From an optimization exercise on the open Yosys and OpenROAD flow, aimed at small area and a short achievable clock period; shortcuts taken in it are not production practice.
At most, simulation tests tie the RTL to the original design; equivalence was not proved.
The series may have gaps, and a smaller design here may also do less where the tests do not look.
The RTL of runs 14 to 18 was laid out without a check of its function.
Power and IR drop assume default switching activity.

Figure 1. The metal 1 layer (run 1).
Supply wires on this layer in gray.
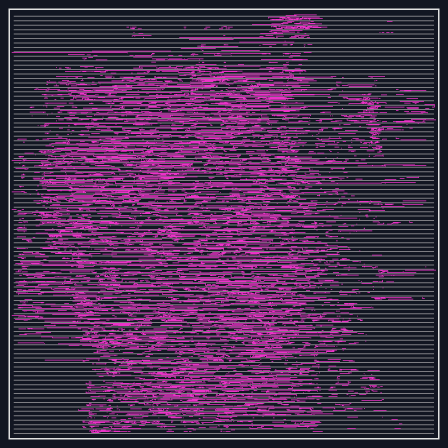
Figure 2. Nets reached from selected ports (run 1).
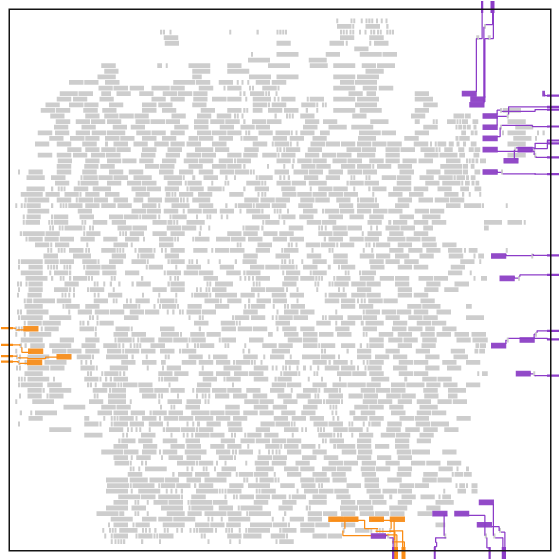
Figure 3. Logic cells by family (run 1).
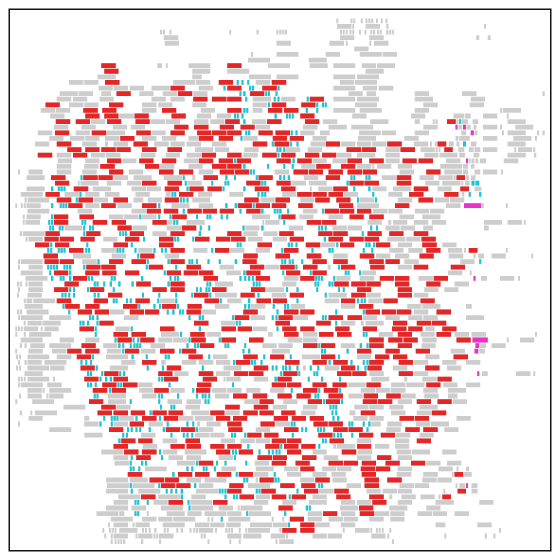
Figure 4. The clock network (run 1).
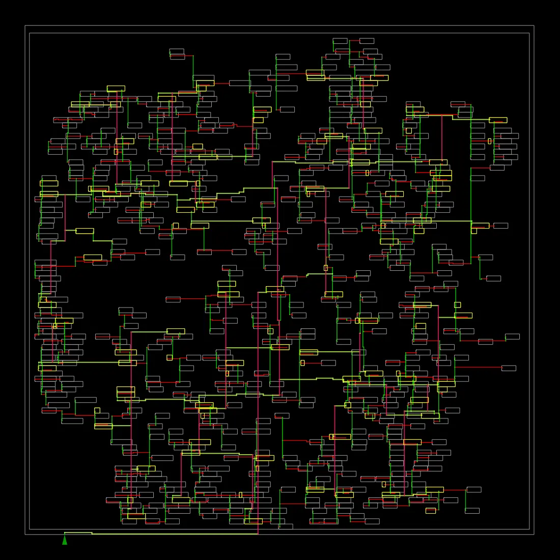
==> flow/design.v <==
module Convolution(
    input clk,
    input rst_n,
    input in_valid,
    input weight_valid,
    input [7:0] In_IFM_1,
    input [7:0] In_IFM_2,
    input [7:0] In_IFM_3,
    input [7:0] In_IFM_4,
    input [7:0] In_IFM_5,
    input [7:0] In_IFM_6,
    input [7:0] In_IFM_7,
    input [7:0] In_IFM_8,
    input [7:0] In_IFM_9,
    input [7:0] In_Weight_1,
    input [7:0] In_Weight_2,
    input [7:0] In_Weight_3,
    input [7:0] In_Weight_4,
    input [7:0] In_Weight_5,
    input [7:0] In_Weight_6,
    input [7:0] In_Weight_7,
    input [7:0] In_Weight_8,
    input [7:0] In_Weight_9,
    output reg out_valid,
    output reg [20:0] Out_OFM
);
reg [7:0] xn1, wn1;
reg [7:0] xn2, wn2;
reg [7:0] xn3, wn3;
reg [7:0] xn4, wn4;
reg [7:0] xn5, wn5;
reg [7:0] xn6, wn6;
reg [7:0] xn7, wn7;
reg [7:0] xn8, wn8;
reg [7:0] xn9, wn9;
always @(posedge clk) begin
    xn1 <= In_IFM_1;
    xn2 <= In_IFM_2;
    xn3 <= In_IFM_3;
    xn4 <= In_IFM_4;
    xn5 <= In_IFM_5;
    xn6 <= In_IFM_6;
    xn7 <= In_IFM_7;
    xn8 <= In_IFM_8;
    xn9 <= In_IFM_9;
    if (weight_valid) begin
        wn1 <= In_Weight_1;
        wn2 <= In_Weight_2;
        wn3 <= In_Weight_3;
        wn4 <= In_Weight_4;
        wn5 <= In_Weight_5;
        wn6 <= In_Weight_6;
        wn7 <= In_Weight_7;
        wn8 <= In_Weight_8;
        wn9 <= In_Weight_9;
    end
end
reg [4:0] vpipe;
always @(posedge clk or negedge rst_n) begin
    if (!rst_n) begin
        vpipe <= 0;
        out_valid <= 1'b0;
    end else begin
        vpipe <= {vpipe[3:0], in_valid};
        out_valid <= vpipe[4];
    end
end
reg r0_0;
reg r0_1;
reg r0_2;
reg r0_3;
reg r0_4;
reg r0_5;
reg r0_6;
reg r0_7;
reg r0_8;
reg r0_9;
reg r0_10;
reg r0_11;
reg r0_12;
reg r0_13;
reg r0_14;
reg r0_15;
reg r0_16;
reg r0_17;
reg r0_18;
reg r0_19;
reg r0_20;
reg r0_21;
reg r0_22;
reg r0_23;
reg r0_24;
reg r0_25;
reg r0_26;
reg r0_27;
reg r0_28;
reg r0_29;
reg r0_30;
reg r0_31;
reg r0_32;
reg r0_33;
reg r0_34;
reg r0_35;
reg r0_36;
reg r0_37;
reg r0_38;
reg r0_39;
reg r0_40;
reg r0_41;
reg r0_42;
reg r0_43;
reg r0_44;
reg r0_45;
reg r0_46;
reg r0_47;
reg r0_48;
reg r0_49;
reg r0_50;
reg r0_51;
reg r0_52;
reg r0_53;
reg r0_54;
reg r0_55;
reg r0_56;
reg r0_57;
reg r0_58;
reg r0_59;
reg r0_60;
reg r0_61;
reg r0_62;
reg r0_63;
reg r0_64;
reg r0_65;
reg r0_66;
reg r0_67;
reg r0_68;
reg r0_69;
reg r0_70;
reg r0_71;
reg r0_72;
reg r0_73;
reg r0_74;
reg r0_75;
reg r0_76;
reg r0_77;
reg r0_78;
reg r0_79;
reg r0_80;
reg r0_81;
reg r0_82;
reg r0_83;
reg r0_84;
reg r0_85;
reg r0_86;
reg r0_87;
reg r0_88;
reg r0_89;
reg r0_90;
reg r0_91;
reg r0_92;
reg r0_93;
reg r0_94;
reg r0_95;
reg r0_96;
reg r0_97;
reg r0_98;
reg r0_99;
reg r0_100;
reg r0_101;
reg r0_102;
reg r0_103;
reg r0_104;
reg r0_105;
reg r0_106;
reg r0_107;
reg r0_108;
reg r0_109;
reg r0_110;
reg r0_111;
reg r0_112;
reg r0_113;
reg r0_114;
reg r0_115;
reg r0_116;
reg r0_117;
reg r0_118;
reg r0_119;
reg r0_120;
reg r0_121;
reg r0_122;
reg r0_123;
reg r0_124;
reg r0_125;
reg r0_126;
reg r0_127;
reg r0_128;
reg r0_129;
reg r0_130;
reg r0_131;
reg r0_132;
reg r0_133;
reg r0_134;
reg r0_135;
reg r0_136;
reg r0_137;
reg r0_138;
reg r0_139;
reg r0_140;
reg r0_141;
reg r0_142;
reg r0_143;
reg r0_144;
reg r0_145;
reg r0_146;
reg r0_147;
reg r0_148;
reg r0_149;
reg r0_150;
reg r0_151;
reg r0_152;
reg r0_153;
reg r0_154;
reg r0_155;
reg r0_156;
reg r0_157;
reg r0_158;
reg r0_159;
reg r0_160;
reg r0_161;
reg r0_162;
reg r0_163;
reg r0_164;
reg r0_165;
reg r0_166;
reg r0_167;
reg r0_168;
reg r0_169;
reg r0_170;
reg r0_171;
reg r0_172;
reg r0_173;
reg r0_174;
reg r0_175;
reg r0_176;
reg r0_177;
reg r0_178;
reg r0_179;
reg r0_180;
reg r0_181;
reg r0_182;
reg r0_183;
reg r0_184;
reg r0_185;
reg r0_186;
reg r0_187;
reg r0_188;
reg r0_189;
reg r0_190;
reg r0_191;
reg r0_192;
reg r0_193;
reg r0_194;
reg r0_195;
reg r0_196;
reg r0_197;
reg r0_198;
reg r0_199;
reg r0_200;
reg r0_201;
reg r0_202;
reg r0_203;
reg r0_204;
reg r0_205;
reg r0_206;
reg r0_207;
reg r0_208;
reg r0_209;
reg r0_210;
reg r0_211;
reg r0_212;
reg r0_213;
reg r0_214;
reg r0_215;
reg r0_216;
reg r0_217;
reg r0_218;
reg r0_219;
reg r0_220;
reg r0_221;
reg r0_222;
reg r0_223;
reg r0_224;
reg r0_225;
reg r0_226;
reg r0_227;
reg r0_228;
reg r0_229;
reg r0_230;
reg r0_231;
reg r0_232;
reg r0_233;
reg r0_234;
reg r0_235;
reg r0_236;
reg r0_237;
reg r0_238;
reg r0_239;
reg r0_240;
reg r0_241;
reg r0_242;
reg r0_243;
reg r0_244;
reg r0_245;
reg r0_246;
reg r0_247;
reg r0_248;
reg r0_249;
reg r0_250;
reg r0_251;
reg r0_252;
reg r0_253;
reg r0_254;
reg r0_255;
reg r1_0;
reg r1_1;
reg r1_2;
reg r1_3;
reg r1_4;
reg r1_5;
reg r1_6;
reg r1_7;
reg r1_8;
reg r1_9;
reg r1_10;
reg r1_11;
reg r1_12;
reg r1_13;
reg r1_14;
reg r1_15;
reg r1_16;
reg r1_17;
reg r1_18;
reg r1_19;
reg r1_20;
reg r1_21;
reg r1_22;
reg r1_23;
reg r1_24;
reg r1_25;
reg r1_26;
reg r1_27;
reg r1_28;
reg r1_29;
reg r1_30;
reg r1_31;
reg r1_32;
reg r1_33;
reg r1_34;
reg r1_35;
reg r1_36;
reg r1_37;
reg r1_38;
reg r1_39;
reg r1_40;
reg r1_41;
reg r1_42;
reg r1_43;
reg r1_44;
reg r1_45;
reg r1_46;
reg r1_47;
reg r1_48;
reg r1_49;
reg r1_50;
reg r1_51;
reg r1_52;
reg r1_53;
reg r1_54;
reg r1_55;
reg r1_56;
reg r1_57;
reg r1_58;
reg r1_59;
reg r1_60;
reg r1_61;
reg r1_62;
reg r1_63;
reg r1_64;
reg r1_65;
reg r1_66;
reg r1_67;
reg r1_68;
reg r1_69;
reg r1_70;
reg r1_71;
reg r1_72;
reg r1_73;
reg r1_74;
reg r1_75;
reg r1_76;
reg r1_77;
reg r1_78;
reg r1_79;
reg r1_80;
reg r1_81;
reg r1_82;
reg r1_83;
reg r1_84;
reg r1_85;
reg r1_86;
reg r1_87;
reg r2_0;
reg r2_1;
reg r2_2;
reg r2_3;
reg r2_4;
reg r2_5;
reg r2_6;
reg r2_7;
reg r2_8;
reg r2_9;
reg r2_10;
reg r2_11;
reg r2_12;
reg r2_13;
reg r2_14;
reg r2_15;
reg r2_16;
reg r2_17;
reg r2_18;
reg r2_19;
reg r2_20;
reg r2_21;
reg r2_22;
reg r2_23;
reg r2_24;
reg r2_25;
reg r2_26;
reg r2_27;
reg r2_28;
reg r2_29;
reg r2_30;
reg r2_31;
reg r2_32;
reg r2_33;
reg r2_34;
reg r2_35;
reg r2_36;
reg r2_37;
reg r2_38;
reg r3_0;
reg r3_1;
reg r3_2;
reg r3_3;
reg r3_4;
reg r3_5;
reg r3_6;
reg r3_7;
reg r3_8;
reg r3_9;
reg r3_10;
reg r3_11;
reg r3_12;
reg r3_13;
reg r3_14;
reg r3_15;
reg r3_16;
reg r3_17;
reg r3_18;
reg r3_19;
reg r3_20;
reg r3_21;
reg r3_22;
reg r3_23;
reg r3_24;
reg r3_25;
reg r3_26;
wire n1, n2, n3, n4, n5, n6, n7, n8, n9, n10, n11, n12, n13, n14, n15, n16, n17, n18, n19, n20, n21, n22, n23, n24, n25, n26, n27, n28, n29, n30, n31, n32, n33, n34, n35, n36, n37, n38, n39, n40, n41, n42, n43, n44, n45, n46, n47, n48, n49, n50, n51, n52, n53, n54, n55, n56, n57, n58, n59, n60, n61, n62, n63, n64, n65, n66, n67, n68, n69, n70, n71, n72, n73, n74, n75, n76, n77, n78, n79, n80, n81, n82, n83, n84, n85, n86, n87, n88, n89, n90, n91, n92, n93, n94, n95, n96, n97, n98, n99, n100, n101, n102, n103, n104, n105, n106, n107, n108, n109, n110, n111, n112, n113, n114, n115, n116, n117, n118, n119, n120, n121, n122, n123, n124, n125, n126, n127, n128, n129, n130, n131, n132, n133, n134, n135, n136, n137, n138, n139, n140, n141, n142, n143, n144, n145, n146, n147, n148, n149, n150, n151, n152, n153, n154, n155, n156, n157, n158, n159, n160, n161, n162, n163, n164, n165, n166, n167, n168, n169, n170, n171, n172, n173, n174, n175, n176, n177, n178, n179, n180, n181, n182, n183, n184, n185, n186, n187, n188, n189, n190, n191, n192, n193, n194, n195, n196, n197, n198, n199, n200, n201, n202, n203, n204, n205, n206, n207, n208, n209, n210, n211, n212, n213, n214, n215, n216, n217, n218, n219, n220, n221, n222, n223, n224, n225, n226, n227, n228, n229, n230, n231, n232, n233, n234, n235, n236, n237, n238, n239, n240, n241, n242, n243, n244, n245, n246, n247, n248, n249, n250, n251, n252, n253, n254, n255, n256, n257, n258, n259, n260, n261, n262, n263, n264, n265, n266, n267, n268, n269, n270, n271, n272, n273, n274, n275, n276, n277, n278, n279, n280, n281, n282, n283, n284, n285, n286, n287, n288, n289, n290, n291, n292, n293, n294, n295, n296, n297, n298, n299, n300, n301, n302, n303, n304, n305, n306, n307, n308, n309, n310, n311, n312, n313, n314, n315, n316, n317, n318, n319, n320, n321, n322, n323, n324, n325, n326, n327, n328, n329, n330, n331, n332, n333, n334, n335, n336, n337, n338, n339, n340, n341, n342, n343, n344, n345, n346, n347, n348, n349, n350, n351, n352, n353, n354, n355, n356, n357, n358, n359, n360, n361, n362, n363, n364, n365, n366, n367, n368, n369, n370, n371, n372, n373, n374, n375, n376, n377, n378, n379, n380, n381, n382, n383, n384, n385, n386, n387, n388, n389, n390, n391, n392, n393, n394, n395, n396, n397, n398, n399, n400, n401, n402, n403, n404, n405, n406, n407, n408, n409, n410, n411, n412, n413, n414, n415, n416, n417, n418, n419, n420, n421, n422, n423, n424, n425, n426, n427, n428, n429, n430, n431, n432, n433, n434, n435, n436, n437, n438, n439, n440, n441, n442, n443, n444, n445, n446, n447, n448, n449, n450, n451, n452, n453, n454, n455, n456, n457, n458, n459, n460, n461, n462, n463, n464, n465, n466, n467, n468, n469, n470, n471, n472, n473, n474, n475, n476, n477, n478, n479, n480, n481, n482, n483, n484, n485, n486, n487, n488, n489, n490, n491, n492, n493, n494, n495, n496, n497, n498, n499, n500, n501, n502, n503, n504, n505, n506, n507, n508, n509, n510, n511, n512, n513, n514, n515, n516, n517, n518, n519, n520, n521, n522, n523, n524, n525, n526, n527, n528, n529, n530, n531, n532, n533, n534, n535, n536, n537, n538, n539, n540, n541, n542, n543, n544, n545, n546, n547, n548, n549, n550, n551, n552, n553, n554, n555, n556, n557, n558, n559, n560, n561, n562, n563, n564, n565, n566, n567, n568, n569, n570, n571, n572, n573, n574, n575, n576, n577, n578, n579, n580, n581, n582, n583, n584, n585, n586, n587, n588, n589, n590, n591, n592, n593, n594, n595, n596, n597, n598, n599, n600, n601, n602, n603, n604, n605, n606, n607, n608, n609, n610, n611, n612, n613, n614, n615, n616, n617, n618, n619, n620, n621, n622, n623, n624, n625, n626, n627, n628, n629, n630, n631, n632, n633, n634, n635, n636, n637, n638, n639, n640, n641, n642, n643, n644, n645, n646, n647, n648, n649, n650, n651, n652, n653, n654, n655, n656, n657, n658, n659, n660, n661, n662, n663, n664, n665, n666, n667, n668, n669, n670, n671, n672, n673, n674, n675, n676, n677, n678, n679, n680, n681, n682, n683, n684, n685, n686, n687, n688, n689, n690, n691, n692, n693, n694, n695, n696, n697, n698, n699, n700, n701, n702, n703, n704, n705, n706, n707, n708, n709, n710, n711, n712, n713, n714, n715, n716, n717, n718, n719, n720, n721, n722, n723, n724, n725, n726, n727, n728, n729, n730, n731, n732, n733, n734, n735, n736, n737, n738, n739, n740, n741, n742, n743, n744, n745, n746, n747, n748, n749, n750, n751, n752, n753, n754, n755, n756, n757, n758, n759, n760, n761, n762, n763, n764, n765, n766, n767, n768, n769, n770, n771, n772, n773, n774, n775, n776, n777, n778, n779, n780, n781, n782, n783, n784, n785, n786, n787, n788, n789, n790, n791, n792, n793, n794, n795, n796, n797, n798, n799, n800, n801, n802, n803, n804, n805, n806, n807, n808, n809, n810, n811, n812, n813, n814, n815, n816, n817, n818, n819, n820, n821, n822, n823, n824, n825, n826, n827, n828, n829, n830, n831, n832, n833, n834, n835, n836, n837, n838, n839, n840, n841, n842, n843, n844, n845, n846, n847, n848, n849, n850, n851, n852, n853, n854, n855, n856, n857, n858, n859, n860, n861, n862, n863, n864, n865, n866, n867, n868, n869, n870, n871, n872, n873, n874, n875, n876, n877, n878, n879, n880, n881, n882, n883, n884, n885, n886, n887, n888, n889, n890, n891, n892, n893, n894, n895, n896, n897, n898, n899, n900, n901, n902, n903, n904, n905, n906, n907, n908, n909, n910, n911, n912, n913, n914, n915, n916, n917, n918, n919, n920, n921, n922, n923, n924, n925, n926, n927, n928, n929, n930, n931, n932, n933, n934, n935, n936, n937, n938, n939, n940, n941, n942, n943, n944, n945, n946, n947, n948, n949, n950, n951, n952, n953, n954, n955, n956, n957, n958, n959, n960, n961, n962, n963, n964, n965, n966, n967, n968, n969, n970, n971, n972, n973, n974, n975, n976, n977, n978, n979, n980, n981, n982, n983, n984, n985, n986, n987, n988, n989, n990, n991, n992, n993, n994, n995, n996, n997, n998, n999, n1000, n1001, n1002, n1003, n1004, n1005, n1006, n1007, n1008, n1009, n1010, n1011, n1012, n1013, n1014, n1015, n1016, n1017, n1018, n1019, n1020, n1021, n1022, n1023, n1024, n1025, n1026, n1027, n1028, n1029, n1030, n1031, n1032, n1033, n1034, n1035, n1036, n1037, n1038, n1039, n1040, n1041, n1042, n1043, n1044, n1045, n1046, n1047, n1048, n1049, n1050, n1051, n1052, n1053, n1054, n1055, n1056, n1057, n1058, n1059, n1060, n1061, n1062, n1063, n1064, n1065, n1066, n1067, n1068, n1069, n1070, n1071, n1072, n1073, n1074, n1075, n1076, n1077, n1078, n1079, n1080, n1081, n1082, n1083, n1084, n1085, n1086, n1087, n1088, n1089, n1090, n1091, n1092, n1093, n1094, n1095, n1096, n1097, n1098, n1099, n1100, n1101, n1102, n1103, n1104, n1105, n1106, n1107, n1108, n1109, n1110, n1111, n1112, n1113, n1114, n1115, n1116, n1117, n1118, n1119, n1120, n1121, n1122, n1123, n1124, n1125, n1126, n1127, n1128, n1129, n1130, n1131, n1132, n1133, n1134, n1135, n1136, n1137, n1138, n1139, n1140, n1141, n1142, n1143, n1144, n1145, n1146, n1147, n1148, n1149, n1150, n1151, n1152, n1153, n1154, n1155, n1156, n1157, n1158, n1159, n1160, n1161, n1162, n1163, n1164, n1165, n1166, n1167, n1168, n1169, n1170, n1171, n1172, n1173, n1174, n1175, n1176, n1177, n1178, n1179, n1180, n1181, n1182, n1183, n1184, n1185, n1186, n1187, n1188, n1189, n1190, n1191, n1192, n1193, n1194, n1195, n1196, n1197, n1198, n1199, n1200, n1201, n1202, n1203, n1204, n1205, n1206, n1207, n1208, n1209, n1210, n1211, n1212, n1213, n1214, n1215, n1216, n1217, n1218, n1219, n1220, n1221, n1222, n1223, n1224, n1225, n1226, n1227, n1228, n1229, n1230, n1231, n1232, n1233, n1234, n1235, n1236, n1237, n1238, n1239, n1240, n1241, n1242, n1243, n1244, n1245, n1246, n1247, n1248, n1249, n1250, n1251, n1252, n1253, n1254, n1255, n1256, n1257, n1258, n1259, n1260, n1261, n1262, n1263, n1264, n1265, n1266, n1267, n1268, n1269, n1270, n1271, n1272, n1273, n1274, n1275, n1276, n1277, n1278, n1279, n1280, n1281, n1282, n1283, n1284, n1285, n1286, n1287, n1288, n1289, n1290, n1291, n1292, n1293, n1294, n1295, n1296, n1297, n1298, n1299, n1300, n1301, n1302, n1303, n1304, n1305, n1306, n1307, n1308, n1309, n1310, n1311, n1312, n1313, n1314, n1315, n1316, n1317, n1318, n1319, n1320, n1321, n1322, n1323, n1324, n1325, n1326, n1327, n1328, n1329, n1330, n1331, n1332, n1333, n1334, n1335, n1336, n1337, n1338, n1339, n1340, n1341, n1342, n1343, n1344, n1345, n1346, n1347, n1348, n1349, n1350, n1351, n1352, n1353, n1354, n1355, n1356, n1357, n1358, n1359, n1360, n1361, n1362, n1363, n1364, n1365, n1366, n1367, n1368, n1369, n1370, n1371, n1372, n1373, n1374, n1375, n1376, n1377, n1378, n1379, n1380, n1381, n1382, n1383, n1384, n1385, n1386, n1387, n1388, n1389, n1390, n1391, n1392, n1393, n1394, n1395, n1396, n1397, n1398, n1399, n1400, n1401, n1402, n1403, n1404, n1405, n1406, n1407, n1408, n1409, n1410, n1411, n1412, n1413, n1414, n1415, n1416, n1417, n1418, n1419, n1420, n1421, n1422, n1423, n1424, n1425, n1426, n1427, n1428, n1429, n1430, n1431, n1432, n1433, n1434, n1435, n1436, n1437, n1438, n1439, n1440, n1441, n1442, n1443, n1444, n1445, n1446, n1447, n1448, n1449, n1450, n1451, n1452, n1453, n1454, n1455, n1456, n1457, n1458, n1459, n1460, n1461, n1462, n1463, n1464, n1465, n1466, n1467, n1468, n1469, n1470, n1471, n1472, n1473, n1474, n1475, n1476, n1477, n1478, n1479, n1480, n1481, n1482, n1483, n1484, n1485, n1486, n1487, n1488, n1489, n1490, n1491, n1492, n1493, n1494, n1495, n1496, n1497, n1498, n1499, n1500, n1501, n1502, n1503, n1504, n1505, n1506, n1507, n1508, n1509, n1510, n1511, n1512, n1513, n1514, n1515, n1516, n1517, n1518, n1519, n1520, n1521, n1522, n1523, n1524, n1525, n1526, n1527, n1528, n1529, n1530, n1531, n1532, n1533, n1534, n1535, n1536, n1537, n1538, n1539, n1540, n1541, n1542, n1543, n1544, n1545, n1546, n1547, n1548, n1549, n1550, n1551, n1552, n1553, n1554, n1555, n1556, n1557, n1558, n1559, n1560, n1561, n1562, n1563, n1564, n1565, n1566, n1567, n1568, n1569, n1570, n1571, n1572, n1573, n1574, n1575, n1576, n1577, n1578, n1579, n1580, n1581, n1582, n1583, n1584, n1585, n1586, n1587, n1588, n1589, n1590, n1591, n1592, n1593, n1594, n1595, n1596, n1597, n1598, n1599, n1600, n1601, n1602, n1603, n1604, n1605, n1606, n1607, n1608, n1609, n1610, n1611, n1612, n1613, n1614, n1615, n1616, n1617, n1618, n1619, n1620, n1621, n1622, n1623, n1624, n1625, n1626, n1627, n1628, n1629, n1630, n1631, n1632, n1633, n1634, n1635, n1636, n1637, n1638, n1639, n1640, n1641, n1642, n1643, n1644, n1645, n1646, n1647, n1648, n1649, n1650, n1651, n1652, n1653, n1654, n1655, n1656, n1657, n1658, n1659, n1660, n1661, n1662, n1663, n1664, n1665, n1666, n1667, n1668, n1669, n1670, n1671, n1672, n1673, n1674;
assign n1 = ~(xn1[0] & wn1[0]);
assign n2 = ~(xn1[0] & wn1[1]);
assign n3 = ~(xn1[0] & wn1[2]);
assign n4 = ~(xn1[0] & wn1[3]);
assign n5 = ~(xn1[0] & wn1[4]);
assign n6 = ~(xn1[0] & wn1[5]);
assign n7 = ~(xn1[0] & wn1[6]);
assign n8 = ~(xn1[0] & wn1[7]);
assign n9 = ~(xn1[1] & wn1[0]);
assign n10 = ~(xn1[1] & wn1[1]);
assign n11 = ~(xn1[1] & wn1[2]);
assign n12 = ~(xn1[1] & wn1[3]);
assign n13 = ~(xn1[1] & wn1[4]);
assign n14 = ~(xn1[1] & wn1[5]);
assign n15 = ~(xn1[1] & wn1[6]);
assign n16 = ~(xn1[1] & wn1[7]);
assign n17 = ~(xn1[2] & wn1[0]);
assign n18 = ~(xn1[2] & wn1[1]);
assign n19 = ~(xn1[2] & wn1[2]);
assign n20 = ~(xn1[2] & wn1[3]);
assign n21 = ~(xn1[2] & wn1[4]);
assign n22 = ~(xn1[2] & wn1[5]);
assign n23 = ~(xn1[2] & wn1[6]);
assign n24 = ~(xn1[2] & wn1[7]);
assign n25 = ~(xn1[3] & wn1[0]);
assign n26 = ~(xn1[3] & wn1[1]);
assign n27 = ~(xn1[3] & wn1[2]);
assign n28 = ~(xn1[3] & wn1[3]);
assign n29 = ~(xn1[3] & wn1[4]);
assign n30 = ~(xn1[3] & wn1[5]);
assign n31 = ~(xn1[3] & wn1[6]);
assign n32 = ~(xn1[3] & wn1[7]);
assign n33 = ~(xn1[4] & wn1[0]);
assign n34 = ~(xn1[4] & wn1[1]);
assign n35 = ~(xn1[4] & wn1[2]);
assign n36 = ~(xn1[4] & wn1[3]);
assign n37 = ~(xn1[4] & wn1[4]);
assign n38 = ~(xn1[4] & wn1[5]);
assign n39 = ~(xn1[4] & wn1[6]);
assign n40 = ~(xn1[4] & wn1[7]);
assign n41 = ~(xn1[5] & wn1[0]);
assign n42 = ~(xn1[5] & wn1[1]);
assign n43 = ~(xn1[5] & wn1[2]);
assign n44 = ~(xn1[5] & wn1[3]);
assign n45 = ~(xn1[5] & wn1[4]);
assign n46 = ~(xn1[5] & wn1[5]);
assign n47 = ~(xn1[5] & wn1[6]);
assign n48 = ~(xn1[5] & wn1[7]);
assign n49 = ~(xn1[6] & wn1[0]);
assign n50 = ~(xn1[6] & wn1[1]);
assign n51 = ~(xn1[6] & wn1[2]);
assign n52 = ~(xn1[6] & wn1[3]);
assign n53 = ~(xn1[6] & wn1[4]);
assign n54 = ~(xn1[6] & wn1[5]);
assign n55 = ~(xn1[6] & wn1[6]);
assign n56 = ~(xn1[6] & wn1[7]);
assign n57 = ~(xn1[7] & wn1[0]);
assign n58 = ~(xn1[7] & wn1[1]);
assign n59 = ~(xn1[7] & wn1[2]);
assign n60 = ~(xn1[7] & wn1[3]);
assign n61 = ~(xn1[7] & wn1[4]);
assign n62 = ~(xn1[7] & wn1[5]);
assign n63 = ~(xn1[7] & wn1[6]);
assign n64 = ~(xn1[7] & wn1[7]);
assign n65 = ~(xn2[0] & wn2[0]);
assign n66 = ~(xn2[0] & wn2[1]);
assign n67 = ~(xn2[0] & wn2[2]);
assign n68 = ~(xn2[0] & wn2[3]);
assign n69 = ~(xn2[0] & wn2[4]);
assign n70 = ~(xn2[0] & wn2[5]);
assign n71 = ~(xn2[0] & wn2[6]);
assign n72 = ~(xn2[0] & wn2[7]);
assign n73 = ~(xn2[1] & wn2[0]);
assign n74 = ~(xn2[1] & wn2[1]);
assign n75 = ~(xn2[1] & wn2[2]);
assign n76 = ~(xn2[1] & wn2[3]);
assign n77 = ~(xn2[1] & wn2[4]);
assign n78 = ~(xn2[1] & wn2[5]);
assign n79 = ~(xn2[1] & wn2[6]);
assign n80 = ~(xn2[1] & wn2[7]);
assign n81 = ~(xn2[2] & wn2[0]);
assign n82 = ~(xn2[2] & wn2[1]);
assign n83 = ~(xn2[2] & wn2[2]);
assign n84 = ~(xn2[2] & wn2[3]);
assign n85 = ~(xn2[2] & wn2[4]);
assign n86 = ~(xn2[2] & wn2[5]);
assign n87 = ~(xn2[2] & wn2[6]);
assign n88 = ~(xn2[2] & wn2[7]);
assign n89 = ~(xn2[3] & wn2[0]);
assign n90 = ~(xn2[3] & wn2[1]);
assign n91 = ~(xn2[3] & wn2[2]);
assign n92 = ~(xn2[3] & wn2[3]);
assign n93 = ~(xn2[3] & wn2[4]);
assign n94 = ~(xn2[3] & wn2[5]);
assign n95 = ~(xn2[3] & wn2[6]);
assign n96 = ~(xn2[3] & wn2[7]);
assign n97 = ~(xn2[4] & wn2[0]);
assign n98 = ~(xn2[4] & wn2[1]);
assign n99 = ~(xn2[4] & wn2[2]);
assign n100 = ~(xn2[4] & wn2[3]);
assign n101 = ~(xn2[4] & wn2[4]);
assign n102 = ~(xn2[4] & wn2[5]);
assign n103 = ~(xn2[4] & wn2[6]);
assign n104 = ~(xn2[4] & wn2[7]);
assign n105 = ~(xn2[5] & wn2[0]);
assign n106 = ~(xn2[5] & wn2[1]);
assign n107 = ~(xn2[5] & wn2[2]);
assign n108 = ~(xn2[5] & wn2[3]);
assign n109 = ~(xn2[5] & wn2[4]);
assign n110 = ~(xn2[5] & wn2[5]);
assign n111 = ~(xn2[5] & wn2[6]);
assign n112 = ~(xn2[5] & wn2[7]);
assign n113 = ~(xn2[6] & wn2[0]);
assign n114 = ~(xn2[6] & wn2[1]);
assign n115 = ~(xn2[6] & wn2[2]);
assign n116 = ~(xn2[6] & wn2[3]);
assign n117 = ~(xn2[6] & wn2[4]);
assign n118 = ~(xn2[6] & wn2[5]);
assign n119 = ~(xn2[6] & wn2[6]);
assign n120 = ~(xn2[6] & wn2[7]);
assign n121 = ~(xn2[7] & wn2[0]);
assign n122 = ~(xn2[7] & wn2[1]);
assign n123 = ~(xn2[7] & wn2[2]);
assign n124 = ~(xn2[7] & wn2[3]);
assign n125 = ~(xn2[7] & wn2[4]);
assign n126 = ~(xn2[7] & wn2[5]);
assign n127 = ~(xn2[7] & wn2[6]);
assign n128 = ~(xn2[7] & wn2[7]);
assign n129 = ~(xn3[0] & wn3[0]);
assign n130 = ~(xn3[0] & wn3[1]);
assign n131 = ~(xn3[0] & wn3[2]);
assign n132 = ~(xn3[0] & wn3[3]);
assign n133 = ~(xn3[0] & wn3[4]);
assign n134 = ~(xn3[0] & wn3[5]);
assign n135 = ~(xn3[0] & wn3[6]);
assign n136 = ~(xn3[0] & wn3[7]);
assign n137 = ~(xn3[1] & wn3[0]);
assign n138 = ~(xn3[1] & wn3[1]);
assign n139 = ~(xn3[1] & wn3[2]);
assign n140 = ~(xn3[1] & wn3[3]);
assign n141 = ~(xn3[1] & wn3[4]);
assign n142 = ~(xn3[1] & wn3[5]);
assign n143 = ~(xn3[1] & wn3[6]);
assign n144 = ~(xn3[1] & wn3[7]);
assign n145 = ~(xn3[2] & wn3[0]);
assign n146 = ~(xn3[2] & wn3[1]);
assign n147 = ~(xn3[2] & wn3[2]);
assign n148 = ~(xn3[2] & wn3[3]);
assign n149 = ~(xn3[2] & wn3[4]);
assign n150 = ~(xn3[2] & wn3[5]);
assign n151 = ~(xn3[2] & wn3[6]);
assign n152 = ~(xn3[2] & wn3[7]);
assign n153 = ~(xn3[3] & wn3[0]);
assign n154 = ~(xn3[3] & wn3[1]);
assign n155 = ~(xn3[3] & wn3[2]);
assign n156 = ~(xn3[3] & wn3[3]);
assign n157 = ~(xn3[3] & wn3[4]);
assign n158 = ~(xn3[3] & wn3[5]);
assign n159 = ~(xn3[3] & wn3[6]);
assign n160 = ~(xn3[3] & wn3[7]);
assign n161 = ~(xn3[4] & wn3[0]);
assign n162 = ~(xn3[4] & wn3[1]);
assign n163 = ~(xn3[4] & wn3[2]);
assign n164 = ~(xn3[4] & wn3[3]);
assign n165 = ~(xn3[4] & wn3[4]);
assign n166 = ~(xn3[4] & wn3[5]);
assign n167 = ~(xn3[4] & wn3[6]);
assign n168 = ~(xn3[4] & wn3[7]);
assign n169 = ~(xn3[5] & wn3[0]);
assign n170 = ~(xn3[5] & wn3[1]);
assign n171 = ~(xn3[5] & wn3[2]);
assign n172 = ~(xn3[5] & wn3[3]);
assign n173 = ~(xn3[5] & wn3[4]);
assign n174 = ~(xn3[5] & wn3[5]);
assign n175 = ~(xn3[5] & wn3[6]);
assign n176 = ~(xn3[5] & wn3[7]);
assign n177 = ~(xn3[6] & wn3[0]);
assign n178 = ~(xn3[6] & wn3[1]);
assign n179 = ~(xn3[6] & wn3[2]);
assign n180 = ~(xn3[6] & wn3[3]);
assign n181 = ~(xn3[6] & wn3[4]);
assign n182 = ~(xn3[6] & wn3[5]);
assign n183 = ~(xn3[6] & wn3[6]);
assign n184 = ~(xn3[6] & wn3[7]);
assign n185 = ~(xn3[7] & wn3[0]);
assign n186 = ~(xn3[7] & wn3[1]);
assign n187 = ~(xn3[7] & wn3[2]);
assign n188 = ~(xn3[7] & wn3[3]);
assign n189 = ~(xn3[7] & wn3[4]);
assign n190 = ~(xn3[7] & wn3[5]);
assign n191 = ~(xn3[7] & wn3[6]);
assign n192 = ~(xn3[7] & wn3[7]);
assign n193 = ~(xn4[0] & wn4[0]);
assign n194 = ~(xn4[0] & wn4[1]);
assign n195 = ~(xn4[0] & wn4[2]);
assign n196 = ~(xn4[0] & wn4[3]);
assign n197 = ~(xn4[0] & wn4[4]);
assign n198 = ~(xn4[0] & wn4[5]);
assign n199 = ~(xn4[0] & wn4[6]);
assign n200 = ~(xn4[0] & wn4[7]);
assign n201 = ~(xn4[1] & wn4[0]);
assign n202 = ~(xn4[1] & wn4[1]);
assign n203 = ~(xn4[1] & wn4[2]);
assign n204 = ~(xn4[1] & wn4[3]);
assign n205 = ~(xn4[1] & wn4[4]);
assign n206 = ~(xn4[1] & wn4[5]);
assign n207 = ~(xn4[1] & wn4[6]);
assign n208 = ~(xn4[1] & wn4[7]);
assign n209 = ~(xn4[2] & wn4[0]);
assign n210 = ~(xn4[2] & wn4[1]);
assign n211 = ~(xn4[2] & wn4[2]);
assign n212 = ~(xn4[2] & wn4[3]);
assign n213 = ~(xn4[2] & wn4[4]);
assign n214 = ~(xn4[2] & wn4[5]);
assign n215 = ~(xn4[2] & wn4[6]);
assign n216 = ~(xn4[2] & wn4[7]);
assign n217 = ~(xn4[3] & wn4[0]);
assign n218 = ~(xn4[3] & wn4[1]);
assign n219 = ~(xn4[3] & wn4[2]);
assign n220 = ~(xn4[3] & wn4[3]);
assign n221 = ~(xn4[3] & wn4[4]);
assign n222 = ~(xn4[3] & wn4[5]);
assign n223 = ~(xn4[3] & wn4[6]);
assign n224 = ~(xn4[3] & wn4[7]);
assign n225 = ~(xn4[4] & wn4[0]);
assign n226 = ~(xn4[4] & wn4[1]);
assign n227 = ~(xn4[4] & wn4[2]);
assign n228 = ~(xn4[4] & wn4[3]);
assign n229 = ~(xn4[4] & wn4[4]);
assign n230 = ~(xn4[4] & wn4[5]);
assign n231 = ~(xn4[4] & wn4[6]);
assign n232 = ~(xn4[4] & wn4[7]);
assign n233 = ~(xn4[5] & wn4[0]);
assign n234 = ~(xn4[5] & wn4[1]);
assign n235 = ~(xn4[5] & wn4[2]);
assign n236 = ~(xn4[5] & wn4[3]);
assign n237 = ~(xn4[5] & wn4[4]);
assign n238 = ~(xn4[5] & wn4[5]);
assign n239 = ~(xn4[5] & wn4[6]);
assign n240 = ~(xn4[5] & wn4[7]);
assign n241 = ~(xn4[6] & wn4[0]);
assign n242 = ~(xn4[6] & wn4[1]);
assign n243 = ~(xn4[6] & wn4[2]);
assign n244 = ~(xn4[6] & wn4[3]);
assign n245 = ~(xn4[6] & wn4[4]);
assign n246 = ~(xn4[6] & wn4[5]);
assign n247 = ~(xn4[6] & wn4[6]);
assign n248 = ~(xn4[6] & wn4[7]);
assign n249 = ~(xn4[7] & wn4[0]);
assign n250 = ~(xn4[7] & wn4[1]);
assign n251 = ~(xn4[7] & wn4[2]);
assign n252 = ~(xn4[7] & wn4[3]);
assign n253 = ~(xn4[7] & wn4[4]);
assign n254 = ~(xn4[7] & wn4[5]);
assign n255 = ~(xn4[7] & wn4[6]);
assign n256 = ~(xn4[7] & wn4[7]);
assign n257 = ~(xn5[0] & wn5[0]);
assign n258 = ~(xn5[0] & wn5[1]);
assign n259 = ~(xn5[0] & wn5[2]);
assign n260 = ~(xn5[0] & wn5[3]);
assign n261 = ~(xn5[0] & wn5[4]);
assign n262 = ~(xn5[0] & wn5[5]);
assign n263 = ~(xn5[0] & wn5[6]);
assign n264 = ~(xn5[0] & wn5[7]);
assign n265 = ~(xn5[1] & wn5[0]);
assign n266 = ~(xn5[1] & wn5[1]);
assign n267 = ~(xn5[1] & wn5[2]);
assign n268 = ~(xn5[1] & wn5[3]);
assign n269 = ~(xn5[1] & wn5[4]);
assign n270 = ~(xn5[1] & wn5[5]);
assign n271 = ~(xn5[1] & wn5[6]);
assign n272 = ~(xn5[1] & wn5[7]);
assign n273 = ~(xn5[2] & wn5[0]);
assign n274 = ~(xn5[2] & wn5[1]);
assign n275 = ~(xn5[2] & wn5[2]);
assign n276 = ~(xn5[2] & wn5[3]);
assign n277 = ~(xn5[2] & wn5[4]);
assign n278 = ~(xn5[2] & wn5[5]);
assign n279 = ~(xn5[2] & wn5[6]);
assign n280 = ~(xn5[2] & wn5[7]);
assign n281 = ~(xn5[3] & wn5[0]);
assign n282 = ~(xn5[3] & wn5[1]);
assign n283 = ~(xn5[3] & wn5[2]);
assign n284 = ~(xn5[3] & wn5[3]);
assign n285 = ~(xn5[3] & wn5[4]);
assign n286 = ~(xn5[3] & wn5[5]);
assign n287 = ~(xn5[3] & wn5[6]);
assign n288 = ~(xn5[3] & wn5[7]);
assign n289 = ~(xn5[4] & wn5[0]);
assign n290 = ~(xn5[4] & wn5[1]);
assign n291 = ~(xn5[4] & wn5[2]);
assign n292 = ~(xn5[4] & wn5[3]);
assign n293 = ~(xn5[4] & wn5[4]);
assign n294 = ~(xn5[4] & wn5[5]);
assign n295 = ~(xn5[4] & wn5[6]);
assign n296 = ~(xn5[4] & wn5[7]);
assign n297 = ~(xn5[5] & wn5[0]);
assign n298 = ~(xn5[5] & wn5[1]);
assign n299 = ~(xn5[5] & wn5[2]);
assign n300 = ~(xn5[5] & wn5[3]);
assign n301 = ~(xn5[5] & wn5[4]);
assign n302 = ~(xn5[5] & wn5[5]);
assign n303 = ~(xn5[5] & wn5[6]);
assign n304 = ~(xn5[5] & wn5[7]);
assign n305 = ~(xn5[6] & wn5[0]);
assign n306 = ~(xn5[6] & wn5[1]);
assign n307 = ~(xn5[6] & wn5[2]);
assign n308 = ~(xn5[6] & wn5[3]);
assign n309 = ~(xn5[6] & wn5[4]);
assign n310 = ~(xn5[6] & wn5[5]);
assign n311 = ~(xn5[6] & wn5[6]);
assign n312 = ~(xn5[6] & wn5[7]);
assign n313 = ~(xn5[7] & wn5[0]);
assign n314 = ~(xn5[7] & wn5[1]);
assign n315 = ~(xn5[7] & wn5[2]);
assign n316 = ~(xn5[7] & wn5[3]);
assign n317 = ~(xn5[7] & wn5[4]);
assign n318 = ~(xn5[7] & wn5[5]);
assign n319 = ~(xn5[7] & wn5[6]);
assign n320 = ~(xn5[7] & wn5[7]);
assign n321 = ~(xn6[0] & wn6[0]);
assign n322 = ~(xn6[0] & wn6[1]);
assign n323 = ~(xn6[0] & wn6[2]);
assign n324 = ~(xn6[0] & wn6[3]);
assign n325 = ~(xn6[0] & wn6[4]);
assign n326 = ~(xn6[0] & wn6[5]);
assign n327 = ~(xn6[0] & wn6[6]);
assign n328 = ~(xn6[0] & wn6[7]);
assign n329 = ~(xn6[1] & wn6[0]);
assign n330 = ~(xn6[1] & wn6[1]);
assign n331 = ~(xn6[1] & wn6[2]);
assign n332 = ~(xn6[1] & wn6[3]);
assign n333 = ~(xn6[1] & wn6[4]);
assign n334 = ~(xn6[1] & wn6[5]);
assign n335 = ~(xn6[1] & wn6[6]);
assign n336 = ~(xn6[1] & wn6[7]);
assign n337 = ~(xn6[2] & wn6[0]);
assign n338 = ~(xn6[2] & wn6[1]);
assign n339 = ~(xn6[2] & wn6[2]);
assign n340 = ~(xn6[2] & wn6[3]);
assign n341 = ~(xn6[2] & wn6[4]);
assign n342 = ~(xn6[2] & wn6[5]);
assign n343 = ~(xn6[2] & wn6[6]);
assign n344 = ~(xn6[2] & wn6[7]);
assign n345 = ~(xn6[3] & wn6[0]);
assign n346 = ~(xn6[3] & wn6[1]);
assign n347 = ~(xn6[3] & wn6[2]);
assign n348 = ~(xn6[3] & wn6[3]);
assign n349 = ~(xn6[3] & wn6[4]);
assign n350 = ~(xn6[3] & wn6[5]);
assign n351 = ~(xn6[3] & wn6[6]);
assign n352 = ~(xn6[3] & wn6[7]);
assign n353 = ~(xn6[4] & wn6[0]);
assign n354 = ~(xn6[4] & wn6[1]);
assign n355 = ~(xn6[4] & wn6[2]);
assign n356 = ~(xn6[4] & wn6[3]);
assign n357 = ~(xn6[4] & wn6[4]);
assign n358 = ~(xn6[4] & wn6[5]);
assign n359 = ~(xn6[4] & wn6[6]);
assign n360 = ~(xn6[4] & wn6[7]);
assign n361 = ~(xn6[5] & wn6[0]);
assign n362 = ~(xn6[5] & wn6[1]);
assign n363 = ~(xn6[5] & wn6[2]);
assign n364 = ~(xn6[5] & wn6[3]);
assign n365 = ~(xn6[5] & wn6[4]);
assign n366 = ~(xn6[5] & wn6[5]);
assign n367 = ~(xn6[5] & wn6[6]);
assign n368 = ~(xn6[5] & wn6[7]);
assign n369 = ~(xn6[6] & wn6[0]);
assign n370 = ~(xn6[6] & wn6[1]);
assign n371 = ~(xn6[6] & wn6[2]);
assign n372 = ~(xn6[6] & wn6[3]);
assign n373 = ~(xn6[6] & wn6[4]);
assign n374 = ~(xn6[6] & wn6[5]);
assign n375 = ~(xn6[6] & wn6[6]);
assign n376 = ~(xn6[6] & wn6[7]);
assign n377 = ~(xn6[7] & wn6[0]);
assign n378 = ~(xn6[7] & wn6[1]);
assign n379 = ~(xn6[7] & wn6[2]);
assign n380 = ~(xn6[7] & wn6[3]);
assign n381 = ~(xn6[7] & wn6[4]);
assign n382 = ~(xn6[7] & wn6[5]);
assign n383 = ~(xn6[7] & wn6[6]);
assign n384 = ~(xn6[7] & wn6[7]);
assign n385 = ~(xn7[0] & wn7[0]);
assign n386 = ~(xn7[0] & wn7[1]);
assign n387 = ~(xn7[0] & wn7[2]);
assign n388 = ~(xn7[0] & wn7[3]);
assign n389 = ~(xn7[0] & wn7[4]);
assign n390 = ~(xn7[0] & wn7[5]);
assign n391 = ~(xn7[0] & wn7[6]);
assign n392 = ~(xn7[0] & wn7[7]);
assign n393 = ~(xn7[1] & wn7[0]);
assign n394 = ~(xn7[1] & wn7[1]);
assign n395 = ~(xn7[1] & wn7[2]);
assign n396 = ~(xn7[1] & wn7[3]);
assign n397 = ~(xn7[1] & wn7[4]);
assign n398 = ~(xn7[1] & wn7[5]);
assign n399 = ~(xn7[1] & wn7[6]);
assign n400 = ~(xn7[1] & wn7[7]);
assign n401 = ~(xn7[2] & wn7[0]);
assign n402 = ~(xn7[2] & wn7[1]);
assign n403 = ~(xn7[2] & wn7[2]);
assign n404 = ~(xn7[2] & wn7[3]);
assign n405 = ~(xn7[2] & wn7[4]);
assign n406 = ~(xn7[2] & wn7[5]);
assign n407 = ~(xn7[2] & wn7[6]);
assign n408 = ~(xn7[2] & wn7[7]);
assign n409 = ~(xn7[3] & wn7[0]);
assign n410 = ~(xn7[3] & wn7[1]);
assign n411 = ~(xn7[3] & wn7[2]);
assign n412 = ~(xn7[3] & wn7[3]);
assign n413 = ~(xn7[3] & wn7[4]);
assign n414 = ~(xn7[3] & wn7[5]);
assign n415 = ~(xn7[3] & wn7[6]);
assign n416 = ~(xn7[3] & wn7[7]);
assign n417 = ~(xn7[4] & wn7[0]);
assign n418 = ~(xn7[4] & wn7[1]);
assign n419 = ~(xn7[4] & wn7[2]);
assign n420 = ~(xn7[4] & wn7[3]);
assign n421 = ~(xn7[4] & wn7[4]);
assign n422 = ~(xn7[4] & wn7[5]);
assign n423 = ~(xn7[4] & wn7[6]);
assign n424 = ~(xn7[4] & wn7[7]);
assign n425 = ~(xn7[5] & wn7[0]);
assign n426 = ~(xn7[5] & wn7[1]);
assign n427 = ~(xn7[5] & wn7[2]);
assign n428 = ~(xn7[5] & wn7[3]);
assign n429 = ~(xn7[5] & wn7[4]);
assign n430 = ~(xn7[5] & wn7[5]);
assign n431 = ~(xn7[5] & wn7[6]);
assign n432 = ~(xn7[5] & wn7[7]);
assign n433 = ~(xn7[6] & wn7[0]);
assign n434 = ~(xn7[6] & wn7[1]);
assign n435 = ~(xn7[6] & wn7[2]);
assign n436 = ~(xn7[6] & wn7[3]);
assign n437 = ~(xn7[6] & wn7[4]);
assign n438 = ~(xn7[6] & wn7[5]);
assign n439 = ~(xn7[6] & wn7[6]);
assign n440 = ~(xn7[6] & wn7[7]);
assign n441 = ~(xn7[7] & wn7[0]);
assign n442 = ~(xn7[7] & wn7[1]);
assign n443 = ~(xn7[7] & wn7[2]);
assign n444 = ~(xn7[7] & wn7[3]);
assign n445 = ~(xn7[7] & wn7[4]);
assign n446 = ~(xn7[7] & wn7[5]);
assign n447 = ~(xn7[7] & wn7[6]);
assign n448 = ~(xn7[7] & wn7[7]);
assign n449 = ~(xn8[0] & wn8[0]);
assign n450 = ~(xn8[0] & wn8[1]);
assign n451 = ~(xn8[0] & wn8[2]);
assign n452 = ~(xn8[0] & wn8[3]);
assign n453 = ~(xn8[0] & wn8[4]);
assign n454 = ~(xn8[0] & wn8[5]);
assign n455 = ~(xn8[0] & wn8[6]);
assign n456 = ~(xn8[0] & wn8[7]);
assign n457 = ~(xn8[1] & wn8[0]);
assign n458 = ~(xn8[1] & wn8[1]);
assign n459 = ~(xn8[1] & wn8[2]);
assign n460 = ~(xn8[1] & wn8[3]);
assign n461 = ~(xn8[1] & wn8[4]);
assign n462 = ~(xn8[1] & wn8[5]);
assign n463 = ~(xn8[1] & wn8[6]);
assign n464 = ~(xn8[1] & wn8[7]);
assign n465 = ~(xn8[2] & wn8[0]);
assign n466 = ~(xn8[2] & wn8[1]);
assign n467 = ~(xn8[2] & wn8[2]);
assign n468 = ~(xn8[2] & wn8[3]);
assign n469 = ~(xn8[2] & wn8[4]);
assign n470 = ~(xn8[2] & wn8[5]);
assign n471 = ~(xn8[2] & wn8[6]);
assign n472 = ~(xn8[2] & wn8[7]);
assign n473 = ~(xn8[3] & wn8[0]);
assign n474 = ~(xn8[3] & wn8[1]);
assign n475 = ~(xn8[3] & wn8[2]);
assign n476 = ~(xn8[3] & wn8[3]);
assign n477 = ~(xn8[3] & wn8[4]);
assign n478 = ~(xn8[3] & wn8[5]);
assign n479 = ~(xn8[3] & wn8[6]);
assign n480 = ~(xn8[3] & wn8[7]);
assign n481 = ~(xn8[4] & wn8[0]);
assign n482 = ~(xn8[4] & wn8[1]);
assign n483 = ~(xn8[4] & wn8[2]);
assign n484 = ~(xn8[4] & wn8[3]);
assign n485 = ~(xn8[4] & wn8[4]);
assign n486 = ~(xn8[4] & wn8[5]);
assign n487 = ~(xn8[4] & wn8[6]);
assign n488 = ~(xn8[4] & wn8[7]);
assign n489 = ~(xn8[5] & wn8[0]);
assign n490 = ~(xn8[5] & wn8[1]);
assign n491 = ~(xn8[5] & wn8[2]);
assign n492 = ~(xn8[5] & wn8[3]);
assign n493 = ~(xn8[5] & wn8[4]);
assign n494 = ~(xn8[5] & wn8[5]);
assign n495 = ~(xn8[5] & wn8[6]);
assign n496 = ~(xn8[5] & wn8[7]);
assign n497 = ~(xn8[6] & wn8[0]);
assign n498 = ~(xn8[6] & wn8[1]);
assign n499 = ~(xn8[6] & wn8[2]);
assign n500 = ~(xn8[6] & wn8[3]);
assign n501 = ~(xn8[6] & wn8[4]);
assign n502 = ~(xn8[6] & wn8[5]);
assign n503 = ~(xn8[6] & wn8[6]);
assign n504 = ~(xn8[6] & wn8[7]);
assign n505 = ~(xn8[7] & wn8[0]);
assign n506 = ~(xn8[7] & wn8[1]);
assign n507 = ~(xn8[7] & wn8[2]);
assign n508 = ~(xn8[7] & wn8[3]);
assign n509 = ~(xn8[7] & wn8[4]);
assign n510 = ~(xn8[7] & wn8[5]);
assign n511 = ~(xn8[7] & wn8[6]);
assign n512 = ~(xn8[7] & wn8[7]);
assign n513 = ~(xn9[0] & wn9[0]);
assign n514 = ~(xn9[0] & wn9[1]);
assign n515 = ~(xn9[0] & wn9[2]);
assign n516 = ~(xn9[0] & wn9[3]);
assign n517 = ~(xn9[0] & wn9[4]);
assign n518 = ~(xn9[0] & wn9[5]);
assign n519 = ~(xn9[0] & wn9[6]);
assign n520 = ~(xn9[0] & wn9[7]);
assign n521 = ~(xn9[1] & wn9[0]);
assign n522 = ~(xn9[1] & wn9[1]);
assign n523 = ~(xn9[1] & wn9[2]);
assign n524 = ~(xn9[1] & wn9[3]);
assign n525 = ~(xn9[1] & wn9[4]);
assign n526 = ~(xn9[1] & wn9[5]);
assign n527 = ~(xn9[1] & wn9[6]);
assign n528 = ~(xn9[1] & wn9[7]);
assign n529 = ~(xn9[2] & wn9[0]);
assign n530 = ~(xn9[2] & wn9[1]);
assign n531 = ~(xn9[2] & wn9[2]);
assign n532 = ~(xn9[2] & wn9[3]);
assign n533 = ~(xn9[2] & wn9[4]);
assign n534 = ~(xn9[2] & wn9[5]);
assign n535 = ~(xn9[2] & wn9[6]);
assign n536 = ~(xn9[2] & wn9[7]);
assign n537 = ~(xn9[3] & wn9[0]);
assign n538 = ~(xn9[3] & wn9[1]);
assign n539 = ~(xn9[3] & wn9[2]);
assign n540 = ~(xn9[3] & wn9[3]);
assign n541 = ~(xn9[3] & wn9[4]);
assign n542 = ~(xn9[3] & wn9[5]);
assign n543 = ~(xn9[3] & wn9[6]);
assign n544 = ~(xn9[3] & wn9[7]);
assign n545 = ~(xn9[4] & wn9[0]);
assign n546 = ~(xn9[4] & wn9[1]);
assign n547 = ~(xn9[4] & wn9[2]);
assign n548 = ~(xn9[4] & wn9[3]);
assign n549 = ~(xn9[4] & wn9[4]);
assign n550 = ~(xn9[4] & wn9[5]);
assign n551 = ~(xn9[4] & wn9[6]);
assign n552 = ~(xn9[4] & wn9[7]);
assign n553 = ~(xn9[5] & wn9[0]);
assign n554 = ~(xn9[5] & wn9[1]);
assign n555 = ~(xn9[5] & wn9[2]);
assign n556 = ~(xn9[5] & wn9[3]);
assign n557 = ~(xn9[5] & wn9[4]);
assign n558 = ~(xn9[5] & wn9[5]);
assign n559 = ~(xn9[5] & wn9[6]);
assign n560 = ~(xn9[5] & wn9[7]);
assign n561 = ~(xn9[6] & wn9[0]);
assign n562 = ~(xn9[6] & wn9[1]);
assign n563 = ~(xn9[6] & wn9[2]);
assign n564 = ~(xn9[6] & wn9[3]);
assign n565 = ~(xn9[6] & wn9[4]);
assign n566 = ~(xn9[6] & wn9[5]);
assign n567 = ~(xn9[6] & wn9[6]);
assign n568 = ~(xn9[6] & wn9[7]);
assign n569 = ~(xn9[7] & wn9[0]);
assign n570 = ~(xn9[7] & wn9[1]);
assign n571 = ~(xn9[7] & wn9[2]);
assign n572 = ~(xn9[7] & wn9[3]);
assign n573 = ~(xn9[7] & wn9[4]);
assign n574 = ~(xn9[7] & wn9[5]);
assign n575 = ~(xn9[7] & wn9[6]);
assign n576 = ~(xn9[7] & wn9[7]);
fa un577 (.a(n1), .b(n129), .c(n193), .s(n577), .co(n578));
fa un579 (.a(n257), .b(n321), .c(n385), .s(n579), .co(n580));
fa un581 (.a(n449), .b(n513), .c(n65), .s(n581), .co(n582));
fa un583 (.a(n577), .b(n579), .c(n581), .s(n583), .co(n584));
fa un585 (.a(n130), .b(n137), .c(n194), .s(n585), .co(n586));
fa un587 (.a(n2), .b(n201), .c(n258), .s(n587), .co(n588));
fa un589 (.a(n265), .b(n322), .c(n329), .s(n589), .co(n590));
fa un591 (.a(n386), .b(n393), .c(n450), .s(n591), .co(n592));
fa un593 (.a(n457), .b(n514), .c(n521), .s(n593), .co(n594));
fa un595 (.a(n66), .b(n73), .c(n9), .s(n595), .co(n596));
fa un597 (.a(n578), .b(n580), .c(n582), .s(n597), .co(n598));
fa un599 (.a(n585), .b(n587), .c(n589), .s(n599), .co(n600));
fa un601 (.a(n591), .b(n593), .c(n595), .s(n601), .co(n602));
fa un603 (.a(n10), .b(n131), .c(n138), .s(n603), .co(n604));
fa un605 (.a(n145), .b(n17), .c(n195), .s(n605), .co(n606));
fa un607 (.a(n202), .b(n209), .c(n259), .s(n607), .co(n608));
fa un609 (.a(n266), .b(n273), .c(n3), .s(n609), .co(n610));
fa un611 (.a(n323), .b(n330), .c(n337), .s(n611), .co(n612));
fa un613 (.a(n387), .b(n394), .c(n401), .s(n613), .co(n614));
fa un615 (.a(n451), .b(n458), .c(n465), .s(n615), .co(n616));
fa un617 (.a(n515), .b(n522), .c(n529), .s(n617), .co(n618));
fa un619 (.a(n67), .b(n74), .c(n81), .s(n619), .co(n620));
fa un621 (.a(n586), .b(n588), .c(n590), .s(n621), .co(n622));
fa un623 (.a(n592), .b(n594), .c(n596), .s(n623), .co(n624));
fa un625 (.a(n603), .b(n605), .c(n607), .s(n625), .co(n626));
fa un627 (.a(n609), .b(n611), .c(n613), .s(n627), .co(n628));
fa un629 (.a(n615), .b(n617), .c(n619), .s(n629), .co(n630));
fa un631 (.a(n11), .b(n132), .c(n139), .s(n631), .co(n632));
fa un633 (.a(n146), .b(n153), .c(n18), .s(n633), .co(n634));
fa un635 (.a(n196), .b(n203), .c(n210), .s(n635), .co(n636));
fa un637 (.a(n217), .b(n25), .c(n260), .s(n637), .co(n638));
fa un639 (.a(n267), .b(n274), .c(n281), .s(n639), .co(n640));
fa un641 (.a(n324), .b(n331), .c(n338), .s(n641), .co(n642));
fa un643 (.a(n345), .b(n388), .c(n395), .s(n643), .co(n644));
fa un645 (.a(n4), .b(n402), .c(n409), .s(n645), .co(n646));
fa un647 (.a(n452), .b(n459), .c(n466), .s(n647), .co(n648));
fa un649 (.a(n473), .b(n516), .c(n523), .s(n649), .co(n650));
fa un651 (.a(n530), .b(n537), .c(n68), .s(n651), .co(n652));
fa un653 (.a(n75), .b(n82), .c(n89), .s(n653), .co(n654));
fa un655 (.a(n604), .b(n606), .c(n608), .s(n655), .co(n656));
fa un657 (.a(n610), .b(n612), .c(n614), .s(n657), .co(n658));
fa un659 (.a(n616), .b(n618), .c(n620), .s(n659), .co(n660));
fa un661 (.a(n631), .b(n633), .c(n635), .s(n661), .co(n662));
fa un663 (.a(n637), .b(n639), .c(n641), .s(n663), .co(n664));
fa un665 (.a(n643), .b(n645), .c(n647), .s(n665), .co(n666));
fa un667 (.a(n649), .b(n651), .c(n653), .s(n667), .co(n668));
fa un669 (.a(n12), .b(n133), .c(n140), .s(n669), .co(n670));
fa un671 (.a(n147), .b(n154), .c(n161), .s(n671), .co(n672));
fa un673 (.a(n19), .b(n197), .c(n204), .s(n673), .co(n674));
fa un675 (.a(n211), .b(n218), .c(n225), .s(n675), .co(n676));
fa un677 (.a(n26), .b(n261), .c(n268), .s(n677), .co(n678));
fa un679 (.a(n275), .b(n282), .c(n289), .s(n679), .co(n680));
fa un681 (.a(n325), .b(n33), .c(n332), .s(n681), .co(n682));
fa un683 (.a(n339), .b(n346), .c(n353), .s(n683), .co(n684));
fa un685 (.a(n389), .b(n396), .c(n403), .s(n685), .co(n686));
fa un687 (.a(n410), .b(n417), .c(n453), .s(n687), .co(n688));
fa un689 (.a(n460), .b(n467), .c(n474), .s(n689), .co(n690));
fa un691 (.a(n481), .b(n5), .c(n517), .s(n691), .co(n692));
fa un693 (.a(n524), .b(n531), .c(n538), .s(n693), .co(n694));
fa un695 (.a(n545), .b(n69), .c(n76), .s(n695), .co(n696));
fa un697 (.a(n83), .b(n90), .c(n97), .s(n697), .co(n698));
fa un699 (.a(n632), .b(n634), .c(n636), .s(n699), .co(n700));
fa un701 (.a(n638), .b(n640), .c(n642), .s(n701), .co(n702));
fa un703 (.a(n644), .b(n646), .c(n648), .s(n703), .co(n704));
fa un705 (.a(n650), .b(n652), .c(n654), .s(n705), .co(n706));
fa un707 (.a(n669), .b(n671), .c(n673), .s(n707), .co(n708));
fa un709 (.a(n675), .b(n677), .c(n679), .s(n709), .co(n710));
fa un711 (.a(n681), .b(n683), .c(n685), .s(n711), .co(n712));
fa un713 (.a(n687), .b(n689), .c(n691), .s(n713), .co(n714));
fa un715 (.a(n693), .b(n695), .c(n697), .s(n715), .co(n716));
fa un717 (.a(n105), .b(n13), .c(n134), .s(n717), .co(n718));
fa un719 (.a(n141), .b(n148), .c(n155), .s(n719), .co(n720));
fa un721 (.a(n162), .b(n169), .c(n198), .s(n721), .co(n722));
fa un723 (.a(n20), .b(n205), .c(n212), .s(n723), .co(n724));
fa un725 (.a(n219), .b(n226), .c(n233), .s(n725), .co(n726));
fa un727 (.a(n262), .b(n269), .c(n27), .s(n727), .co(n728));
fa un729 (.a(n276), .b(n283), .c(n290), .s(n729), .co(n730));
fa un731 (.a(n297), .b(n326), .c(n333), .s(n731), .co(n732));
fa un733 (.a(n34), .b(n340), .c(n347), .s(n733), .co(n734));
fa un735 (.a(n354), .b(n361), .c(n390), .s(n735), .co(n736));
fa un737 (.a(n397), .b(n404), .c(n41), .s(n737), .co(n738));
fa un739 (.a(n411), .b(n418), .c(n425), .s(n739), .co(n740));
fa un741 (.a(n454), .b(n461), .c(n468), .s(n741), .co(n742));
fa un743 (.a(n475), .b(n482), .c(n489), .s(n743), .co(n744));
fa un745 (.a(n518), .b(n525), .c(n532), .s(n745), .co(n746));
fa un747 (.a(n539), .b(n546), .c(n553), .s(n747), .co(n748));
fa un749 (.a(n6), .b(n70), .c(n77), .s(n749), .co(n750));
fa un751 (.a(n84), .b(n91), .c(n98), .s(n751), .co(n752));
fa un753 (.a(n670), .b(n672), .c(n674), .s(n753), .co(n754));
fa un755 (.a(n676), .b(n678), .c(n680), .s(n755), .co(n756));
fa un757 (.a(n682), .b(n684), .c(n686), .s(n757), .co(n758));
fa un759 (.a(n688), .b(n690), .c(n692), .s(n759), .co(n760));
fa un761 (.a(n694), .b(n696), .c(n698), .s(n761), .co(n762));
fa un763 (.a(n717), .b(n719), .c(n721), .s(n763), .co(n764));
fa un765 (.a(n723), .b(n725), .c(n727), .s(n765), .co(n766));
fa un767 (.a(n729), .b(n731), .c(n733), .s(n767), .co(n768));
fa un769 (.a(n735), .b(n737), .c(n739), .s(n769), .co(n770));
fa un771 (.a(n741), .b(n743), .c(n745), .s(n771), .co(n772));
fa un773 (.a(n747), .b(n749), .c(n751), .s(n773), .co(n774));
fa un775 (.a(n106), .b(n113), .c(n135), .s(n775), .co(n776));
fa un777 (.a(n14), .b(n142), .c(n149), .s(n777), .co(n778));
fa un779 (.a(n156), .b(n163), .c(n170), .s(n779), .co(n780));
fa un781 (.a(n177), .b(n199), .c(n206), .s(n781), .co(n782));
fa un783 (.a(n21), .b(n213), .c(n220), .s(n783), .co(n784));
fa un785 (.a(n227), .b(n234), .c(n241), .s(n785), .co(n786));
fa un787 (.a(n263), .b(n270), .c(n277), .s(n787), .co(n788));
fa un789 (.a(n28), .b(n284), .c(n291), .s(n789), .co(n790));
fa un791 (.a(n298), .b(n305), .c(n327), .s(n791), .co(n792));
fa un793 (.a(n334), .b(n341), .c(n348), .s(n793), .co(n794));
fa un795 (.a(n35), .b(n355), .c(n362), .s(n795), .co(n796));
fa un797 (.a(n369), .b(n391), .c(n398), .s(n797), .co(n798));
fa un799 (.a(n405), .b(n412), .c(n419), .s(n799), .co(n800));
fa un801 (.a(n42), .b(n426), .c(n433), .s(n801), .co(n802));
fa un803 (.a(n455), .b(n462), .c(n469), .s(n803), .co(n804));
fa un805 (.a(n476), .b(n483), .c(n49), .s(n805), .co(n806));
fa un807 (.a(n490), .b(n497), .c(n519), .s(n807), .co(n808));
fa un809 (.a(n526), .b(n533), .c(n540), .s(n809), .co(n810));
fa un811 (.a(n547), .b(n554), .c(n561), .s(n811), .co(n812));
fa un813 (.a(n7), .b(n71), .c(n78), .s(n813), .co(n814));
fa un815 (.a(n85), .b(n92), .c(n99), .s(n815), .co(n816));
fa un817 (.a(n718), .b(n720), .c(n722), .s(n817), .co(n818));
fa un819 (.a(n724), .b(n726), .c(n728), .s(n819), .co(n820));
fa un821 (.a(n730), .b(n732), .c(n734), .s(n821), .co(n822));
fa un823 (.a(n736), .b(n738), .c(n740), .s(n823), .co(n824));
fa un825 (.a(n742), .b(n744), .c(n746), .s(n825), .co(n826));
fa un827 (.a(n748), .b(n750), .c(n752), .s(n827), .co(n828));
fa un829 (.a(n775), .b(n777), .c(n779), .s(n829), .co(n830));
fa un831 (.a(n781), .b(n783), .c(n785), .s(n831), .co(n832));
fa un833 (.a(n787), .b(n789), .c(n791), .s(n833), .co(n834));
fa un835 (.a(n793), .b(n795), .c(n797), .s(n835), .co(n836));
fa un837 (.a(n799), .b(n801), .c(n803), .s(n837), .co(n838));
fa un839 (.a(n805), .b(n807), .c(n809), .s(n839), .co(n840));
fa un841 (.a(n811), .b(n813), .c(n815), .s(n841), .co(n842));
fa un843 (.a(n100), .b(n107), .c(n114), .s(n843), .co(n844));
fa un845 (.a(n121), .b(n136), .c(n143), .s(n845), .co(n846));
fa un847 (.a(n15), .b(n150), .c(n157), .s(n847), .co(n848));
fa un849 (.a(n164), .b(n171), .c(n178), .s(n849), .co(n850));
fa un851 (.a(n185), .b(n200), .c(n207), .s(n851), .co(n852));
fa un853 (.a(n214), .b(n22), .c(n221), .s(n853), .co(n854));
fa un855 (.a(n228), .b(n235), .c(n242), .s(n855), .co(n856));
fa un857 (.a(n249), .b(n264), .c(n271), .s(n857), .co(n858));
fa un859 (.a(n278), .b(n285), .c(n29), .s(n859), .co(n860));
fa un861 (.a(n292), .b(n299), .c(n306), .s(n861), .co(n862));
fa un863 (.a(n313), .b(n328), .c(n335), .s(n863), .co(n864));
fa un865 (.a(n342), .b(n349), .c(n356), .s(n865), .co(n866));
fa un867 (.a(n36), .b(n363), .c(n370), .s(n867), .co(n868));
fa un869 (.a(n377), .b(n392), .c(n399), .s(n869), .co(n870));
fa un871 (.a(n406), .b(n413), .c(n420), .s(n871), .co(n872));
fa un873 (.a(n427), .b(n43), .c(n434), .s(n873), .co(n874));
fa un875 (.a(n441), .b(n456), .c(n463), .s(n875), .co(n876));
fa un877 (.a(n470), .b(n477), .c(n484), .s(n877), .co(n878));
fa un879 (.a(n491), .b(n498), .c(n50), .s(n879), .co(n880));
fa un881 (.a(n505), .b(n520), .c(n527), .s(n881), .co(n882));
fa un883 (.a(n534), .b(n541), .c(n548), .s(n883), .co(n884));
fa un885 (.a(n555), .b(n562), .c(n569), .s(n885), .co(n886));
fa un887 (.a(n57), .b(n72), .c(n79), .s(n887), .co(n888));
fa un889 (.a(n8), .b(n86), .c(n93), .s(n889), .co(n890));
fa un891 (.a(n776), .b(n778), .c(n780), .s(n891), .co(n892));
fa un893 (.a(n782), .b(n784), .c(n786), .s(n893), .co(n894));
fa un895 (.a(n788), .b(n790), .c(n792), .s(n895), .co(n896));
fa un897 (.a(n794), .b(n796), .c(n798), .s(n897), .co(n898));
fa un899 (.a(n800), .b(n802), .c(n804), .s(n899), .co(n900));
fa un901 (.a(n806), .b(n808), .c(n810), .s(n901), .co(n902));
fa un903 (.a(n812), .b(n814), .c(n816), .s(n903), .co(n904));
fa un905 (.a(n843), .b(n845), .c(n847), .s(n905), .co(n906));
fa un907 (.a(n849), .b(n851), .c(n853), .s(n907), .co(n908));
fa un909 (.a(n855), .b(n857), .c(n859), .s(n909), .co(n910));
fa un911 (.a(n861), .b(n863), .c(n865), .s(n911), .co(n912));
fa un913 (.a(n867), .b(n869), .c(n871), .s(n913), .co(n914));
fa un915 (.a(n873), .b(n875), .c(n877), .s(n915), .co(n916));
fa un917 (.a(n879), .b(n881), .c(n883), .s(n917), .co(n918));
fa un919 (.a(n885), .b(n887), .c(n889), .s(n919), .co(n920));
fa un921 (.a(n101), .b(n108), .c(n115), .s(n921), .co(n922));
fa un923 (.a(n122), .b(n144), .c(n151), .s(n923), .co(n924));
fa un925 (.a(n158), .b(n16), .c(n165), .s(n925), .co(n926));
fa un927 (.a(n172), .b(n179), .c(n186), .s(n927), .co(n928));
fa un929 (.a(n208), .b(n215), .c(n222), .s(n929), .co(n930));
fa un931 (.a(n229), .b(n23), .c(n236), .s(n931), .co(n932));
fa un933 (.a(n243), .b(n250), .c(n272), .s(n933), .co(n934));
fa un935 (.a(n279), .b(n286), .c(n293), .s(n935), .co(n936));
fa un937 (.a(n30), .b(n300), .c(n307), .s(n937), .co(n938));
fa un939 (.a(n314), .b(n336), .c(n343), .s(n939), .co(n940));
fa un941 (.a(n350), .b(n357), .c(n364), .s(n941), .co(n942));
fa un943 (.a(n37), .b(n371), .c(n378), .s(n943), .co(n944));
fa un945 (.a(n400), .b(n407), .c(n414), .s(n945), .co(n946));
fa un947 (.a(n421), .b(n428), .c(n435), .s(n947), .co(n948));
fa un949 (.a(n44), .b(n442), .c(n464), .s(n949), .co(n950));
fa un951 (.a(n471), .b(n478), .c(n485), .s(n951), .co(n952));
fa un953 (.a(n492), .b(n499), .c(n506), .s(n953), .co(n954));
fa un955 (.a(n51), .b(n528), .c(n535), .s(n955), .co(n956));
fa un957 (.a(n542), .b(n549), .c(n556), .s(n957), .co(n958));
fa un959 (.a(n563), .b(n570), .c(n58), .s(n959), .co(n960));
fa un961 (.a(n80), .b(n87), .c(n94), .s(n961), .co(n962));
fa un963 (.a(n844), .b(n846), .c(n848), .s(n963), .co(n964));
fa un965 (.a(n850), .b(n852), .c(n854), .s(n965), .co(n966));
fa un967 (.a(n856), .b(n858), .c(n860), .s(n967), .co(n968));
fa un969 (.a(n862), .b(n864), .c(n866), .s(n969), .co(n970));
fa un971 (.a(n868), .b(n870), .c(n872), .s(n971), .co(n972));
fa un973 (.a(n874), .b(n876), .c(n878), .s(n973), .co(n974));
fa un975 (.a(n880), .b(n882), .c(n884), .s(n975), .co(n976));
fa un977 (.a(n886), .b(n888), .c(n890), .s(n977), .co(n978));
fa un979 (.a(n921), .b(n923), .c(n925), .s(n979), .co(n980));
fa un981 (.a(n927), .b(n929), .c(n931), .s(n981), .co(n982));
fa un983 (.a(n933), .b(n935), .c(n937), .s(n983), .co(n984));
fa un985 (.a(n939), .b(n941), .c(n943), .s(n985), .co(n986));
fa un987 (.a(n945), .b(n947), .c(n949), .s(n987), .co(n988));
fa un989 (.a(n951), .b(n953), .c(n955), .s(n989), .co(n990));
fa un991 (.a(n957), .b(n959), .c(n961), .s(n991), .co(n992));
fa un993 (.a(n102), .b(n109), .c(n116), .s(n993), .co(n994));
fa un995 (.a(n123), .b(n152), .c(n159), .s(n995), .co(n996));
fa un997 (.a(n166), .b(n173), .c(n180), .s(n997), .co(n998));
fa un999 (.a(n187), .b(n216), .c(n223), .s(n999), .co(n1000));
fa un1001 (.a(n230), .b(n237), .c(n24), .s(n1001), .co(n1002));
fa un1003 (.a(n244), .b(n251), .c(n280), .s(n1003), .co(n1004));
fa un1005 (.a(n287), .b(n294), .c(n301), .s(n1005), .co(n1006));
fa un1007 (.a(n308), .b(n31), .c(n315), .s(n1007), .co(n1008));
fa un1009 (.a(n344), .b(n351), .c(n358), .s(n1009), .co(n1010));
fa un1011 (.a(n365), .b(n372), .c(n379), .s(n1011), .co(n1012));
fa un1013 (.a(n38), .b(n408), .c(n415), .s(n1013), .co(n1014));
fa un1015 (.a(n422), .b(n429), .c(n436), .s(n1015), .co(n1016));
fa un1017 (.a(n443), .b(n45), .c(n472), .s(n1017), .co(n1018));
fa un1019 (.a(n479), .b(n486), .c(n493), .s(n1019), .co(n1020));
fa un1021 (.a(n500), .b(n507), .c(n52), .s(n1021), .co(n1022));
fa un1023 (.a(n536), .b(n543), .c(n550), .s(n1023), .co(n1024));
fa un1025 (.a(n557), .b(n564), .c(n571), .s(n1025), .co(n1026));
fa un1027 (.a(n59), .b(n88), .c(n95), .s(n1027), .co(n1028));
fa un1029 (.a(n922), .b(n924), .c(n926), .s(n1029), .co(n1030));
fa un1031 (.a(n928), .b(n930), .c(n932), .s(n1031), .co(n1032));
fa un1033 (.a(n934), .b(n936), .c(n938), .s(n1033), .co(n1034));
fa un1035 (.a(n940), .b(n942), .c(n944), .s(n1035), .co(n1036));
fa un1037 (.a(n946), .b(n948), .c(n950), .s(n1037), .co(n1038));
fa un1039 (.a(n952), .b(n954), .c(n956), .s(n1039), .co(n1040));
fa un1041 (.a(n958), .b(n960), .c(n962), .s(n1041), .co(n1042));
fa un1043 (.a(n1001), .b(n1003), .c(n1005), .s(n1043), .co(n1044));
fa un1045 (.a(n1007), .b(n1009), .c(n1011), .s(n1045), .co(n1046));
fa un1047 (.a(n1013), .b(n1015), .c(n1017), .s(n1047), .co(n1048));
fa un1049 (.a(n1019), .b(n1021), .c(n1023), .s(n1049), .co(n1050));
fa un1051 (.a(n1025), .b(n1027), .c(n993), .s(n1051), .co(n1052));
fa un1053 (.a(n995), .b(n997), .c(n999), .s(n1053), .co(n1054));
fa un1055 (.a(n103), .b(n110), .c(n117), .s(n1055), .co(n1056));
fa un1057 (.a(n124), .b(n160), .c(n167), .s(n1057), .co(n1058));
fa un1059 (.a(n174), .b(n181), .c(n188), .s(n1059), .co(n1060));
fa un1061 (.a(n224), .b(n231), .c(n238), .s(n1061), .co(n1062));
fa un1063 (.a(n245), .b(n252), .c(n288), .s(n1063), .co(n1064));
fa un1065 (.a(n295), .b(n302), .c(n309), .s(n1065), .co(n1066));
fa un1067 (.a(n316), .b(n32), .c(n352), .s(n1067), .co(n1068));
fa un1069 (.a(n359), .b(n366), .c(n373), .s(n1069), .co(n1070));
fa un1071 (.a(n380), .b(n39), .c(n416), .s(n1071), .co(n1072));
fa un1073 (.a(n423), .b(n430), .c(n437), .s(n1073), .co(n1074));
fa un1075 (.a(n444), .b(n46), .c(n480), .s(n1075), .co(n1076));
fa un1077 (.a(n487), .b(n494), .c(n501), .s(n1077), .co(n1078));
fa un1079 (.a(n508), .b(n53), .c(n544), .s(n1079), .co(n1080));
fa un1081 (.a(n551), .b(n558), .c(n565), .s(n1081), .co(n1082));
fa un1083 (.a(n572), .b(n60), .c(n96), .s(n1083), .co(n1084));
fa un1085 (.a(n1000), .b(n1002), .c(n1004), .s(n1085), .co(n1086));
fa un1087 (.a(n1006), .b(n1008), .c(n1010), .s(n1087), .co(n1088));
fa un1089 (.a(n1012), .b(n1014), .c(n1016), .s(n1089), .co(n1090));
fa un1091 (.a(n1018), .b(n1020), .c(n1022), .s(n1091), .co(n1092));
fa un1093 (.a(n1024), .b(n1026), .c(n1028), .s(n1093), .co(n1094));
fa un1095 (.a(n994), .b(n996), .c(n998), .s(n1095), .co(n1096));
fa un1097 (.a(n1055), .b(n1057), .c(n1059), .s(n1097), .co(n1098));
fa un1099 (.a(n1061), .b(n1063), .c(n1065), .s(n1099), .co(n1100));
fa un1101 (.a(n1067), .b(n1069), .c(n1071), .s(n1101), .co(n1102));
fa un1103 (.a(n1073), .b(n1075), .c(n1077), .s(n1103), .co(n1104));
fa un1105 (.a(n1079), .b(n1081), .c(n1083), .s(n1105), .co(n1106));
fa un1107 (.a(n104), .b(n111), .c(n118), .s(n1107), .co(n1108));
fa un1109 (.a(n125), .b(n168), .c(n175), .s(n1109), .co(n1110));
fa un1111 (.a(n182), .b(n189), .c(n232), .s(n1111), .co(n1112));
fa un1113 (.a(n239), .b(n246), .c(n253), .s(n1113), .co(n1114));
fa un1115 (.a(n296), .b(n303), .c(n310), .s(n1115), .co(n1116));
fa un1117 (.a(n317), .b(n360), .c(n367), .s(n1117), .co(n1118));
fa un1119 (.a(n374), .b(n381), .c(n40), .s(n1119), .co(n1120));
fa un1121 (.a(n424), .b(n431), .c(n438), .s(n1121), .co(n1122));
fa un1123 (.a(n445), .b(n47), .c(n488), .s(n1123), .co(n1124));
fa un1125 (.a(n495), .b(n502), .c(n509), .s(n1125), .co(n1126));
fa un1127 (.a(n54), .b(n552), .c(n559), .s(n1127), .co(n1128));
fa un1129 (.a(n566), .b(n573), .c(n61), .s(n1129), .co(n1130));
fa un1131 (.a(n1056), .b(n1058), .c(n1060), .s(n1131), .co(n1132));
fa un1133 (.a(n1062), .b(n1064), .c(n1066), .s(n1133), .co(n1134));
fa un1135 (.a(n1068), .b(n1070), .c(n1072), .s(n1135), .co(n1136));
fa un1137 (.a(n1074), .b(n1076), .c(n1078), .s(n1137), .co(n1138));
fa un1139 (.a(n1080), .b(n1082), .c(n1084), .s(n1139), .co(n1140));
fa un1141 (.a(n1107), .b(n1109), .c(n1111), .s(n1141), .co(n1142));
fa un1143 (.a(n1113), .b(n1115), .c(n1117), .s(n1143), .co(n1144));
fa un1145 (.a(n1119), .b(n1121), .c(n1123), .s(n1145), .co(n1146));
fa un1147 (.a(n1125), .b(n1127), .c(n1129), .s(n1147), .co(n1148));
fa un1149 (.a(n112), .b(n119), .c(n126), .s(n1149), .co(n1150));
fa un1151 (.a(n176), .b(n183), .c(n190), .s(n1151), .co(n1152));
fa un1153 (.a(n240), .b(n247), .c(n254), .s(n1153), .co(n1154));
fa un1155 (.a(n304), .b(n311), .c(n318), .s(n1155), .co(n1156));
fa un1157 (.a(n368), .b(n375), .c(n382), .s(n1157), .co(n1158));
fa un1159 (.a(n432), .b(n439), .c(n446), .s(n1159), .co(n1160));
fa un1161 (.a(n48), .b(n496), .c(n503), .s(n1161), .co(n1162));
fa un1163 (.a(n510), .b(n55), .c(n560), .s(n1163), .co(n1164));
fa un1165 (.a(n567), .b(n574), .c(n62), .s(n1165), .co(n1166));
fa un1167 (.a(n1108), .b(n1110), .c(n1112), .s(n1167), .co(n1168));
fa un1169 (.a(n1114), .b(n1116), .c(n1118), .s(n1169), .co(n1170));
fa un1171 (.a(n1120), .b(n1122), .c(n1124), .s(n1171), .co(n1172));
fa un1173 (.a(n1126), .b(n1128), .c(n1130), .s(n1173), .co(n1174));
fa un1175 (.a(n1149), .b(n1151), .c(n1153), .s(n1175), .co(n1176));
fa un1177 (.a(n1155), .b(n1157), .c(n1159), .s(n1177), .co(n1178));
fa un1179 (.a(n1161), .b(n1163), .c(n1165), .s(n1179), .co(n1180));
fa un1181 (.a(n120), .b(n127), .c(n184), .s(n1181), .co(n1182));
fa un1183 (.a(n191), .b(n248), .c(n255), .s(n1183), .co(n1184));
fa un1185 (.a(n312), .b(n319), .c(n376), .s(n1185), .co(n1186));
fa un1187 (.a(n383), .b(n440), .c(n447), .s(n1187), .co(n1188));
fa un1189 (.a(n504), .b(n511), .c(n56), .s(n1189), .co(n1190));
fa un1191 (.a(n568), .b(n575), .c(n63), .s(n1191), .co(n1192));
fa un1193 (.a(n1150), .b(n1152), .c(n1154), .s(n1193), .co(n1194));
fa un1195 (.a(n1156), .b(n1158), .c(n1160), .s(n1195), .co(n1196));
fa un1197 (.a(n1162), .b(n1164), .c(n1166), .s(n1197), .co(n1198));
fa un1199 (.a(n1181), .b(n1183), .c(n1185), .s(n1199), .co(n1200));
fa un1201 (.a(n1187), .b(n1189), .c(n1191), .s(n1201), .co(n1202));
fa un1203 (.a(n128), .b(n192), .c(n256), .s(n1203), .co(n1204));
fa un1205 (.a(n320), .b(n384), .c(n448), .s(n1205), .co(n1206));
fa un1207 (.a(n512), .b(n576), .c(n64), .s(n1207), .co(n1208));
fa un1209 (.a(n1182), .b(n1184), .c(n1186), .s(n1209), .co(n1210));
fa un1211 (.a(n1188), .b(n1190), .c(n1192), .s(n1211), .co(n1212));
fa un1213 (.a(n1203), .b(n1205), .c(n1207), .s(n1213), .co(n1214));
fa un1215 (.a(n1204), .b(n1206), .c(n1208), .s(n1215), .co(n1216));
fa un1217 (.a(r0_1), .b(r0_2), .c(r0_3), .s(n1217), .co(n1218));
fa un1219 (.a(r0_10), .b(r0_11), .c(r0_12), .s(n1219), .co(n1220));
fa un1221 (.a(r0_5), .b(r0_6), .c(r0_7), .s(n1221), .co(n1222));
fa un1223 (.a(r0_8), .b(r0_9), .c(n1218), .s(n1223), .co(n1224));
fa un1225 (.a(n1219), .b(n1221), .c(n1223), .s(n1225), .co(n1226));
fa un1227 (.a(r0_13), .b(r0_14), .c(r0_15), .s(n1227), .co(n1228));
fa un1229 (.a(r0_16), .b(r0_17), .c(r0_18), .s(n1229), .co(n1230));
fa un1231 (.a(r0_19), .b(r0_20), .c(r0_21), .s(n1231), .co(n1232));
fa un1233 (.a(r0_22), .b(r0_23), .c(r0_24), .s(n1233), .co(n1234));
fa un1235 (.a(n1220), .b(n1222), .c(n1227), .s(n1235), .co(n1236));
fa un1237 (.a(n1229), .b(n1231), .c(n1233), .s(n1237), .co(n1238));
fa un1239 (.a(n1224), .b(n1235), .c(n1237), .s(n1239), .co(n1240));
fa un1241 (.a(r0_25), .b(r0_26), .c(r0_27), .s(n1241), .co(n1242));
fa un1243 (.a(r0_28), .b(r0_29), .c(r0_30), .s(n1243), .co(n1244));
fa un1245 (.a(r0_31), .b(r0_32), .c(r0_33), .s(n1245), .co(n1246));
fa un1247 (.a(r0_34), .b(r0_35), .c(r0_36), .s(n1247), .co(n1248));
fa un1249 (.a(r0_37), .b(r0_38), .c(r0_39), .s(n1249), .co(n1250));
fa un1251 (.a(r0_40), .b(n1228), .c(n1230), .s(n1251), .co(n1252));
fa un1253 (.a(n1232), .b(n1234), .c(n1241), .s(n1253), .co(n1254));
fa un1255 (.a(n1243), .b(n1245), .c(n1247), .s(n1255), .co(n1256));
fa un1257 (.a(n1249), .b(n1236), .c(n1238), .s(n1257), .co(n1258));
fa un1259 (.a(n1251), .b(n1253), .c(n1255), .s(n1259), .co(n1260));
fa un1261 (.a(r0_41), .b(r0_42), .c(r0_43), .s(n1261), .co(n1262));
fa un1263 (.a(r0_44), .b(r0_45), .c(r0_46), .s(n1263), .co(n1264));
fa un1265 (.a(r0_47), .b(r0_48), .c(r0_49), .s(n1265), .co(n1266));
fa un1267 (.a(r0_50), .b(r0_51), .c(r0_52), .s(n1267), .co(n1268));
fa un1269 (.a(r0_53), .b(r0_54), .c(r0_55), .s(n1269), .co(n1270));
fa un1271 (.a(r0_56), .b(r0_57), .c(r0_58), .s(n1271), .co(n1272));
fa un1273 (.a(r0_59), .b(r0_60), .c(n1242), .s(n1273), .co(n1274));
fa un1275 (.a(n1244), .b(n1246), .c(n1248), .s(n1275), .co(n1276));
fa un1277 (.a(n1250), .b(n1261), .c(n1263), .s(n1277), .co(n1278));
fa un1279 (.a(n1265), .b(n1267), .c(n1269), .s(n1279), .co(n1280));
fa un1281 (.a(n1271), .b(n1252), .c(n1254), .s(n1281), .co(n1282));
fa un1283 (.a(n1256), .b(n1273), .c(n1275), .s(n1283), .co(n1284));
fa un1285 (.a(r0_61), .b(r0_62), .c(r0_63), .s(n1285), .co(n1286));
fa un1287 (.a(r0_64), .b(r0_65), .c(r0_66), .s(n1287), .co(n1288));
fa un1289 (.a(r0_67), .b(r0_68), .c(r0_69), .s(n1289), .co(n1290));
fa un1291 (.a(r0_70), .b(r0_71), .c(r0_72), .s(n1291), .co(n1292));
fa un1293 (.a(r0_73), .b(r0_74), .c(r0_75), .s(n1293), .co(n1294));
fa un1295 (.a(r0_76), .b(r0_77), .c(r0_78), .s(n1295), .co(n1296));
fa un1297 (.a(r0_79), .b(r0_80), .c(r0_81), .s(n1297), .co(n1298));
fa un1299 (.a(r0_82), .b(r0_83), .c(r0_84), .s(n1299), .co(n1300));
fa un1301 (.a(n1262), .b(n1264), .c(n1266), .s(n1301), .co(n1302));
fa un1303 (.a(n1268), .b(n1270), .c(n1272), .s(n1303), .co(n1304));
fa un1305 (.a(n1285), .b(n1287), .c(n1289), .s(n1305), .co(n1306));
fa un1307 (.a(n1291), .b(n1293), .c(n1295), .s(n1307), .co(n1308));
fa un1309 (.a(n1297), .b(n1299), .c(n1274), .s(n1309), .co(n1310));
fa un1311 (.a(n1276), .b(n1278), .c(n1280), .s(n1311), .co(n1312));
fa un1313 (.a(n1301), .b(n1303), .c(n1305), .s(n1313), .co(n1314));
fa un1315 (.a(r0_100), .b(r0_101), .c(r0_102), .s(n1315), .co(n1316));
fa un1317 (.a(r0_103), .b(r0_104), .c(r0_105), .s(n1317), .co(n1318));
fa un1319 (.a(r0_106), .b(r0_107), .c(r0_108), .s(n1319), .co(n1320));
fa un1321 (.a(r0_109), .b(r0_110), .c(r0_111), .s(n1321), .co(n1322));
fa un1323 (.a(r0_112), .b(r0_85), .c(r0_86), .s(n1323), .co(n1324));
fa un1325 (.a(r0_87), .b(r0_88), .c(r0_89), .s(n1325), .co(n1326));
fa un1327 (.a(r0_90), .b(r0_91), .c(r0_92), .s(n1327), .co(n1328));
fa un1329 (.a(r0_93), .b(r0_94), .c(r0_95), .s(n1329), .co(n1330));
fa un1331 (.a(r0_96), .b(r0_97), .c(r0_98), .s(n1331), .co(n1332));
fa un1333 (.a(r0_99), .b(n1286), .c(n1288), .s(n1333), .co(n1334));
fa un1335 (.a(n1290), .b(n1292), .c(n1294), .s(n1335), .co(n1336));
fa un1337 (.a(n1296), .b(n1298), .c(n1300), .s(n1337), .co(n1338));
fa un1339 (.a(n1315), .b(n1317), .c(n1319), .s(n1339), .co(n1340));
fa un1341 (.a(n1321), .b(n1323), .c(n1325), .s(n1341), .co(n1342));
fa un1343 (.a(n1327), .b(n1329), .c(n1331), .s(n1343), .co(n1344));
fa un1345 (.a(n1302), .b(n1304), .c(n1306), .s(n1345), .co(n1346));
fa un1347 (.a(n1308), .b(n1333), .c(n1335), .s(n1347), .co(n1348));
fa un1349 (.a(n1337), .b(n1339), .c(n1341), .s(n1349), .co(n1350));
fa un1351 (.a(r0_113), .b(r0_114), .c(r0_115), .s(n1351), .co(n1352));
fa un1353 (.a(r0_116), .b(r0_117), .c(r0_118), .s(n1353), .co(n1354));
fa un1355 (.a(r0_119), .b(r0_120), .c(r0_121), .s(n1355), .co(n1356));
fa un1357 (.a(r0_122), .b(r0_123), .c(r0_124), .s(n1357), .co(n1358));
fa un1359 (.a(r0_125), .b(r0_126), .c(r0_127), .s(n1359), .co(n1360));
fa un1361 (.a(r0_128), .b(r0_129), .c(r0_130), .s(n1361), .co(n1362));
fa un1363 (.a(r0_131), .b(r0_132), .c(r0_133), .s(n1363), .co(n1364));
fa un1365 (.a(r0_134), .b(r0_135), .c(r0_136), .s(n1365), .co(n1366));
fa un1367 (.a(r0_137), .b(r0_138), .c(r0_139), .s(n1367), .co(n1368));
fa un1369 (.a(r0_140), .b(r0_141), .c(r0_142), .s(n1369), .co(n1370));
fa un1371 (.a(n1316), .b(n1318), .c(n1320), .s(n1371), .co(n1372));
fa un1373 (.a(n1322), .b(n1324), .c(n1326), .s(n1373), .co(n1374));
fa un1375 (.a(n1328), .b(n1330), .c(n1332), .s(n1375), .co(n1376));
fa un1377 (.a(n1351), .b(n1353), .c(n1355), .s(n1377), .co(n1378));
fa un1379 (.a(n1357), .b(n1359), .c(n1361), .s(n1379), .co(n1380));
fa un1381 (.a(n1363), .b(n1365), .c(n1367), .s(n1381), .co(n1382));
fa un1383 (.a(n1369), .b(n1334), .c(n1336), .s(n1383), .co(n1384));
fa un1385 (.a(n1338), .b(n1340), .c(n1342), .s(n1385), .co(n1386));
fa un1387 (.a(n1344), .b(n1371), .c(n1373), .s(n1387), .co(n1388));
fa un1389 (.a(n1375), .b(n1377), .c(n1379), .s(n1389), .co(n1390));
fa un1391 (.a(r0_143), .b(r0_144), .c(r0_145), .s(n1391), .co(n1392));
fa un1393 (.a(r0_146), .b(r0_147), .c(r0_148), .s(n1393), .co(n1394));
fa un1395 (.a(r0_149), .b(r0_150), .c(r0_151), .s(n1395), .co(n1396));
fa un1397 (.a(r0_152), .b(r0_153), .c(r0_154), .s(n1397), .co(n1398));
fa un1399 (.a(r0_155), .b(r0_156), .c(r0_157), .s(n1399), .co(n1400));
fa un1401 (.a(r0_158), .b(r0_159), .c(r0_160), .s(n1401), .co(n1402));
fa un1403 (.a(r0_161), .b(r0_162), .c(r0_163), .s(n1403), .co(n1404));
fa un1405 (.a(r0_164), .b(r0_165), .c(r0_166), .s(n1405), .co(n1406));
fa un1407 (.a(r0_167), .b(r0_168), .c(r0_169), .s(n1407), .co(n1408));
fa un1409 (.a(r0_170), .b(n1352), .c(n1354), .s(n1409), .co(n1410));
fa un1411 (.a(n1356), .b(n1358), .c(n1360), .s(n1411), .co(n1412));
fa un1413 (.a(n1362), .b(n1364), .c(n1366), .s(n1413), .co(n1414));
fa un1415 (.a(n1368), .b(n1370), .c(n1391), .s(n1415), .co(n1416));
fa un1417 (.a(n1393), .b(n1395), .c(n1397), .s(n1417), .co(n1418));
fa un1419 (.a(n1399), .b(n1401), .c(n1403), .s(n1419), .co(n1420));
fa un1421 (.a(n1405), .b(n1407), .c(n1372), .s(n1421), .co(n1422));
fa un1423 (.a(n1374), .b(n1376), .c(n1378), .s(n1423), .co(n1424));
fa un1425 (.a(n1380), .b(n1382), .c(n1409), .s(n1425), .co(n1426));
fa un1427 (.a(n1411), .b(n1413), .c(n1415), .s(n1427), .co(n1428));
fa un1429 (.a(r0_171), .b(r0_172), .c(r0_173), .s(n1429), .co(n1430));
fa un1431 (.a(r0_174), .b(r0_175), .c(r0_176), .s(n1431), .co(n1432));
fa un1433 (.a(r0_177), .b(r0_178), .c(r0_179), .s(n1433), .co(n1434));
fa un1435 (.a(r0_180), .b(r0_181), .c(r0_182), .s(n1435), .co(n1436));
fa un1437 (.a(r0_183), .b(r0_184), .c(r0_185), .s(n1437), .co(n1438));
fa un1439 (.a(r0_186), .b(r0_187), .c(r0_188), .s(n1439), .co(n1440));
fa un1441 (.a(r0_189), .b(r0_190), .c(r0_191), .s(n1441), .co(n1442));
fa un1443 (.a(r0_192), .b(r0_193), .c(r0_194), .s(n1443), .co(n1444));
fa un1445 (.a(n1392), .b(n1394), .c(n1396), .s(n1445), .co(n1446));
fa un1447 (.a(n1398), .b(n1400), .c(n1402), .s(n1447), .co(n1448));
fa un1449 (.a(n1404), .b(n1406), .c(n1408), .s(n1449), .co(n1450));
fa un1451 (.a(n1429), .b(n1431), .c(n1433), .s(n1451), .co(n1452));
fa un1453 (.a(n1435), .b(n1437), .c(n1439), .s(n1453), .co(n1454));
fa un1455 (.a(n1441), .b(n1443), .c(n1410), .s(n1455), .co(n1456));
fa un1457 (.a(n1412), .b(n1414), .c(n1416), .s(n1457), .co(n1458));
fa un1459 (.a(n1418), .b(n1420), .c(n1445), .s(n1459), .co(n1460));
fa un1461 (.a(n1447), .b(n1449), .c(n1451), .s(n1461), .co(n1462));
fa un1463 (.a(r0_195), .b(r0_196), .c(r0_197), .s(n1463), .co(n1464));
fa un1465 (.a(r0_198), .b(r0_199), .c(r0_200), .s(n1465), .co(n1466));
fa un1467 (.a(r0_201), .b(r0_202), .c(r0_203), .s(n1467), .co(n1468));
fa un1469 (.a(r0_204), .b(r0_205), .c(r0_206), .s(n1469), .co(n1470));
fa un1471 (.a(r0_207), .b(r0_208), .c(r0_209), .s(n1471), .co(n1472));
fa un1473 (.a(r0_210), .b(r0_211), .c(r0_212), .s(n1473), .co(n1474));
fa un1475 (.a(r0_213), .b(r0_214), .c(n1430), .s(n1475), .co(n1476));
fa un1477 (.a(n1432), .b(n1434), .c(n1436), .s(n1477), .co(n1478));
fa un1479 (.a(n1438), .b(n1440), .c(n1442), .s(n1479), .co(n1480));
fa un1481 (.a(n1444), .b(n1463), .c(n1465), .s(n1481), .co(n1482));
fa un1483 (.a(n1467), .b(n1469), .c(n1471), .s(n1483), .co(n1484));
fa un1485 (.a(n1473), .b(n1446), .c(n1448), .s(n1485), .co(n1486));
fa un1487 (.a(n1450), .b(n1452), .c(n1454), .s(n1487), .co(n1488));
fa un1489 (.a(n1475), .b(n1477), .c(n1479), .s(n1489), .co(n1490));
fa un1491 (.a(r0_215), .b(r0_216), .c(r0_217), .s(n1491), .co(n1492));
fa un1493 (.a(r0_218), .b(r0_219), .c(r0_220), .s(n1493), .co(n1494));
fa un1495 (.a(r0_221), .b(r0_222), .c(r0_223), .s(n1495), .co(n1496));
fa un1497 (.a(r0_224), .b(r0_225), .c(r0_226), .s(n1497), .co(n1498));
fa un1499 (.a(r0_227), .b(r0_228), .c(r0_229), .s(n1499), .co(n1500));
fa un1501 (.a(r0_230), .b(n1464), .c(n1466), .s(n1501), .co(n1502));
fa un1503 (.a(n1468), .b(n1470), .c(n1472), .s(n1503), .co(n1504));
fa un1505 (.a(n1474), .b(n1491), .c(n1493), .s(n1505), .co(n1506));
fa un1507 (.a(n1495), .b(n1497), .c(n1499), .s(n1507), .co(n1508));
fa un1509 (.a(n1476), .b(n1478), .c(n1480), .s(n1509), .co(n1510));
fa un1511 (.a(n1482), .b(n1484), .c(n1501), .s(n1511), .co(n1512));
fa un1513 (.a(n1503), .b(n1505), .c(n1507), .s(n1513), .co(n1514));
fa un1515 (.a(r0_231), .b(r0_232), .c(r0_233), .s(n1515), .co(n1516));
fa un1517 (.a(r0_234), .b(r0_235), .c(r0_236), .s(n1517), .co(n1518));
fa un1519 (.a(r0_237), .b(r0_238), .c(r0_239), .s(n1519), .co(n1520));
fa un1521 (.a(r0_240), .b(r0_241), .c(r0_242), .s(n1521), .co(n1522));
fa un1523 (.a(n1492), .b(n1494), .c(n1496), .s(n1523), .co(n1524));
fa un1525 (.a(n1498), .b(n1500), .c(n1515), .s(n1525), .co(n1526));
fa un1527 (.a(n1517), .b(n1519), .c(n1521), .s(n1527), .co(n1528));
fa un1529 (.a(n1502), .b(n1504), .c(n1506), .s(n1529), .co(n1530));
fa un1531 (.a(n1508), .b(n1523), .c(n1525), .s(n1531), .co(n1532));
fa un1533 (.a(r0_243), .b(r0_244), .c(r0_245), .s(n1533), .co(n1534));
fa un1535 (.a(r0_246), .b(r0_247), .c(r0_248), .s(n1535), .co(n1536));
fa un1537 (.a(r0_249), .b(r0_250), .c(n1516), .s(n1537), .co(n1538));
fa un1539 (.a(n1518), .b(n1520), .c(n1522), .s(n1539), .co(n1540));
fa un1541 (.a(n1533), .b(n1535), .c(n1524), .s(n1541), .co(n1542));
fa un1543 (.a(n1526), .b(n1528), .c(n1537), .s(n1543), .co(n1544));
fa un1545 (.a(r0_251), .b(r0_252), .c(r0_253), .s(n1545), .co(n1546));
fa un1547 (.a(r0_254), .b(n1534), .c(n1536), .s(n1547), .co(n1548));
fa un1549 (.a(n1545), .b(n1538), .c(n1540), .s(n1549), .co(n1550));
fa un1551 (.a(r0_255), .b(n1546), .c(n1548), .s(n1551), .co(n1552));
fa un1553 (.a(r1_6), .b(r1_7), .c(r1_8), .s(n1553), .co(n1554));
fa un1555 (.a(r1_10), .b(r1_11), .c(r1_12), .s(n1555), .co(n1556));
fa un1557 (.a(r1_13), .b(r1_14), .c(r1_9), .s(n1557), .co(n1558));
fa un1559 (.a(n1554), .b(n1555), .c(n1557), .s(n1559), .co(n1560));
fa un1561 (.a(r1_15), .b(r1_16), .c(r1_17), .s(n1561), .co(n1562));
fa un1563 (.a(r1_18), .b(r1_19), .c(r1_20), .s(n1563), .co(n1564));
fa un1565 (.a(n1556), .b(n1558), .c(n1561), .s(n1565), .co(n1566));
fa un1567 (.a(n1563), .b(n1560), .c(n1565), .s(n1567), .co(n1568));
fa un1569 (.a(r1_21), .b(r1_22), .c(r1_23), .s(n1569), .co(n1570));
fa un1571 (.a(r1_24), .b(r1_25), .c(r1_26), .s(n1571), .co(n1572));
fa un1573 (.a(r1_27), .b(n1562), .c(n1564), .s(n1573), .co(n1574));
fa un1575 (.a(n1569), .b(n1571), .c(n1566), .s(n1575), .co(n1576));
fa un1577 (.a(r1_28), .b(r1_29), .c(r1_30), .s(n1577), .co(n1578));
fa un1579 (.a(r1_31), .b(r1_32), .c(r1_33), .s(n1579), .co(n1580));
fa un1581 (.a(r1_34), .b(r1_35), .c(n1570), .s(n1581), .co(n1582));
fa un1583 (.a(n1572), .b(n1577), .c(n1579), .s(n1583), .co(n1584));
fa un1585 (.a(n1574), .b(n1581), .c(n1583), .s(n1585), .co(n1586));
fa un1587 (.a(r1_36), .b(r1_37), .c(r1_38), .s(n1587), .co(n1588));
fa un1589 (.a(r1_39), .b(r1_40), .c(r1_41), .s(n1589), .co(n1590));
fa un1591 (.a(r1_42), .b(r1_43), .c(r1_44), .s(n1591), .co(n1592));
fa un1593 (.a(r1_45), .b(n1578), .c(n1580), .s(n1593), .co(n1594));
fa un1595 (.a(n1587), .b(n1589), .c(n1591), .s(n1595), .co(n1596));
fa un1597 (.a(n1582), .b(n1584), .c(n1593), .s(n1597), .co(n1598));
fa un1599 (.a(r1_46), .b(r1_47), .c(r1_48), .s(n1599), .co(n1600));
fa un1601 (.a(r1_49), .b(r1_50), .c(r1_51), .s(n1601), .co(n1602));
fa un1603 (.a(r1_52), .b(r1_53), .c(r1_54), .s(n1603), .co(n1604));
fa un1605 (.a(n1588), .b(n1590), .c(n1592), .s(n1605), .co(n1606));
fa un1607 (.a(n1599), .b(n1601), .c(n1603), .s(n1607), .co(n1608));
fa un1609 (.a(n1594), .b(n1596), .c(n1605), .s(n1609), .co(n1610));
fa un1611 (.a(r1_55), .b(r1_56), .c(r1_57), .s(n1611), .co(n1612));
fa un1613 (.a(r1_58), .b(r1_59), .c(r1_60), .s(n1613), .co(n1614));
fa un1615 (.a(r1_61), .b(r1_62), .c(r1_63), .s(n1615), .co(n1616));
fa un1617 (.a(n1600), .b(n1602), .c(n1604), .s(n1617), .co(n1618));
fa un1619 (.a(n1611), .b(n1613), .c(n1615), .s(n1619), .co(n1620));
fa un1621 (.a(n1606), .b(n1608), .c(n1617), .s(n1621), .co(n1622));
fa un1623 (.a(r1_64), .b(r1_65), .c(r1_66), .s(n1623), .co(n1624));
fa un1625 (.a(r1_67), .b(r1_68), .c(r1_69), .s(n1625), .co(n1626));
fa un1627 (.a(n1612), .b(n1614), .c(n1616), .s(n1627), .co(n1628));
fa un1629 (.a(n1623), .b(n1625), .c(n1618), .s(n1629), .co(n1630));
fa un1631 (.a(r1_70), .b(r1_71), .c(r1_72), .s(n1631), .co(n1632));
fa un1633 (.a(r1_73), .b(r1_74), .c(r1_75), .s(n1633), .co(n1634));
fa un1635 (.a(n1624), .b(n1626), .c(n1631), .s(n1635), .co(n1636));
fa un1637 (.a(n1633), .b(n1628), .c(n1635), .s(n1637), .co(n1638));
fa un1639 (.a(r1_76), .b(r1_77), .c(r1_78), .s(n1639), .co(n1640));
fa un1641 (.a(r1_79), .b(r1_80), .c(n1632), .s(n1641), .co(n1642));
fa un1643 (.a(n1634), .b(n1639), .c(n1636), .s(n1643), .co(n1644));
fa un1645 (.a(r1_81), .b(r1_82), .c(r1_83), .s(n1645), .co(n1646));
fa un1647 (.a(r1_84), .b(n1640), .c(n1645), .s(n1647), .co(n1648));
fa un1649 (.a(r1_85), .b(r1_86), .c(n1646), .s(n1649), .co(n1650));
fa un1651 (.a(r2_10), .b(r2_11), .c(r2_9), .s(n1651), .co(n1652));
fa un1653 (.a(r2_12), .b(r2_13), .c(n1652), .s(n1653), .co(n1654));
fa un1655 (.a(r2_14), .b(r2_15), .c(r2_16), .s(n1655), .co(n1656));
fa un1657 (.a(r2_17), .b(r2_18), .c(r2_19), .s(n1657), .co(n1658));
fa un1659 (.a(r2_20), .b(r2_21), .c(r2_22), .s(n1659), .co(n1660));
fa un1661 (.a(r2_23), .b(r2_24), .c(r2_25), .s(n1661), .co(n1662));
fa un1663 (.a(r2_26), .b(n1660), .c(n1661), .s(n1663), .co(n1664));
fa un1665 (.a(r2_27), .b(r2_28), .c(n1662), .s(n1665), .co(n1666));
fa un1667 (.a(r2_29), .b(r2_30), .c(r2_31), .s(n1667), .co(n1668));
fa un1669 (.a(r2_32), .b(r2_33), .c(r2_34), .s(n1669), .co(n1670));
fa un1671 (.a(r2_35), .b(r2_36), .c(n1670), .s(n1671), .co(n1672));
fa un1673 (.a(r2_37), .b(r2_38), .c(n1672), .s(n1673), .co(n1674));
always @(posedge clk) begin
    r0_0 <= n583;
    r0_1 <= n584;
    r0_2 <= n597;
    r0_3 <= n599;
    r0_4 <= n601;
    r0_5 <= n598;
    r0_6 <= n600;
    r0_7 <= n602;
    r0_8 <= n621;
    r0_9 <= n623;
    r0_10 <= n625;
    r0_11 <= n627;
    r0_12 <= n629;
    r0_13 <= n622;
    r0_14 <= n624;
    r0_15 <= n626;
    r0_16 <= n628;
    r0_17 <= n630;
    r0_18 <= n655;
    r0_19 <= n657;
    r0_20 <= n659;
    r0_21 <= n661;
    r0_22 <= n663;
    r0_23 <= n665;
    r0_24 <= n667;
    r0_25 <= n656;
    r0_26 <= n658;
    r0_27 <= n660;
    r0_28 <= n662;
    r0_29 <= n664;
    r0_30 <= n666;
    r0_31 <= n668;
    r0_32 <= n699;
    r0_33 <= n701;
    r0_34 <= n703;
    r0_35 <= n705;
    r0_36 <= n707;
    r0_37 <= n709;
    r0_38 <= n711;
    r0_39 <= n713;
    r0_40 <= n715;
    r0_41 <= n700;
    r0_42 <= n702;
    r0_43 <= n704;
    r0_44 <= n706;
    r0_45 <= n708;
    r0_46 <= n710;
    r0_47 <= n712;
    r0_48 <= n714;
    r0_49 <= n716;
    r0_50 <= n753;
    r0_51 <= n755;
    r0_52 <= n757;
    r0_53 <= n759;
    r0_54 <= n761;
    r0_55 <= n763;
    r0_56 <= n765;
    r0_57 <= n767;
    r0_58 <= n769;
    r0_59 <= n771;
    r0_60 <= n773;
    r0_61 <= n754;
    r0_62 <= n756;
    r0_63 <= n758;
    r0_64 <= n760;
    r0_65 <= n762;
    r0_66 <= n764;
    r0_67 <= n766;
    r0_68 <= n768;
    r0_69 <= n770;
    r0_70 <= n772;
    r0_71 <= n774;
    r0_72 <= n817;
    r0_73 <= n819;
    r0_74 <= n821;
    r0_75 <= n823;
    r0_76 <= n825;
    r0_77 <= n827;
    r0_78 <= n829;
    r0_79 <= n831;
    r0_80 <= n833;
    r0_81 <= n835;
    r0_82 <= n837;
    r0_83 <= n839;
    r0_84 <= n841;
    r0_85 <= n818;
    r0_86 <= n820;
    r0_87 <= n822;
    r0_88 <= n824;
    r0_89 <= n826;
    r0_90 <= n828;
    r0_91 <= n830;
    r0_92 <= n832;
    r0_93 <= n834;
    r0_94 <= n836;
    r0_95 <= n838;
    r0_96 <= n840;
    r0_97 <= n842;
    r0_98 <= n891;
    r0_99 <= n893;
    r0_100 <= n895;
    r0_101 <= n897;
    r0_102 <= n899;
    r0_103 <= n901;
    r0_104 <= n903;
    r0_105 <= n905;
    r0_106 <= n907;
    r0_107 <= n909;
    r0_108 <= n911;
    r0_109 <= n913;
    r0_110 <= n915;
    r0_111 <= n917;
    r0_112 <= n919;
    r0_113 <= n892;
    r0_114 <= n894;
    r0_115 <= n896;
    r0_116 <= n898;
    r0_117 <= n900;
    r0_118 <= n902;
    r0_119 <= n904;
    r0_120 <= n906;
    r0_121 <= n908;
    r0_122 <= n910;
    r0_123 <= n912;
    r0_124 <= n914;
    r0_125 <= n916;
    r0_126 <= n918;
    r0_127 <= n920;
    r0_128 <= n963;
    r0_129 <= n965;
    r0_130 <= n967;
    r0_131 <= n969;
    r0_132 <= n971;
    r0_133 <= n973;
    r0_134 <= n975;
    r0_135 <= n977;
    r0_136 <= n979;
    r0_137 <= n981;
    r0_138 <= n983;
    r0_139 <= n985;
    r0_140 <= n987;
    r0_141 <= n989;
    r0_142 <= n991;
    r0_143 <= n964;
    r0_144 <= n966;
    r0_145 <= n968;
    r0_146 <= n970;
    r0_147 <= n972;
    r0_148 <= n974;
    r0_149 <= n976;
    r0_150 <= n978;
    r0_151 <= n1029;
    r0_152 <= n1031;
    r0_153 <= n1033;
    r0_154 <= n1035;
    r0_155 <= n1037;
    r0_156 <= n1039;
    r0_157 <= n1041;
    r0_158 <= n980;
    r0_159 <= n982;
    r0_160 <= n984;
    r0_161 <= n986;
    r0_162 <= n988;
    r0_163 <= n990;
    r0_164 <= n992;
    r0_165 <= n1043;
    r0_166 <= n1045;
    r0_167 <= n1047;
    r0_168 <= n1049;
    r0_169 <= n1051;
    r0_170 <= n1053;
    r0_171 <= n1030;
    r0_172 <= n1032;
    r0_173 <= n1034;
    r0_174 <= n1036;
    r0_175 <= n1038;
    r0_176 <= n1040;
    r0_177 <= n1042;
    r0_178 <= n1044;
    r0_179 <= n1046;
    r0_180 <= n1048;
    r0_181 <= n1050;
    r0_182 <= n1052;
    r0_183 <= n1054;
    r0_184 <= n1085;
    r0_185 <= n1087;
    r0_186 <= n1089;
    r0_187 <= n1091;
    r0_188 <= n1093;
    r0_189 <= n1095;
    r0_190 <= n1097;
    r0_191 <= n1099;
    r0_192 <= n1101;
    r0_193 <= n1103;
    r0_194 <= n1105;
    r0_195 <= n1086;
    r0_196 <= n1088;
    r0_197 <= n1090;
    r0_198 <= n1092;
    r0_199 <= n1094;
    r0_200 <= n1096;
    r0_201 <= n1098;
    r0_202 <= n1100;
    r0_203 <= n1102;
    r0_204 <= n1104;
    r0_205 <= n1106;
    r0_206 <= n1131;
    r0_207 <= n1133;
    r0_208 <= n1135;
    r0_209 <= n1137;
    r0_210 <= n1139;
    r0_211 <= n1141;
    r0_212 <= n1143;
    r0_213 <= n1145;
    r0_214 <= n1147;
    r0_215 <= n1132;
    r0_216 <= n1134;
    r0_217 <= n1136;
    r0_218 <= n1138;
    r0_219 <= n1140;
    r0_220 <= n1142;
    r0_221 <= n1144;
    r0_222 <= n1146;
    r0_223 <= n1148;
    r0_224 <= n1167;
    r0_225 <= n1169;
    r0_226 <= n1171;
    r0_227 <= n1173;
    r0_228 <= n1175;
    r0_229 <= n1177;
    r0_230 <= n1179;
    r0_231 <= n1168;
    r0_232 <= n1170;
    r0_233 <= n1172;
    r0_234 <= n1174;
    r0_235 <= n1176;
    r0_236 <= n1178;
    r0_237 <= n1180;
    r0_238 <= n1193;
    r0_239 <= n1195;
    r0_240 <= n1197;
    r0_241 <= n1199;
    r0_242 <= n1201;
    r0_243 <= n1194;
    r0_244 <= n1196;
    r0_245 <= n1198;
    r0_246 <= n1200;
    r0_247 <= n1202;
    r0_248 <= n1209;
    r0_249 <= n1211;
    r0_250 <= n1213;
    r0_251 <= n1210;
    r0_252 <= n1212;
    r0_253 <= n1214;
    r0_254 <= n1215;
    r0_255 <= n1216;
    r1_0 <= r0_0;
    r1_1 <= r0_4;
    r1_2 <= n1217;
    r1_3 <= n1225;
    r1_4 <= n1226;
    r1_5 <= n1239;
    r1_6 <= n1240;
    r1_7 <= n1257;
    r1_8 <= n1259;
    r1_9 <= n1277;
    r1_10 <= n1279;
    r1_11 <= n1258;
    r1_12 <= n1260;
    r1_13 <= n1281;
    r1_14 <= n1283;
    r1_15 <= n1307;
    r1_16 <= n1282;
    r1_17 <= n1284;
    r1_18 <= n1309;
    r1_19 <= n1311;
    r1_20 <= n1313;
    r1_21 <= n1343;
    r1_22 <= n1310;
    r1_23 <= n1312;
    r1_24 <= n1314;
    r1_25 <= n1345;
    r1_26 <= n1347;
    r1_27 <= n1349;
    r1_28 <= n1381;
    r1_29 <= n1346;
    r1_30 <= n1348;
    r1_31 <= n1383;
    r1_32 <= n1350;
    r1_33 <= n1385;
    r1_34 <= n1387;
    r1_35 <= n1389;
    r1_36 <= n1417;
    r1_37 <= n1419;
    r1_38 <= n1384;
    r1_39 <= n1386;
    r1_40 <= n1388;
    r1_41 <= n1421;
    r1_42 <= n1390;
    r1_43 <= n1423;
    r1_44 <= n1425;
    r1_45 <= n1427;
    r1_46 <= n1453;
    r1_47 <= n1422;
    r1_48 <= n1424;
    r1_49 <= n1426;
    r1_50 <= n1455;
    r1_51 <= n1428;
    r1_52 <= n1457;
    r1_53 <= n1459;
    r1_54 <= n1461;
    r1_55 <= n1481;
    r1_56 <= n1483;
    r1_57 <= n1456;
    r1_58 <= n1458;
    r1_59 <= n1460;
    r1_60 <= n1485;
    r1_61 <= n1462;
    r1_62 <= n1487;
    r1_63 <= n1489;
    r1_64 <= n1486;
    r1_65 <= n1488;
    r1_66 <= n1490;
    r1_67 <= n1509;
    r1_68 <= n1511;
    r1_69 <= n1513;
    r1_70 <= n1527;
    r1_71 <= n1510;
    r1_72 <= n1512;
    r1_73 <= n1514;
    r1_74 <= n1529;
    r1_75 <= n1531;
    r1_76 <= n1539;
    r1_77 <= n1530;
    r1_78 <= n1541;
    r1_79 <= n1532;
    r1_80 <= n1543;
    r1_81 <= n1547;
    r1_82 <= n1542;
    r1_83 <= n1544;
    r1_84 <= n1549;
    r1_85 <= n1550;
    r1_86 <= n1551;
    r1_87 <= n1552;
    r2_0 <= r1_0;
    r2_1 <= r1_1;
    r2_2 <= r1_2;
    r2_3 <= r1_3;
    r2_4 <= r1_4;
    r2_5 <= r1_5;
    r2_6 <= n1553;
    r2_7 <= n1559;
    r2_8 <= n1567;
    r2_9 <= n1573;
    r2_10 <= n1568;
    r2_11 <= n1575;
    r2_12 <= n1576;
    r2_13 <= n1585;
    r2_14 <= n1595;
    r2_15 <= n1586;
    r2_16 <= n1597;
    r2_17 <= n1607;
    r2_18 <= n1598;
    r2_19 <= n1609;
    r2_20 <= n1619;
    r2_21 <= n1610;
    r2_22 <= n1621;
    r2_23 <= n1620;
    r2_24 <= n1627;
    r2_25 <= n1622;
    r2_26 <= n1629;
    r2_27 <= n1630;
    r2_28 <= n1637;
    r2_29 <= n1641;
    r2_30 <= n1638;
    r2_31 <= n1643;
    r2_32 <= n1642;
    r2_33 <= n1647;
    r2_34 <= n1644;
    r2_35 <= n1648;
    r2_36 <= n1649;
    r2_37 <= r1_87;
    r2_38 <= n1650;
    r3_0 <= r2_0;
    r3_1 <= r2_1;
    r3_2 <= r2_2;
    r3_3 <= r2_3;
    r3_4 <= r2_4;
    r3_5 <= r2_5;
    r3_6 <= r2_6;
    r3_7 <= r2_7;
    r3_8 <= r2_8;
    r3_9 <= n1651;
    r3_10 <= n1653;
    r3_11 <= n1655;
    r3_12 <= n1654;
    r3_13 <= n1656;
    r3_14 <= n1657;
    r3_15 <= n1658;
    r3_16 <= n1659;
    r3_17 <= n1663;
    r3_18 <= n1664;
    r3_19 <= n1665;
    r3_20 <= n1667;
    r3_21 <= n1666;
    r3_22 <= n1668;
    r3_23 <= n1669;
    r3_24 <= n1671;
    r3_25 <= n1673;
    r3_26 <= n1674;
end
wire [20:0] row_a = {1'b1, 1'b1, r3_26, r3_25, r3_24, r3_22, r3_20, r3_18, r3_17, r3_15, r3_13, r3_11, r3_10, r3_9, r3_8, r3_7, r3_6, r3_4, r3_3, r3_1, r3_0};
wire [20:0] row_b = {1'b1, 1'b1, 1'b1, 1'b1, 1'b1, r3_23, r3_21, r3_19, 1'b1, r3_16, r3_14, r3_12, 1'b1, 1'b1, 1'b1, 1'b1, 1'b1, r3_5, 1'b1, r3_2, 1'b1};
always @(posedge clk) Out_OFM <= ~row_a + ~row_b;
endmodule
module fa(input a, input b, input c, output s, output co);
assign s = a ^ b ^ c;
assign co = (a & b) | (a & c) | (b & c);
endmodule
==> flow/flow/run.sh <==
#!/bin/bash
# Standard ORFS layout, with plain buf_1 cells as the port buffers (the resizer
# may upsize them) instead of the delay-buffer cells buffer_ports picks itself.
set -euo pipefail
bash standard.sh finish "BUFFER_PORTS_ARGS=-buffer_cell sky130_fd_sc_hd__buf_1" > orfs_flow.log 2>&1
==> flow/standard.sh <==
#!/bin/bash
# synth_recipe.tcl (not shown) runs the flow's synth.tcl, then flattens the netlist and writes it again
# the make line also repeats each setting of config.mk as NAME=value (left out here)
make -C /OpenROAD-flow-scripts/flow DESIGN_CONFIG=/design/flow/config.mk WORK_HOME=/design/flow/orfs CLKGATE_MAP_FILE= SYNTH_SCRIPT=/design/flow/synth_recipe.tcl "${@:-finish}"
==> flow/config.mk <==
export PLATFORM = sky130hd
export DESIGN_NAME = Convolution
export DESIGN_NICKNAME = Convolution
export VERILOG_FILES = /design/flow/design.v
export SDC_FILE = /design/flow/constraint.sdc
export NUM_CORES = 4
export LEC_CHECK = 0
export CAP_MARGIN = 20
export CORE_MARGIN = 2
export CORE_UTILIZATION = 40
export SETUP_SLACK_MARGIN = 3.25
export SLEW_MARGIN = 20
export SYNTH_HIERARCHICAL = 1
export SYNTH_MINIMUM_KEEP_SIZE = 0
==> flow/constraint.sdc <==
create_clock -name core_clock -period 5.5 [get_ports {clk}]
set_input_delay 1.1000 -clock core_clock [delete_from_list [all_inputs] [get_ports {clk}]]
set_output_delay 1.1000 -clock core_clock [all_outputs]
set_load 0.01 [all_outputs]
==> run_results.csv, run 1 <==
group,metric,value,unit
outcome,outcome,"complete, no violations",
placement,placed_area,27900,sq um
yosys,yosys.area_share.simple,8.63,%
placement,globalplace.congestion,0.900,
drt,drc,0,
yosys,synthXorXnorAreaFrac,0.492,%
worst_setup_path,end_kind,"output pin",
power,p_seq_share,39.5,%
power,ir_worst_vdd,0.288,mV
placement,place_ws,2.98,ns
worst_setup_path,slowest_delay,0.33,ns
yosys,syn-num-nets,2644,
worst_setup_path,cp.buffers_inverters,1,
final_layout,final_area,30200,sq um
clock_tree,clk_latency,0.61,ns
placement,dp_cells,2826,
power,power,17.2,mW
final_layout,buffer_area_share,2.14,%
yosys,syn_inst,1938,
final_layout,seq_share,41.0,%
sta,hold_violations,0,
sta,finalMaxSlewViolations,0,
final_layout,signal_buffers,169,
worst_setup_path,rr_worst_depth,3,
grt,grt_pass1_vias,16900,
sta,post-route-min-period,2.18,ns
clock_tree,clk_path_buf_depth,3,
worst_setup_path,path_class,"register to output pin",
final_layout,seqCellArea,12400,sq um
yosys,yosysMostFrequentCell,"nand2_1",
final_layout,multi_input_area_share,45.4,%
yosys,synthTopCellsByCount,"580 x nand2_1, 549 x fa_1, 502 x dfxtp_1",
clock_tree,cts_hold_buf,0,
drt,first_pass_iters,5,
drt,wl_met1,29900,um
power,swShare,34.7,%
sta,rsz0062_at_grt,"false",
grt,grt_first_pass_wirelength,112000,um
grt,grt_busiest_layer,"met2",
grt,grt_use_met3,6.15,%
clock_tree,clock-root-buffer,"clkbuf_16",
floorplan,fp.dieArea,68800,sq um
grt,track_usage,22.6,%
yosys,ys_types,36,
clock_tree,tritoncts,"done",
yosys,synth-compound-area-share,0.605,%
placement,dpl.hpwl,60700,um
clock_tree,cts-resized-gates,0,
sta,finalSetupViolCount,0,
drt,drtIter0Drc,938,
yosys,synth_top_cell_by_area,"fa_1",
sta,skew,0.0255,ns
final_layout,inv_count,20,
power,p_seq,6.78,mW
yosys,synth_top_family_by_area,"adder cells",
placement,numPortBuffers,168,
floorplan,tap_cells,864,
final_layout,drive_gt1_share,5.86,%
power,p_switching,5.95,mW
clock_tree,h-tree-depth,3,
job,maxCapViolCount,0,
yosys,synth_top_cell_area_share,41.2,%
final_layout,regMostFlops,"Out_OFM",
yosys,synthAdderAreaFrac,41.6,%
worst_setup_path,critPathArrivalTime,1.08,ns
grt,overflow,0,
sta,holdWs,0.321,ns
final_layout,clock_cell_area_share,7.62,%
worst_setup_path,cp_top_family,"flip-flops",
power,p_comb_share,33.9,%
worst_setup_path,required,4.40,ns
floorplan,die_w,262,um
yosys,synthTopCellsByArea,"fa_1 41%, dfxtp_1 38%, nand2_1 8.2%",
worst_setup_path,endpoint,"Out_OFM[17]",
worst_hold_path,min_delay_path_depth,0,
grt,grt_max_degree,51,
clock_tree,numCtsBuffers,66,
power,powerComb,5.82,mW
floorplan,core,65900,sq um
worst_setup_path,r2r_end,"r0_60",
floorplan,rows,94,
sta,finalCritPeriodShare,39.7,%
floorplan,die_h,262,um
final_layout,multi_input_area,13700,sq um
worst_setup_path,cp_cell_sequence,"buf_1",
power,power.share.clock,26.6,%
worst_setup_path,r2r_slack,3.33,ns
floorplan,io_pins,170,
clock_tree,cts_setup_buffers,0,
-- Figure 1 (at the start) --
The layer carries 29.9 mm of wire. The layer holds 40% of the routed length.
M1 GR Usage: 28.9%
vias: 14666
Post-Route WL: 75500 um

-- Figure 2 (at the start) --
Key: In_IFM_2 = orange [bits 8, direction input, edge 4 bottom, 4 left, end cells 8, wire 185 um]; Out_OFM = purple [bits 21, direction output, edge 13 right, 5 bottom, 3 top, end cells 21, wire 490 um]

-- Figure 3 (at the start) --
Key: adder and majority cells = red [cells 558]; NAND gates = cyan [cells 583]; NOR gates = magenta [cells 11, where middle right]
Non-Filler Instances: 2946
most common library cell in the layout ignoring fill and taps: nand2_1

-- Figure 4 (at the start) --
seq_cells: 580
layout clock buffer count: 92
CTS Sinks: 580

==> run 2, diff against run 1 <==
--- a/flow/config.mk
+++ b/flow/config.mk
@@ -9,4 +9,6 @@
 export CORE_MARGIN = 2
 export CORE_UTILIZATION = 40
+export CTS_CLUSTER_DIAMETER = 60
+export CTS_CLUSTER_SIZE = 22
 export SETUP_SLACK_MARGIN = 3.25
 export SLEW_MARGIN = 20
Figure 5. The clock network (run 2).
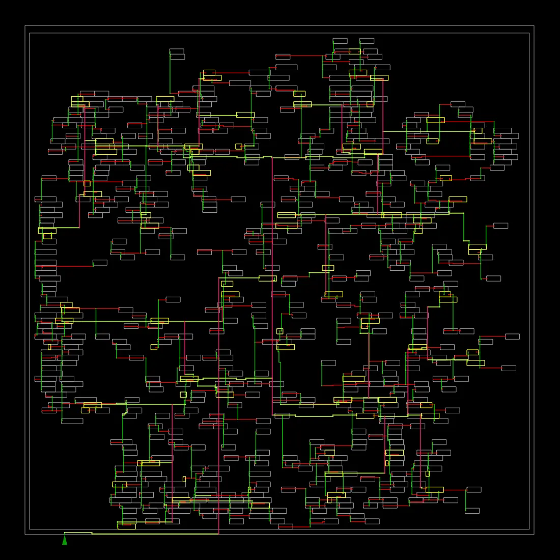
power in the clock group: 3.73 mW
CTS buffer count: 47

Figure 6. The metal 1 layer (run 2).
Supply wires on this layer in gray.
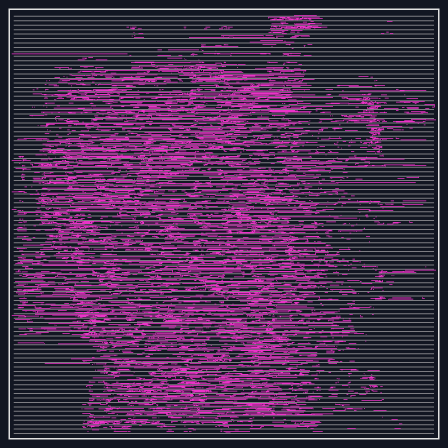
2378 nets have wire on it. The wires run mostly horizontal.

Figure 7. Logic cells by family (run 2).
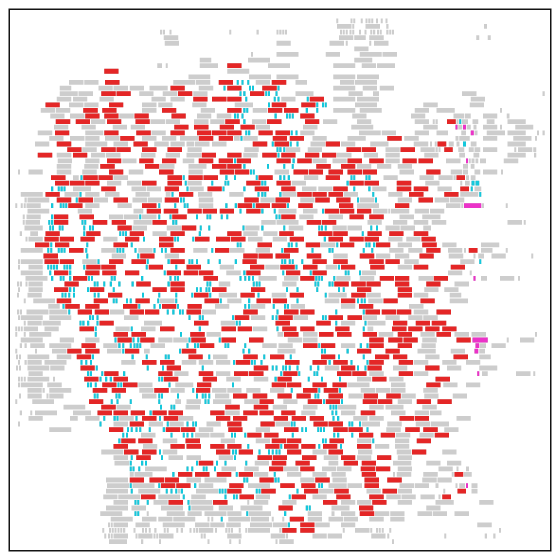
Key: adder and majority cells = red [cells 558]; NOR gates = magenta [cells 11, where middle right]; NAND gates = cyan [cells 583]
fraction of area in multi-input gates: 46.3%
Non-Filler Instances: 2914

==> run 2 against run 1 <==
Effect of this change:
- routed wire length down 0.23%
- critical path depth unchanged
- largest cell class unchanged
- power down 4.6%
- worst setup slack worse by 0.021 ns
- maximum frequency down 0.94%
- core utilization down 0.88 points
- register-to-register slack worse by 0.03 ns
==> run_results.csv, run 2 <==
group,metric,value,unit
outcome,outcome,"complete, no violations",
power,power,16.4,mW
grt,grt_use_met3,6.55,%
final_layout,seq_share,41.8,%
final_layout,final_area,29600,sq um
placement,globalplace.congestion,0.900,
grt,grt_pass1_vias,16716,
yosys,yosys.area_share.simple,8.63,%
yosys,synthTopCellsByCount,"580 x nand2_1, 549 x fa_1, 502 x dfxtp_1",
clock_tree,cts-resized-gates,3,
worst_setup_path,r2r_end,"r0_210",
placement,dp_cells,2826,
worst_setup_path,cp_top_family,"flip-flops",
drt,first_pass_iters,5,
final_layout,drive_gt1_share,4.78,%
final_layout,fill_cells,5953,
yosys,synth_enable_flop_cells,72,
power,p_seq_share,41.4,%
power,p_comb_share,35.8,%
grt,track_usage,22.4,%
worst_setup_path,critPathArrivalTime,1.10,ns
placement,place_ws,2.98,ns
sta,holdWs,0.327,ns
placement,placed_area,27900,sq um
power,p_int,10.3,mW
drt,dr_total_vias,14634,
worst_setup_path,cp_slowest_cell,"dfrtp_1",
job,maxCapViolCount,0,
power,top_power_group,"registers",
sta,post-route-min-period,2.20,ns
worst_setup_path,slowest_delay,0.37,ns
placement,dpl.hpwl,60700,um
yosys,synth-compound-area-share,0.605,%
clock_tree,clk_path_buf_depth,3,
final_layout,area_growth,10.9,%
final_layout,final_common_cell,"nand2_1",
worst_setup_path,endpoint,"out_valid",
yosys,synthAdderAreaFrac,41.6,%
power,powerComb,5.87,mW
grt,antenna_found_initial,1,
clock_tree,clock-root-buffer,"clkbuf_16",
final_layout,seq_cells,580,
worst_hold_path,holdCritPathClass,"input pin to async pin",
yosys,synthTopCellsByArea,"fa_1 41%, dfxtp_1 38%, nand2_1 8.2%",
final_layout,buffer_area_share,2.19,%
drt,top_layer,"met4",
final_layout,clock_cell_area_share,5.81,%
final_layout,signal_buffers,169,
drt,drtIter0Drc,1019,
yosys,syn_inst,1938,
grt,overflow,0,
grt,grt.met1_usage,28.3,%
worst_setup_path,cp_num_cells,1,
worst_setup_path,start_kind,"register",
worst_setup_path,setup.worst_path.start,"out_valid",
yosys,synth_top_cell_by_area,"fa_1",
floorplan,rows,94,
floorplan,core,65900,sq um
drt,drc,0,
floorplan,tap_cells,864,
power,ir_worst_vdd,0.282,mV
floorplan,fp.dieArea,68800,sq um
worst_setup_path,r2r_slack,3.30,ns
placement,numPortBuffers,168,
power,p_seq,6.78,mW
yosys,yosysMostFrequentCell,"nand2_1",
yosys,ys_seq_area_share,46.3,%
final_layout,num-multi-input-gates,1193,
grt,grt_first_pass_wirelength,110000,um
worst_setup_path,path_class,"register to output pin",
final_layout,finalNetCount,2717,
clock_tree,clk_latency,0.62,ns
final_layout,seqCellArea,12400,sq um
yosys,synthXorXnorAreaFrac,0.492,%
grt,grt_max_degree,51,
yosys,synth_top_family_by_area,"adder cells",
sta,skew,0.0295,ns
clock_tree,clkSinkCount,580,
floorplan,die_w,262,um
grt,grt_busiest_layer,"met2",
drt,wl,75300,um
final_layout,regMostFlops,"Out_OFM",
floorplan,die_h,262,um
worst_setup_path,cp_max_fo,1,
power,swShare,36.9,%
drt,wl_met1,29700,um
power,p_switching,6.04,mW
yosys,ys_types,36,
final_layout,inv_count,20,
yosys,synth_top_cell_area_share,41.2,%
clock_tree,cts_setup_buffers,0,
worst_setup_path,end_kind,"output pin",
clock_tree,h-tree-depth,2,
sta,setup_tns,0,ns
drt,ant_nets,0,
final_layout,multi_input_area,13700,sq um
final_layout,layout_common_cells,"580 x nand2_1, 549 x fa_1, 502 x dfxtp_1, 162 x buf_1, 72 x edfxtp_1",
sta,finalSetupViolCount,0,
sta,rsz0062_at_grt,"false",
power,power.share.clock,22.8,%
sta,finalCritPeriodShare,40.0,%
yosys,syn-num-nets,2644,
clock_tree,cts_hold_buf,0,
sta,hold_violations,0,
yosys,muxShareOfSynthArea,0,%
worst_setup_path,cp_cell_sequence,"buf_1",
worst_setup_path,rr_worst_depth,3,
worst_setup_path,cp.buffers_inverters,1,
power,p_per_area,553,nW/um^2
sta,finalMaxSlewViolations,0,
floorplan,io_pins,170,
final_layout,clkbuf_count,55,
sta,worst_slew_pin_slew,0.776,ns
clock_tree,tritoncts,"done",
worst_setup_path,required,4.40,ns
sta,setup_ws,3.30,ns
Figure 8. Nets reached from selected ports (run 2).
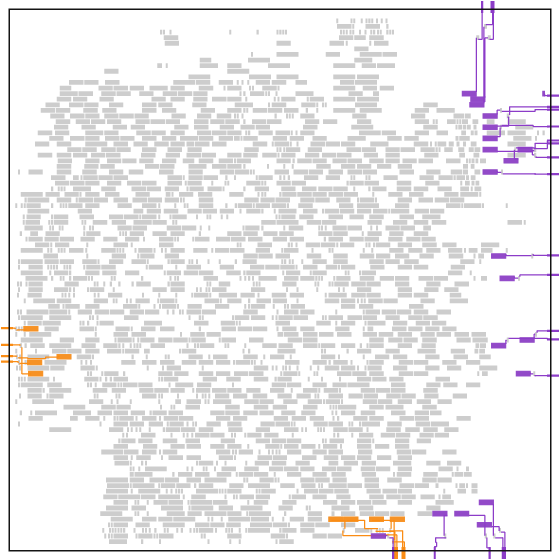

==> run 3, diff against run 2 <==
--- a/flow/config.mk
+++ b/flow/config.mk
@@ -8,7 +8,8 @@
 export CAP_MARGIN = 20
 export CORE_MARGIN = 2
-export CORE_UTILIZATION = 40
+export CORE_UTILIZATION = 60
 export CTS_CLUSTER_DIAMETER = 60
 export CTS_CLUSTER_SIZE = 22
+export PLACE_DENSITY = 0.7
 export SETUP_SLACK_MARGIN = 3.25
 export SLEW_MARGIN = 20
Figure 9. Nets reached from selected ports (run 3).
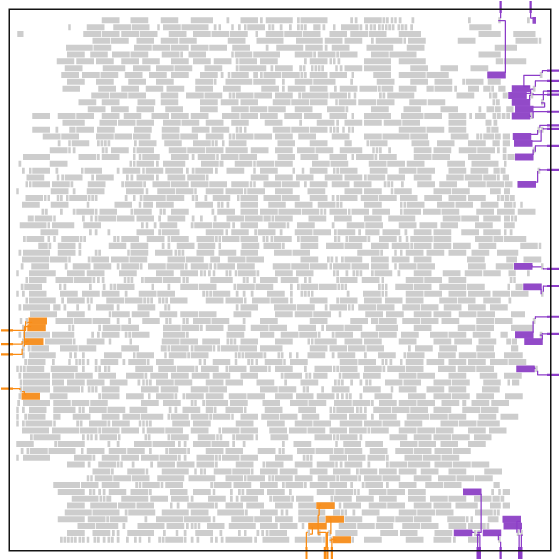
Key: In_IFM_2 = orange [bits 8, direction input, edge 4 bottom, 4 left, end cells 8, wire 98.6 um]; Out_OFM = purple [bits 21, direction output, edge 14 right, 5 bottom, 2 top, end cells 21, wire 225 um]
Boundary Pins: 170
PortBufs: 168

Figure 10. The clock network (run 3).
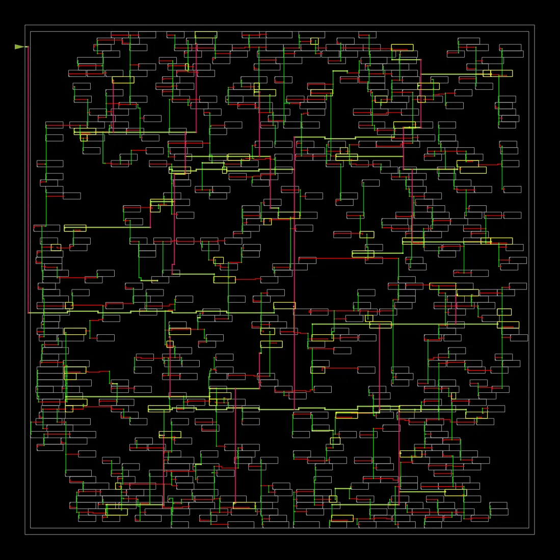
power in the clock group: 3.19 mW
CTS buffer count: 41
worst skew pair latency: 0.60 ns
final clock skew: 0.0245 ns
layout clock buffer count: 44

Figure 11. Logic cells by family (run 3).
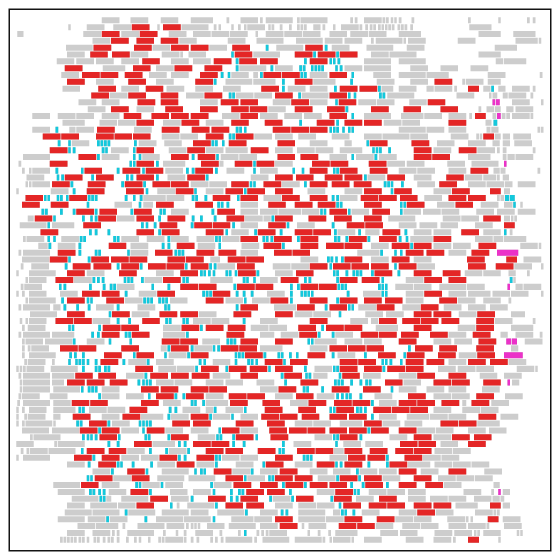
Key: NAND gates = cyan [cells 583]; NOR gates = magenta [cells 11]; adder and majority cells = red [cells 558, where widely spread]

==> run 3 against run 2 <==
Effect of this change:
- still clean on timing, DRC and antenna
- first-iteration DRC count is 45% higher
- sequential share of layout area is 1.0 points higher
- worst setup slack better by 0.032 ns
- routed wire length is 9.9% lower
- power is 4.3% lower
- global-route usage is 8.8 points higher
- final area is 2.4% lower
- maximum frequency is 1.5% higher
- die area is 33% lower
- worst hold slack better by 0.0026 ns
- critical path type is now register to register
==> run_results.csv, run 3 <==
group,metric,value,unit
yosys,synth_top_cell_by_area,"fa_1",
yosys,avgSynthCellArea,13.8,sq um
final_layout,fill_cells,3226,
final_layout,final_common_cell,"nand2_1",
yosys,synthAdderAreaFrac,41.6,%
yosys,synthXorXnorAreaFrac,0.492,%
drt,wl_met1,25600,um
final_layout,dominant_cells,"multi-input combinational cells",
power,p_int,9.94,mW
drt,ant_nets,0,
final_layout,drive_gt1_share,3.89,%
yosys,ys_types,36,
yosys,muxShareOfSynthArea,0,%
floorplan,die_h,215,um
yosys,ys_ff_latch,580,
drt,wl_met2,32100,um
final_layout,multi_input_area,13700,sq um
placement,placed_area,27500,sq um
placement,globalplace.congestion,0.941,
yosys,yosysMostFrequentCell,"nand2_1",
job,maxCapViolCount,0,
worst_setup_path,path_class,"register to register",
sta,relSlewSlack,51.8,%
power,top_power_group,"registers",
sta,finalCritPeriodShare,39.5,%
sta,setup_ws,3.33,ns
yosys,synth_top_family_by_area,"adder cells",
power,p_switching,5.72,mW
worst_setup_path,required,5.96,ns
final_layout,layout_common_cells,"580 x nand2_1, 549 x fa_1, 502 x dfxtp_1, 167 x buf_1, 72 x edfxtp_1",
sta,setup_tns,0,ns
final_layout,final_area,28900,sq um
power,leakage,10.5,nW
worst_hold_path,min_delay_path_depth,0,
drt,top_layer,"met4",
clock_tree,cts_hold_buf,0,
grt,grt_pass1_vias,16620,
power,p_seq,6.80,mW
worst_hold_path,hp-start,"r2_8",
worst_setup_path,r2r_slack,3.33,ns
floorplan,die_w,215,um
final_layout,area_growth,8.24,%
sta,finalSetupViolCount,0,
worst_setup_path,slowest_delay,0.71,ns
yosys,syn-num-nets,2644,
worst_setup_path,endpoint,"r0_169",
worst_setup_path,path_common_cell,"fa_1",
yosys,synth.cell_area,26700,sq um
yosys,syn_inst,1938,
grt,track_usage,31.2,%
drt,post_drt_wl_per_cell,25.9,um
final_layout,regMostFlops,"Out_OFM",
power,p_seq_share,43.4,%
yosys,synth_ff_type,"dfxtp_1",
placement,dp_cells,2554,
drt,drc,0,
yosys,async_reset_ff_share,1.03,%
grt,grt_first_pass_wirelength,102000,um
final_layout,clock_cell_area_share,4.72,%
worst_setup_path,cp.buffers_inverters,0,
final_layout,multi_input_area_share,47.4,%
grt,grt_use_met2,49.6,%
sta,rsz0062_at_grt,"false",
worst_setup_path,rr_worst_depth,3,
yosys,synth-warning-count,7,
drt,dr_total_vias,14748,
worst_setup_path,critPathArrivalTime,2.63,ns
clock_tree,cts-resized-gates,0,
yosys,synthTopCellsByArea,"fa_1 41%, dfxtp_1 38%, nand2_1 8.2%",
final_layout,final_core_util,65.6,%
power,p_comb_share,36.2,%
final_layout,signal_buffers,169,
clock_tree,clk_pin_slew_worst_paths,0.08,ns
power,swShare,36.5,%
sta,hold_violations,0,
sta,timing.fmax,461,MHz
outcome,outcome,"complete, no violations",
sta,worst_slew_pin_slew,0.723,ns
final_layout,inv_count,20,
grt,antenna_found_initial,0,
worst_setup_path,cp_top_family,"adder cells",
drt,wl,67900,um
placement,place_ws,2.99,ns
final_layout,final-instance-count-excl-fill,2625,
grt,grt_busiest_layer,"met2",
final_layout,finalNetCount,2711,
grt,grt_max_degree,49,
final_layout,largest_reg_flops,20,
worst_setup_path,cp_num_cells,3,
worst_setup_path,cp_cell_sequence,"nand2_1 > fa_1 > fa_1",
worst_setup_path,cp_slowest_cell,"dfxtp_1",
yosys,synth_enable_flop_cells,72,
sta,finalMaxSlewViolations,0,
sta,post-route-min-period,2.17,ns
yosys,ys_seq_area_share,46.3,%
worst_setup_path,cp_max_fo,8,
floorplan,core,44000,sq um
yosys,synthTopCellsByCount,"580 x nand2_1, 549 x fa_1, 502 x dfxtp_1",
worst_setup_path,setup.worst_path.start,"xn2[4]",
yosys,synth_top_cell_area_share,41.2,%
floorplan,start_util,60.6,%
final_layout,seq_cells,580,
clock_tree,clkSinkCount,580,
floorplan,fp.dieArea,46200,sq um
final_layout,seq_share,42.8,%
worst_setup_path,start_kind,"register",
clock_tree,clock-root-buffer,"clkbuf_16",
clock_tree,h-tree-depth,2,
clock_tree,clk_path_buf_depth,3,
clock_tree,cts_setup_buffers,0,
grt,overflow,0,
worst_setup_path,r2r_start,"xn2[4]",
final_layout,diodes,0,
floorplan,tap_cells,592,
power,power.share.clock,20.4,%
power,powerComb,5.67,mW
worst_hold_path,holdCritPathClass,"register to register",
final_layout,num-multi-input-gates,1193,
worst_setup_path,r2r_end,"r0_169",
drt,first_pass_iters,5,
grt,grt.met1_usage,41.0,%
yosys,yosys.area_share.simple,8.63,%
grt,grt_use_met3,10.2,%
drt,drtIter0Drc,1476,
clock_tree,tritoncts,"done",
drt,wl_met3,7680,um
power,ir_worst_vdd,0.293,mV
yosys,synth-compound-area-share,0.605,%
placement,dpl.hpwl,55000,um
floorplan,rows,77,
power,p_per_area,542,nW/um^2
worst_setup_path,end_kind,"register",
power,power,15.7,mW
final_layout,buffer_area_share,2.22,%
sta,holdWs,0.329,ns
final_layout,seqCellArea,12400,sq um
drt,avgViaCountPerCell,5.62,
worst_hold_path,holdPathEnd,"r3_8",
==> run 4, diff against run 3 <==
--- a/flow/config.mk
+++ b/flow/config.mk
@@ -8,9 +8,6 @@
 export CAP_MARGIN = 20
 export CORE_MARGIN = 2
-export CORE_UTILIZATION = 60
-export CTS_CLUSTER_DIAMETER = 60
-export CTS_CLUSTER_SIZE = 22
-export PLACE_DENSITY = 0.7
-export SETUP_SLACK_MARGIN = 3.25
+export CORE_UTILIZATION = 40
+export SETUP_SLACK_MARGIN = 3.45
 export SLEW_MARGIN = 20
 export SYNTH_HIERARCHICAL = 1
Figure 12. The metal 1 layer (run 4).
Supply wires on this layer in gray.
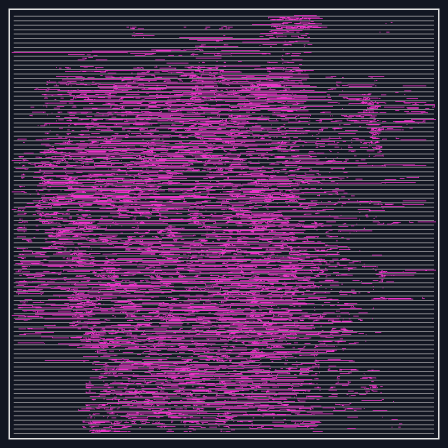
The layer holds 40% of the routed length. The wires run mostly horizontal. The longest straight run is 89.7 um.
vias: 14903
M1 GR Usage: 29.2%
Post-Route WL: 76200 um

Figure 13. Logic cells by family (run 4).
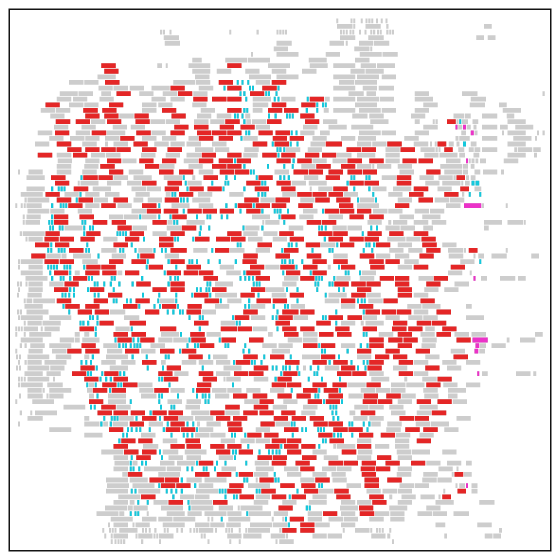
Key: NOR gates = magenta [cells 11, where middle right]; adder and majority cells = red [cells 558]; NAND gates = cyan [cells 583]

==> run 4 against run 3 <==
Effect of this change:
- global-route usage is 8.4 points lower
- maximum frequency is 0.31% higher
- die area is 49% higher
- flip-flop and latch count stayed put
- via count is 1.1% higher
- critical path depth is 2 lower
- largest power group unchanged
==> run_results.csv, run 4 <==
group,metric,value,unit
final_layout,inv_count,20,
power,p_per_area,561,nW/um^2
clock_tree,numCtsBuffers,66,
worst_setup_path,cp_slowest_cell,"dfrtp_1",
yosys,synth.cell_area,26700,sq um
grt,grt_use_met3,5.81,%
worst_setup_path,cp_num_cells,1,
final_layout,clock_cell_area_share,7.43,%
final_layout,final_common_cell,"nand2_1",
worst_setup_path,end_kind,"output pin",
yosys,synth_top_cell_area_share,41.2,%
final_layout,clkbuf_count,92,
floorplan,core,65900,sq um
clock_tree,tritoncts,"done",
final_layout,num-multi-input-gates,1193,
power,p_int,11.4,mW
yosys,synthAdderAreaFrac,41.6,%
final_layout,fill_cells,5801,
worst_setup_path,required,4.40,ns
grt,overflow,0,
floorplan,start_util,40.5,%
final_layout,diodes,1,
drt,wl_met1,30400,um
outcome,outcome,"complete, no violations",
clock_tree,clkSinkCount,580,
yosys,synth_ff_type,"dfxtp_1",
drt,avgViaCountPerCell,4.99,
worst_setup_path,setup.worst_path.start,"out_valid",
final_layout,buffer_area_share,4.35,%
placement,placed_area,27900,sq um
clock_tree,cts_hold_buf,0,
power,top_power_group,"registers",
worst_setup_path,path_class,"register to output pin",
clock_tree,clk_path_buf_depth,3,
worst_setup_path,cp.buffers_inverters,1,
yosys,syn_inst,1938,
sta,finalSetupViolCount,0,
floorplan,tap_cells,864,
worst_hold_path,holdCritPathClass,"register to register",
drt,ant_nets,0,
worst_setup_path,endpoint,"out_valid",
power,p_switching,5.99,mW
final_layout,area_growth,16.0,%
yosys,synthTopCellsByArea,"fa_1 41%, dfxtp_1 38%, nand2_1 8.2%",
floorplan,fp.dieArea,68800,sq um
power,leakage,11.3,nW
sta,setup_tns,0,ns
worst_hold_path,min_delay_path_depth,0,
drt,drtIter0Drc,951,
worst_setup_path,rr_worst_depth,3,
worst_setup_path,cp_max_fo,1,
power,ir_worst_vdd,0.283,mV
power,p_comb_share,34.8,%
final_layout,layout_common_cells,"580 x nand2_1, 543 x fa_1, 453 x dfxtp_1, 147 x buf_1, 74 x clkbuf_16",
grt,antenna_found_initial,1,
worst_setup_path,slowest_delay,0.36,ns
yosys,async_reset_ff_share,1.03,%
yosys,synth_top_family_by_area,"adder cells",
job,maxCapViolCount,0,
drt,first_pass_iters,5,
sta,holdWs,0.321,ns
drt,post_drt_wl_per_cell,25.5,um
clock_tree,cts-resized-gates,52,
drt,drc,0,
yosys,ys_types,36,
final_layout,drive_gt1_share,11.2,%
worst_hold_path,hp-start,"r1_3",
worst_setup_path,r2r_slack,3.43,ns
power,p_seq,6.74,mW
sta,hold_violations,0,
power,power,17.4,mW
final_layout,dominant_cells,"multi-input combinational cells",
floorplan,rows,94,
grt,track_usage,22.8,%
sta,rsz0062_at_grt,"true",
yosys,synthXorXnorAreaFrac,0.492,%
worst_setup_path,cp_top_family,"flip-flops",
final_layout,regMostFlops,"Out_OFM",
clock_tree,clk_pin_slew_worst_paths,0.06,ns
worst_setup_path,critPathArrivalTime,1.06,ns
final_layout,multi_input_area_share,44.3,%
power,power.share.clock,26.3,%
yosys,avgSynthCellArea,13.8,sq um
yosys,ys_ff_latch,580,
sta,setup_ws,3.34,ns
sta,finalMaxSlewViolations,0,
sta,skew,0.0238,ns
clock_tree,clk_latency,0.61,ns
worst_hold_path,holdPathEnd,"r2_3",
placement,globalplace.congestion,0.900,
yosys,synth_top_cell_by_area,"fa_1",
yosys,yosysMostFrequentCell,"nand2_1",
placement,dpl.hpwl,60700,um
power,p_clk,4.57,mW
sta,relSlewSlack,53.5,%
placement,numPortBuffers,168,
yosys,muxShareOfSynthArea,0,%
grt,grt_max_degree,51,
worst_setup_path,cp_cell_sequence,"buf_1",
yosys,syn-num-nets,2644,
floorplan,die_w,262,um
floorplan,io_pins,170,
final_layout,final_core_util,47.0,%
clock_tree,clock-root-buffer,"clkbuf_16",
power,powerComb,6.05,mW
drt,top_layer,"met4",
grt,grt_first_pass_wirelength,112000,um
grt,grt_pass1_vias,17067,
final_layout,final_area,31000,sq um
power,p_seq_share,38.8,%
final_layout,signal_buffers,211,
drt,wl_met3,6070,um
final_layout,largest_reg_flops,20,
worst_setup_path,start_kind,"register",
clock_tree,cts_setup_buffers,16,
placement,dp_cells,2826,
yosys,synth_enable_flop_cells,72,
yosys,synthTopCellsByCount,"580 x nand2_1, 549 x fa_1, 502 x dfxtp_1",
final_layout,final-instance-count-excl-fill,2988,
final_layout,multi_input_area,13700,sq um
sta,timing.fmax,462,MHz
worst_setup_path,r2r_end,"r1_20",
worst_setup_path,r2r_start,"r0_63",
yosys,yosys.area_share.simple,8.63,%
final_layout,seq_share,40.1,%
grt,grt_use_met2,37.7,%
yosys,synth-compound-area-share,0.605,%
sta,post-route-min-period,2.16,ns
floorplan,die_h,262,um
clock_tree,h-tree-depth,3,
yosys,synth-warning-count,7,
final_layout,finalNetCount,2778,
final_layout,seqCellArea,12400,sq um
sta,worst_slew_pin_slew,0.697,ns
power,swShare,34.5,%
sta,finalCritPeriodShare,39.3,%
yosys,ys_seq_area_share,46.3,%
grt,grt_busiest_layer,"met2",
final_layout,seq_cells,580,
placement,place_ws,2.98,ns
drt,wl_met2,36900,um
Figure 14. Nets reached from selected ports (run 4).
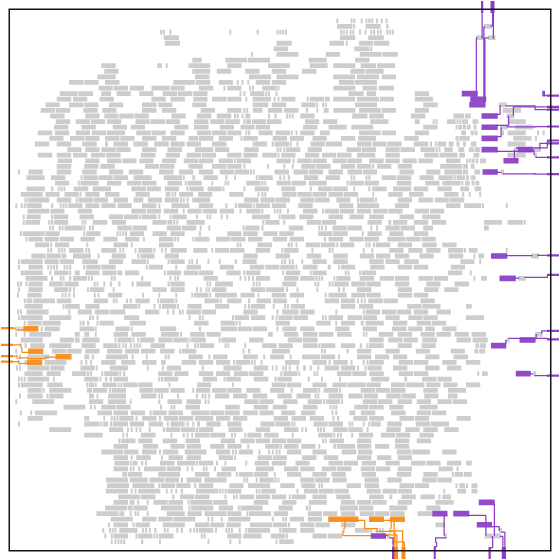
Key: Out_OFM = purple [bits 21, direction output, edge 13 right, 5 bottom, 3 top, end cells 21, wire 482 um]; In_IFM_2 = orange [bits 8, direction input, edge 4 bottom, 4 left, end cells 8, wire 184 um]

Figure 15. Cell sizes after repair (run 4).
The bar under the picture is 100 um long.
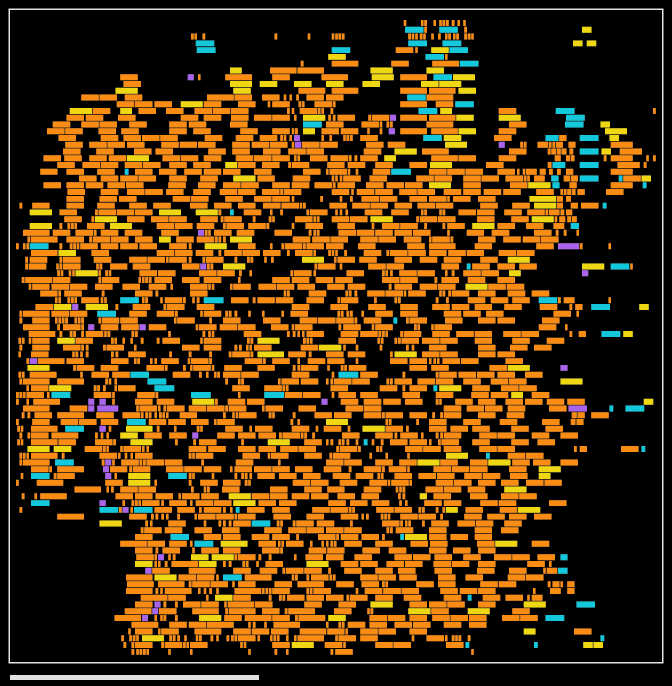

==> run 5, diff against run 4 <==
==> flow/flow/run.sh (replaced) <==
#!/bin/bash
# Standard ORFS layout, with plain buf_1 cells as the port buffers (the resizer
# may upsize them) instead of the delay-buffer cells buffer_ports picks itself,
# and clock tree synthesis without dummy loads.
set -euo pipefail
bash standard.sh finish \
  "BUFFER_PORTS_ARGS=-buffer_cell sky130_fd_sc_hd__buf_1" \
  "CTS_ARGS=-sink_clustering_enable -repair_clock_nets -sink_clustering_size 22 -sink_clustering_max_diameter 60 -dont_use_dummy_load" \
  > orfs_flow.log 2>&1
--- a/flow/config.mk
+++ b/flow/config.mk
@@ -8,6 +8,7 @@
 export CAP_MARGIN = 20
 export CORE_MARGIN = 2
-export CORE_UTILIZATION = 40
-export SETUP_SLACK_MARGIN = 3.45
+export CORE_UTILIZATION = 60
+export PLACE_DENSITY = 0.7
+export SETUP_SLACK_MARGIN = 3.15
 export SLEW_MARGIN = 20
 export SYNTH_HIERARCHICAL = 1
Figure 16. Cell sizes after repair (run 5).
The bar under the picture is 50 um long.
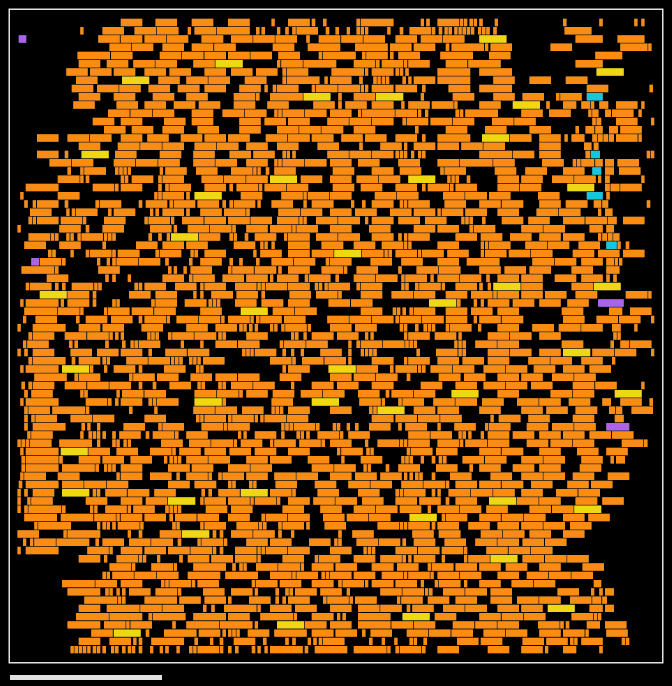
Key: drive 3 to 4 = purple [cells 4, share 0.20%]; drive 2 = cyan [cells 5, share 0.25%]; drive 1 or less = orange [cells 1953, share 98%, most used nand2_1]; drive 6 and up = yellow [cells 41, share 2.0%, most used clkbuf_16]

Figure 17. Nets reached from selected ports (run 5).
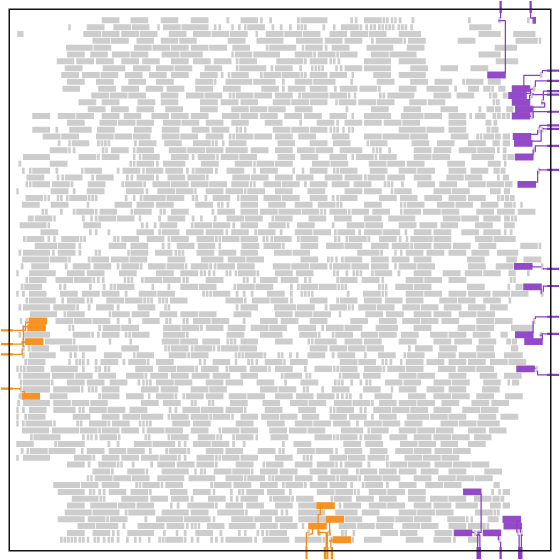
Key: Out_OFM = purple [bits 21, direction output, edge 14 right, 5 bottom, 2 top, end cells 21, wire 225 um]; In_IFM_2 = orange [bits 8, direction input, edge 4 bottom, 4 left, end cells 8, wire 99.8 um]

==> run 5 against run 4 <==
Effect of this change:
- critical path depth rose by 2
- clock power decreased by 41%
- combinational power shrank 6.8%
- die area shrank 33%
- critical endpoint is now r0_60
- global-route usage grew 8.4 points
- critical path type is now register to register
- sequential share of layout area is 3.2 points higher
==> run_results.csv, run 5 <==
group,metric,value,unit
outcome,outcome,"complete, no violations",
yosys,ys_seq_area_share,46.3,%
yosys,synthAdderAreaFrac,41.6,%
final_layout,regMostFlops,"Out_OFM",
sta,holdWs,0.319,ns
final_layout,final-instance-count-excl-fill,2595,
worst_setup_path,path_class,"register to register",
drt,wl_met1,26100,um
final_layout,largest_reg_flops,20,
worst_setup_path,r2r_start,"wn1[5]",
power,swShare,36.0,%
grt,grt_busiest_layer,"met2",
floorplan,fp.dieArea,46200,sq um
sta,hold_violations,0,
worst_setup_path,cp_max_fo,8,
final_layout,clock_cell_area_share,3.59,%
yosys,synth_ff_type,"dfxtp_1",
clock_tree,clock-root-buffer,"clkbuf_16",
worst_setup_path,rr_worst_depth,3,
sta,setup_ws,3.33,ns
clock_tree,clk_path_buf_depth,3,
placement,dp_cells,2554,
worst_setup_path,start_kind,"register",
final_layout,inv_count,20,
yosys,muxShareOfSynthArea,0,%
yosys,synth_top_cell_by_area,"fa_1",
sta,worst_slew_pin_slew,0.747,ns
worst_setup_path,r2r_slack,3.33,ns
clock_tree,cts-resized-gates,0,
placement,dpl.hpwl,55000,um
drt,drtIter0Drc,1486,
final_layout,signal_buffers,169,
yosys,synth.cell_area,26700,sq um
grt,grt_first_pass_wirelength,102000,um
yosys,synth_top_cell_area_share,41.2,%
floorplan,die_h,215,um
yosys,yosys.area_share.simple,8.63,%
yosys,synthXorXnorAreaFrac,0.492,%
worst_setup_path,slowest_delay,0.84,ns
yosys,synth_top_family_by_area,"adder cells",
grt,grt_use_met2,49.9,%
worst_setup_path,required,5.94,ns
final_layout,buffer_area_share,2.25,%
drt,first_pass_iters,5,
grt,grt_use_met3,7.90,%
worst_setup_path,r2r_end,"r0_60",
final_layout,seq_share,43.3,%
worst_setup_path,cp_cell_sequence,"nand2_1 > fa_1 > fa_1",
placement,globalplace.congestion,0.941,
power,powerComb,5.64,mW
placement,placed_area,27500,sq um
worst_setup_path,critPathArrivalTime,2.61,ns
drt,wl_met2,32400,um
worst_setup_path,path_common_cell,"fa_1",
worst_hold_path,holdCritPathClass,"register to register",
final_layout,seqCellArea,12400,sq um
sta,finalSetupViolCount,0,
grt,grt_max_degree,49,
worst_hold_path,holdPathEnd,"r2_0",
drt,ant_nets,0,
power,leakage,10.3,nW
power,ir_worst_vdd,0.272,mV
worst_setup_path,setup.worst_path.start,"wn1[5]",
final_layout,multi_input_area_share,48.0,%
worst_setup_path,end_kind,"register",
power,p_per_area,531,nW/um^2
power,p_seq_share,44.9,%
clock_tree,numCtsBuffers,41,
final_layout,multi_input_area,13700,sq um
drt,dr_total_vias,14724,
final_layout,final_common_cell,"nand2_1",
clock_tree,tritoncts,"done",
yosys,ys_ff_latch,580,
yosys,synth-warning-count,7,
final_layout,drive_gt1_share,2.50,%
final_layout,num-multi-input-gates,1193,
power,p_comb_share,37.2,%
job,maxCapViolCount,0,
yosys,yosysMostFrequentCell,"nand2_1",
final_layout,finalNetCount,2711,
power,p_seq,6.80,mW
floorplan,tap_cells,592,
grt,grt_pass1_vias,16462,
floorplan,core,44000,sq um
floorplan,rows,77,
drt,wl_met3,7300,um
yosys,synth-compound-area-share,0.605,%
drt,top_layer,"met4",
Figure 18. The clock network (run 5).
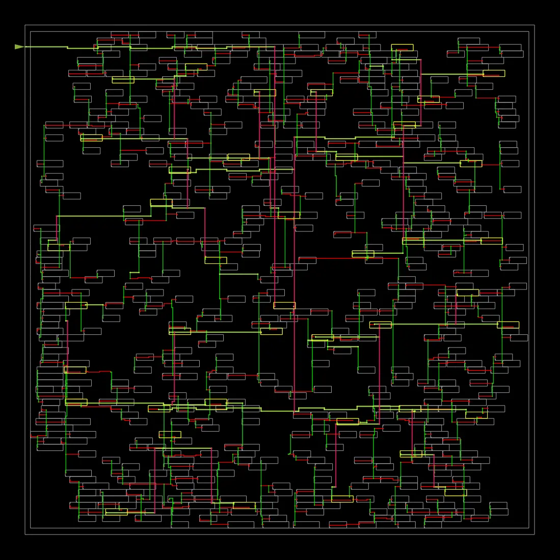
layout clock buffer count: 41
final clock skew: 0.0365 ns
power in the clock group: 2.71 mW
worst skew pair latency: 0.59 ns

==> run 6, diff against run 5 <==
--- a/flow/config.mk
+++ b/flow/config.mk
@@ -9,6 +9,8 @@
 export CORE_MARGIN = 2
 export CORE_UTILIZATION = 60
+export CTS_CLUSTER_DIAMETER = 60
+export CTS_CLUSTER_SIZE = 22
 export PLACE_DENSITY = 0.7
-export SETUP_SLACK_MARGIN = 3.15
+export SETUP_SLACK_MARGIN = 3.25
 export SLEW_MARGIN = 20
 export SYNTH_HIERARCHICAL = 1
Figure 19. The metal 1 layer (run 6).
Supply wires on this layer in gray.
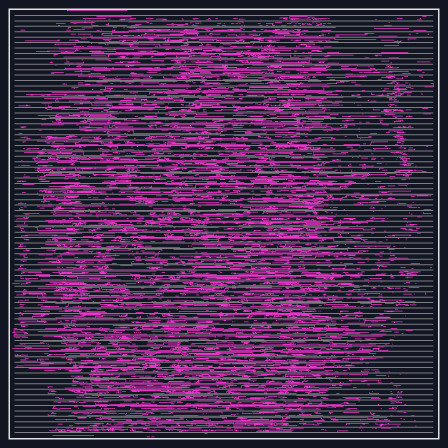
The wires run mostly horizontal. The longest straight run is 100 um. The layer carries 26.1 mm of wire. 2376 nets have wire on it. The layer holds 38% of the routed length.

Figure 20. Logic cells by family (run 6).
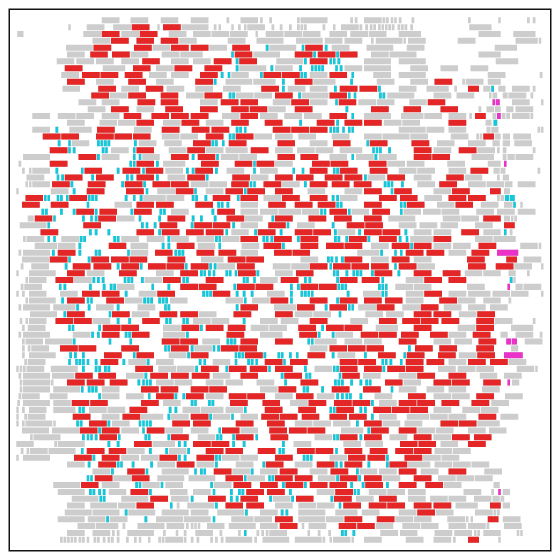
Key: adder and majority cells = red [cells 558, where widely spread]; NOR gates = magenta [cells 11]; NAND gates = cyan [cells 583]
Non-Filler Instances: 2595
fraction of area in multi-input gates: 48.0%

==> run 6 against run 5 <==
Effect of this change:
- combinational power is essentially flat
- critical path type unchanged
- largest power group unchanged
- largest cell class unchanged
- non-clock buffer count did not move
- worst hold slack unchanged
- count of clock-buffer cells in the layout unchanged
- flip-flop and latch count is the same
- clock power barely moved
==> run_results.csv, run 6 <==
group,metric,value,unit
final_layout,clkbuf_count,41,
yosys,muxShareOfSynthArea,0,%
worst_setup_path,slowest_delay,0.84,ns
floorplan,fp.dieArea,46200,sq um
final_layout,layout_common_cells,"580 x nand2_1, 549 x fa_1, 502 x dfxtp_1, 167 x buf_1, 72 x edfxtp_1",
grt,grt_max_degree,49,
grt,grt_pass1_vias,16462,
sta,holdWs,0.319,ns
yosys,synth.cell_area,26700,sq um
grt,grt_busiest_layer,"met2",
final_layout,drive_gt1_share,2.50,%
yosys,synth-compound-area-share,0.605,%
yosys,synth_enable_flop_cells,72,
grt,grt.met1_usage,42.5,%
floorplan,die_w,215,um
placement,place_ws,2.99,ns
worst_hold_path,holdPathEnd,"r2_0",
drt,top_layer,"met4",
drt,wl_met2,32400,um
worst_setup_path,r2r_end,"r0_60",
power,top_power_group,"registers",
worst_setup_path,r2r_start,"wn1[5]",
sta,finalMaxSlewViolations,0,
yosys,ys_ff_latch,580,
yosys,async_reset_ff_share,1.03,%
clock_tree,cts_setup_buffers,0,
power,p_seq,6.80,mW
worst_setup_path,setup.worst_path.start,"wn1[5]",
power,leakage,10.3,nW
final_layout,dominant_cells,"multi-input combinational cells",
yosys,synthTopCellsByCount,"580 x nand2_1, 549 x fa_1, 502 x dfxtp_1",
sta,relSlewSlack,50.2,%
yosys,synthXorXnorAreaFrac,0.492,%
worst_setup_path,rr_worst_depth,3,
sta,finalSetupViolCount,0,
worst_hold_path,holdCritPathClass,"register to register",
yosys,synth_top_family_by_area,"adder cells",
final_layout,seq_cells,580,
power,p_seq_share,44.9,%
final_layout,clock_cell_area_share,3.59,%
worst_setup_path,cp_max_fo,8,
worst_setup_path,r2r_slack,3.33,ns
final_layout,num-multi-input-gates,1193,
final_layout,seqCellArea,12400,sq um
worst_setup_path,required,5.94,ns
power,p_clk,2.71,mW
drt,drc,0,
final_layout,inv_count,20,
clock_tree,tritoncts,"done",
final_layout,seq_share,43.3,%
yosys,synth_ff_type,"dfxtp_1",
placement,dpl.hpwl,55000,um
worst_hold_path,hp-start,"r1_0",
drt,dr_total_vias,14724,
drt,post_drt_wl_per_cell,26.2,um
grt,track_usage,31.2,%
power,p_switching,5.46,mW
grt,overflow,0,
worst_setup_path,endpoint,"r0_60",
outcome,outcome,"complete, no violations",
yosys,ys_seq_area_share,46.3,%
sta,post-route-min-period,2.17,ns
final_layout,largest_reg_flops,20,
sta,setup_ws,3.33,ns
drt,avgViaCountPerCell,5.67,
drt,wl_met1,26100,um
power,power.share.clock,17.9,%
final_layout,regMostFlops,"Out_OFM",
final_layout,final_core_util,64.8,%
floorplan,tap_cells,592,
worst_setup_path,path_class,"register to register",
yosys,synth-warning-count,7,
floorplan,core,44000,sq um
clock_tree,clkSinkCount,580,
power,p_int,9.69,mW
worst_setup_path,cp_cell_sequence,"nand2_1 > fa_1 > fa_1",
power,powerComb,5.64,mW
final_layout,area_growth,6.97,%
drt,first_pass_iters,5,
placement,dp_cells,2554,
clock_tree,cts_hold_buf,0,
power,p_per_area,531,nW/um^2
sta,setup_tns,0,ns
yosys,yosysMostFrequentCell,"nand2_1",
power,swShare,36.0,%
clock_tree,clock-root-buffer,"clkbuf_16",
worst_hold_path,min_delay_path_depth,0,
final_layout,finalNetCount,2711,
final_layout,signal_buffers,169,
final_layout,fill_cells,3258,
final_layout,final_common_cell,"nand2_1",
yosys,ys_types,36,
yosys,syn-num-nets,2644,
yosys,syn_inst,1938,
yosys,yosys.area_share.simple,8.63,%
worst_setup_path,cp_slowest_cell,"edfxtp_1",
yosys,synthAdderAreaFrac,41.6,%
floorplan,start_util,60.6,%
sta,finalCritPeriodShare,39.5,%
worst_setup_path,critPathArrivalTime,2.61,ns
sta,timing.fmax,461,MHz
clock_tree,clk_path_buf_depth,3,
power,power,15.2,mW
worst_setup_path,path_common_cell,"fa_1",
worst_setup_path,cp_top_family,"adder cells",
placement,numPortBuffers,168,
floorplan,io_pins,170,
yosys,synth_top_cell_area_share,41.2,%
worst_setup_path,cp.buffers_inverters,0,
grt,grt_use_met2,49.9,%
floorplan,die_h,215,um
power,p_comb_share,37.2,%
drt,wl,68000,um
final_layout,multi_input_area,13700,sq um
placement,globalplace.congestion,0.941,
final_layout,buffer_area_share,2.25,%
worst_setup_path,end_kind,"register",
sta,worst_slew_pin_slew,0.747,ns
drt,drtIter0Drc,1486,
clock_tree,h-tree-depth,2,
final_layout,diodes,0,
yosys,synth_top_cell_by_area,"fa_1",
sta,hold_violations,0,
sta,rsz0062_at_grt,"false",
job,maxCapViolCount,0,
floorplan,rows,77,
clock_tree,cts-resized-gates,0,
yosys,avgSynthCellArea,13.8,sq um
clock_tree,clk_latency,0.59,ns
sta,skew,0.0365,ns
grt,grt_first_pass_wirelength,102000,um
power,ir_worst_vdd,0.272,mV
yosys,synthTopCellsByArea,"fa_1 41%, dfxtp_1 38%, nand2_1 8.2%",
drt,ant_nets,0,
==> run 7, diff against run 6 <==
--- a/flow/config.mk
+++ b/flow/config.mk
@@ -8,8 +8,6 @@
 export CAP_MARGIN = 20
 export CORE_MARGIN = 2
-export CORE_UTILIZATION = 60
-export CTS_CLUSTER_DIAMETER = 60
-export CTS_CLUSTER_SIZE = 22
-export PLACE_DENSITY = 0.7
+export CORE_UTILIZATION = 70
+export PLACE_DENSITY = 0.8
 export SETUP_SLACK_MARGIN = 3.25
 export SLEW_MARGIN = 20
==> run 7 against run 6 <==
Effect of this change:
- sequential power is essentially flat
- non-clock buffer count up 4
- sequential share of layout area is 0.21 points higher
- final area down 0.46%
- synthesized cell count stayed put
- combinational power rose by 3.9%
- die area shrank 14%
- worst hold slack gained 0.010 ns
- core utilization rose by 11 points
- critical path depth did not move
- area after synthesis stayed put
==> run_results.csv, run 7 <==
group,metric,value,unit
sta,hold_violations,0,
power,top_power_group,"registers",
grt,track_usage,37.5,%
final_layout,num-multi-input-gates,1193,
yosys,synth-warning-count,7,
yosys,synth_enable_flop_cells,72,
yosys,synth_top_family_by_area,"adder cells",
clock_tree,cts_setup_buffers,0,
yosys,synth_top_cell_by_area,"fa_1",
final_layout,largest_reg_flops,20,
placement,globalplace.congestion,0.980,
final_layout,seq_share,43.5,%
clock_tree,cts_hold_buf,0,
grt,grt.met1_usage,46.5,%
placement,placed_area,27400,sq um
drt,post_drt_wl_per_cell,27.4,um
sta,finalSetupViolCount,0,
clock_tree,tritoncts,"done",
clock_tree,clk_path_buf_depth,3,
drt,first_pass_iters,5,
grt,grt_use_met3,13.5,%
final_layout,multi_input_area_share,48.2,%
floorplan,die_h,199,um
power,p_comb_share,38.4,%
worst_setup_path,start_kind,"register",
floorplan,rows,71,
clock_tree,h-tree-depth,2,
worst_setup_path,setup.worst_path.start,"xn8[4]",
final_layout,dominant_cells,"multi-input combinational cells",
drt,dr_total_vias,15029,
sta,rsz0062_at_grt,"false",
final_layout,seq_cells,580,
yosys,synthTopCellsByCount,"580 x nand2_1, 549 x fa_1, 502 x dfxtp_1",
yosys,avgSynthCellArea,13.8,sq um
worst_setup_path,rr_worst_depth,3,
worst_setup_path,r2r_slack,3.26,ns
power,p_clk,2.59,mW
power,power.share.clock,17.0,%
grt,overflow,0,
yosys,yosys.area_share.simple,8.63,%
clock_tree,numCtsBuffers,38,
final_layout,final_common_cell,"nand2_1",
yosys,synth_ff_type,"dfxtp_1",
placement,numPortBuffers,168,
sta,finalCritPeriodShare,40.8,%
worst_setup_path,critPathArrivalTime,2.65,ns
power,swShare,36.6,%
job,maxCapViolCount,0,
power,powerComb,5.86,mW
sta,timing.fmax,446,MHz
final_layout,layout_common_cells,"580 x nand2_1, 549 x fa_1, 501 x dfxtp_1, 167 x buf_1, 72 x edfxtp_1",
worst_setup_path,path_class,"register to register",
final_layout,clock_cell_area_share,3.35,%
sta,worst_slew_pin_slew,1.03,ns
final_layout,final-instance-count-excl-fill,2515,
worst_setup_path,cp_cell_sequence,"nand2_1 > fa_1 > fa_1",
drt,ant_nets,0,
placement,place_ws,3.08,ns
final_layout,seqCellArea,12400,sq um
worst_setup_path,endpoint,"r0_59",
worst_hold_path,hp-start,"r2_5",
floorplan,fp.dieArea,39700,sq um
floorplan,die_w,199,um
power,p_seq,6.80,mW
worst_hold_path,holdPathEnd,"r3_5",
clock_tree,cts-resized-gates,0,
yosys,yosysMostFrequentCell,"nand2_1",
worst_setup_path,cp_top_family,"adder cells",
yosys,synthTopCellsByArea,"fa_1 41%, dfxtp_1 38%, nand2_1 8.2%",
power,ir_worst_vdd,0.281,mV
floorplan,start_util,71.0,%
final_layout,buffer_area_share,2.41,%
yosys,synth-compound-area-share,0.605,%
grt,grt_first_pass_wirelength,103000,um
drt,wl_met3,9340,um
clock_tree,clock-root-buffer,"clkbuf_16",
final_layout,diodes,0,
drt,wl_met1,23100,um
drt,drtIter0Drc,1471,
final_layout,fill_cells,2352,
sta,finalMaxSlewViolations,0,
power,p_int,9.67,mW
worst_setup_path,r2r_end,"r0_59",
worst_setup_path,end_kind,"register",
sta,skew,0.0453,ns
final_layout,multi_input_area,13700,sq um
worst_setup_path,r2r_start,"xn8[4]",
drt,wl_met2,32900,um
yosys,async_reset_ff_share,1.03,%
grt,antenna_found_initial,1,
worst_setup_path,path_common_cell,"fa_1",
yosys,ys_seq_area_share,46.3,%
clock_tree,clk_pin_slew_worst_paths,0.08,ns
floorplan,tap_cells,511,
grt,grt_pass1_vias,16981,
yosys,muxShareOfSynthArea,0,%
grt,grt_use_met2,60.1,%
worst_setup_path,cp.buffers_inverters,0,
final_layout,finalNetCount,2712,
worst_hold_path,min_delay_path_depth,0,
drt,drc,0,
yosys,ys_types,36,
final_layout,final_core_util,75.6,%
placement,dp_cells,2473,
final_layout,regMostFlops,"Out_OFM",
power,p_switching,5.57,mW
sta,holdWs,0.330,ns
yosys,synthXorXnorAreaFrac,0.492,%
power,power,15.2,mW
drt,wl,69000,um
worst_setup_path,required,5.90,ns
yosys,ys_ff_latch,580,
floorplan,core,37600,sq um
drt,top_layer,"met5",
worst_setup_path,cp_slowest_cell,"dfxtp_1",
drt,avgViaCountPerCell,5.98,
yosys,synth.cell_area,26700,sq um
yosys,syn-num-nets,2644,
worst_hold_path,holdCritPathClass,"register to register",
worst_setup_path,slowest_delay,0.78,ns
outcome,outcome,"complete, no violations",
final_layout,inv_count,20,
power,p_seq_share,44.6,%
sta,setup_tns,0,ns
power,leakage,10.3,nW
yosys,synth_top_cell_area_share,41.2,%
final_layout,clkbuf_count,38,
sta,post-route-min-period,2.24,ns
floorplan,io_pins,170,
yosys,synthAdderAreaFrac,41.6,%
grt,grt_max_degree,73,
yosys,syn_inst,1938,
final_layout,drive_gt1_share,2.59,%
power,p_per_area,536,nW/um^2
worst_setup_path,cp_max_fo,8,
clock_tree,clkSinkCount,580,
worst_setup_path,cp_num_cells,3,
clock_tree,clk_latency,0.58,ns
grt,grt_busiest_layer,"met2",
placement,dpl.hpwl,54000,um
sta,relSlewSlack,31.3,%
Figure 21. Cell sizes after repair (run 7).
The bar under the picture is 50 um long.
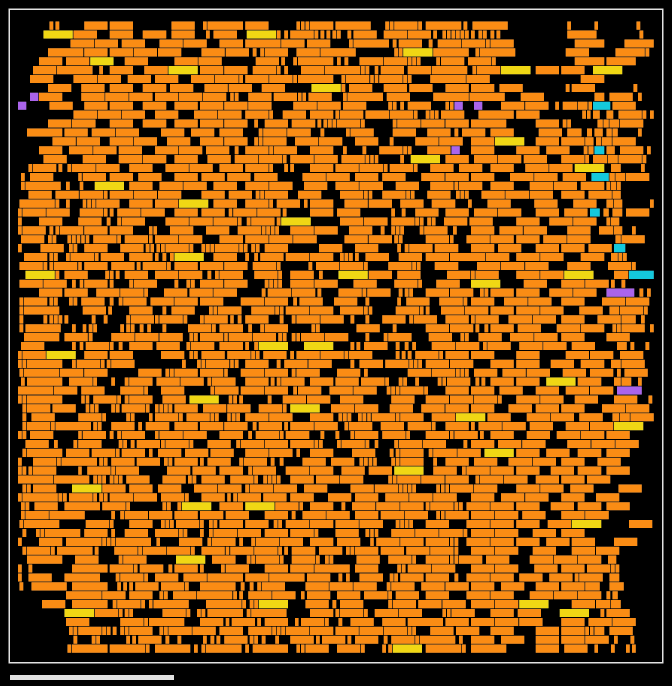
Key: drive 2 = cyan [cells 6, share 0.30%]; drive 1 or less = orange [cells 1952, share 97%, most used nand2_1]; drive 3 to 4 = purple [cells 7, share 0.35%, most used buf_4]; drive 6 and up = yellow [cells 39, share 1.9%, most used clkbuf_16]
Area Growth Syn to Fin: 6.47%
Final WS setup: 3.26 ns
bufs w/o clock: 173
final instance area: 28400 sq um

Figure 22. The metal 1 layer (run 7).
Supply wires on this layer in gray.
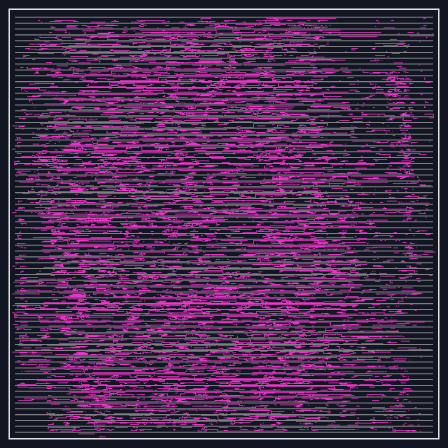
The layer carries 23.1 mm of wire. The layer holds 33% of the routed length. The wires run mostly horizontal. 2359 nets have wire on it.

Figure 23. Nets reached from selected ports (run 7).
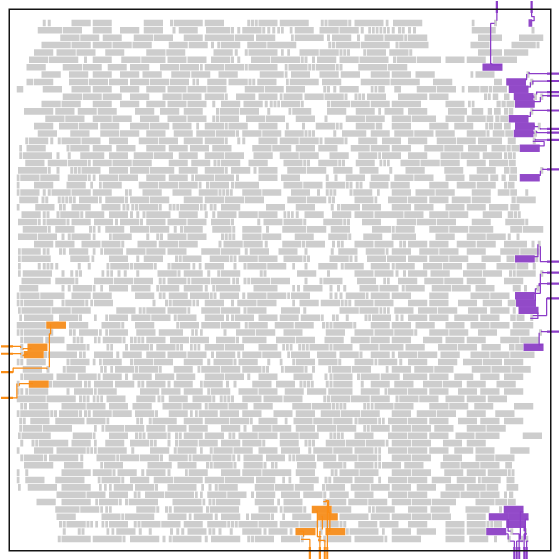
Key: In_IFM_2 = orange [bits 8, direction input, edge 4 bottom, 4 left, end cells 8, wire 128 um]; Out_OFM = purple [bits 21, direction output, edge 14 right, 5 bottom, 2 top, end cells 21, wire 219 um]

==> run 8, diff against run 7 <==
--- a/flow/flow/run.sh
+++ b/flow/flow/run.sh
@@ -6,4 +6,4 @@
 bash standard.sh finish \
   "BUFFER_PORTS_ARGS=-buffer_cell sky130_fd_sc_hd__buf_1" \
-  "CTS_ARGS=-sink_clustering_enable -repair_clock_nets -sink_clustering_size 22 -sink_clustering_max_diameter 60 -dont_use_dummy_load" \
+  "CTS_ARGS=-sink_clustering_enable -repair_clock_nets -sink_clustering_size 16 -sink_clustering_max_diameter 50 -dont_use_dummy_load -buf_list sky130_fd_sc_hd__clkbuf_8" \
   > orfs_flow.log 2>&1
--- a/flow/config.mk
+++ b/flow/config.mk
@@ -8,6 +8,6 @@
 export CAP_MARGIN = 20
 export CORE_MARGIN = 2
-export CORE_UTILIZATION = 70
-export PLACE_DENSITY = 0.8
+export CORE_UTILIZATION = 60
+export PLACE_DENSITY = 0.7
 export SETUP_SLACK_MARGIN = 3.25
 export SLEW_MARGIN = 20
==> run 8 against run 7 <==
Effect of this change:
- still clean on timing, DRC and antenna
- power fell by 4.2%
- worst hold slack got worse by 0.041 ns
- via count fell by 2.3%
- combinational power fell by 3.6%
- first-iteration DRC count fell by 12%
- largest power group unchanged
==> run_results.csv, run 8 <==
group,metric,value,unit
drt,wl_met2,31700,um
grt,grt_busiest_layer,"met2",
yosys,ys_ff_latch,580,
floorplan,die_w,215,um
final_layout,layout_common_cells,"580 x nand2_1, 549 x fa_1, 500 x dfxtp_1, 150 x buf_1, 72 x edfxtp_1",
final_layout,regMostFlops,"Out_OFM",
floorplan,start_util,60.6,%
sta,finalSetupViolCount,0,
worst_hold_path,holdCritPathClass,"input pin to async pin",
final_layout,clock_cell_area_share,2.44,%
yosys,synth.cell_area,26700,sq um
power,p_comb_share,38.7,%
drt,drtIter0Drc,1298,
yosys,synth_ff_type,"dfxtp_1",
final_layout,clkbuf_count,50,
yosys,synth_top_cell_area_share,41.2,%
power,p_per_area,517,nW/um^2
sta,hold_violations,0,
grt,grt_pass1_vias,16594,
worst_setup_path,r2r_start,"wn1[5]",
sta,holdWs,0.289,ns
final_layout,seq_cells,580,
final_layout,multi_input_area_share,48.5,%
placement,numPortBuffers,168,
yosys,avgSynthCellArea,13.8,sq um
final_layout,inv_count,20,
drt,ant_nets,0,
sta,post-route-min-period,2.22,ns
worst_setup_path,endpoint,"out_valid",
yosys,synthTopCellsByCount,"580 x nand2_1, 549 x fa_1, 502 x dfxtp_1",
floorplan,io_pins,170,
final_layout,drive_gt1_share,3.88,%
power,power.share.clock,14.8,%
yosys,ys_types,36,
drt,wl_met3,7310,um
power,p_switching,5.40,mW
power,leakage,10.2,nW
drt,dr_total_vias,14686,
clock_tree,tritoncts,"done",
drt,top_layer,"met4",
sta,timing.fmax,450,MHz
final_layout,dominant_cells,"multi-input combinational cells",
final_layout,fill_cells,3263,
drt,first_pass_iters,6,
grt,grt_use_met3,9.09,%
outcome,outcome,"complete, no violations",
yosys,synth_top_family_by_area,"adder cells",
grt,antenna_found_initial,0,
yosys,synthAdderAreaFrac,41.6,%
worst_setup_path,cp_max_fo,1,
yosys,ys_seq_area_share,46.3,%
power,powerComb,5.65,mW
yosys,async_reset_ff_share,1.03,%
grt,overflow,0,
worst_setup_path,setup.worst_path.start,"out_valid",
worst_setup_path,cp_slowest_cell,"dfrtp_1",
job,maxCapViolCount,0,
sta,finalMaxSlewViolations,0,
final_layout,final_core_util,64.2,%
grt,grt_first_pass_wirelength,102000,um
power,p_int,9.20,mW
final_layout,diodes,0,
floorplan,tap_cells,592,
drt,drc,0,
sta,worst_slew_pin_slew,0.716,ns
final_layout,seq_share,43.8,%
worst_setup_path,cp.buffers_inverters,1,
worst_setup_path,cp_cell_sequence,"clkbuf_2",
power,top_power_group,"registers",
worst_setup_path,path_class,"register to output pin",
grt,track_usage,31.0,%
clock_tree,clk_pin_slew_worst_paths,0.08,ns
grt,grt_use_met2,49.1,%
final_layout,multi_input_area,13700,sq um
clock_tree,clkSinkCount,580,
power,p_clk,2.15,mW
final_layout,finalNetCount,2720,
placement,globalplace.congestion,0.941,
worst_setup_path,r2r_end,"r0_167",
placement,placed_area,27500,sq um
sta,setup_tns,0,ns
sta,finalCritPeriodShare,40.4,%
yosys,synth_enable_flop_cells,72,
worst_setup_path,critPathArrivalTime,1.12,ns
worst_setup_path,cp_num_cells,1,
drt,wl_met1,26100,um
clock_tree,numCtsBuffers,50,
clock_tree,cts-resized-gates,13,
final_layout,num-multi-input-gates,1193,
final_layout,largest_reg_flops,20,
yosys,muxShareOfSynthArea,0,%
drt,avgViaCountPerCell,5.64,
worst_setup_path,start_kind,"register",
final_layout,final-instance-count-excl-fill,2604,
placement,dpl.hpwl,55000,um
final_layout,final_common_cell,"nand2_1",
yosys,synth-compound-area-share,0.605,%
floorplan,fp.dieArea,46200,sq um
clock_tree,clk_path_buf_depth,3,
worst_setup_path,end_kind,"output pin",
final_layout,final_area,28200,sq um
drt,post_drt_wl_per_cell,25.9,um
sta,rsz0062_at_grt,"true",
clock_tree,cts_setup_buffers,0,
sta,skew,0.0529,ns
worst_setup_path,cp_top_family,"flip-flops",
yosys,yosysMostFrequentCell,"nand2_1",
yosys,synthTopCellsByArea,"fa_1 41%, dfxtp_1 38%, nand2_1 8.2%",
grt,grt.met1_usage,41.5,%
clock_tree,clock-root-buffer,"clkbuf_8",
floorplan,die_h,215,um
clock_tree,cts_hold_buf,0,
power,swShare,37.0,%
yosys,syn_inst,1938,
power,p_seq,6.79,mW
yosys,synthXorXnorAreaFrac,0.492,%
clock_tree,clk_latency,0.69,ns
worst_setup_path,slowest_delay,0.35,ns
clock_tree,h-tree-depth,2,
yosys,synth_top_cell_by_area,"fa_1",
floorplan,rows,77,
final_layout,seqCellArea,12400,sq um
power,ir_worst_vdd,0.250,mV
yosys,syn-num-nets,2644,
worst_setup_path,required,4.40,ns
floorplan,core,44000,sq um
worst_setup_path,r2r_slack,3.34,ns
worst_setup_path,rr_worst_depth,3,
sta,relSlewSlack,52.2,%
placement,place_ws,2.99,ns
yosys,synth-warning-count,7,
power,p_seq_share,46.5,%
power,power,14.6,mW
grt,grt_max_degree,49,
placement,dp_cells,2554,
drt,wl,67500,um
final_layout,buffer_area_share,2.39,%
yosys,yosys.area_share.simple,8.63,%
Figure 24. The metal 1 layer (run 8).
Supply wires on this layer in gray.
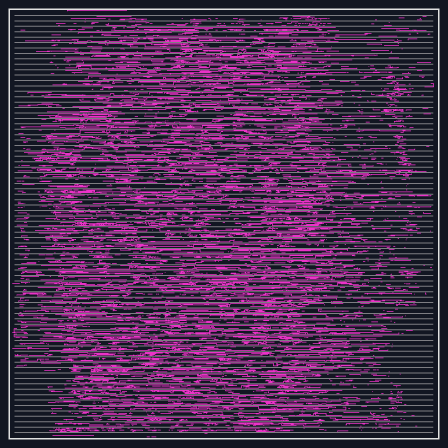
The layer holds 39% of the routed length. The layer carries 26.1 mm of wire. The longest straight run is 99.4 um. 2383 nets have wire on it. The wires run mostly horizontal.

Figure 25. Cell sizes after repair (run 8).
The bar under the picture is 50 um long.
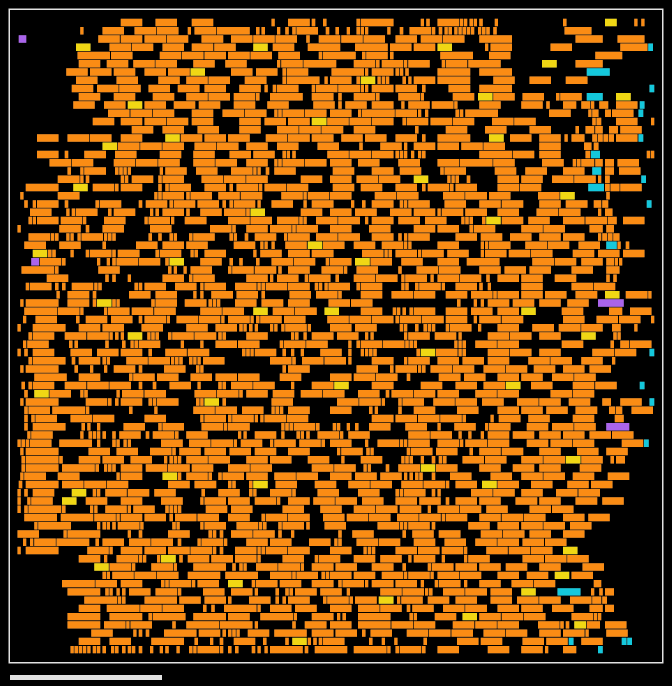
Key: drive 2 = cyan [cells 22, share 1.1%, most used buf_2]; drive 6 and up = yellow [cells 52, share 2.6%, most used clkbuf_8]; drive 1 or less = orange [cells 1934, share 96%, most used nand2_1]; drive 3 to 4 = purple [cells 4, share 0.20%]
Final WS setup: 3.28 ns
bufs w/o clock: 169
Area Growth Syn to Fin: 5.84%

Figure 26. Nets reached from selected ports (run 8).
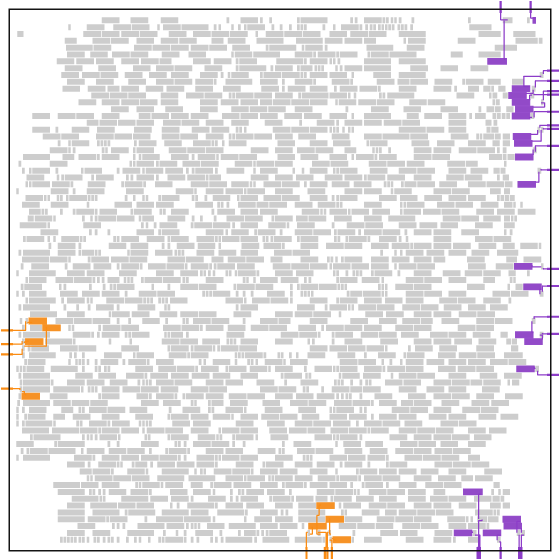
Key: In_IFM_2 = orange [bits 8, direction input, edge 4 bottom, 4 left, end cells 8, wire 105 um]; Out_OFM = purple [bits 21, direction output, edge 14 right, 5 bottom, 2 top, end cells 21, wire 223 um]

==> run 9, diff against run 8 <==
--- a/flow/flow/run.sh
+++ b/flow/flow/run.sh
@@ -2,5 +2,6 @@
 # Standard ORFS layout, with plain buf_1 cells as the port buffers (the resizer
 # may upsize them) instead of the delay-buffer cells buffer_ports picks itself,
-# and clock tree synthesis without dummy loads.
+# and clock tree synthesis without dummy loads, on clkbuf_8 cells in
+# smaller sink clusters.
 set -euo pipefail
 bash standard.sh finish \
==> run 9 against run 8 <==
Effect of this change:
- worst setup slack unchanged
- routed wire length unchanged
- non-clock buffer count unchanged
- clock skew unchanged
- first-iteration DRC count unchanged
- synthesized cell count unchanged
- highest routed layer unchanged
- power unchanged
==> run_results.csv, run 9 <==
group,metric,value,unit
sta,relSlewSlack,52.2,%
placement,placed_area,27500,sq um
sta,finalCritPeriodShare,40.4,%
grt,grt_busiest_layer,"met2",
grt,overflow,0,
floorplan,tap_cells,592,
grt,grt.met1_usage,41.5,%
clock_tree,cts_setup_buffers,0,
sta,rsz0062_at_grt,"true",
yosys,synthTopCellsByCount,"580 x nand2_1, 549 x fa_1, 502 x dfxtp_1",
sta,worst_slew_pin_slew,0.716,ns
worst_setup_path,cp_max_fo,1,
drt,dr_total_vias,14686,
power,power.share.clock,14.8,%
yosys,ys_seq_area_share,46.3,%
final_layout,area_growth,5.84,%
yosys,synth.cell_area,26700,sq um
final_layout,final_area,28200,sq um
placement,globalplace.congestion,0.941,
final_layout,regMostFlops,"Out_OFM",
final_layout,final_core_util,64.2,%
worst_setup_path,required,4.40,ns
yosys,syn_inst,1938,
power,p_comb_share,38.7,%
yosys,ys_ff_latch,580,
yosys,synthAdderAreaFrac,41.6,%
yosys,synth-compound-area-share,0.605,%
worst_setup_path,slowest_delay,0.35,ns
clock_tree,clkSinkCount,580,
drt,ant_nets,0,
clock_tree,clk_path_buf_depth,3,
outcome,outcome,"complete, no violations",
worst_setup_path,r2r_slack,3.34,ns
clock_tree,cts_hold_buf,0,
yosys,yosys.area_share.simple,8.63,%
final_layout,dominant_cells,"multi-input combinational cells",
floorplan,io_pins,170,
grt,grt_use_met2,49.1,%
worst_setup_path,cp_num_cells,1,
worst_setup_path,cp_cell_sequence,"clkbuf_2",
sta,holdWs,0.289,ns
worst_setup_path,cp.buffers_inverters,1,
final_layout,multi_input_area,13700,sq um
worst_hold_path,holdCritPathClass,"input pin to async pin",
yosys,async_reset_ff_share,1.03,%
placement,dp_cells,2554,
power,p_seq_share,46.5,%
floorplan,fp.dieArea,46200,sq um
drt,wl_met3,7310,um
yosys,yosysMostFrequentCell,"nand2_1",
worst_setup_path,endpoint,"out_valid",
power,powerComb,5.65,mW
worst_setup_path,cp_top_family,"flip-flops",
final_layout,num-multi-input-gates,1193,
drt,post_drt_wl_per_cell,25.9,um
final_layout,diodes,0,
placement,numPortBuffers,168,
sta,setup_ws,3.28,ns
grt,track_usage,31.0,%
power,p_clk,2.15,mW
worst_setup_path,critPathArrivalTime,1.12,ns
final_layout,largest_reg_flops,20,
power,ir_worst_vdd,0.250,mV
grt,antenna_found_initial,0,
final_layout,fill_cells,3263,
drt,drc,0,
yosys,avgSynthCellArea,13.8,sq um
worst_setup_path,r2r_start,"wn1[5]",
yosys,muxShareOfSynthArea,0,%
Figure 27. Logic cells by family (run 9).
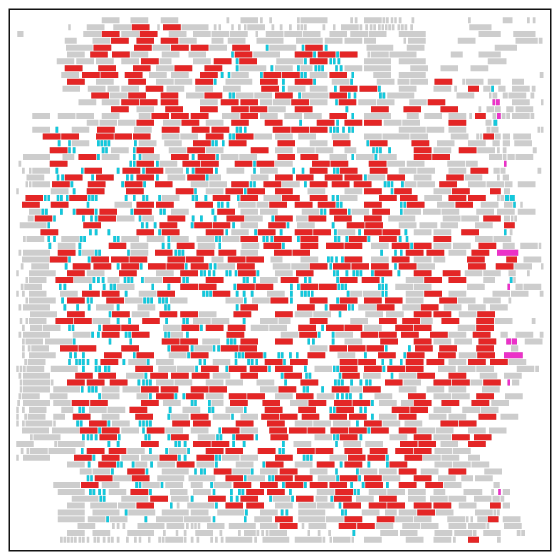
Key: NOR gates = magenta [cells 11]; adder and majority cells = red [cells 558, where widely spread]; NAND gates = cyan [cells 583]
fraction of area in multi-input gates: 48.5%
Non-Filler Instances: 2604

Figure 28. The clock network (run 9).
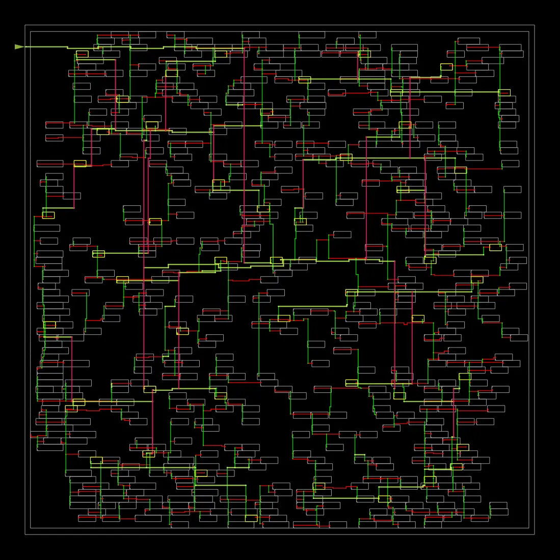
worst skew pair latency: 0.69 ns
final clock skew: 0.0529 ns
layout clock buffer count: 50

==> run 10, diff against run 9 <==
--- a/flow/config.mk
+++ b/flow/config.mk
@@ -6,4 +6,5 @@
 export NUM_CORES = 4
 export LEC_CHECK = 0
+export ABC_AREA = 1
 export CAP_MARGIN = 20
 export CORE_MARGIN = 2
Figure 29. The metal 1 layer (run 10).
Supply wires on this layer in gray.
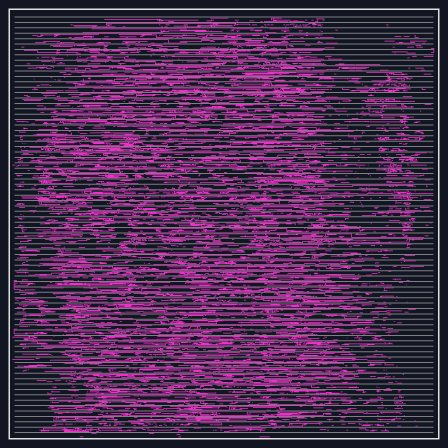
The longest straight run is 81.0 um. The wires run mostly horizontal. 2423 nets have wire on it.

Figure 30. Logic cells by family (run 10).
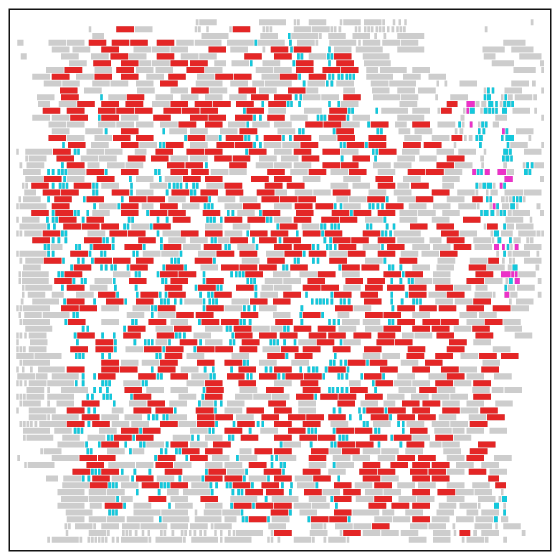
Key: NOR gates = magenta [cells 18]; adder and majority cells = red [cells 558, where widely spread]; NAND gates = cyan [cells 644, where widely spread]
fraction of area in multi-input gates: 48.5%
Non-Filler Instances: 2680

Figure 31. The clock network (run 10).
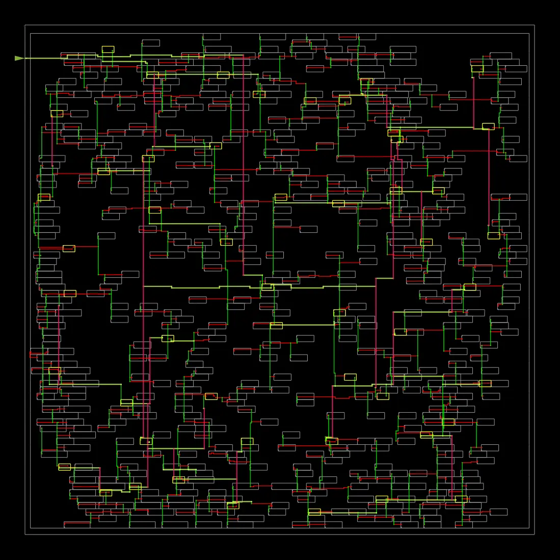
final clock skew: 0.0574 ns
CTS buffer count: 51
power in the clock group: 2.17 mW
layout clock buffer count: 51

==> run 10 against run 9 <==
Effect of this change:
- still clean
- register-to-register slack barely moved
- worst setup slack got worse by 0.012 ns
- die area rose by 0.76%
- synthesized cell count rose by 3.8%
- sequential share of layout area fell by 0.34 points
- critical endpoint unchanged
- largest power group unchanged
==> run_results.csv, run 10 <==
group,metric,value,unit
floorplan,die_w,216,um
yosys,syn_inst,2012,
worst_setup_path,cp_max_fo,1,
drt,drc,0,
worst_setup_path,cp_num_cells,1,
floorplan,fp.dieArea,46500,sq um
final_layout,drive_gt1_share,4.31,%
yosys,synth_ff_type,"dfxtp_1",
drt,top_layer,"met4",
power,p_switching,5.53,mW
worst_setup_path,setup.worst_path.start,"out_valid",
worst_setup_path,cp_top_family,"flip-flops",
yosys,synthTopCellsByArea,"fa_1 41%, dfxtp_1 37%, nand2_1 8.7%",
clock_tree,clkSinkCount,580,
yosys,synthTopCellsByCount,"621 x nand2_1, 549 x fa_1, 502 x dfxtp_1",
yosys,synth_top_cell_area_share,40.9,%
yosys,avgSynthCellArea,13.4,sq um
yosys,syn-num-nets,2718,
clock_tree,clk_latency,0.68,ns
drt,first_pass_iters,7,
final_layout,seqCellArea,12400,sq um
worst_setup_path,start_kind,"register",
clock_tree,cts-resized-gates,15,
grt,grt_use_met2,49.8,%
clock_tree,h-tree-depth,2,
worst_setup_path,end_kind,"output pin",
sta,timing.fmax,448,MHz
yosys,synth-warning-count,7,
power,power.share.clock,14.7,%
drt,wl_met2,32400,um
floorplan,rows,77,
grt,grt_pass1_vias,16902,
drt,wl_met1,26700,um
final_layout,finalNetCount,2795,
grt,grt_use_met3,7.36,%
power,p_seq,6.77,mW
power,top_power_group,"registers",
yosys,async_reset_ff_share,1.03,%
worst_setup_path,rr_worst_depth,3,
final_layout,seq_share,43.4,%
worst_setup_path,critPathArrivalTime,1.13,ns
drt,drtIter0Drc,1479,
drt,dr_total_vias,15035,
sta,rsz0062_at_grt,"true",
floorplan,io_pins,170,
clock_tree,tritoncts,"done",
worst_setup_path,r2r_slack,3.35,ns
grt,grt.met1_usage,42.7,%
final_layout,layout_common_cells,"621 x nand2_1, 549 x fa_1, 501 x dfxtp_1, 151 x buf_1, 72 x edfxtp_1",
drt,wl_met3,7080,um
placement,numPortBuffers,168,
yosys,yosysMostFrequentCell,"nand2_1",
drt,post_drt_wl_per_cell,25.7,um
power,p_comb_share,39.5,%
worst_setup_path,cp_cell_sequence,"clkbuf_2",
floorplan,core,44200,sq um
worst_setup_path,cp.buffers_inverters,1,
power,powerComb,5.83,mW
clock_tree,clk_pin_slew_worst_paths,0.08,ns
floorplan,start_util,60.8,%
sta,setup_tns,0,ns
sta,post-route-min-period,2.23,ns
yosys,ys_seq_area_share,46.0,%
power,ir_worst_vdd,0.258,mV
placement,dpl.hpwl,55600,um
sta,finalCritPeriodShare,40.6,%
worst_setup_path,r2r_start,"xn2[4]",
yosys,synthXorXnorAreaFrac,0.228,%
clock_tree,cts_setup_buffers,0,
final_layout,multi_input_area,13800,sq um
final_layout,largest_reg_flops,20,
worst_setup_path,endpoint,"out_valid",
grt,antenna_found_initial,1,
sta,setup_ws,3.27,ns
drt,ant_nets,0,
worst_hold_path,holdCritPathClass,"input pin to async pin",
final_layout,final_core_util,64.4,%
power,p_seq_share,45.8,%
yosys,ys_types,29,
outcome,outcome,"complete, no violations",
sta,finalMaxSlewViolations,0,
==> run 11, diff against run 10 <==
--- a/flow/config.mk
+++ b/flow/config.mk
@@ -6,10 +6,9 @@
 export NUM_CORES = 4
 export LEC_CHECK = 0
-export ABC_AREA = 1
 export CAP_MARGIN = 20
 export CORE_MARGIN = 2
 export CORE_UTILIZATION = 60
 export PLACE_DENSITY = 0.7
-export SETUP_SLACK_MARGIN = 3.25
+export SETUP_SLACK_MARGIN = 3.35
 export SLEW_MARGIN = 20
 export SYNTH_HIERARCHICAL = 1
Figure 32. Cell sizes after repair (run 11).
The bar under the picture is 50 um long.
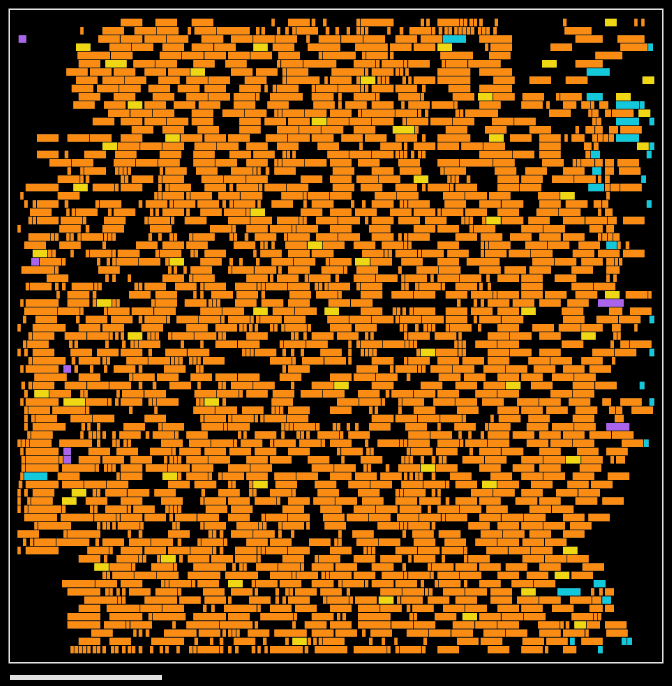
Key: drive 1 or less = orange [cells 1923, share 95%, most used nand2_1]; drive 3 to 4 = purple [cells 7, share 0.35%, most used buf_4]; drive 6 and up = yellow [cells 58, share 2.9%, most used clkbuf_8]; drive 2 = cyan [cells 30, share 1.5%, most used buf_2]
final instance area: 28400 sq um
bufs w/o clock: 175

Figure 33. Nets reached from selected ports (run 11).
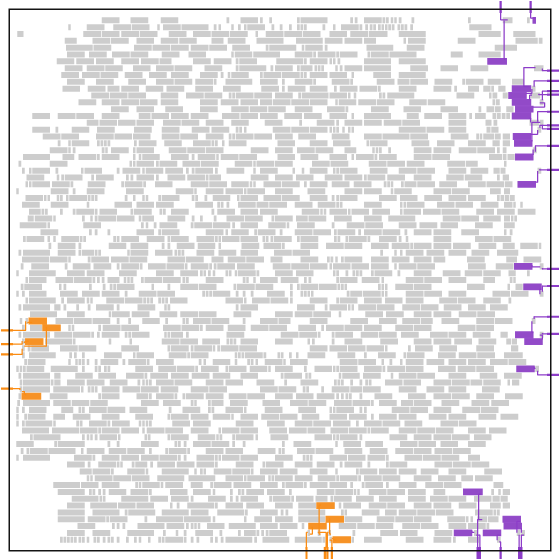
Key: Out_OFM = purple [bits 21, direction output, edge 14 right, 5 bottom, 2 top, end cells 21, wire 229 um]; In_IFM_2 = orange [bits 8, direction input, edge 4 bottom, 4 left, end cells 8, wire 103 um]

Figure 34. The clock network (run 11).
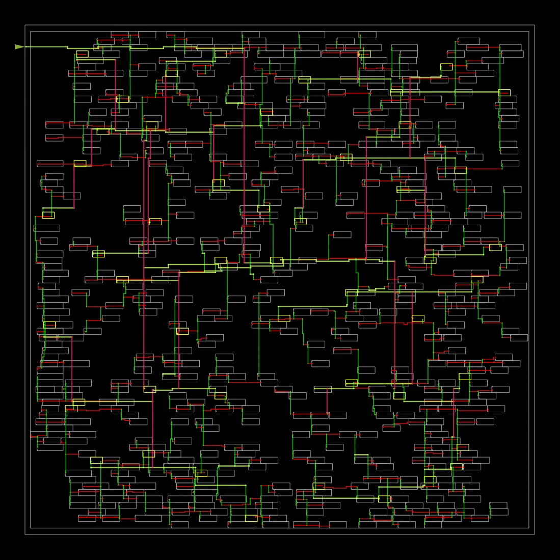
layout clock buffer count: 50
final clock skew: 0.0530 ns
CTS buffer count: 50

==> run 11 against run 10 <==
Effect of this change:
- global-route usage decreased by 0.45 points
- sequential share of layout area increased by 0.17 points
- critical path depth unchanged
- largest power group unchanged
- die area decreased by 0.76%
==> run_results.csv, run 11 <==
group,metric,value,unit
yosys,synthAdderAreaFrac,41.6,%
drt,ant_nets,0,
final_layout,finalNetCount,2726,
sta,setup_tns,0,ns
yosys,yosys.area_share.simple,8.63,%
drt,wl_met1,25700,um
worst_setup_path,start_kind,"register",
grt,grt_max_degree,49,
power,ir_worst_vdd,0.257,mV
worst_hold_path,holdCritPathClass,"input pin to async pin",
final_layout,fill_cells,3248,
sta,finalMaxSlewViolations,0,
final_layout,largest_reg_flops,20,
final_layout,multi_input_area_share,48.3,%
drt,drtIter0Drc,1308,
power,p_int,9.23,mW
final_layout,clock_cell_area_share,2.43,%
worst_setup_path,slowest_delay,0.35,ns
final_layout,multi_input_area,13700,sq um
power,p_seq,6.79,mW
worst_setup_path,required,4.40,ns
power,power.share.clock,14.7,%
sta,rsz0062_at_grt,"true",
final_layout,seq_cells,580,
drt,dr_total_vias,14696,
yosys,synth-warning-count,7,
worst_setup_path,cp_cell_sequence,"clkbuf_2",
worst_setup_path,cp.buffers_inverters,1,
clock_tree,clkSinkCount,580,
final_layout,final_core_util,64.4,%
worst_setup_path,cp_num_cells,1,
floorplan,die_h,215,um
placement,dp_cells,2554,
final_layout,diodes,0,
worst_setup_path,r2r_end,"r1_35",
power,p_per_area,516,nW/um^2
drt,post_drt_wl_per_cell,25.9,um
clock_tree,cts_setup_buffers,0,
drt,wl_met3,7620,um
floorplan,core,44000,sq um
power,p_switching,5.41,mW
yosys,ys_types,36,
yosys,synth_top_family_by_area,"adder cells",
outcome,outcome,"complete, no violations",
yosys,synthXorXnorAreaFrac,0.492,%
final_layout,seqCellArea,12400,sq um
yosys,synth_enable_flop_cells,72,
clock_tree,cts-resized-gates,26,
clock_tree,clk_latency,0.69,ns
grt,overflow,0,
power,p_seq_share,46.4,%
final_layout,buffer_area_share,2.76,%
yosys,ys_ff_latch,580,
power,p_comb_share,38.9,%
drt,wl,67500,um
yosys,synth_top_cell_by_area,"fa_1",
clock_tree,tritoncts,"done",
clock_tree,clk_pin_slew_worst_paths,0.08,ns
worst_setup_path,cp_max_fo,1,
final_layout,regMostFlops,"Out_OFM",
floorplan,rows,77,
clock_tree,h-tree-depth,2,
power,top_power_group,"registers",
final_layout,layout_common_cells,"580 x nand2_1, 549 x fa_1, 495 x dfxtp_1, 146 x buf_1, 72 x edfxtp_1",
worst_setup_path,r2r_slack,3.38,ns
placement,placed_area,27500,sq um
yosys,synth_ff_type,"dfxtp_1",
worst_setup_path,rr_worst_depth,3,
clock_tree,clk_path_buf_depth,3,
sta,finalSetupViolCount,0,
clock_tree,clock-root-buffer,"clkbuf_8",
sta,relSlewSlack,55.1,%
floorplan,die_w,215,um
sta,finalCritPeriodShare,40.3,%
sta,timing.fmax,451,MHz
worst_setup_path,end_kind,"output pin",
yosys,ys_seq_area_share,46.3,%
sta,worst_slew_pin_slew,0.673,ns
sta,hold_violations,0,
power,power,14.6,mW
clock_tree,cts_hold_buf,0,
yosys,muxShareOfSynthArea,0,%
power,leakage,10.3,nW
sta,holdWs,0.290,ns
yosys,syn_inst,1938,
worst_setup_path,path_class,"register to output pin",
grt,grt_busiest_layer,"met2",
final_layout,drive_gt1_share,4.71,%
final_layout,inv_count,20,
drt,top_layer,"met4",
sta,post-route-min-period,2.22,ns
drt,wl_met2,31900,um
worst_setup_path,cp_slowest_cell,"dfrtp_1",
sta,setup_ws,3.28,ns
grt,antenna_found_initial,0,
final_layout,dominant_cells,"multi-input combinational cells",
power,powerComb,5.70,mW
placement,numPortBuffers,168,
yosys,yosysMostFrequentCell,"nand2_1",
grt,grt.met1_usage,41.5,%
final_layout,seq_share,43.6,%
yosys,synth_top_cell_area_share,41.2,%
yosys,avgSynthCellArea,13.8,sq um
worst_setup_path,endpoint,"out_valid",
final_layout,num-multi-input-gates,1193,
floorplan,start_util,60.6,%
drt,first_pass_iters,5,
placement,dpl.hpwl,55000,um
worst_setup_path,cp_top_family,"flip-flops",
job,maxCapViolCount,0,
grt,grt_first_pass_wirelength,102000,um
yosys,synth.cell_area,26700,sq um
yosys,synthTopCellsByArea,"fa_1 41%, dfxtp_1 38%, nand2_1 8.2%",
floorplan,io_pins,170,
yosys,synthTopCellsByCount,"580 x nand2_1, 549 x fa_1, 502 x dfxtp_1",
floorplan,fp.dieArea,46200,sq um
worst_setup_path,r2r_start,"r0_113",
worst_setup_path,critPathArrivalTime,1.12,ns
yosys,synth-compound-area-share,0.605,%
grt,grt_use_met2,49.1,%
power,swShare,36.9,%
yosys,async_reset_ff_share,1.03,%
grt,grt_use_met3,9.09,%
worst_setup_path,setup.worst_path.start,"out_valid",
grt,track_usage,31.0,%
Figure 35. Logic cells by family (run 11).
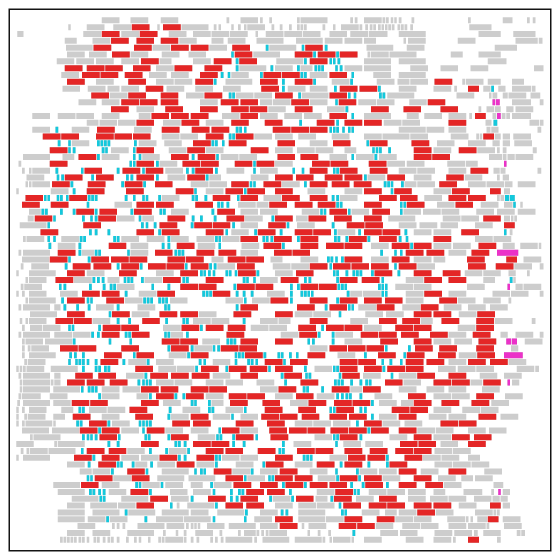

==> run 12, diff against run 11 <==
--- a/flow/config.mk
+++ b/flow/config.mk
@@ -8,7 +8,7 @@
 export CAP_MARGIN = 20
 export CORE_MARGIN = 2
-export CORE_UTILIZATION = 60
-export PLACE_DENSITY = 0.7
-export SETUP_SLACK_MARGIN = 3.35
+export CORE_UTILIZATION = 55
+export PLACE_DENSITY = 0.65
+export SETUP_SLACK_MARGIN = 3.25
 export SLEW_MARGIN = 20
 export SYNTH_HIERARCHICAL = 1
Figure 36. Logic cells by family (run 12).
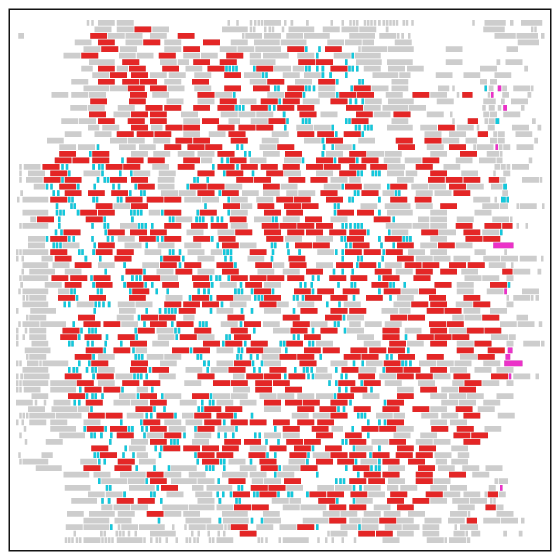
Key: adder and majority cells = red [cells 558, where widely spread]; NAND gates = cyan [cells 583]; NOR gates = magenta [cells 11]

Figure 37. Cell sizes after repair (run 12).
The bar under the picture is 50 um long.
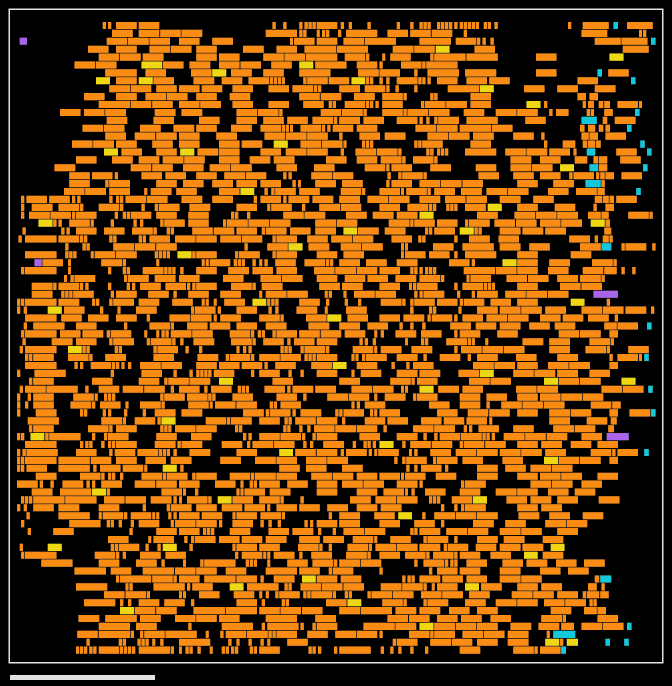
Key: drive 1 or less = orange [cells 1931, share 96%, most used nand2_1]; drive 3 to 4 = purple [cells 4, share 0.20%]; drive 6 and up = yellow [cells 57, share 2.8%, most used clkbuf_8]; drive 2 = cyan [cells 26, share 1.3%, most used buf_2]
final instance area: 28400 sq um
Area Growth Syn to Fin: 6.28%
bufs w/o clock: 170
Final WS setup: 3.27 ns

==> run 12 against run 11 <==
Effect of this change:
- synthesized cell count unchanged
- core utilization decreased by 5.1 points
- final area about the same
- die area is 8.9% higher
- power increased by 0.94%
- clock power is 5% higher
- critical path type unchanged
- final cell count up 0.88%
- area after synthesis did not move
- non-clock buffer count down 5
- count of clock-buffer cells in the layout rose by 5
==> run_results.csv, run 12 <==
group,metric,value,unit
outcome,outcome,"complete, no violations",
grt,grt_use_met2,45.9,%
clock_tree,cts_hold_buf,0,
clock_tree,clk_pin_slew_worst_paths,0.09,ns
sta,skew,0.0651,ns
placement,globalplace.congestion,0.941,
final_layout,finalNetCount,2726,
grt,grt_busiest_layer,"met2",
floorplan,start_util,55.8,%
yosys,ys_types,36,
final_layout,fill_cells,3814,
final_layout,inv_count,20,
sta,post-route-min-period,2.23,ns
yosys,synthXorXnorAreaFrac,0.492,%
placement,dpl.hpwl,55600,um
power,power,14.8,mW
worst_setup_path,end_kind,"output pin",
power,p_int,9.30,mW
drt,first_pass_iters,5,
sta,finalCritPeriodShare,40.5,%
final_layout,final-instance-count-excl-fill,2633,
power,ir_worst_vdd,0.243,mV
worst_setup_path,cp_max_fo,1,
yosys,synth-compound-area-share,0.605,%
sta,worst_slew_pin_slew,0.740,ns
clock_tree,numCtsBuffers,55,
placement,placed_area,27600,sq um
yosys,synthTopCellsByCount,"580 x nand2_1, 549 x fa_1, 502 x dfxtp_1",
final_layout,layout_common_cells,"580 x nand2_1, 549 x fa_1, 501 x dfxtp_1, 147 x buf_1, 72 x edfxtp_1",
floorplan,tap_cells,615,
power,leakage,10.3,nW
power,p_comb_share,38.9,%
clock_tree,clkSinkCount,580,
final_layout,diodes,0,
yosys,synthAdderAreaFrac,41.6,%
worst_setup_path,endpoint,"Out_OFM[3]",
grt,antenna_found_initial,2,
yosys,syn-num-nets,2644,
power,p_clk,2.25,mW
final_layout,seqCellArea,12400,sq um
yosys,synthTopCellsByArea,"fa_1 41%, dfxtp_1 38%, nand2_1 8.2%",
floorplan,rows,80,
final_layout,multi_input_area_share,48.3,%
yosys,ys_ff_latch,580,
yosys,synth_enable_flop_cells,72,
yosys,synth_ff_type,"dfxtp_1",
sta,setup_tns,0,ns
sta,finalMaxSlewViolations,0,
power,top_power_group,"registers",
yosys,avgSynthCellArea,13.8,sq um
final_layout,seq_cells,580,
clock_tree,clock-root-buffer,"clkbuf_8",
sta,finalSetupViolCount,0,
worst_setup_path,path_class,"register to output pin",
worst_setup_path,cp_slowest_cell,"dfxtp_1",
yosys,ys_seq_area_share,46.3,%
placement,dp_cells,2577,
worst_setup_path,cp.buffers_inverters,1,
clock_tree,h-tree-depth,2,
final_layout,seq_share,43.6,%
drt,avgViaCountPerCell,5.52,
sta,timing.fmax,449,MHz
yosys,synth.cell_area,26700,sq um
worst_setup_path,cp_num_cells,1,
final_layout,dominant_cells,"multi-input combinational cells",
sta,holdWs,0.305,ns
grt,track_usage,29.0,%
worst_setup_path,r2r_end,"r0_169",
floorplan,io_pins,170,
power,power.share.clock,15.3,%
yosys,async_reset_ff_share,1.03,%
power,p_switching,5.47,mW
worst_setup_path,r2r_slack,3.29,ns
worst_setup_path,rr_worst_depth,3,
job,maxCapViolCount,0,
yosys,muxShareOfSynthArea,0,%
drt,post_drt_wl_per_cell,26.1,um
yosys,synth-warning-count,7,
clock_tree,clk_path_buf_depth,3,
worst_setup_path,setup.worst_path.start,"Out_OFM[3]",
final_layout,multi_input_area,13700,sq um
final_layout,final_common_cell,"nand2_1",
final_layout,clock_cell_area_share,2.67,%
clock_tree,cts-resized-gates,18,
power,p_seq_share,45.9,%
worst_hold_path,holdCritPathClass,"input pin to async pin",
floorplan,die_w,224,um
drt,wl_met1,26700,um
final_layout,drive_gt1_share,4.31,%
placement,numPortBuffers,168,
final_layout,regMostFlops,"Out_OFM",
final_layout,num-multi-input-gates,1193,
clock_tree,clk_latency,0.70,ns
power,swShare,37.0,%
worst_setup_path,cp_cell_sequence,"buf_2",
grt,grt_first_pass_wirelength,103000,um
clock_tree,tritoncts,"done",
drt,ant_nets,0,
worst_setup_path,critPathArrivalTime,1.13,ns
worst_setup_path,slowest_delay,0.31,ns
drt,wl_met2,32000,um
yosys,yosysMostFrequentCell,"nand2_1",
final_layout,buffer_area_share,2.44,%
final_layout,largest_reg_flops,20,
grt,overflow,0,
final_layout,final_core_util,59.3,%
power,p_seq,6.78,mW
worst_setup_path,start_kind,"register",
clock_tree,cts_setup_buffers,0,
floorplan,core,47800,sq um
drt,wl_met3,7500,um
worst_setup_path,required,4.40,ns
power,powerComb,5.74,mW
worst_setup_path,r2r_start,"wn2[5]",
grt,grt_max_degree,50,
yosys,synth_top_cell_area_share,41.2,%
drt,top_layer,"met5",
Figure 38. The metal 1 layer (run 12).
Supply wires on this layer in gray.
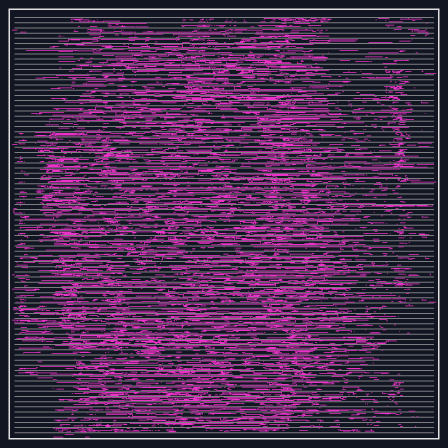
The layer carries 26.7 mm of wire. 2345 nets have wire on it. The layer holds 39% of the routed length. The longest straight run is 68.3 um. The wires run mostly horizontal.
Post-Route WL: 68800 um
vias: 14523
M1 GR Usage: 37.7%

==> run 13, diff against run 12 <==
--- a/flow/flow/run.sh
+++ b/flow/flow/run.sh
@@ -7,4 +7,4 @@
 bash standard.sh finish \
   "BUFFER_PORTS_ARGS=-buffer_cell sky130_fd_sc_hd__buf_1" \
-  "CTS_ARGS=-sink_clustering_enable -repair_clock_nets -sink_clustering_size 16 -sink_clustering_max_diameter 50 -dont_use_dummy_load -buf_list sky130_fd_sc_hd__clkbuf_8" \
+  "CTS_ARGS=-sink_clustering_enable -repair_clock_nets -sink_clustering_size 12 -sink_clustering_max_diameter 40 -dont_use_dummy_load -buf_list sky130_fd_sc_hd__clkbuf_8" \
   > orfs_flow.log 2>&1
--- a/flow/config.mk
+++ b/flow/config.mk
@@ -8,6 +8,6 @@
 export CAP_MARGIN = 20
 export CORE_MARGIN = 2
-export CORE_UTILIZATION = 55
-export PLACE_DENSITY = 0.65
+export CORE_UTILIZATION = 60
+export PLACE_DENSITY = 0.7
 export SETUP_SLACK_MARGIN = 3.25
 export SLEW_MARGIN = 20
Figure 39. The clock network (run 13).
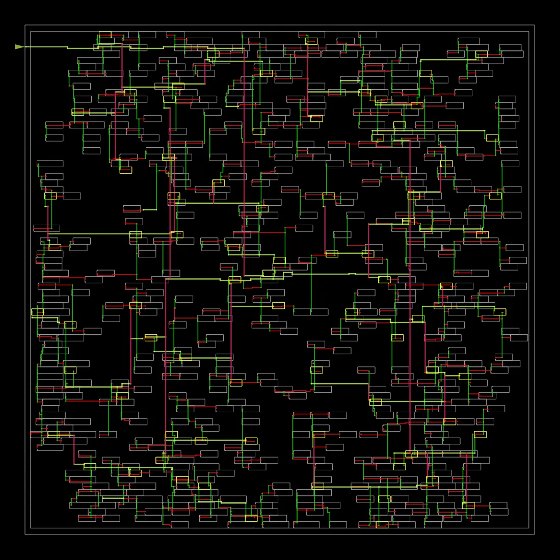
worst skew pair latency: 0.66 ns
power in the clock group: 2.70 mW
CTS buffer count: 79

Figure 40. Cell sizes after repair (run 13).
The bar under the picture is 50 um long.
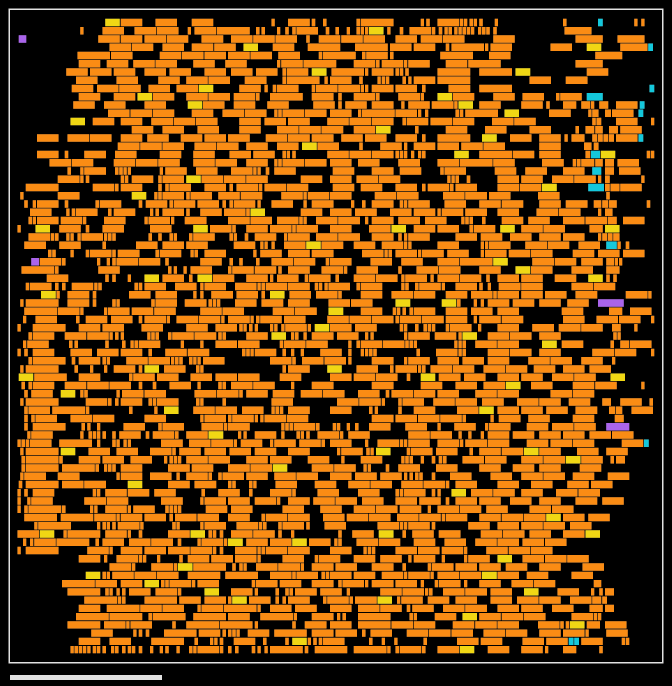
Key: drive 2 = cyan [cells 14, share 0.69%, most used buf_2]; drive 3 to 4 = purple [cells 4, share 0.20%]; drive 6 and up = yellow [cells 79, share 3.9%, most used clkbuf_8]; drive 1 or less = orange [cells 1944, share 95%, most used nand2_1]
Final WS setup: 3.29 ns
final instance area: 28600 sq um
bufs w/o clock: 169
Area Growth Syn to Fin: 7.24%

Figure 41. Logic cells by family (run 13).
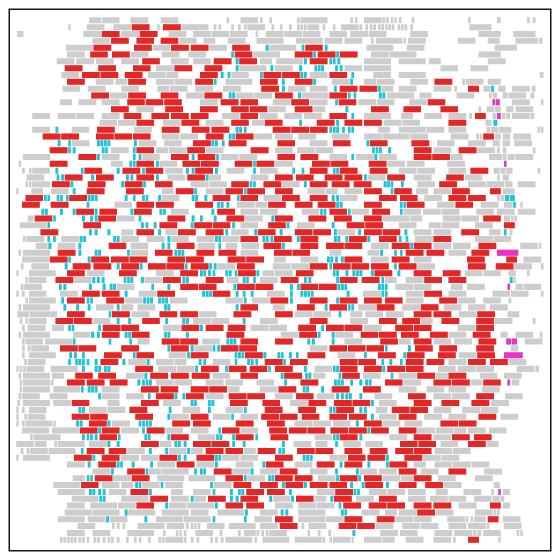
Key: NAND gates = cyan [cells 583]; adder and majority cells = red [cells 558, where widely spread]; NOR gates = magenta [cells 11]
fraction of area in multi-input gates: 47.9%
Non-Filler Instances: 2633

==> run 13 against run 12 <==
Effect of this change:
- still clean
- core utilization grew 5.7 points
- synthesized cell count did not move
- count of clock-buffer cells in the layout up 24
- worst hold slack better by 0.0043 ns
- non-clock buffer count down 1
- global-route usage rose by 2.2 points
- power up 2.5%
- worst setup slack improved by 0.019 ns
- final cell count stayed put
- via count increased by 2.8%
- routed wire length fell by 1.5%
- largest power group unchanged
==> run_results.csv, run 13 <==
group,metric,value,unit
final_layout,finalNetCount,2749,
floorplan,start_util,60.6,%
drt,wl,67800,um
clock_tree,h-tree-depth,3,
worst_setup_path,r2r_end,"r0_169",
grt,grt_use_met3,8.44,%
final_layout,diodes,0,
drt,first_pass_iters,5,
yosys,syn_inst,1938,
yosys,synth_enable_flop_cells,72,
outcome,outcome,"complete, no violations",
placement,dpl.hpwl,55000,um
floorplan,rows,77,
floorplan,tap_cells,592,
yosys,synth-compound-area-share,0.605,%
worst_hold_path,hp-start,"r1_1",
yosys,yosysMostFrequentCell,"nand2_1",
yosys,synth_top_cell_by_area,"fa_1",
yosys,synthTopCellsByCount,"580 x nand2_1, 549 x fa_1, 502 x dfxtp_1",
final_layout,seqCellArea,12400,sq um
yosys,synth_ff_type,"dfxtp_1",
yosys,synth_top_family_by_area,"adder cells",
floorplan,die_h,215,um
drt,avgViaCountPerCell,5.67,
yosys,ys_ff_latch,580,
grt,grt_pass1_vias,16857,
final_layout,num-multi-input-gates,1193,
final_layout,largest_reg_flops,20,
job,maxCapViolCount,0,
sta,finalMaxSlewViolations,0,
final_layout,buffer_area_share,2.28,%
yosys,async_reset_ff_share,1.03,%
power,swShare,36.3,%
power,top_power_group,"registers",
sta,worst_slew_pin_slew,0.710,ns
sta,finalCritPeriodShare,40.2,%
final_layout,dominant_cells,"multi-input combinational cells",
yosys,synth_top_cell_area_share,41.2,%
sta,post-route-min-period,2.21,ns
final_layout,layout_common_cells,"580 x nand2_1, 549 x fa_1, 502 x dfxtp_1, 158 x buf_1, 79 x clkbuf_8",
yosys,muxShareOfSynthArea,0,%
grt,grt_max_degree,49,
power,leakage,10.4,nW
drt,dr_total_vias,14925,
worst_setup_path,cp_num_cells,1,
placement,place_ws,2.99,ns
worst_setup_path,cp_top_family,"flip-flops",
clock_tree,clk_pin_slew_worst_paths,0.07,ns
final_layout,final_common_cell,"nand2_1",
grt,antenna_found_initial,1,
power,ir_worst_vdd,0.250,mV
worst_setup_path,cp_cell_sequence,"clkbuf_2",
worst_setup_path,critPathArrivalTime,1.11,ns
final_layout,fill_cells,3242,
grt,grt.met1_usage,42.1,%
yosys,synthAdderAreaFrac,41.6,%
final_layout,multi_input_area,13700,sq um
sta,rsz0062_at_grt,"false",
drt,drtIter0Drc,1409,
final_layout,seq_cells,580,
sta,setup_tns,0,ns
worst_hold_path,holdCritPathClass,"register to register",
--- run 14: outline of the changes from run 13 ---
flow/design.v: 2023 -> 2023 lines; modules unchanged: 1
  Convolution: edited, 2019 -> 2019 lines
==> flow/run.sh (new file) <==
#!/bin/bash
# synth_recipe.tcl (not shown) runs the flow's synth.tcl, then flattens the netlist and writes it again
# the make line also repeats each setting of config.mk as NAME=value (left out here)
make -C /OpenROAD-flow-scripts/flow DESIGN_CONFIG=/design/flow/config.mk WORK_HOME=/design/flow/orfs CLKGATE_MAP_FILE= SYNTH_SCRIPT=/design/flow/synth_recipe.tcl finish
--- a/flow/config.mk
+++ b/flow/config.mk
@@ -8,6 +8,5 @@
 export CAP_MARGIN = 20
 export CORE_MARGIN = 2
-export CORE_UTILIZATION = 60
-export PLACE_DENSITY = 0.7
+export CORE_UTILIZATION = 40
 export SETUP_SLACK_MARGIN = 3.25
 export SLEW_MARGIN = 20
removed: flow/flow/run.sh
removed: flow/standard.sh
Figure 42. The clock network (run 14).
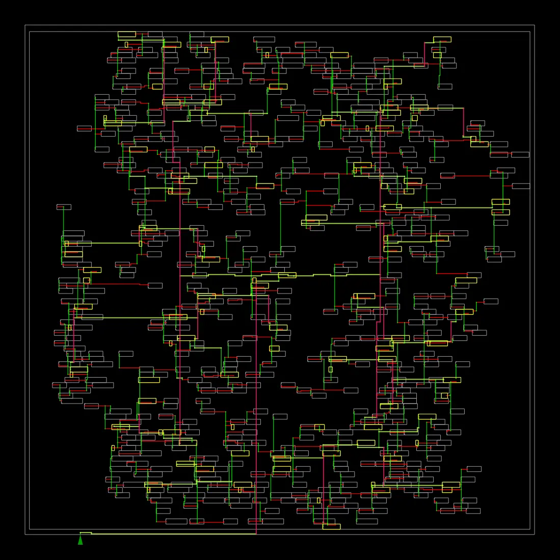
CTS buffer count: 66
final clock skew: 0.0228 ns
power in the clock group: 4.42 mW
layout clock buffer count: 98

Figure 43. The metal 1 layer (run 14).
Supply wires on this layer in gray.
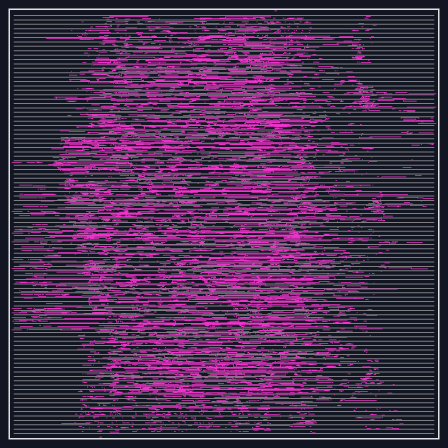
2544 nets have wire on it. The longest straight run is 94.8 um. The layer carries 29.8 mm of wire.

Figure 44. Logic cells by family (run 14).
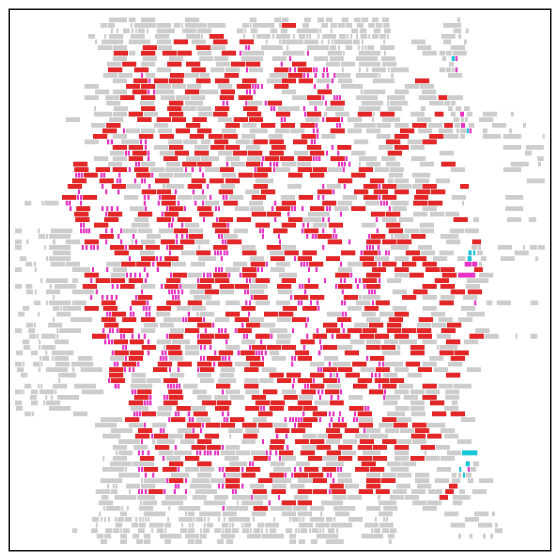
Key: NOR gates = magenta [cells 586]; NAND gates = cyan [cells 9]; adder and majority cells = red [cells 558]

==> run 14 against run 13 <==
Effect of this change:
- synthesized cell count is 6.4% higher
- area after synthesis is 1.8% higher
- maximum frequency hardly changed
- worst hold slack better by 0.014 ns
- clock skew is 0.042 ns lower
- critical path depth stayed put
- register-to-register slack better by 0.05 ns
- final cell count is 17% higher
- core utilization is 18 points lower
==> run_results.csv, run 14 <==
group,metric,value,unit
drt,dr_total_vias,14896,
placement,numPortBuffers,168,
worst_setup_path,path_class,"register to output pin",
power,swShare,34.6,%
sta,timing.fmax,453,MHz
yosys,async_reset_ff_share,1.03,%
yosys,synthTopCellsByCount,"581 x nor2_1, 549 x fa_1, 502 x dfxtp_1",
final_layout,final_area,31500,sq um
worst_setup_path,cp_slowest_cell,"dfxtp_1",
yosys,yosysMostFrequentCell,"nor2_1",
drt,avgViaCountPerCell,4.84,
final_layout,seqCellArea,12400,sq um
floorplan,tap_cells,873,
final_layout,signal_buffers,168,
sta,holdWs,0.324,ns
placement,globalplace.congestion,0.912,
yosys,synth-warning-count,7,
yosys,synth_top_cell_area_share,40.5,%
worst_setup_path,endpoint,"Out_OFM[8]",
drt,first_pass_iters,5,
yosys,ys_types,35,
clock_tree,clk_pin_slew_worst_paths,0.06,ns
grt,grt_busiest_layer,"met2",
worst_setup_path,r2r_end,"r0_91",
sta,finalSetupViolCount,0,
sta,finalCritPeriodShare,40.2,%
drt,ant_nets,0,
job,maxCapViolCount,0,
final_layout,seq_cells,580,
final_layout,multi_input_area_share,43.5,%
worst_hold_path,min_delay_path_depth,0,
clock_tree,cts-resized-gates,75,
final_layout,inv_count,145,
final_layout,final_core_util,46.9,%
clock_tree,clock-root-buffer,"clkbuf_16",
final_layout,largest_reg_flops,20,
worst_setup_path,r2r_slack,3.38,ns
worst_setup_path,required,4.40,ns
worst_hold_path,hp-start,"r2_2",
final_layout,buffer_area_share,5.10,%
placement,dpl.hpwl,60800,um
clock_tree,clk_latency,0.60,ns
final_layout,seq_share,39.2,%
drt,top_layer,"met5",
clock_tree,tritoncts,"done",
sta,setup_tns,0,ns
grt,grt_first_pass_wirelength,112000,um
worst_setup_path,r2r_start,"wn1[5]",
worst_setup_path,cp_num_cells,1,
worst_setup_path,start_kind,"register",
final_layout,drive_gt1_share,5.94,%
final_layout,final-instance-count-excl-fill,3078,
floorplan,fp.dieArea,70000,sq um
yosys,avgSynthCellArea,13.2,sq um
yosys,ys_seq_area_share,45.5,%
floorplan,start_util,40.4,%
drt,drc,0,
final_layout,finalNetCount,2859,
worst_setup_path,rr_worst_depth,3,
power,p_switching,5.92,mW
grt,track_usage,22.4,%
yosys,syn_inst,2062,
worst_hold_path,holdPathEnd,"r3_2",
final_layout,diodes,0,
power,p_seq,6.80,mW
worst_hold_path,holdCritPathClass,"register to register",
sta,hold_violations,0,
drt,wl,74800,um
worst_setup_path,cp_cell_sequence,"clkdlybuf4s15_2",
power,leakage,13.7,nW
yosys,muxShareOfSynthArea,0,%
worst_setup_path,cp.buffers_inverters,1,
yosys,synthAdderAreaFrac,40.9,%
worst_setup_path,cp_max_fo,1,
sta,worst_slew_pin_slew,1.06,ns
final_layout,fill_cells,5871,
drt,drtIter0Drc,1030,
final_layout,final_common_cell,"nor2_1",
final_layout,area_growth,16.0,%
grt,grt_max_degree,73,
drt,wl_met3,5880,um
yosys,synth_ff_type,"dfxtp_1",
power,p_per_area,543,nW/um^2
outcome,outcome,"complete, no violations",
floorplan,rows,95,
floorplan,core,67200,sq um
yosys,synth_enable_flop_cells,72,
yosys,synth.cell_area,27200,sq um
grt,grt.met1_usage,27.8,%
worst_setup_path,end_kind,"output pin",
power,p_seq_share,39.7,%
placement,placed_area,29400,sq um
yosys,synthTopCellsByArea,"fa_1 40%, dfxtp_1 37%, nor2_1 8.0%",
final_layout,num-multi-input-gates,1192,
drt,post_drt_wl_per_cell,24.3,um
grt,grt_use_met3,6.37,%
placement,dp_cells,2958,
power,ir_worst_vdd,0.237,mV
power,p_comb_share,34.4,%
worst_setup_path,setup.worst_path.start,"Out_OFM[8]",
grt,antenna_found_initial,3,
power,power.share.clock,25.8,%
final_layout,regMostFlops,"Out_OFM",
clock_tree,clk_path_buf_depth,3,
placement,place_ws,3.14,ns
sta,finalMaxSlewViolations,0,
final_layout,dominant_cells,"multi-input combinational cells",
power,powerComb,5.90,mW
sta,setup_ws,3.29,ns
==> run 15, diff against run 14 <==
==> flow/flow/run.sh (new file) <==
#!/bin/bash
# Standard ORFS layout, with plain buf_1 cells as the port buffers (the resizer
# may upsize them) instead of the delay-buffer cells buffer_ports picks itself.
set -euo pipefail
bash standard.sh finish "BUFFER_PORTS_ARGS=-buffer_cell sky130_fd_sc_hd__buf_1" > orfs_flow.log 2>&1
==> flow/standard.sh (new file) <==
#!/bin/bash
# synth_recipe.tcl (not shown) runs the flow's synth.tcl, then flattens the netlist and writes it again
# the make line also repeats each setting of config.mk as NAME=value (left out here)
make -C /OpenROAD-flow-scripts/flow DESIGN_CONFIG=/design/flow/config.mk WORK_HOME=/design/flow/orfs CLKGATE_MAP_FILE= SYNTH_SCRIPT=/design/flow/synth_recipe.tcl "${@:-finish}"
removed: flow/run.sh
Figure 45. The clock network (run 15).
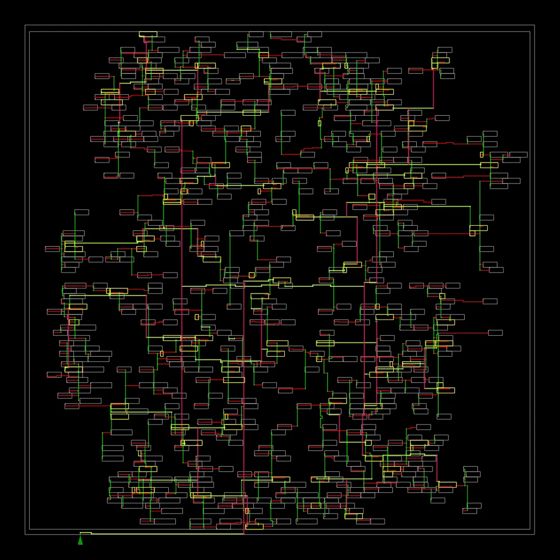
final clock skew: 0.0249 ns
worst skew pair latency: 0.60 ns

Figure 46. Nets reached from selected ports (run 15).
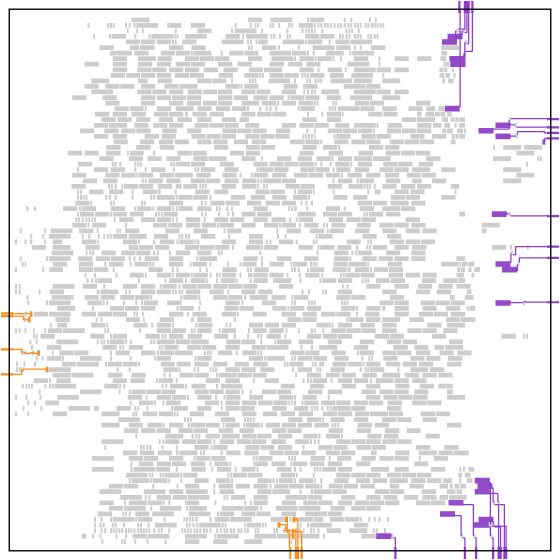
Key: In_IFM_2 = orange [bits 8, direction input, edge 4 bottom, 4 left, end cells 8, wire 129 um]; Out_OFM = purple [bits 21, direction output, edge 8 bottom, 8 right, 5 top, end cells 21, wire 477 um]

==> run 15 against run 14 <==
Effect of this change:
- largest power group unchanged
- synthesized cell count stayed put
- combinational power is 3% lower
- clock power is 2% lower
- die area stayed put
- power is 1.3% lower
- routed wire length is 0.74% lower
- maximum frequency is 2.2% higher
- count of clock-buffer cells in the layout is 5 lower
- highest routed layer is now met4
- critical path depth stayed put
- non-clock buffer count is 1 higher
- clock skew is 0.0021 ns higher
==> run_results.csv, run 15 <==
group,metric,value,unit
power,ir_worst_vdd,0.214,mV
clock_tree,cts-resized-gates,0,
sta,post-route-min-period,2.16,ns
drt,wl,74300,um
sta,relSlewSlack,49.1,%
sta,holdWs,0.324,ns
outcome,outcome,"complete, no violations",
placement,numPortBuffers,168,
yosys,syn_inst,2062,
grt,grt_pass1_vias,17777,
final_layout,num-multi-input-gates,1192,
final_layout,seq_share,40.6,%
final_layout,clkbuf_count,93,
final_layout,drive_gt1_share,4.95,%
grt,overflow,0,
yosys,synth_top_cell_area_share,40.5,%
clock_tree,clkSinkCount,580,
grt,grt_first_pass_wirelength,112000,um
worst_setup_path,slowest_delay,0.36,ns
worst_setup_path,r2r_start,"wn2[5]",
worst_setup_path,cp_slowest_cell,"dfrtp_1",
yosys,synthTopCellsByCount,"581 x nor2_1, 549 x fa_1, 502 x dfxtp_1",
grt,grt_max_degree,43,
yosys,yosysMostFrequentCell,"nor2_1",
final_layout,clock_cell_area_share,6.98,%
floorplan,fp.dieArea,70000,sq um
floorplan,die_h,265,um
final_layout,inv_count,145,
final_layout,fill_cells,5976,
placement,dp_cells,2959,
final_layout,final_core_util,45.4,%
sta,finalMaxSlewViolations,0,
clock_tree,clock-root-buffer,"clkbuf_16",
yosys,synth-warning-count,7,
worst_setup_path,cp_cell_sequence,"buf_1",
yosys,ys_seq_area_share,45.5,%
sta,worst_slew_pin_slew,0.763,ns
yosys,synthAdderAreaFrac,40.9,%
worst_setup_path,critPathArrivalTime,1.06,ns
power,swShare,34.9,%
floorplan,start_util,40.4,%
worst_setup_path,r2r_slack,3.34,ns
yosys,synth_top_family_by_area,"adder cells",
power,p_comb_share,34.0,%
final_layout,buffer_area_share,2.11,%
clock_tree,numCtsBuffers,66,
worst_setup_path,end_kind,"output pin",
worst_hold_path,hp-start,"r1_5",
final_layout,regMostFlops,"Out_OFM",
final_layout,finalNetCount,2860,
drt,wl_met1,29700,um
power,p_switching,5.90,mW
floorplan,die_w,265,um
floorplan,io_pins,170,
worst_setup_path,cp_top_family,"flip-flops",
drt,wl_met3,5180,um
sta,finalCritPeriodShare,39.3,%
power,p_seq_share,40.3,%
clock_tree,cts_setup_buffers,0,
final_layout,multi_input_area_share,45.0,%
grt,grt_busiest_layer,"met2",
job,maxCapViolCount,0,
yosys,muxShareOfSynthArea,0,%
worst_setup_path,cp_num_cells,1,
final_layout,largest_reg_flops,20,
final_layout,area_growth,12.2,%
placement,place_ws,2.94,ns
placement,globalplace.congestion,0.927,
final_layout,signal_buffers,169,
power,p_int,11.0,mW
final_layout,dominant_cells,"multi-input combinational cells",
placement,dpl.hpwl,59900,um
worst_setup_path,rr_worst_depth,3,
yosys,synth_top_cell_by_area,"fa_1",
drt,top_layer,"met4",
sta,setup_tns,0,ns
worst_setup_path,start_kind,"register",
worst_setup_path,r2r_end,"r0_169",
drt,ant_nets,0,
drt,post_drt_wl_per_cell,24.2,um
power,leakage,13.2,nW
sta,setup_ws,3.34,ns
grt,antenna_found_initial,2,
sta,hold_violations,0,
final_layout,multi_input_area,13700,sq um
sta,rsz0062_at_grt,"false",
final_layout,seqCellArea,12400,sq um
final_layout,diodes,0,
drt,avgViaCountPerCell,4.95,
sta,timing.fmax,462,MHz
drt,dr_total_vias,15233,
final_layout,final_common_cell,"nor2_1",
yosys,ys_types,35,
final_layout,final-instance-count-excl-fill,3076,
worst_hold_path,min_delay_path_depth,0,
power,power,16.9,mW
floorplan,core,67200,sq um
drt,drtIter0Drc,1129,
worst_setup_path,cp.buffers_inverters,1,
worst_hold_path,holdPathEnd,"r2_5",
worst_setup_path,endpoint,"out_valid",
yosys,synth_ff_type,"dfxtp_1",
power,p_seq,6.80,mW
yosys,synthXorXnorAreaFrac,0.484,%
worst_hold_path,holdCritPathClass,"register to register",
yosys,synth_enable_flop_cells,72,
power,powerComb,5.74,mW
grt,track_usage,22.1,%
power,p_clk,4.35,mW
drt,first_pass_iters,5,
floorplan,rows,95,
grt,grt_use_met3,3.77,%
final_layout,layout_common_cells,"581 x nor2_1, 549 x fa_1, 502 x dfxtp_1, 167 x buf_1, 145 x inv_1",
placement,placed_area,28300,sq um
worst_setup_path,path_class,"register to output pin",
yosys,async_reset_ff_share,1.03,%
yosys,avgSynthCellArea,13.2,sq um
sta,finalSetupViolCount,0,
yosys,synth-compound-area-share,0.530,%
floorplan,tap_cells,873,
power,p_per_area,554,nW/um^2
yosys,yosys.area_share.simple,8.54,%
clock_tree,h-tree-depth,3,
yosys,synth.cell_area,27200,sq um
clock_tree,cts_hold_buf,0,
final_layout,seq_cells,580,
drt,wl_met2,36600,um
yosys,syn-num-nets,2768,
drt,drc,0,
yosys,synthTopCellsByArea,"fa_1 40%, dfxtp_1 37%, nor2_1 8.0%",
power,top_power_group,"registers",
grt,grt.met1_usage,28.4,%
worst_setup_path,cp_max_fo,1,
clock_tree,clk_path_buf_depth,3,
worst_setup_path,required,4.40,ns
clock_tree,clk_pin_slew_worst_paths,0.06,ns
yosys,ys_ff_latch,580,
grt,grt_use_met2,37.3,%
clock_tree,tritoncts,"done",
final_layout,final_area,30500,sq um
worst_setup_path,setup.worst_path.start,"out_valid",
power,power.share.clock,25.7,%
Figure 47. Logic cells by family (run 15).
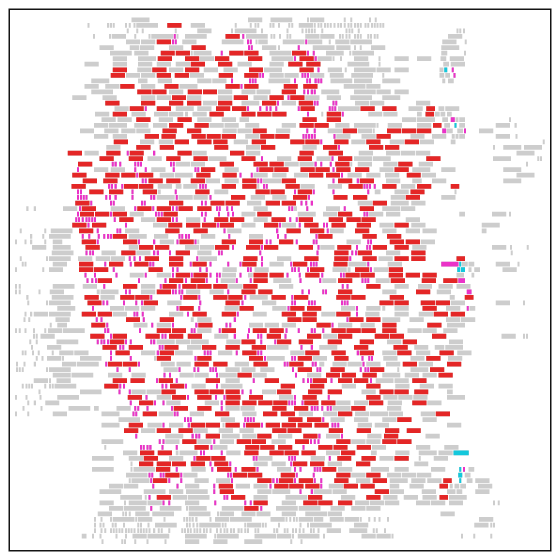
Key: NAND gates = cyan [cells 9]; adder and majority cells = red [cells 558]; NOR gates = magenta [cells 586]

Figure 48. Cell sizes after repair (run 15).
The bar under the picture is 100 um long.
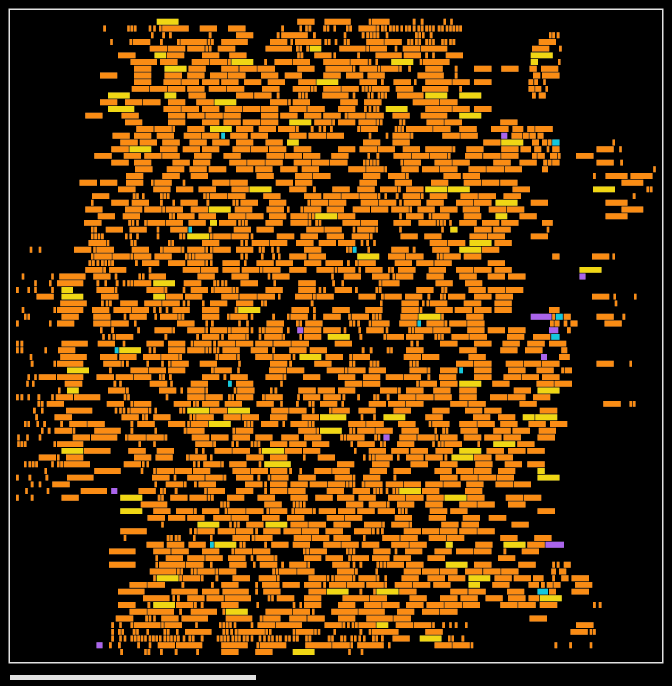

## Run 16: large edit since run 15, in outline
flow/design.v: 2023 -> 1877 lines; modules unchanged: 1
  Convolution: edited, 2019 -> 1873 lines
==> flow/run.sh (new file) <==
#!/bin/bash
# synth_recipe.tcl (not shown) runs the flow's synth.tcl, then flattens the netlist and writes it again
# the make line also repeats each setting of config.mk as NAME=value (left out here)
make -C /OpenROAD-flow-scripts/flow DESIGN_CONFIG=/design/flow/config.mk WORK_HOME=/design/flow/orfs CLKGATE_MAP_FILE= SYNTH_SCRIPT=/design/flow/synth_recipe.tcl finish
--- a/flow/config.mk
+++ b/flow/config.mk
@@ -9,5 +9,4 @@
 export CORE_MARGIN = 2
 export CORE_UTILIZATION = 40
-export SETUP_SLACK_MARGIN = 3.25
 export SLEW_MARGIN = 20
 export SYNTH_HIERARCHICAL = 1
removed: flow/flow/run.sh
removed: flow/standard.sh
Figure 49. Cell sizes after repair (run 16).
The bar under the picture is 100 um long.
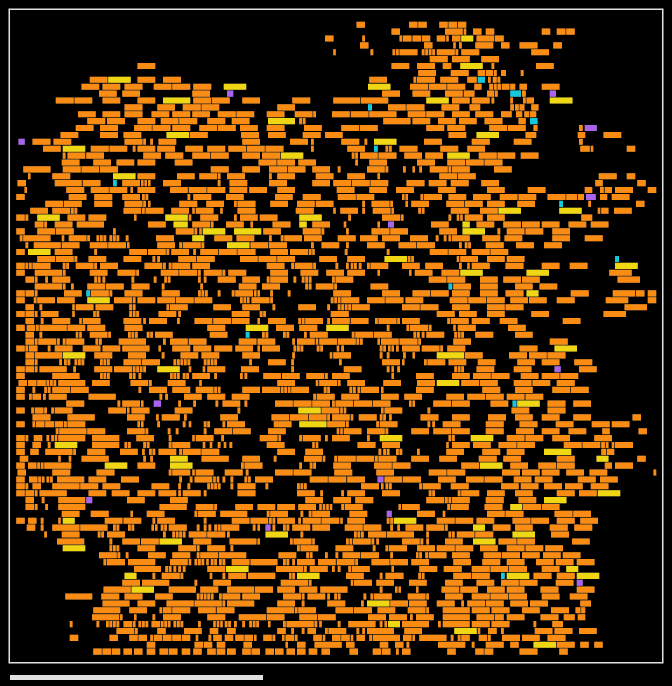
Key: drive 1 or less = orange [cells 2019, share 95%, most used nor2_1]; drive 6 and up = yellow [cells 77, share 3.6%, most used clkbuf_16]; drive 2 = cyan [cells 13, share 0.61%, most used clkinv_2]; drive 3 to 4 = purple [cells 13, share 0.61%, most used clkinvlp_4]

Figure 50. The metal 1 layer (run 16).
Supply wires on this layer in gray.
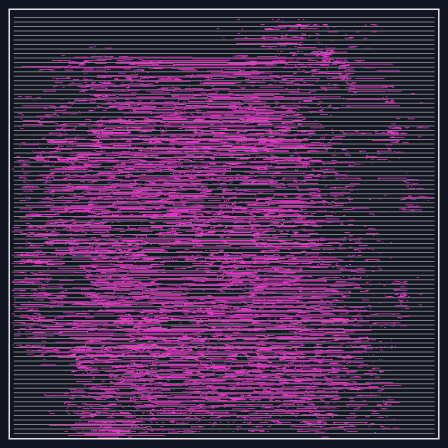
2456 nets have wire on it. The wires run mostly horizontal. The layer carries 31.4 mm of wire.

Figure 51. Logic cells by family (run 16).
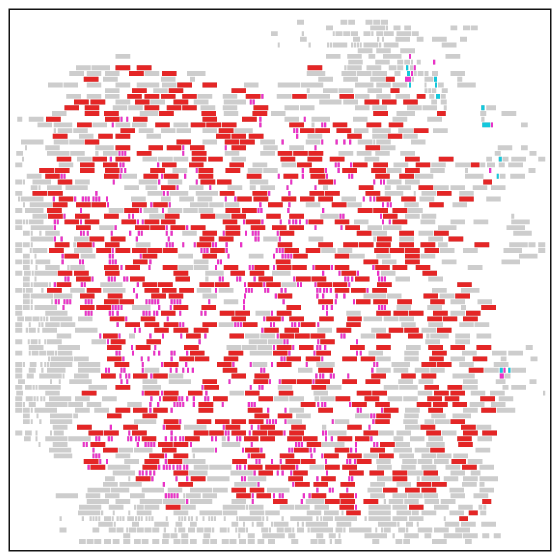
Key: NOR gates = magenta [cells 585]; NAND gates = cyan [cells 12]; adder and majority cells = red [cells 558]
Non-Filler Instances: 2968
fraction of area in multi-input gates: 45.9%
most common library cell in the layout ignoring fill and taps: nor2_1

==> run 16 against run 15 <==
Effect of this change:
- still clean on timing, DRC and antenna
- flip-flop and latch count is 73 lower
- die area is 5.3% lower
- final cell count is 3.5% lower
- critical path type is now register to register
- highest routed layer is now met5
==> run_results.csv, run 16 <==
group,metric,value,unit
outcome,outcome,"complete, no violations",
sta,setup_ws,2.66,ns
final_layout,layout_common_cells,"583 x nor2_1, 549 x fa_1, 429 x dfxtp_1, 167 x clkdlybuf4s50_1, 147 x inv_1",
drt,wl_met1,31400,um
grt,grt_busiest_layer,"met2",
sta,timing.fmax,352,MHz
yosys,synth_top_cell_by_area,"fa_1",
final_layout,clock_cell_area_share,6.51,%
yosys,synth-warning-count,7,
power,power,16.0,mW
yosys,synth_top_cell_area_share,42.8,%
worst_hold_path,holdPathEnd,"r2_4",
power,p_seq,6.22,mW
sta,finalSetupViolCount,0,
final_layout,dominant_cells,"multi-input combinational cells",
yosys,synth_top_family_by_area,"adder cells",
floorplan,core,63300,sq um
drt,dr_total_vias,14806,
yosys,avgSynthCellArea,12.9,sq um
yosys,muxShareOfSynthArea,0,%
placement,globalplace.congestion,0.975,
grt,grt_use_met3,5.67,%
grt,grt_first_pass_wirelength,113000,um
final_layout,finalNetCount,2782,
placement,dpl.hpwl,62800,um
final_layout,num-multi-input-gates,1194,
floorplan,die_h,257,um
yosys,yosys.area_share.simple,8.97,%
power,p_seq_share,38.8,%
worst_hold_path,hp-start,"r1_4",
yosys,synth.cell_area,25700,sq um
final_layout,diodes,0,
sta,relSlewSlack,39.2,%
power,p_clk,3.93,mW
final_layout,seqCellArea,10900,sq um
yosys,synth-compound-area-share,0.560,%
sta,skew,0.0369,ns
clock_tree,cts_hold_buf,0,
power,leakage,13.0,nW
final_layout,buffer_area_share,5.68,%
sta,post-route-min-period,2.84,ns
placement,place_ws,2.76,ns
clock_tree,clkSinkCount,507,
worst_setup_path,slowest_delay,0.91,ns
worst_setup_path,cp_max_fo,8,
yosys,synth_ff_type,"dfxtp_1",
worst_setup_path,endpoint,"r0_127",
power,p_comb_share,36.7,%
sta,finalMaxSlewViolations,0,
worst_setup_path,path_common_cell,"fa_1",
sta,worst_slew_pin_slew,0.910,ns
final_layout,multi_input_area,13700,sq um
grt,grt_use_met2,39.9,%
worst_setup_path,cp_cell_sequence,"nor2_1 > fa_1 > fa_1 > fa_1",
power,power.share.clock,24.5,%
floorplan,fp.dieArea,66300,sq um
worst_setup_path,required,6.00,ns
yosys,ys_seq_area_share,42.4,%
drt,avgViaCountPerCell,4.99,
final_layout,seq_cells,507,
drt,first_pass_iters,6,
drt,drtIter0Drc,1429,
clock_tree,clk_latency,0.64,ns
grt,grt.met1_usage,31.8,%
power,p_per_area,537,nW/um^2
grt,grt_max_degree,50,
final_layout,drive_gt1_share,4.85,%
drt,drc,0,
drt,wl_met3,6410,um
final_layout,regMostFlops,"Out_OFM",
yosys,async_reset_ff_share,1.18,%
==> run 17, diff against run 16 <==
--- a/flow/config.mk
+++ b/flow/config.mk
@@ -9,4 +9,5 @@
 export CORE_MARGIN = 2
 export CORE_UTILIZATION = 40
+export SETUP_SLACK_MARGIN = 3.3
 export SLEW_MARGIN = 20
 export SYNTH_HIERARCHICAL = 1
==> run 17 against run 16 <==
Effect of this change:
- flip-flop and latch count did not move
- worst hold slack hardly changed
- power grew 2.6%
- maximum frequency grew 21%
- register-to-register slack improved by 0.49 ns
- synthesized cell count unchanged
- clock skew decreased by 0.0011 ns
- count of clock-buffer cells in the layout unchanged
- worst setup slack better by 0.49 ns
- first-iteration DRC count down 16%
- critical path type unchanged
- critical endpoint is now r0_44
==> run_results.csv, run 17 <==
group,metric,value,unit
worst_setup_path,endpoint,"r0_44",
drt,ant_nets,0,
worst_setup_path,cp_num_cells,5,
final_layout,dominant_cells,"multi-input combinational cells",
sta,finalCritPeriodShare,42.8,%
yosys,synthXorXnorAreaFrac,0.477,%
final_layout,largest_reg_flops,20,
sta,post-route-min-period,2.35,ns
sta,hold_violations,0,
clock_tree,clkSinkCount,507,
worst_setup_path,r2r_slack,3.15,ns
sta,worst_slew_pin_slew,0.744,ns
clock_tree,cts_setup_buffers,128,
power,powerComb,6.40,mW
yosys,synth_enable_flop_cells,72,
drt,drtIter0Drc,1201,
worst_setup_path,path_class,"register to register",
grt,grt_pass1_vias,17511,
power,top_power_group,"combinational logic",
job,maxCapViolCount,0,
grt,grt_first_pass_wirelength,117000,um
drt,avgViaCountPerCell,4.95,
sta,skew,0.0359,ns
yosys,synthTopCellsByArea,"fa_1 43%, dfxtp_1 33%, nor2_1 8.5%",
drt,wl_met3,6350,um
worst_setup_path,cp_max_fo,4,
yosys,synth_top_cell_area_share,42.8,%
power,p_seq_share,37.1,%
power,p_comb_share,38.9,%
clock_tree,tritoncts,"done",
final_layout,final_core_util,52.1,%
worst_setup_path,r2r_start,"wn4[0]",
final_layout,signal_buffers,303,
clock_tree,clk_path_buf_depth,3,
floorplan,io_pins,170,
drt,wl_met1,32000,um
drt,drc,0,
sta,finalSetupViolCount,0,
sta,rsz0062_at_grt,"true",
worst_setup_path,cp_top_family,"adder cells",
final_layout,final_area,33000,sq um
clock_tree,cts_hold_buf,0,
power,power,16.4,mW
worst_setup_path,cp_cell_sequence,"buf_4 > nor2_1 > fa_2 > fa_2 > fa_2",
floorplan,tap_cells,846,
power,p_per_area,498,nW/um^2
power,leakage,13.7,nW
worst_setup_path,r2r_end,"r0_44",
outcome,outcome,"complete, no violations",
clock_tree,h-tree-depth,2,
worst_hold_path,hp-start,"r2_2",
yosys,synthTopCellsByCount,"583 x nor2_1, 549 x fa_1, 429 x dfxtp_1",
sta,setup_tns,0,ns
yosys,synth-compound-area-share,0.560,%
sta,holdWs,0.326,ns
power,p_switching,5.89,mW
grt,track_usage,25.0,%
clock_tree,clk_pin_slew_worst_paths,0.06,ns
yosys,synth_top_family_by_area,"adder cells",
worst_hold_path,holdCritPathClass,"register to register",
grt,grt_max_degree,50,
final_layout,seq_cells,507,
sta,timing.fmax,425,MHz
worst_setup_path,required,6.07,ns
final_layout,regMostFlops,"Out_OFM",
drt,wl_met2,38800,um
drt,first_pass_iters,8,
worst_setup_path,slowest_delay,0.56,ns
sta,finalMaxSlewViolations,0,
yosys,yosys.area_share.simple,8.97,%
power,p_clk,3.93,mW
Figure 52. Logic cells by family (run 17).
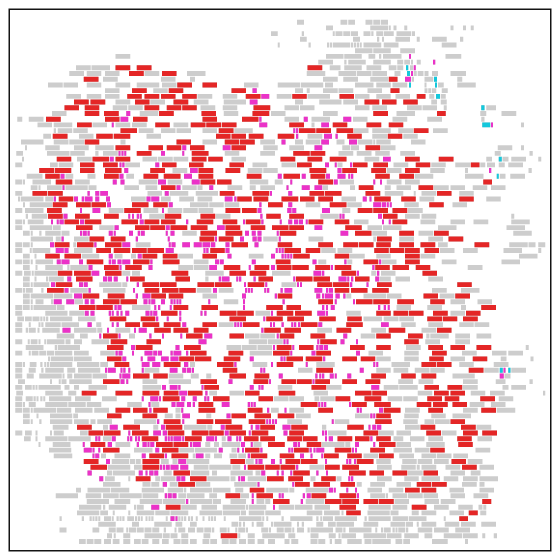
Key: NOR gates = magenta [cells 585]; NAND gates = cyan [cells 12]; adder and majority cells = red [cells 558]
Non-Filler Instances: 3101
most common library cell in the layout ignoring fill and taps: fa_1
fraction of area in multi-input gates: 46.1%

Figure 53. Cell sizes after repair (run 17).
The bar under the picture is 100 um long.
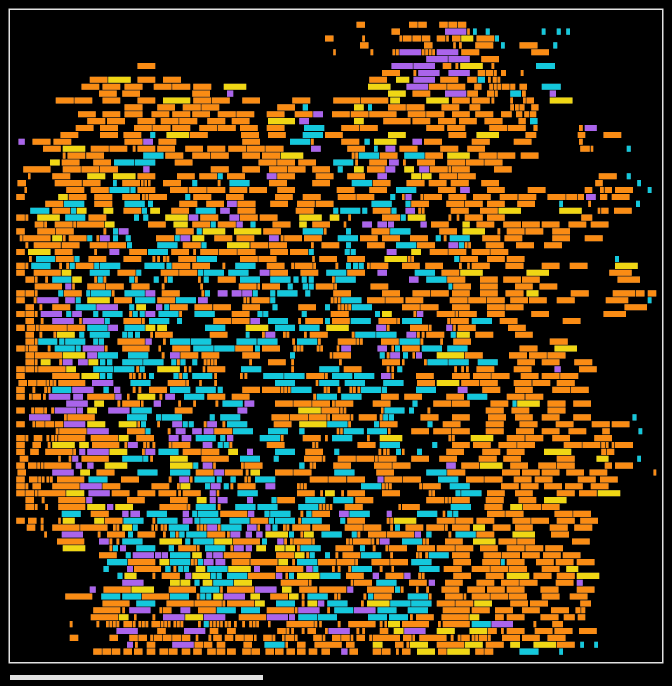
Key: drive 3 to 4 = purple [cells 195, share 8.6%, most used nor2_4]; drive 1 or less = orange [cells 1474, share 65%, most used fa_1]; drive 6 and up = yellow [cells 162, share 7.2%, most used buf_6]; drive 2 = cyan [cells 424, share 19%, most used fa_2]

Figure 54. The metal 1 layer (run 17).
Supply wires on this layer in gray.
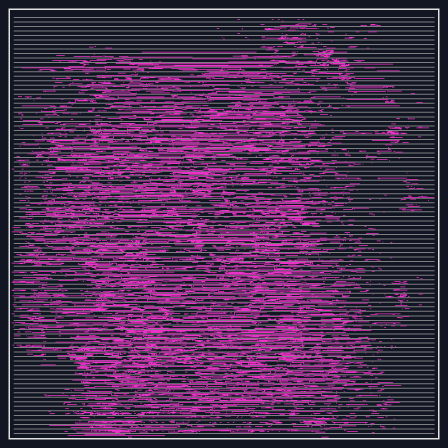
2586 nets have wire on it. The wires run mostly horizontal. The longest straight run is 98.0 um.
vias: 15335
Post-Route WL: 79900 um
M1 GR Usage: 32.7%

Figure 55. Nets reached from selected ports (run 17).
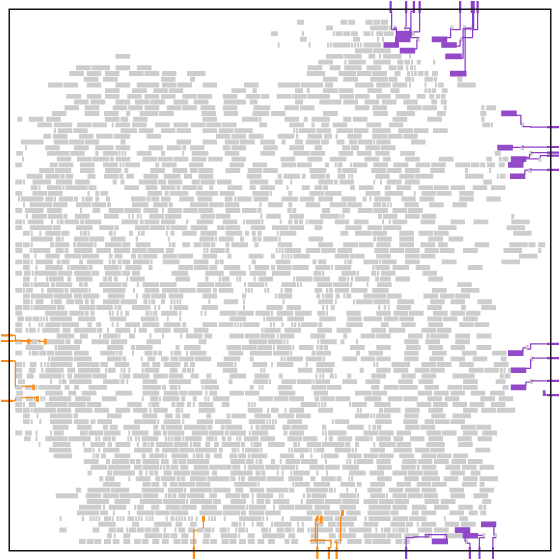

==> run 18, diff against run 17 <==
--- a/flow/config.mk
+++ b/flow/config.mk
@@ -9,5 +9,5 @@
 export CORE_MARGIN = 2
 export CORE_UTILIZATION = 40
-export SETUP_SLACK_MARGIN = 3.3
+export SETUP_SLACK_MARGIN = 3.6
 export SLEW_MARGIN = 20
 export SYNTH_HIERARCHICAL = 1
Figure 56. Nets reached from selected ports (run 18).
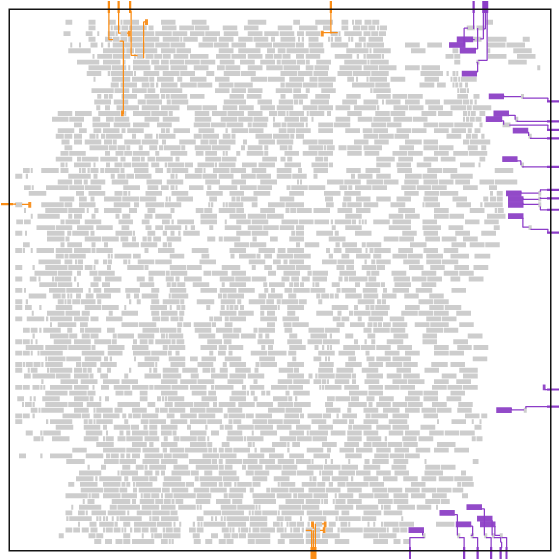
Key: In_IFM_2 = orange [bits 8, direction input, edge 4 top, 3 bottom, 1 left, end cells 8, wire 172 um]; Out_OFM = purple [bits 21, direction output, edge 11 right, 6 bottom, 4 top, end cells 21, wire 367 um]

Figure 57. Cell sizes after repair (run 18).
The bar under the picture is 100 um long.
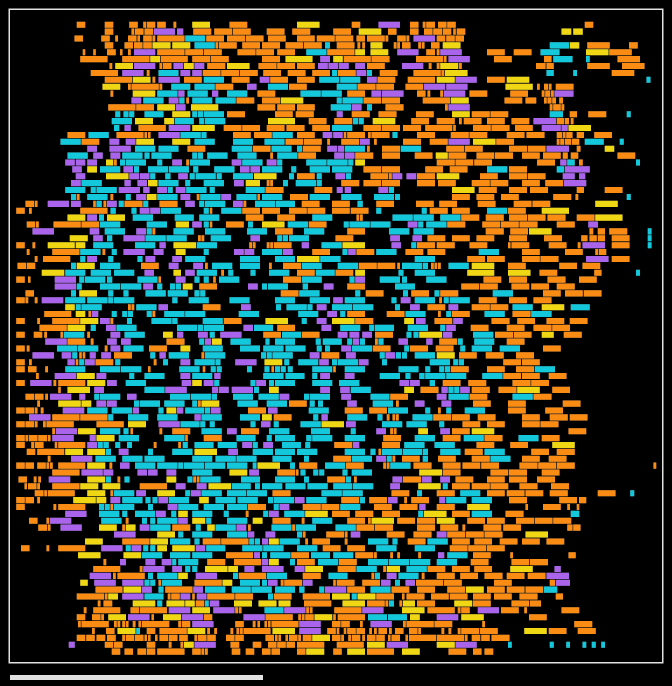
Key: drive 1 or less = orange [cells 1053, share 46%, most used dfxtp_1]; drive 6 and up = yellow [cells 191, share 8.4%, most used buf_12]; drive 3 to 4 = purple [cells 336, share 15%, most used nor2_4]; drive 2 = cyan [cells 685, share 30%, most used fa_2]
Final WS setup: 3.20 ns
final instance area: 35400 sq um
bufs w/o clock: 316
Area Growth Syn to Fin: 37.8%

Figure 58. The metal 1 layer (run 18).
Supply wires on this layer in gray.
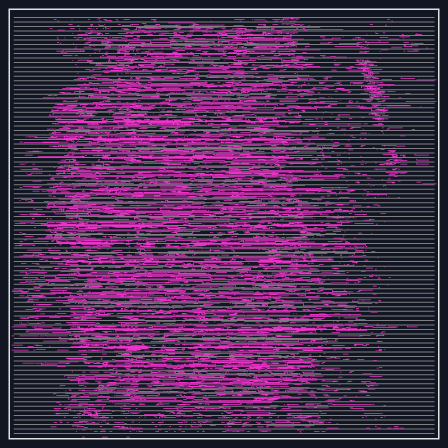
2612 nets have wire on it. The layer holds 41% of the routed length. The wires run mostly horizontal. The longest straight run is 108 um. The layer carries 32.8 mm of wire.

==> run 18 against run 17 <==
Effect of this change:
- still clean
- core utilization rose by 3.8 points
- final cell count rose by 0.32%
- via count fell by 0.82%
- non-clock buffer count rose by 13
- register-to-register slack improved by 0.05 ns
- final area rose by 7.2%
- combinational power rose by 5.3%
- area after synthesis did not move
- worst setup slack improved by 0.051 ns
- critical path type unchanged
==> run_results.csv, run 18 <==
group,metric,value,unit
worst_hold_path,holdCritPathClass,"register to register",
grt,grt_pass1_vias,17407,
worst_setup_path,required,6.04,ns
clock_tree,clk_path_buf_depth,3,
floorplan,die_h,257,um
final_layout,seq_cells,507,
grt,overflow,0,
drt,post_drt_wl_per_cell,25.4,um
sta,holdWs,0.325,ns
drt,drc,0,
grt,grt_first_pass_wirelength,116000,um
worst_setup_path,r2r_slack,3.20,ns
yosys,muxShareOfSynthArea,0,%
power,top_power_group,"combinational logic",
clock_tree,cts_setup_buffers,125,
clock_tree,h-tree-depth,2,
yosys,synth_top_cell_by_area,"fa_1",
clock_tree,clk_pin_slew_worst_paths,0.06,ns
worst_setup_path,path_class,"register to register",
placement,placed_area,29300,sq um
yosys,synth_ff_type,"dfxtp_1",
floorplan,fp.dieArea,66300,sq um
sta,rsz0062_at_grt,"true",
final_layout,num-multi-input-gates,1194,
power,p_seq_share,37.0,%
placement,place_ws,2.78,ns
final_layout,regMostFlops,"Out_OFM",
yosys,synthTopCellsByCount,"583 x nor2_1, 549 x fa_1, 429 x dfxtp_1",
clock_tree,numCtsBuffers,55,
power,ir_worst_vdd,0.281,mV
drt,wl,79000,um
sta,timing.fmax,434,MHz
grt,track_usage,24.6,%
final_layout,largest_reg_flops,20,
clock_tree,tritoncts,"done",
sta,setup_tns,0,ns
outcome,outcome,"complete, no violations",
grt,grt_use_met2,41.7,%
power,power.share.clock,23.1,%
yosys,synthAdderAreaFrac,43.2,%
worst_setup_path,cp_top_family,"adder cells",
final_layout,dominant_cells,"multi-input combinational cells",
final_layout,clkbuf_count,71,
placement,dpl.hpwl,63000,um
drt,wl_met3,4950,um
yosys,synth-warning-count,7,
sta,hold_violations,0,
grt,grt.met1_usage,32.4,%
final_layout,final_core_util,55.9,%
final_layout,multi_input_area,16900,sq um
drt,dr_total_vias,15210,
worst_setup_path,r2r_end,"r0_44",
clock_tree,clk_latency,0.62,ns
yosys,synth_top_cell_area_share,42.8,%
floorplan,io_pins,170,
yosys,synthTopCellsByArea,"fa_1 43%, dfxtp_1 33%, nor2_1 8.5%",
worst_setup_path,cp_max_fo,6,
grt,antenna_found_initial,3,
worst_setup_path,cp_slowest_cell,"fa_2",
floorplan,start_util,40.6,%

## Gallery

Nets reached from selected ports.
(a)
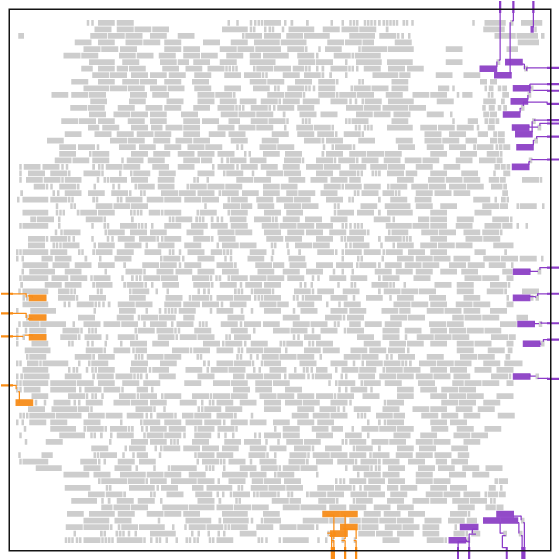
(b)
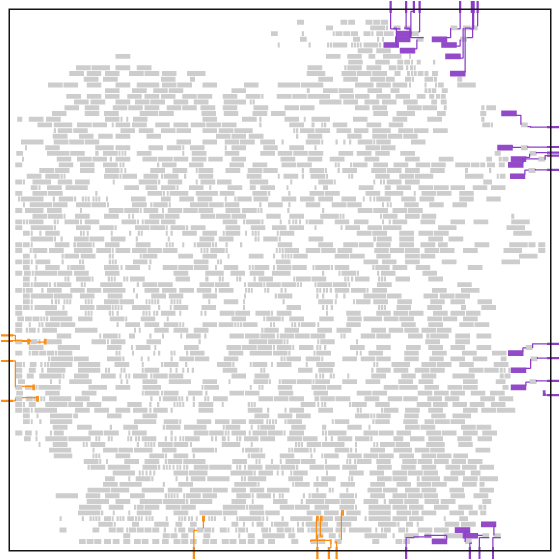
(a): run 12
(b): run 16

Key to (a):
Key: Out_OFM = purple [bits 21, direction output, edge 13 right, 5 bottom, 3 top, end cells 21, wire 244 um]; In_IFM_2 = orange [bits 8, direction input, edge 4 bottom, 4 left, end cells 8, wire 97.2 um]


==> layout pictures side by side <==
The clock network.
panel A
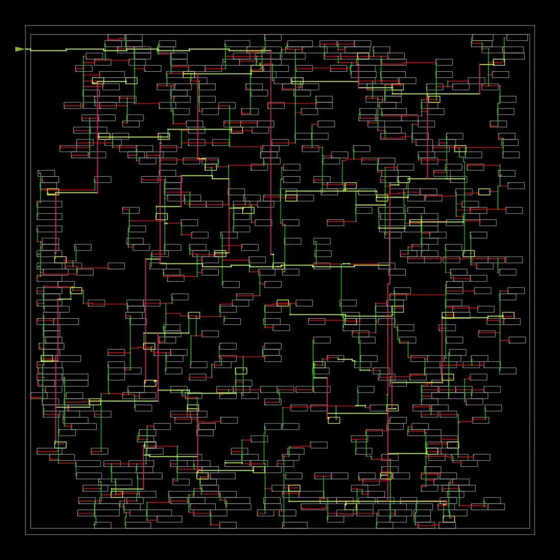
panel B
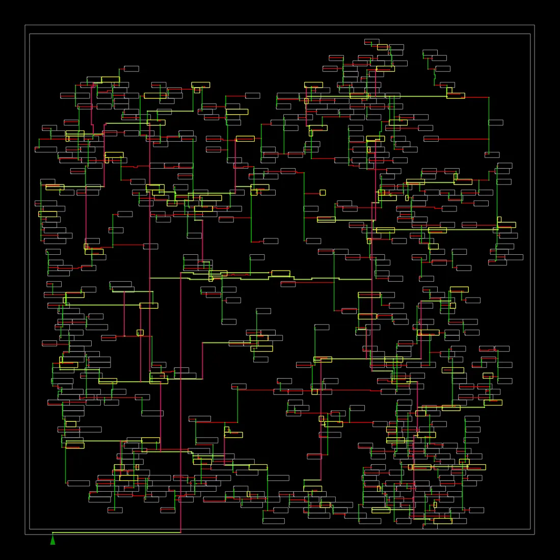
panel C
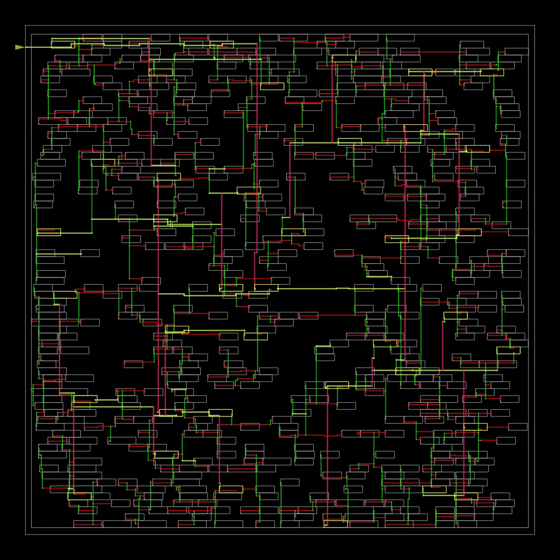
panel D
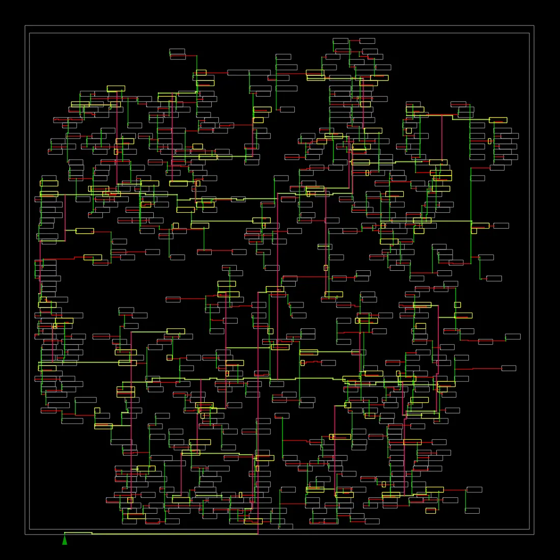
panel E
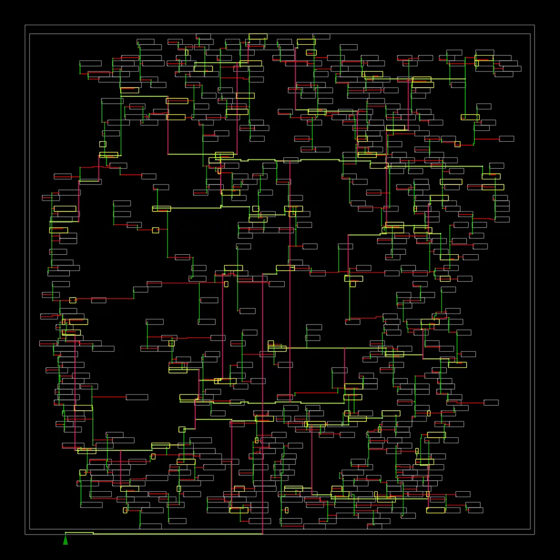
Panel A is run 12.
Panel C is run 7.
Panel E is run 18.
Panel B is run 16.
Panel D is run 4.

==> afterwards: timing with drivers on the ports <==
Ports are ideal in the flow. The routed layouts listed here were re-timed in OpenROAD. Step 1 sets driving cells, clkbuf_16 on the clock port and buf_2 on the other inputs (assumed; they add their load-dependent delay and slew). Step 2 also shifts input and output timing later by t, the mid clock arrival at the registers, as if the neighbouring blocks saw the same clock. Slacks: no drivers / after step 1 / after step 2; pairs: no drivers / after step 1.
run	t, ns	setup slack, ns	hold slack, ns	latest minus earliest clock arrival (ns)
run 1	0.651	3.319 / 3.264 / 2.955	0.321 / 0.321 / 0.321	0.034 / 0.033
run 2	0.668	3.298 / 3.237 / 2.968	0.327 / 0.290 / 0.328	0.036 / 0.036
run 3	0.639	3.330 / 3.299 / 3.004	0.329 / 0.329 / 0.329	0.029 / 0.028
run 4	0.651	3.337 / 3.281 / 2.932	0.321 / 0.321 / 0.321	0.032 / 0.032
run 5	0.636	3.329 / 3.292 / 2.997	0.319 / 0.319 / 0.319	0.039 / 0.040
run 6	0.636	3.329 / 3.292 / 2.997	0.319 / 0.319 / 0.319	0.039 / 0.040
run 7	0.618	3.256 / 3.256 / 3.067	0.330 / 0.330 / 0.330	0.050 / 0.050
run 8	0.718	3.280 / 3.226 / 2.993	0.289 / 0.256 / 0.328	0.054 / 0.055
run 9	0.718	3.280 / 3.226 / 2.993	0.289 / 0.256 / 0.328	0.054 / 0.055
run 10	0.709	3.268 / 3.213 / 3.066	0.299 / 0.266 / 0.330	0.059 / 0.059
run 11	0.717	3.281 / 3.227 / 3.012	0.290 / 0.257 / 0.328	0.057 / 0.058
run 12	0.725	3.272 / 3.218 / 2.991	0.305 / 0.277 / 0.318	0.074 / 0.074
run 13	0.687	3.291 / 3.236 / 3.001	0.309 / 0.283 / 0.309	0.066 / 0.066
run 14	0.649	3.290 / 3.233 / 3.131	0.324 / 0.324 / 0.324	0.024 / 0.023
run 15	0.651	3.338 / 3.278 / 2.970	0.324 / 0.324 / 0.324	0.029 / 0.029
run 16	0.686	2.660 / 2.660 / 2.660	0.326 / 0.326 / 0.326	0.039 / 0.039
run 17	0.686	3.147 / 3.147 / 2.905	0.326 / 0.326 / 0.326	0.037 / 0.037
run 18	0.666	3.198 / 3.198 / 3.149	0.325 / 0.325 / 0.325	0.020 / 0.020
After both steps every run listed still meets setup and hold. The setup slack of run 4, which loses most, moves by -0.056 ns with the drivers and by -0.405 ns with both steps.
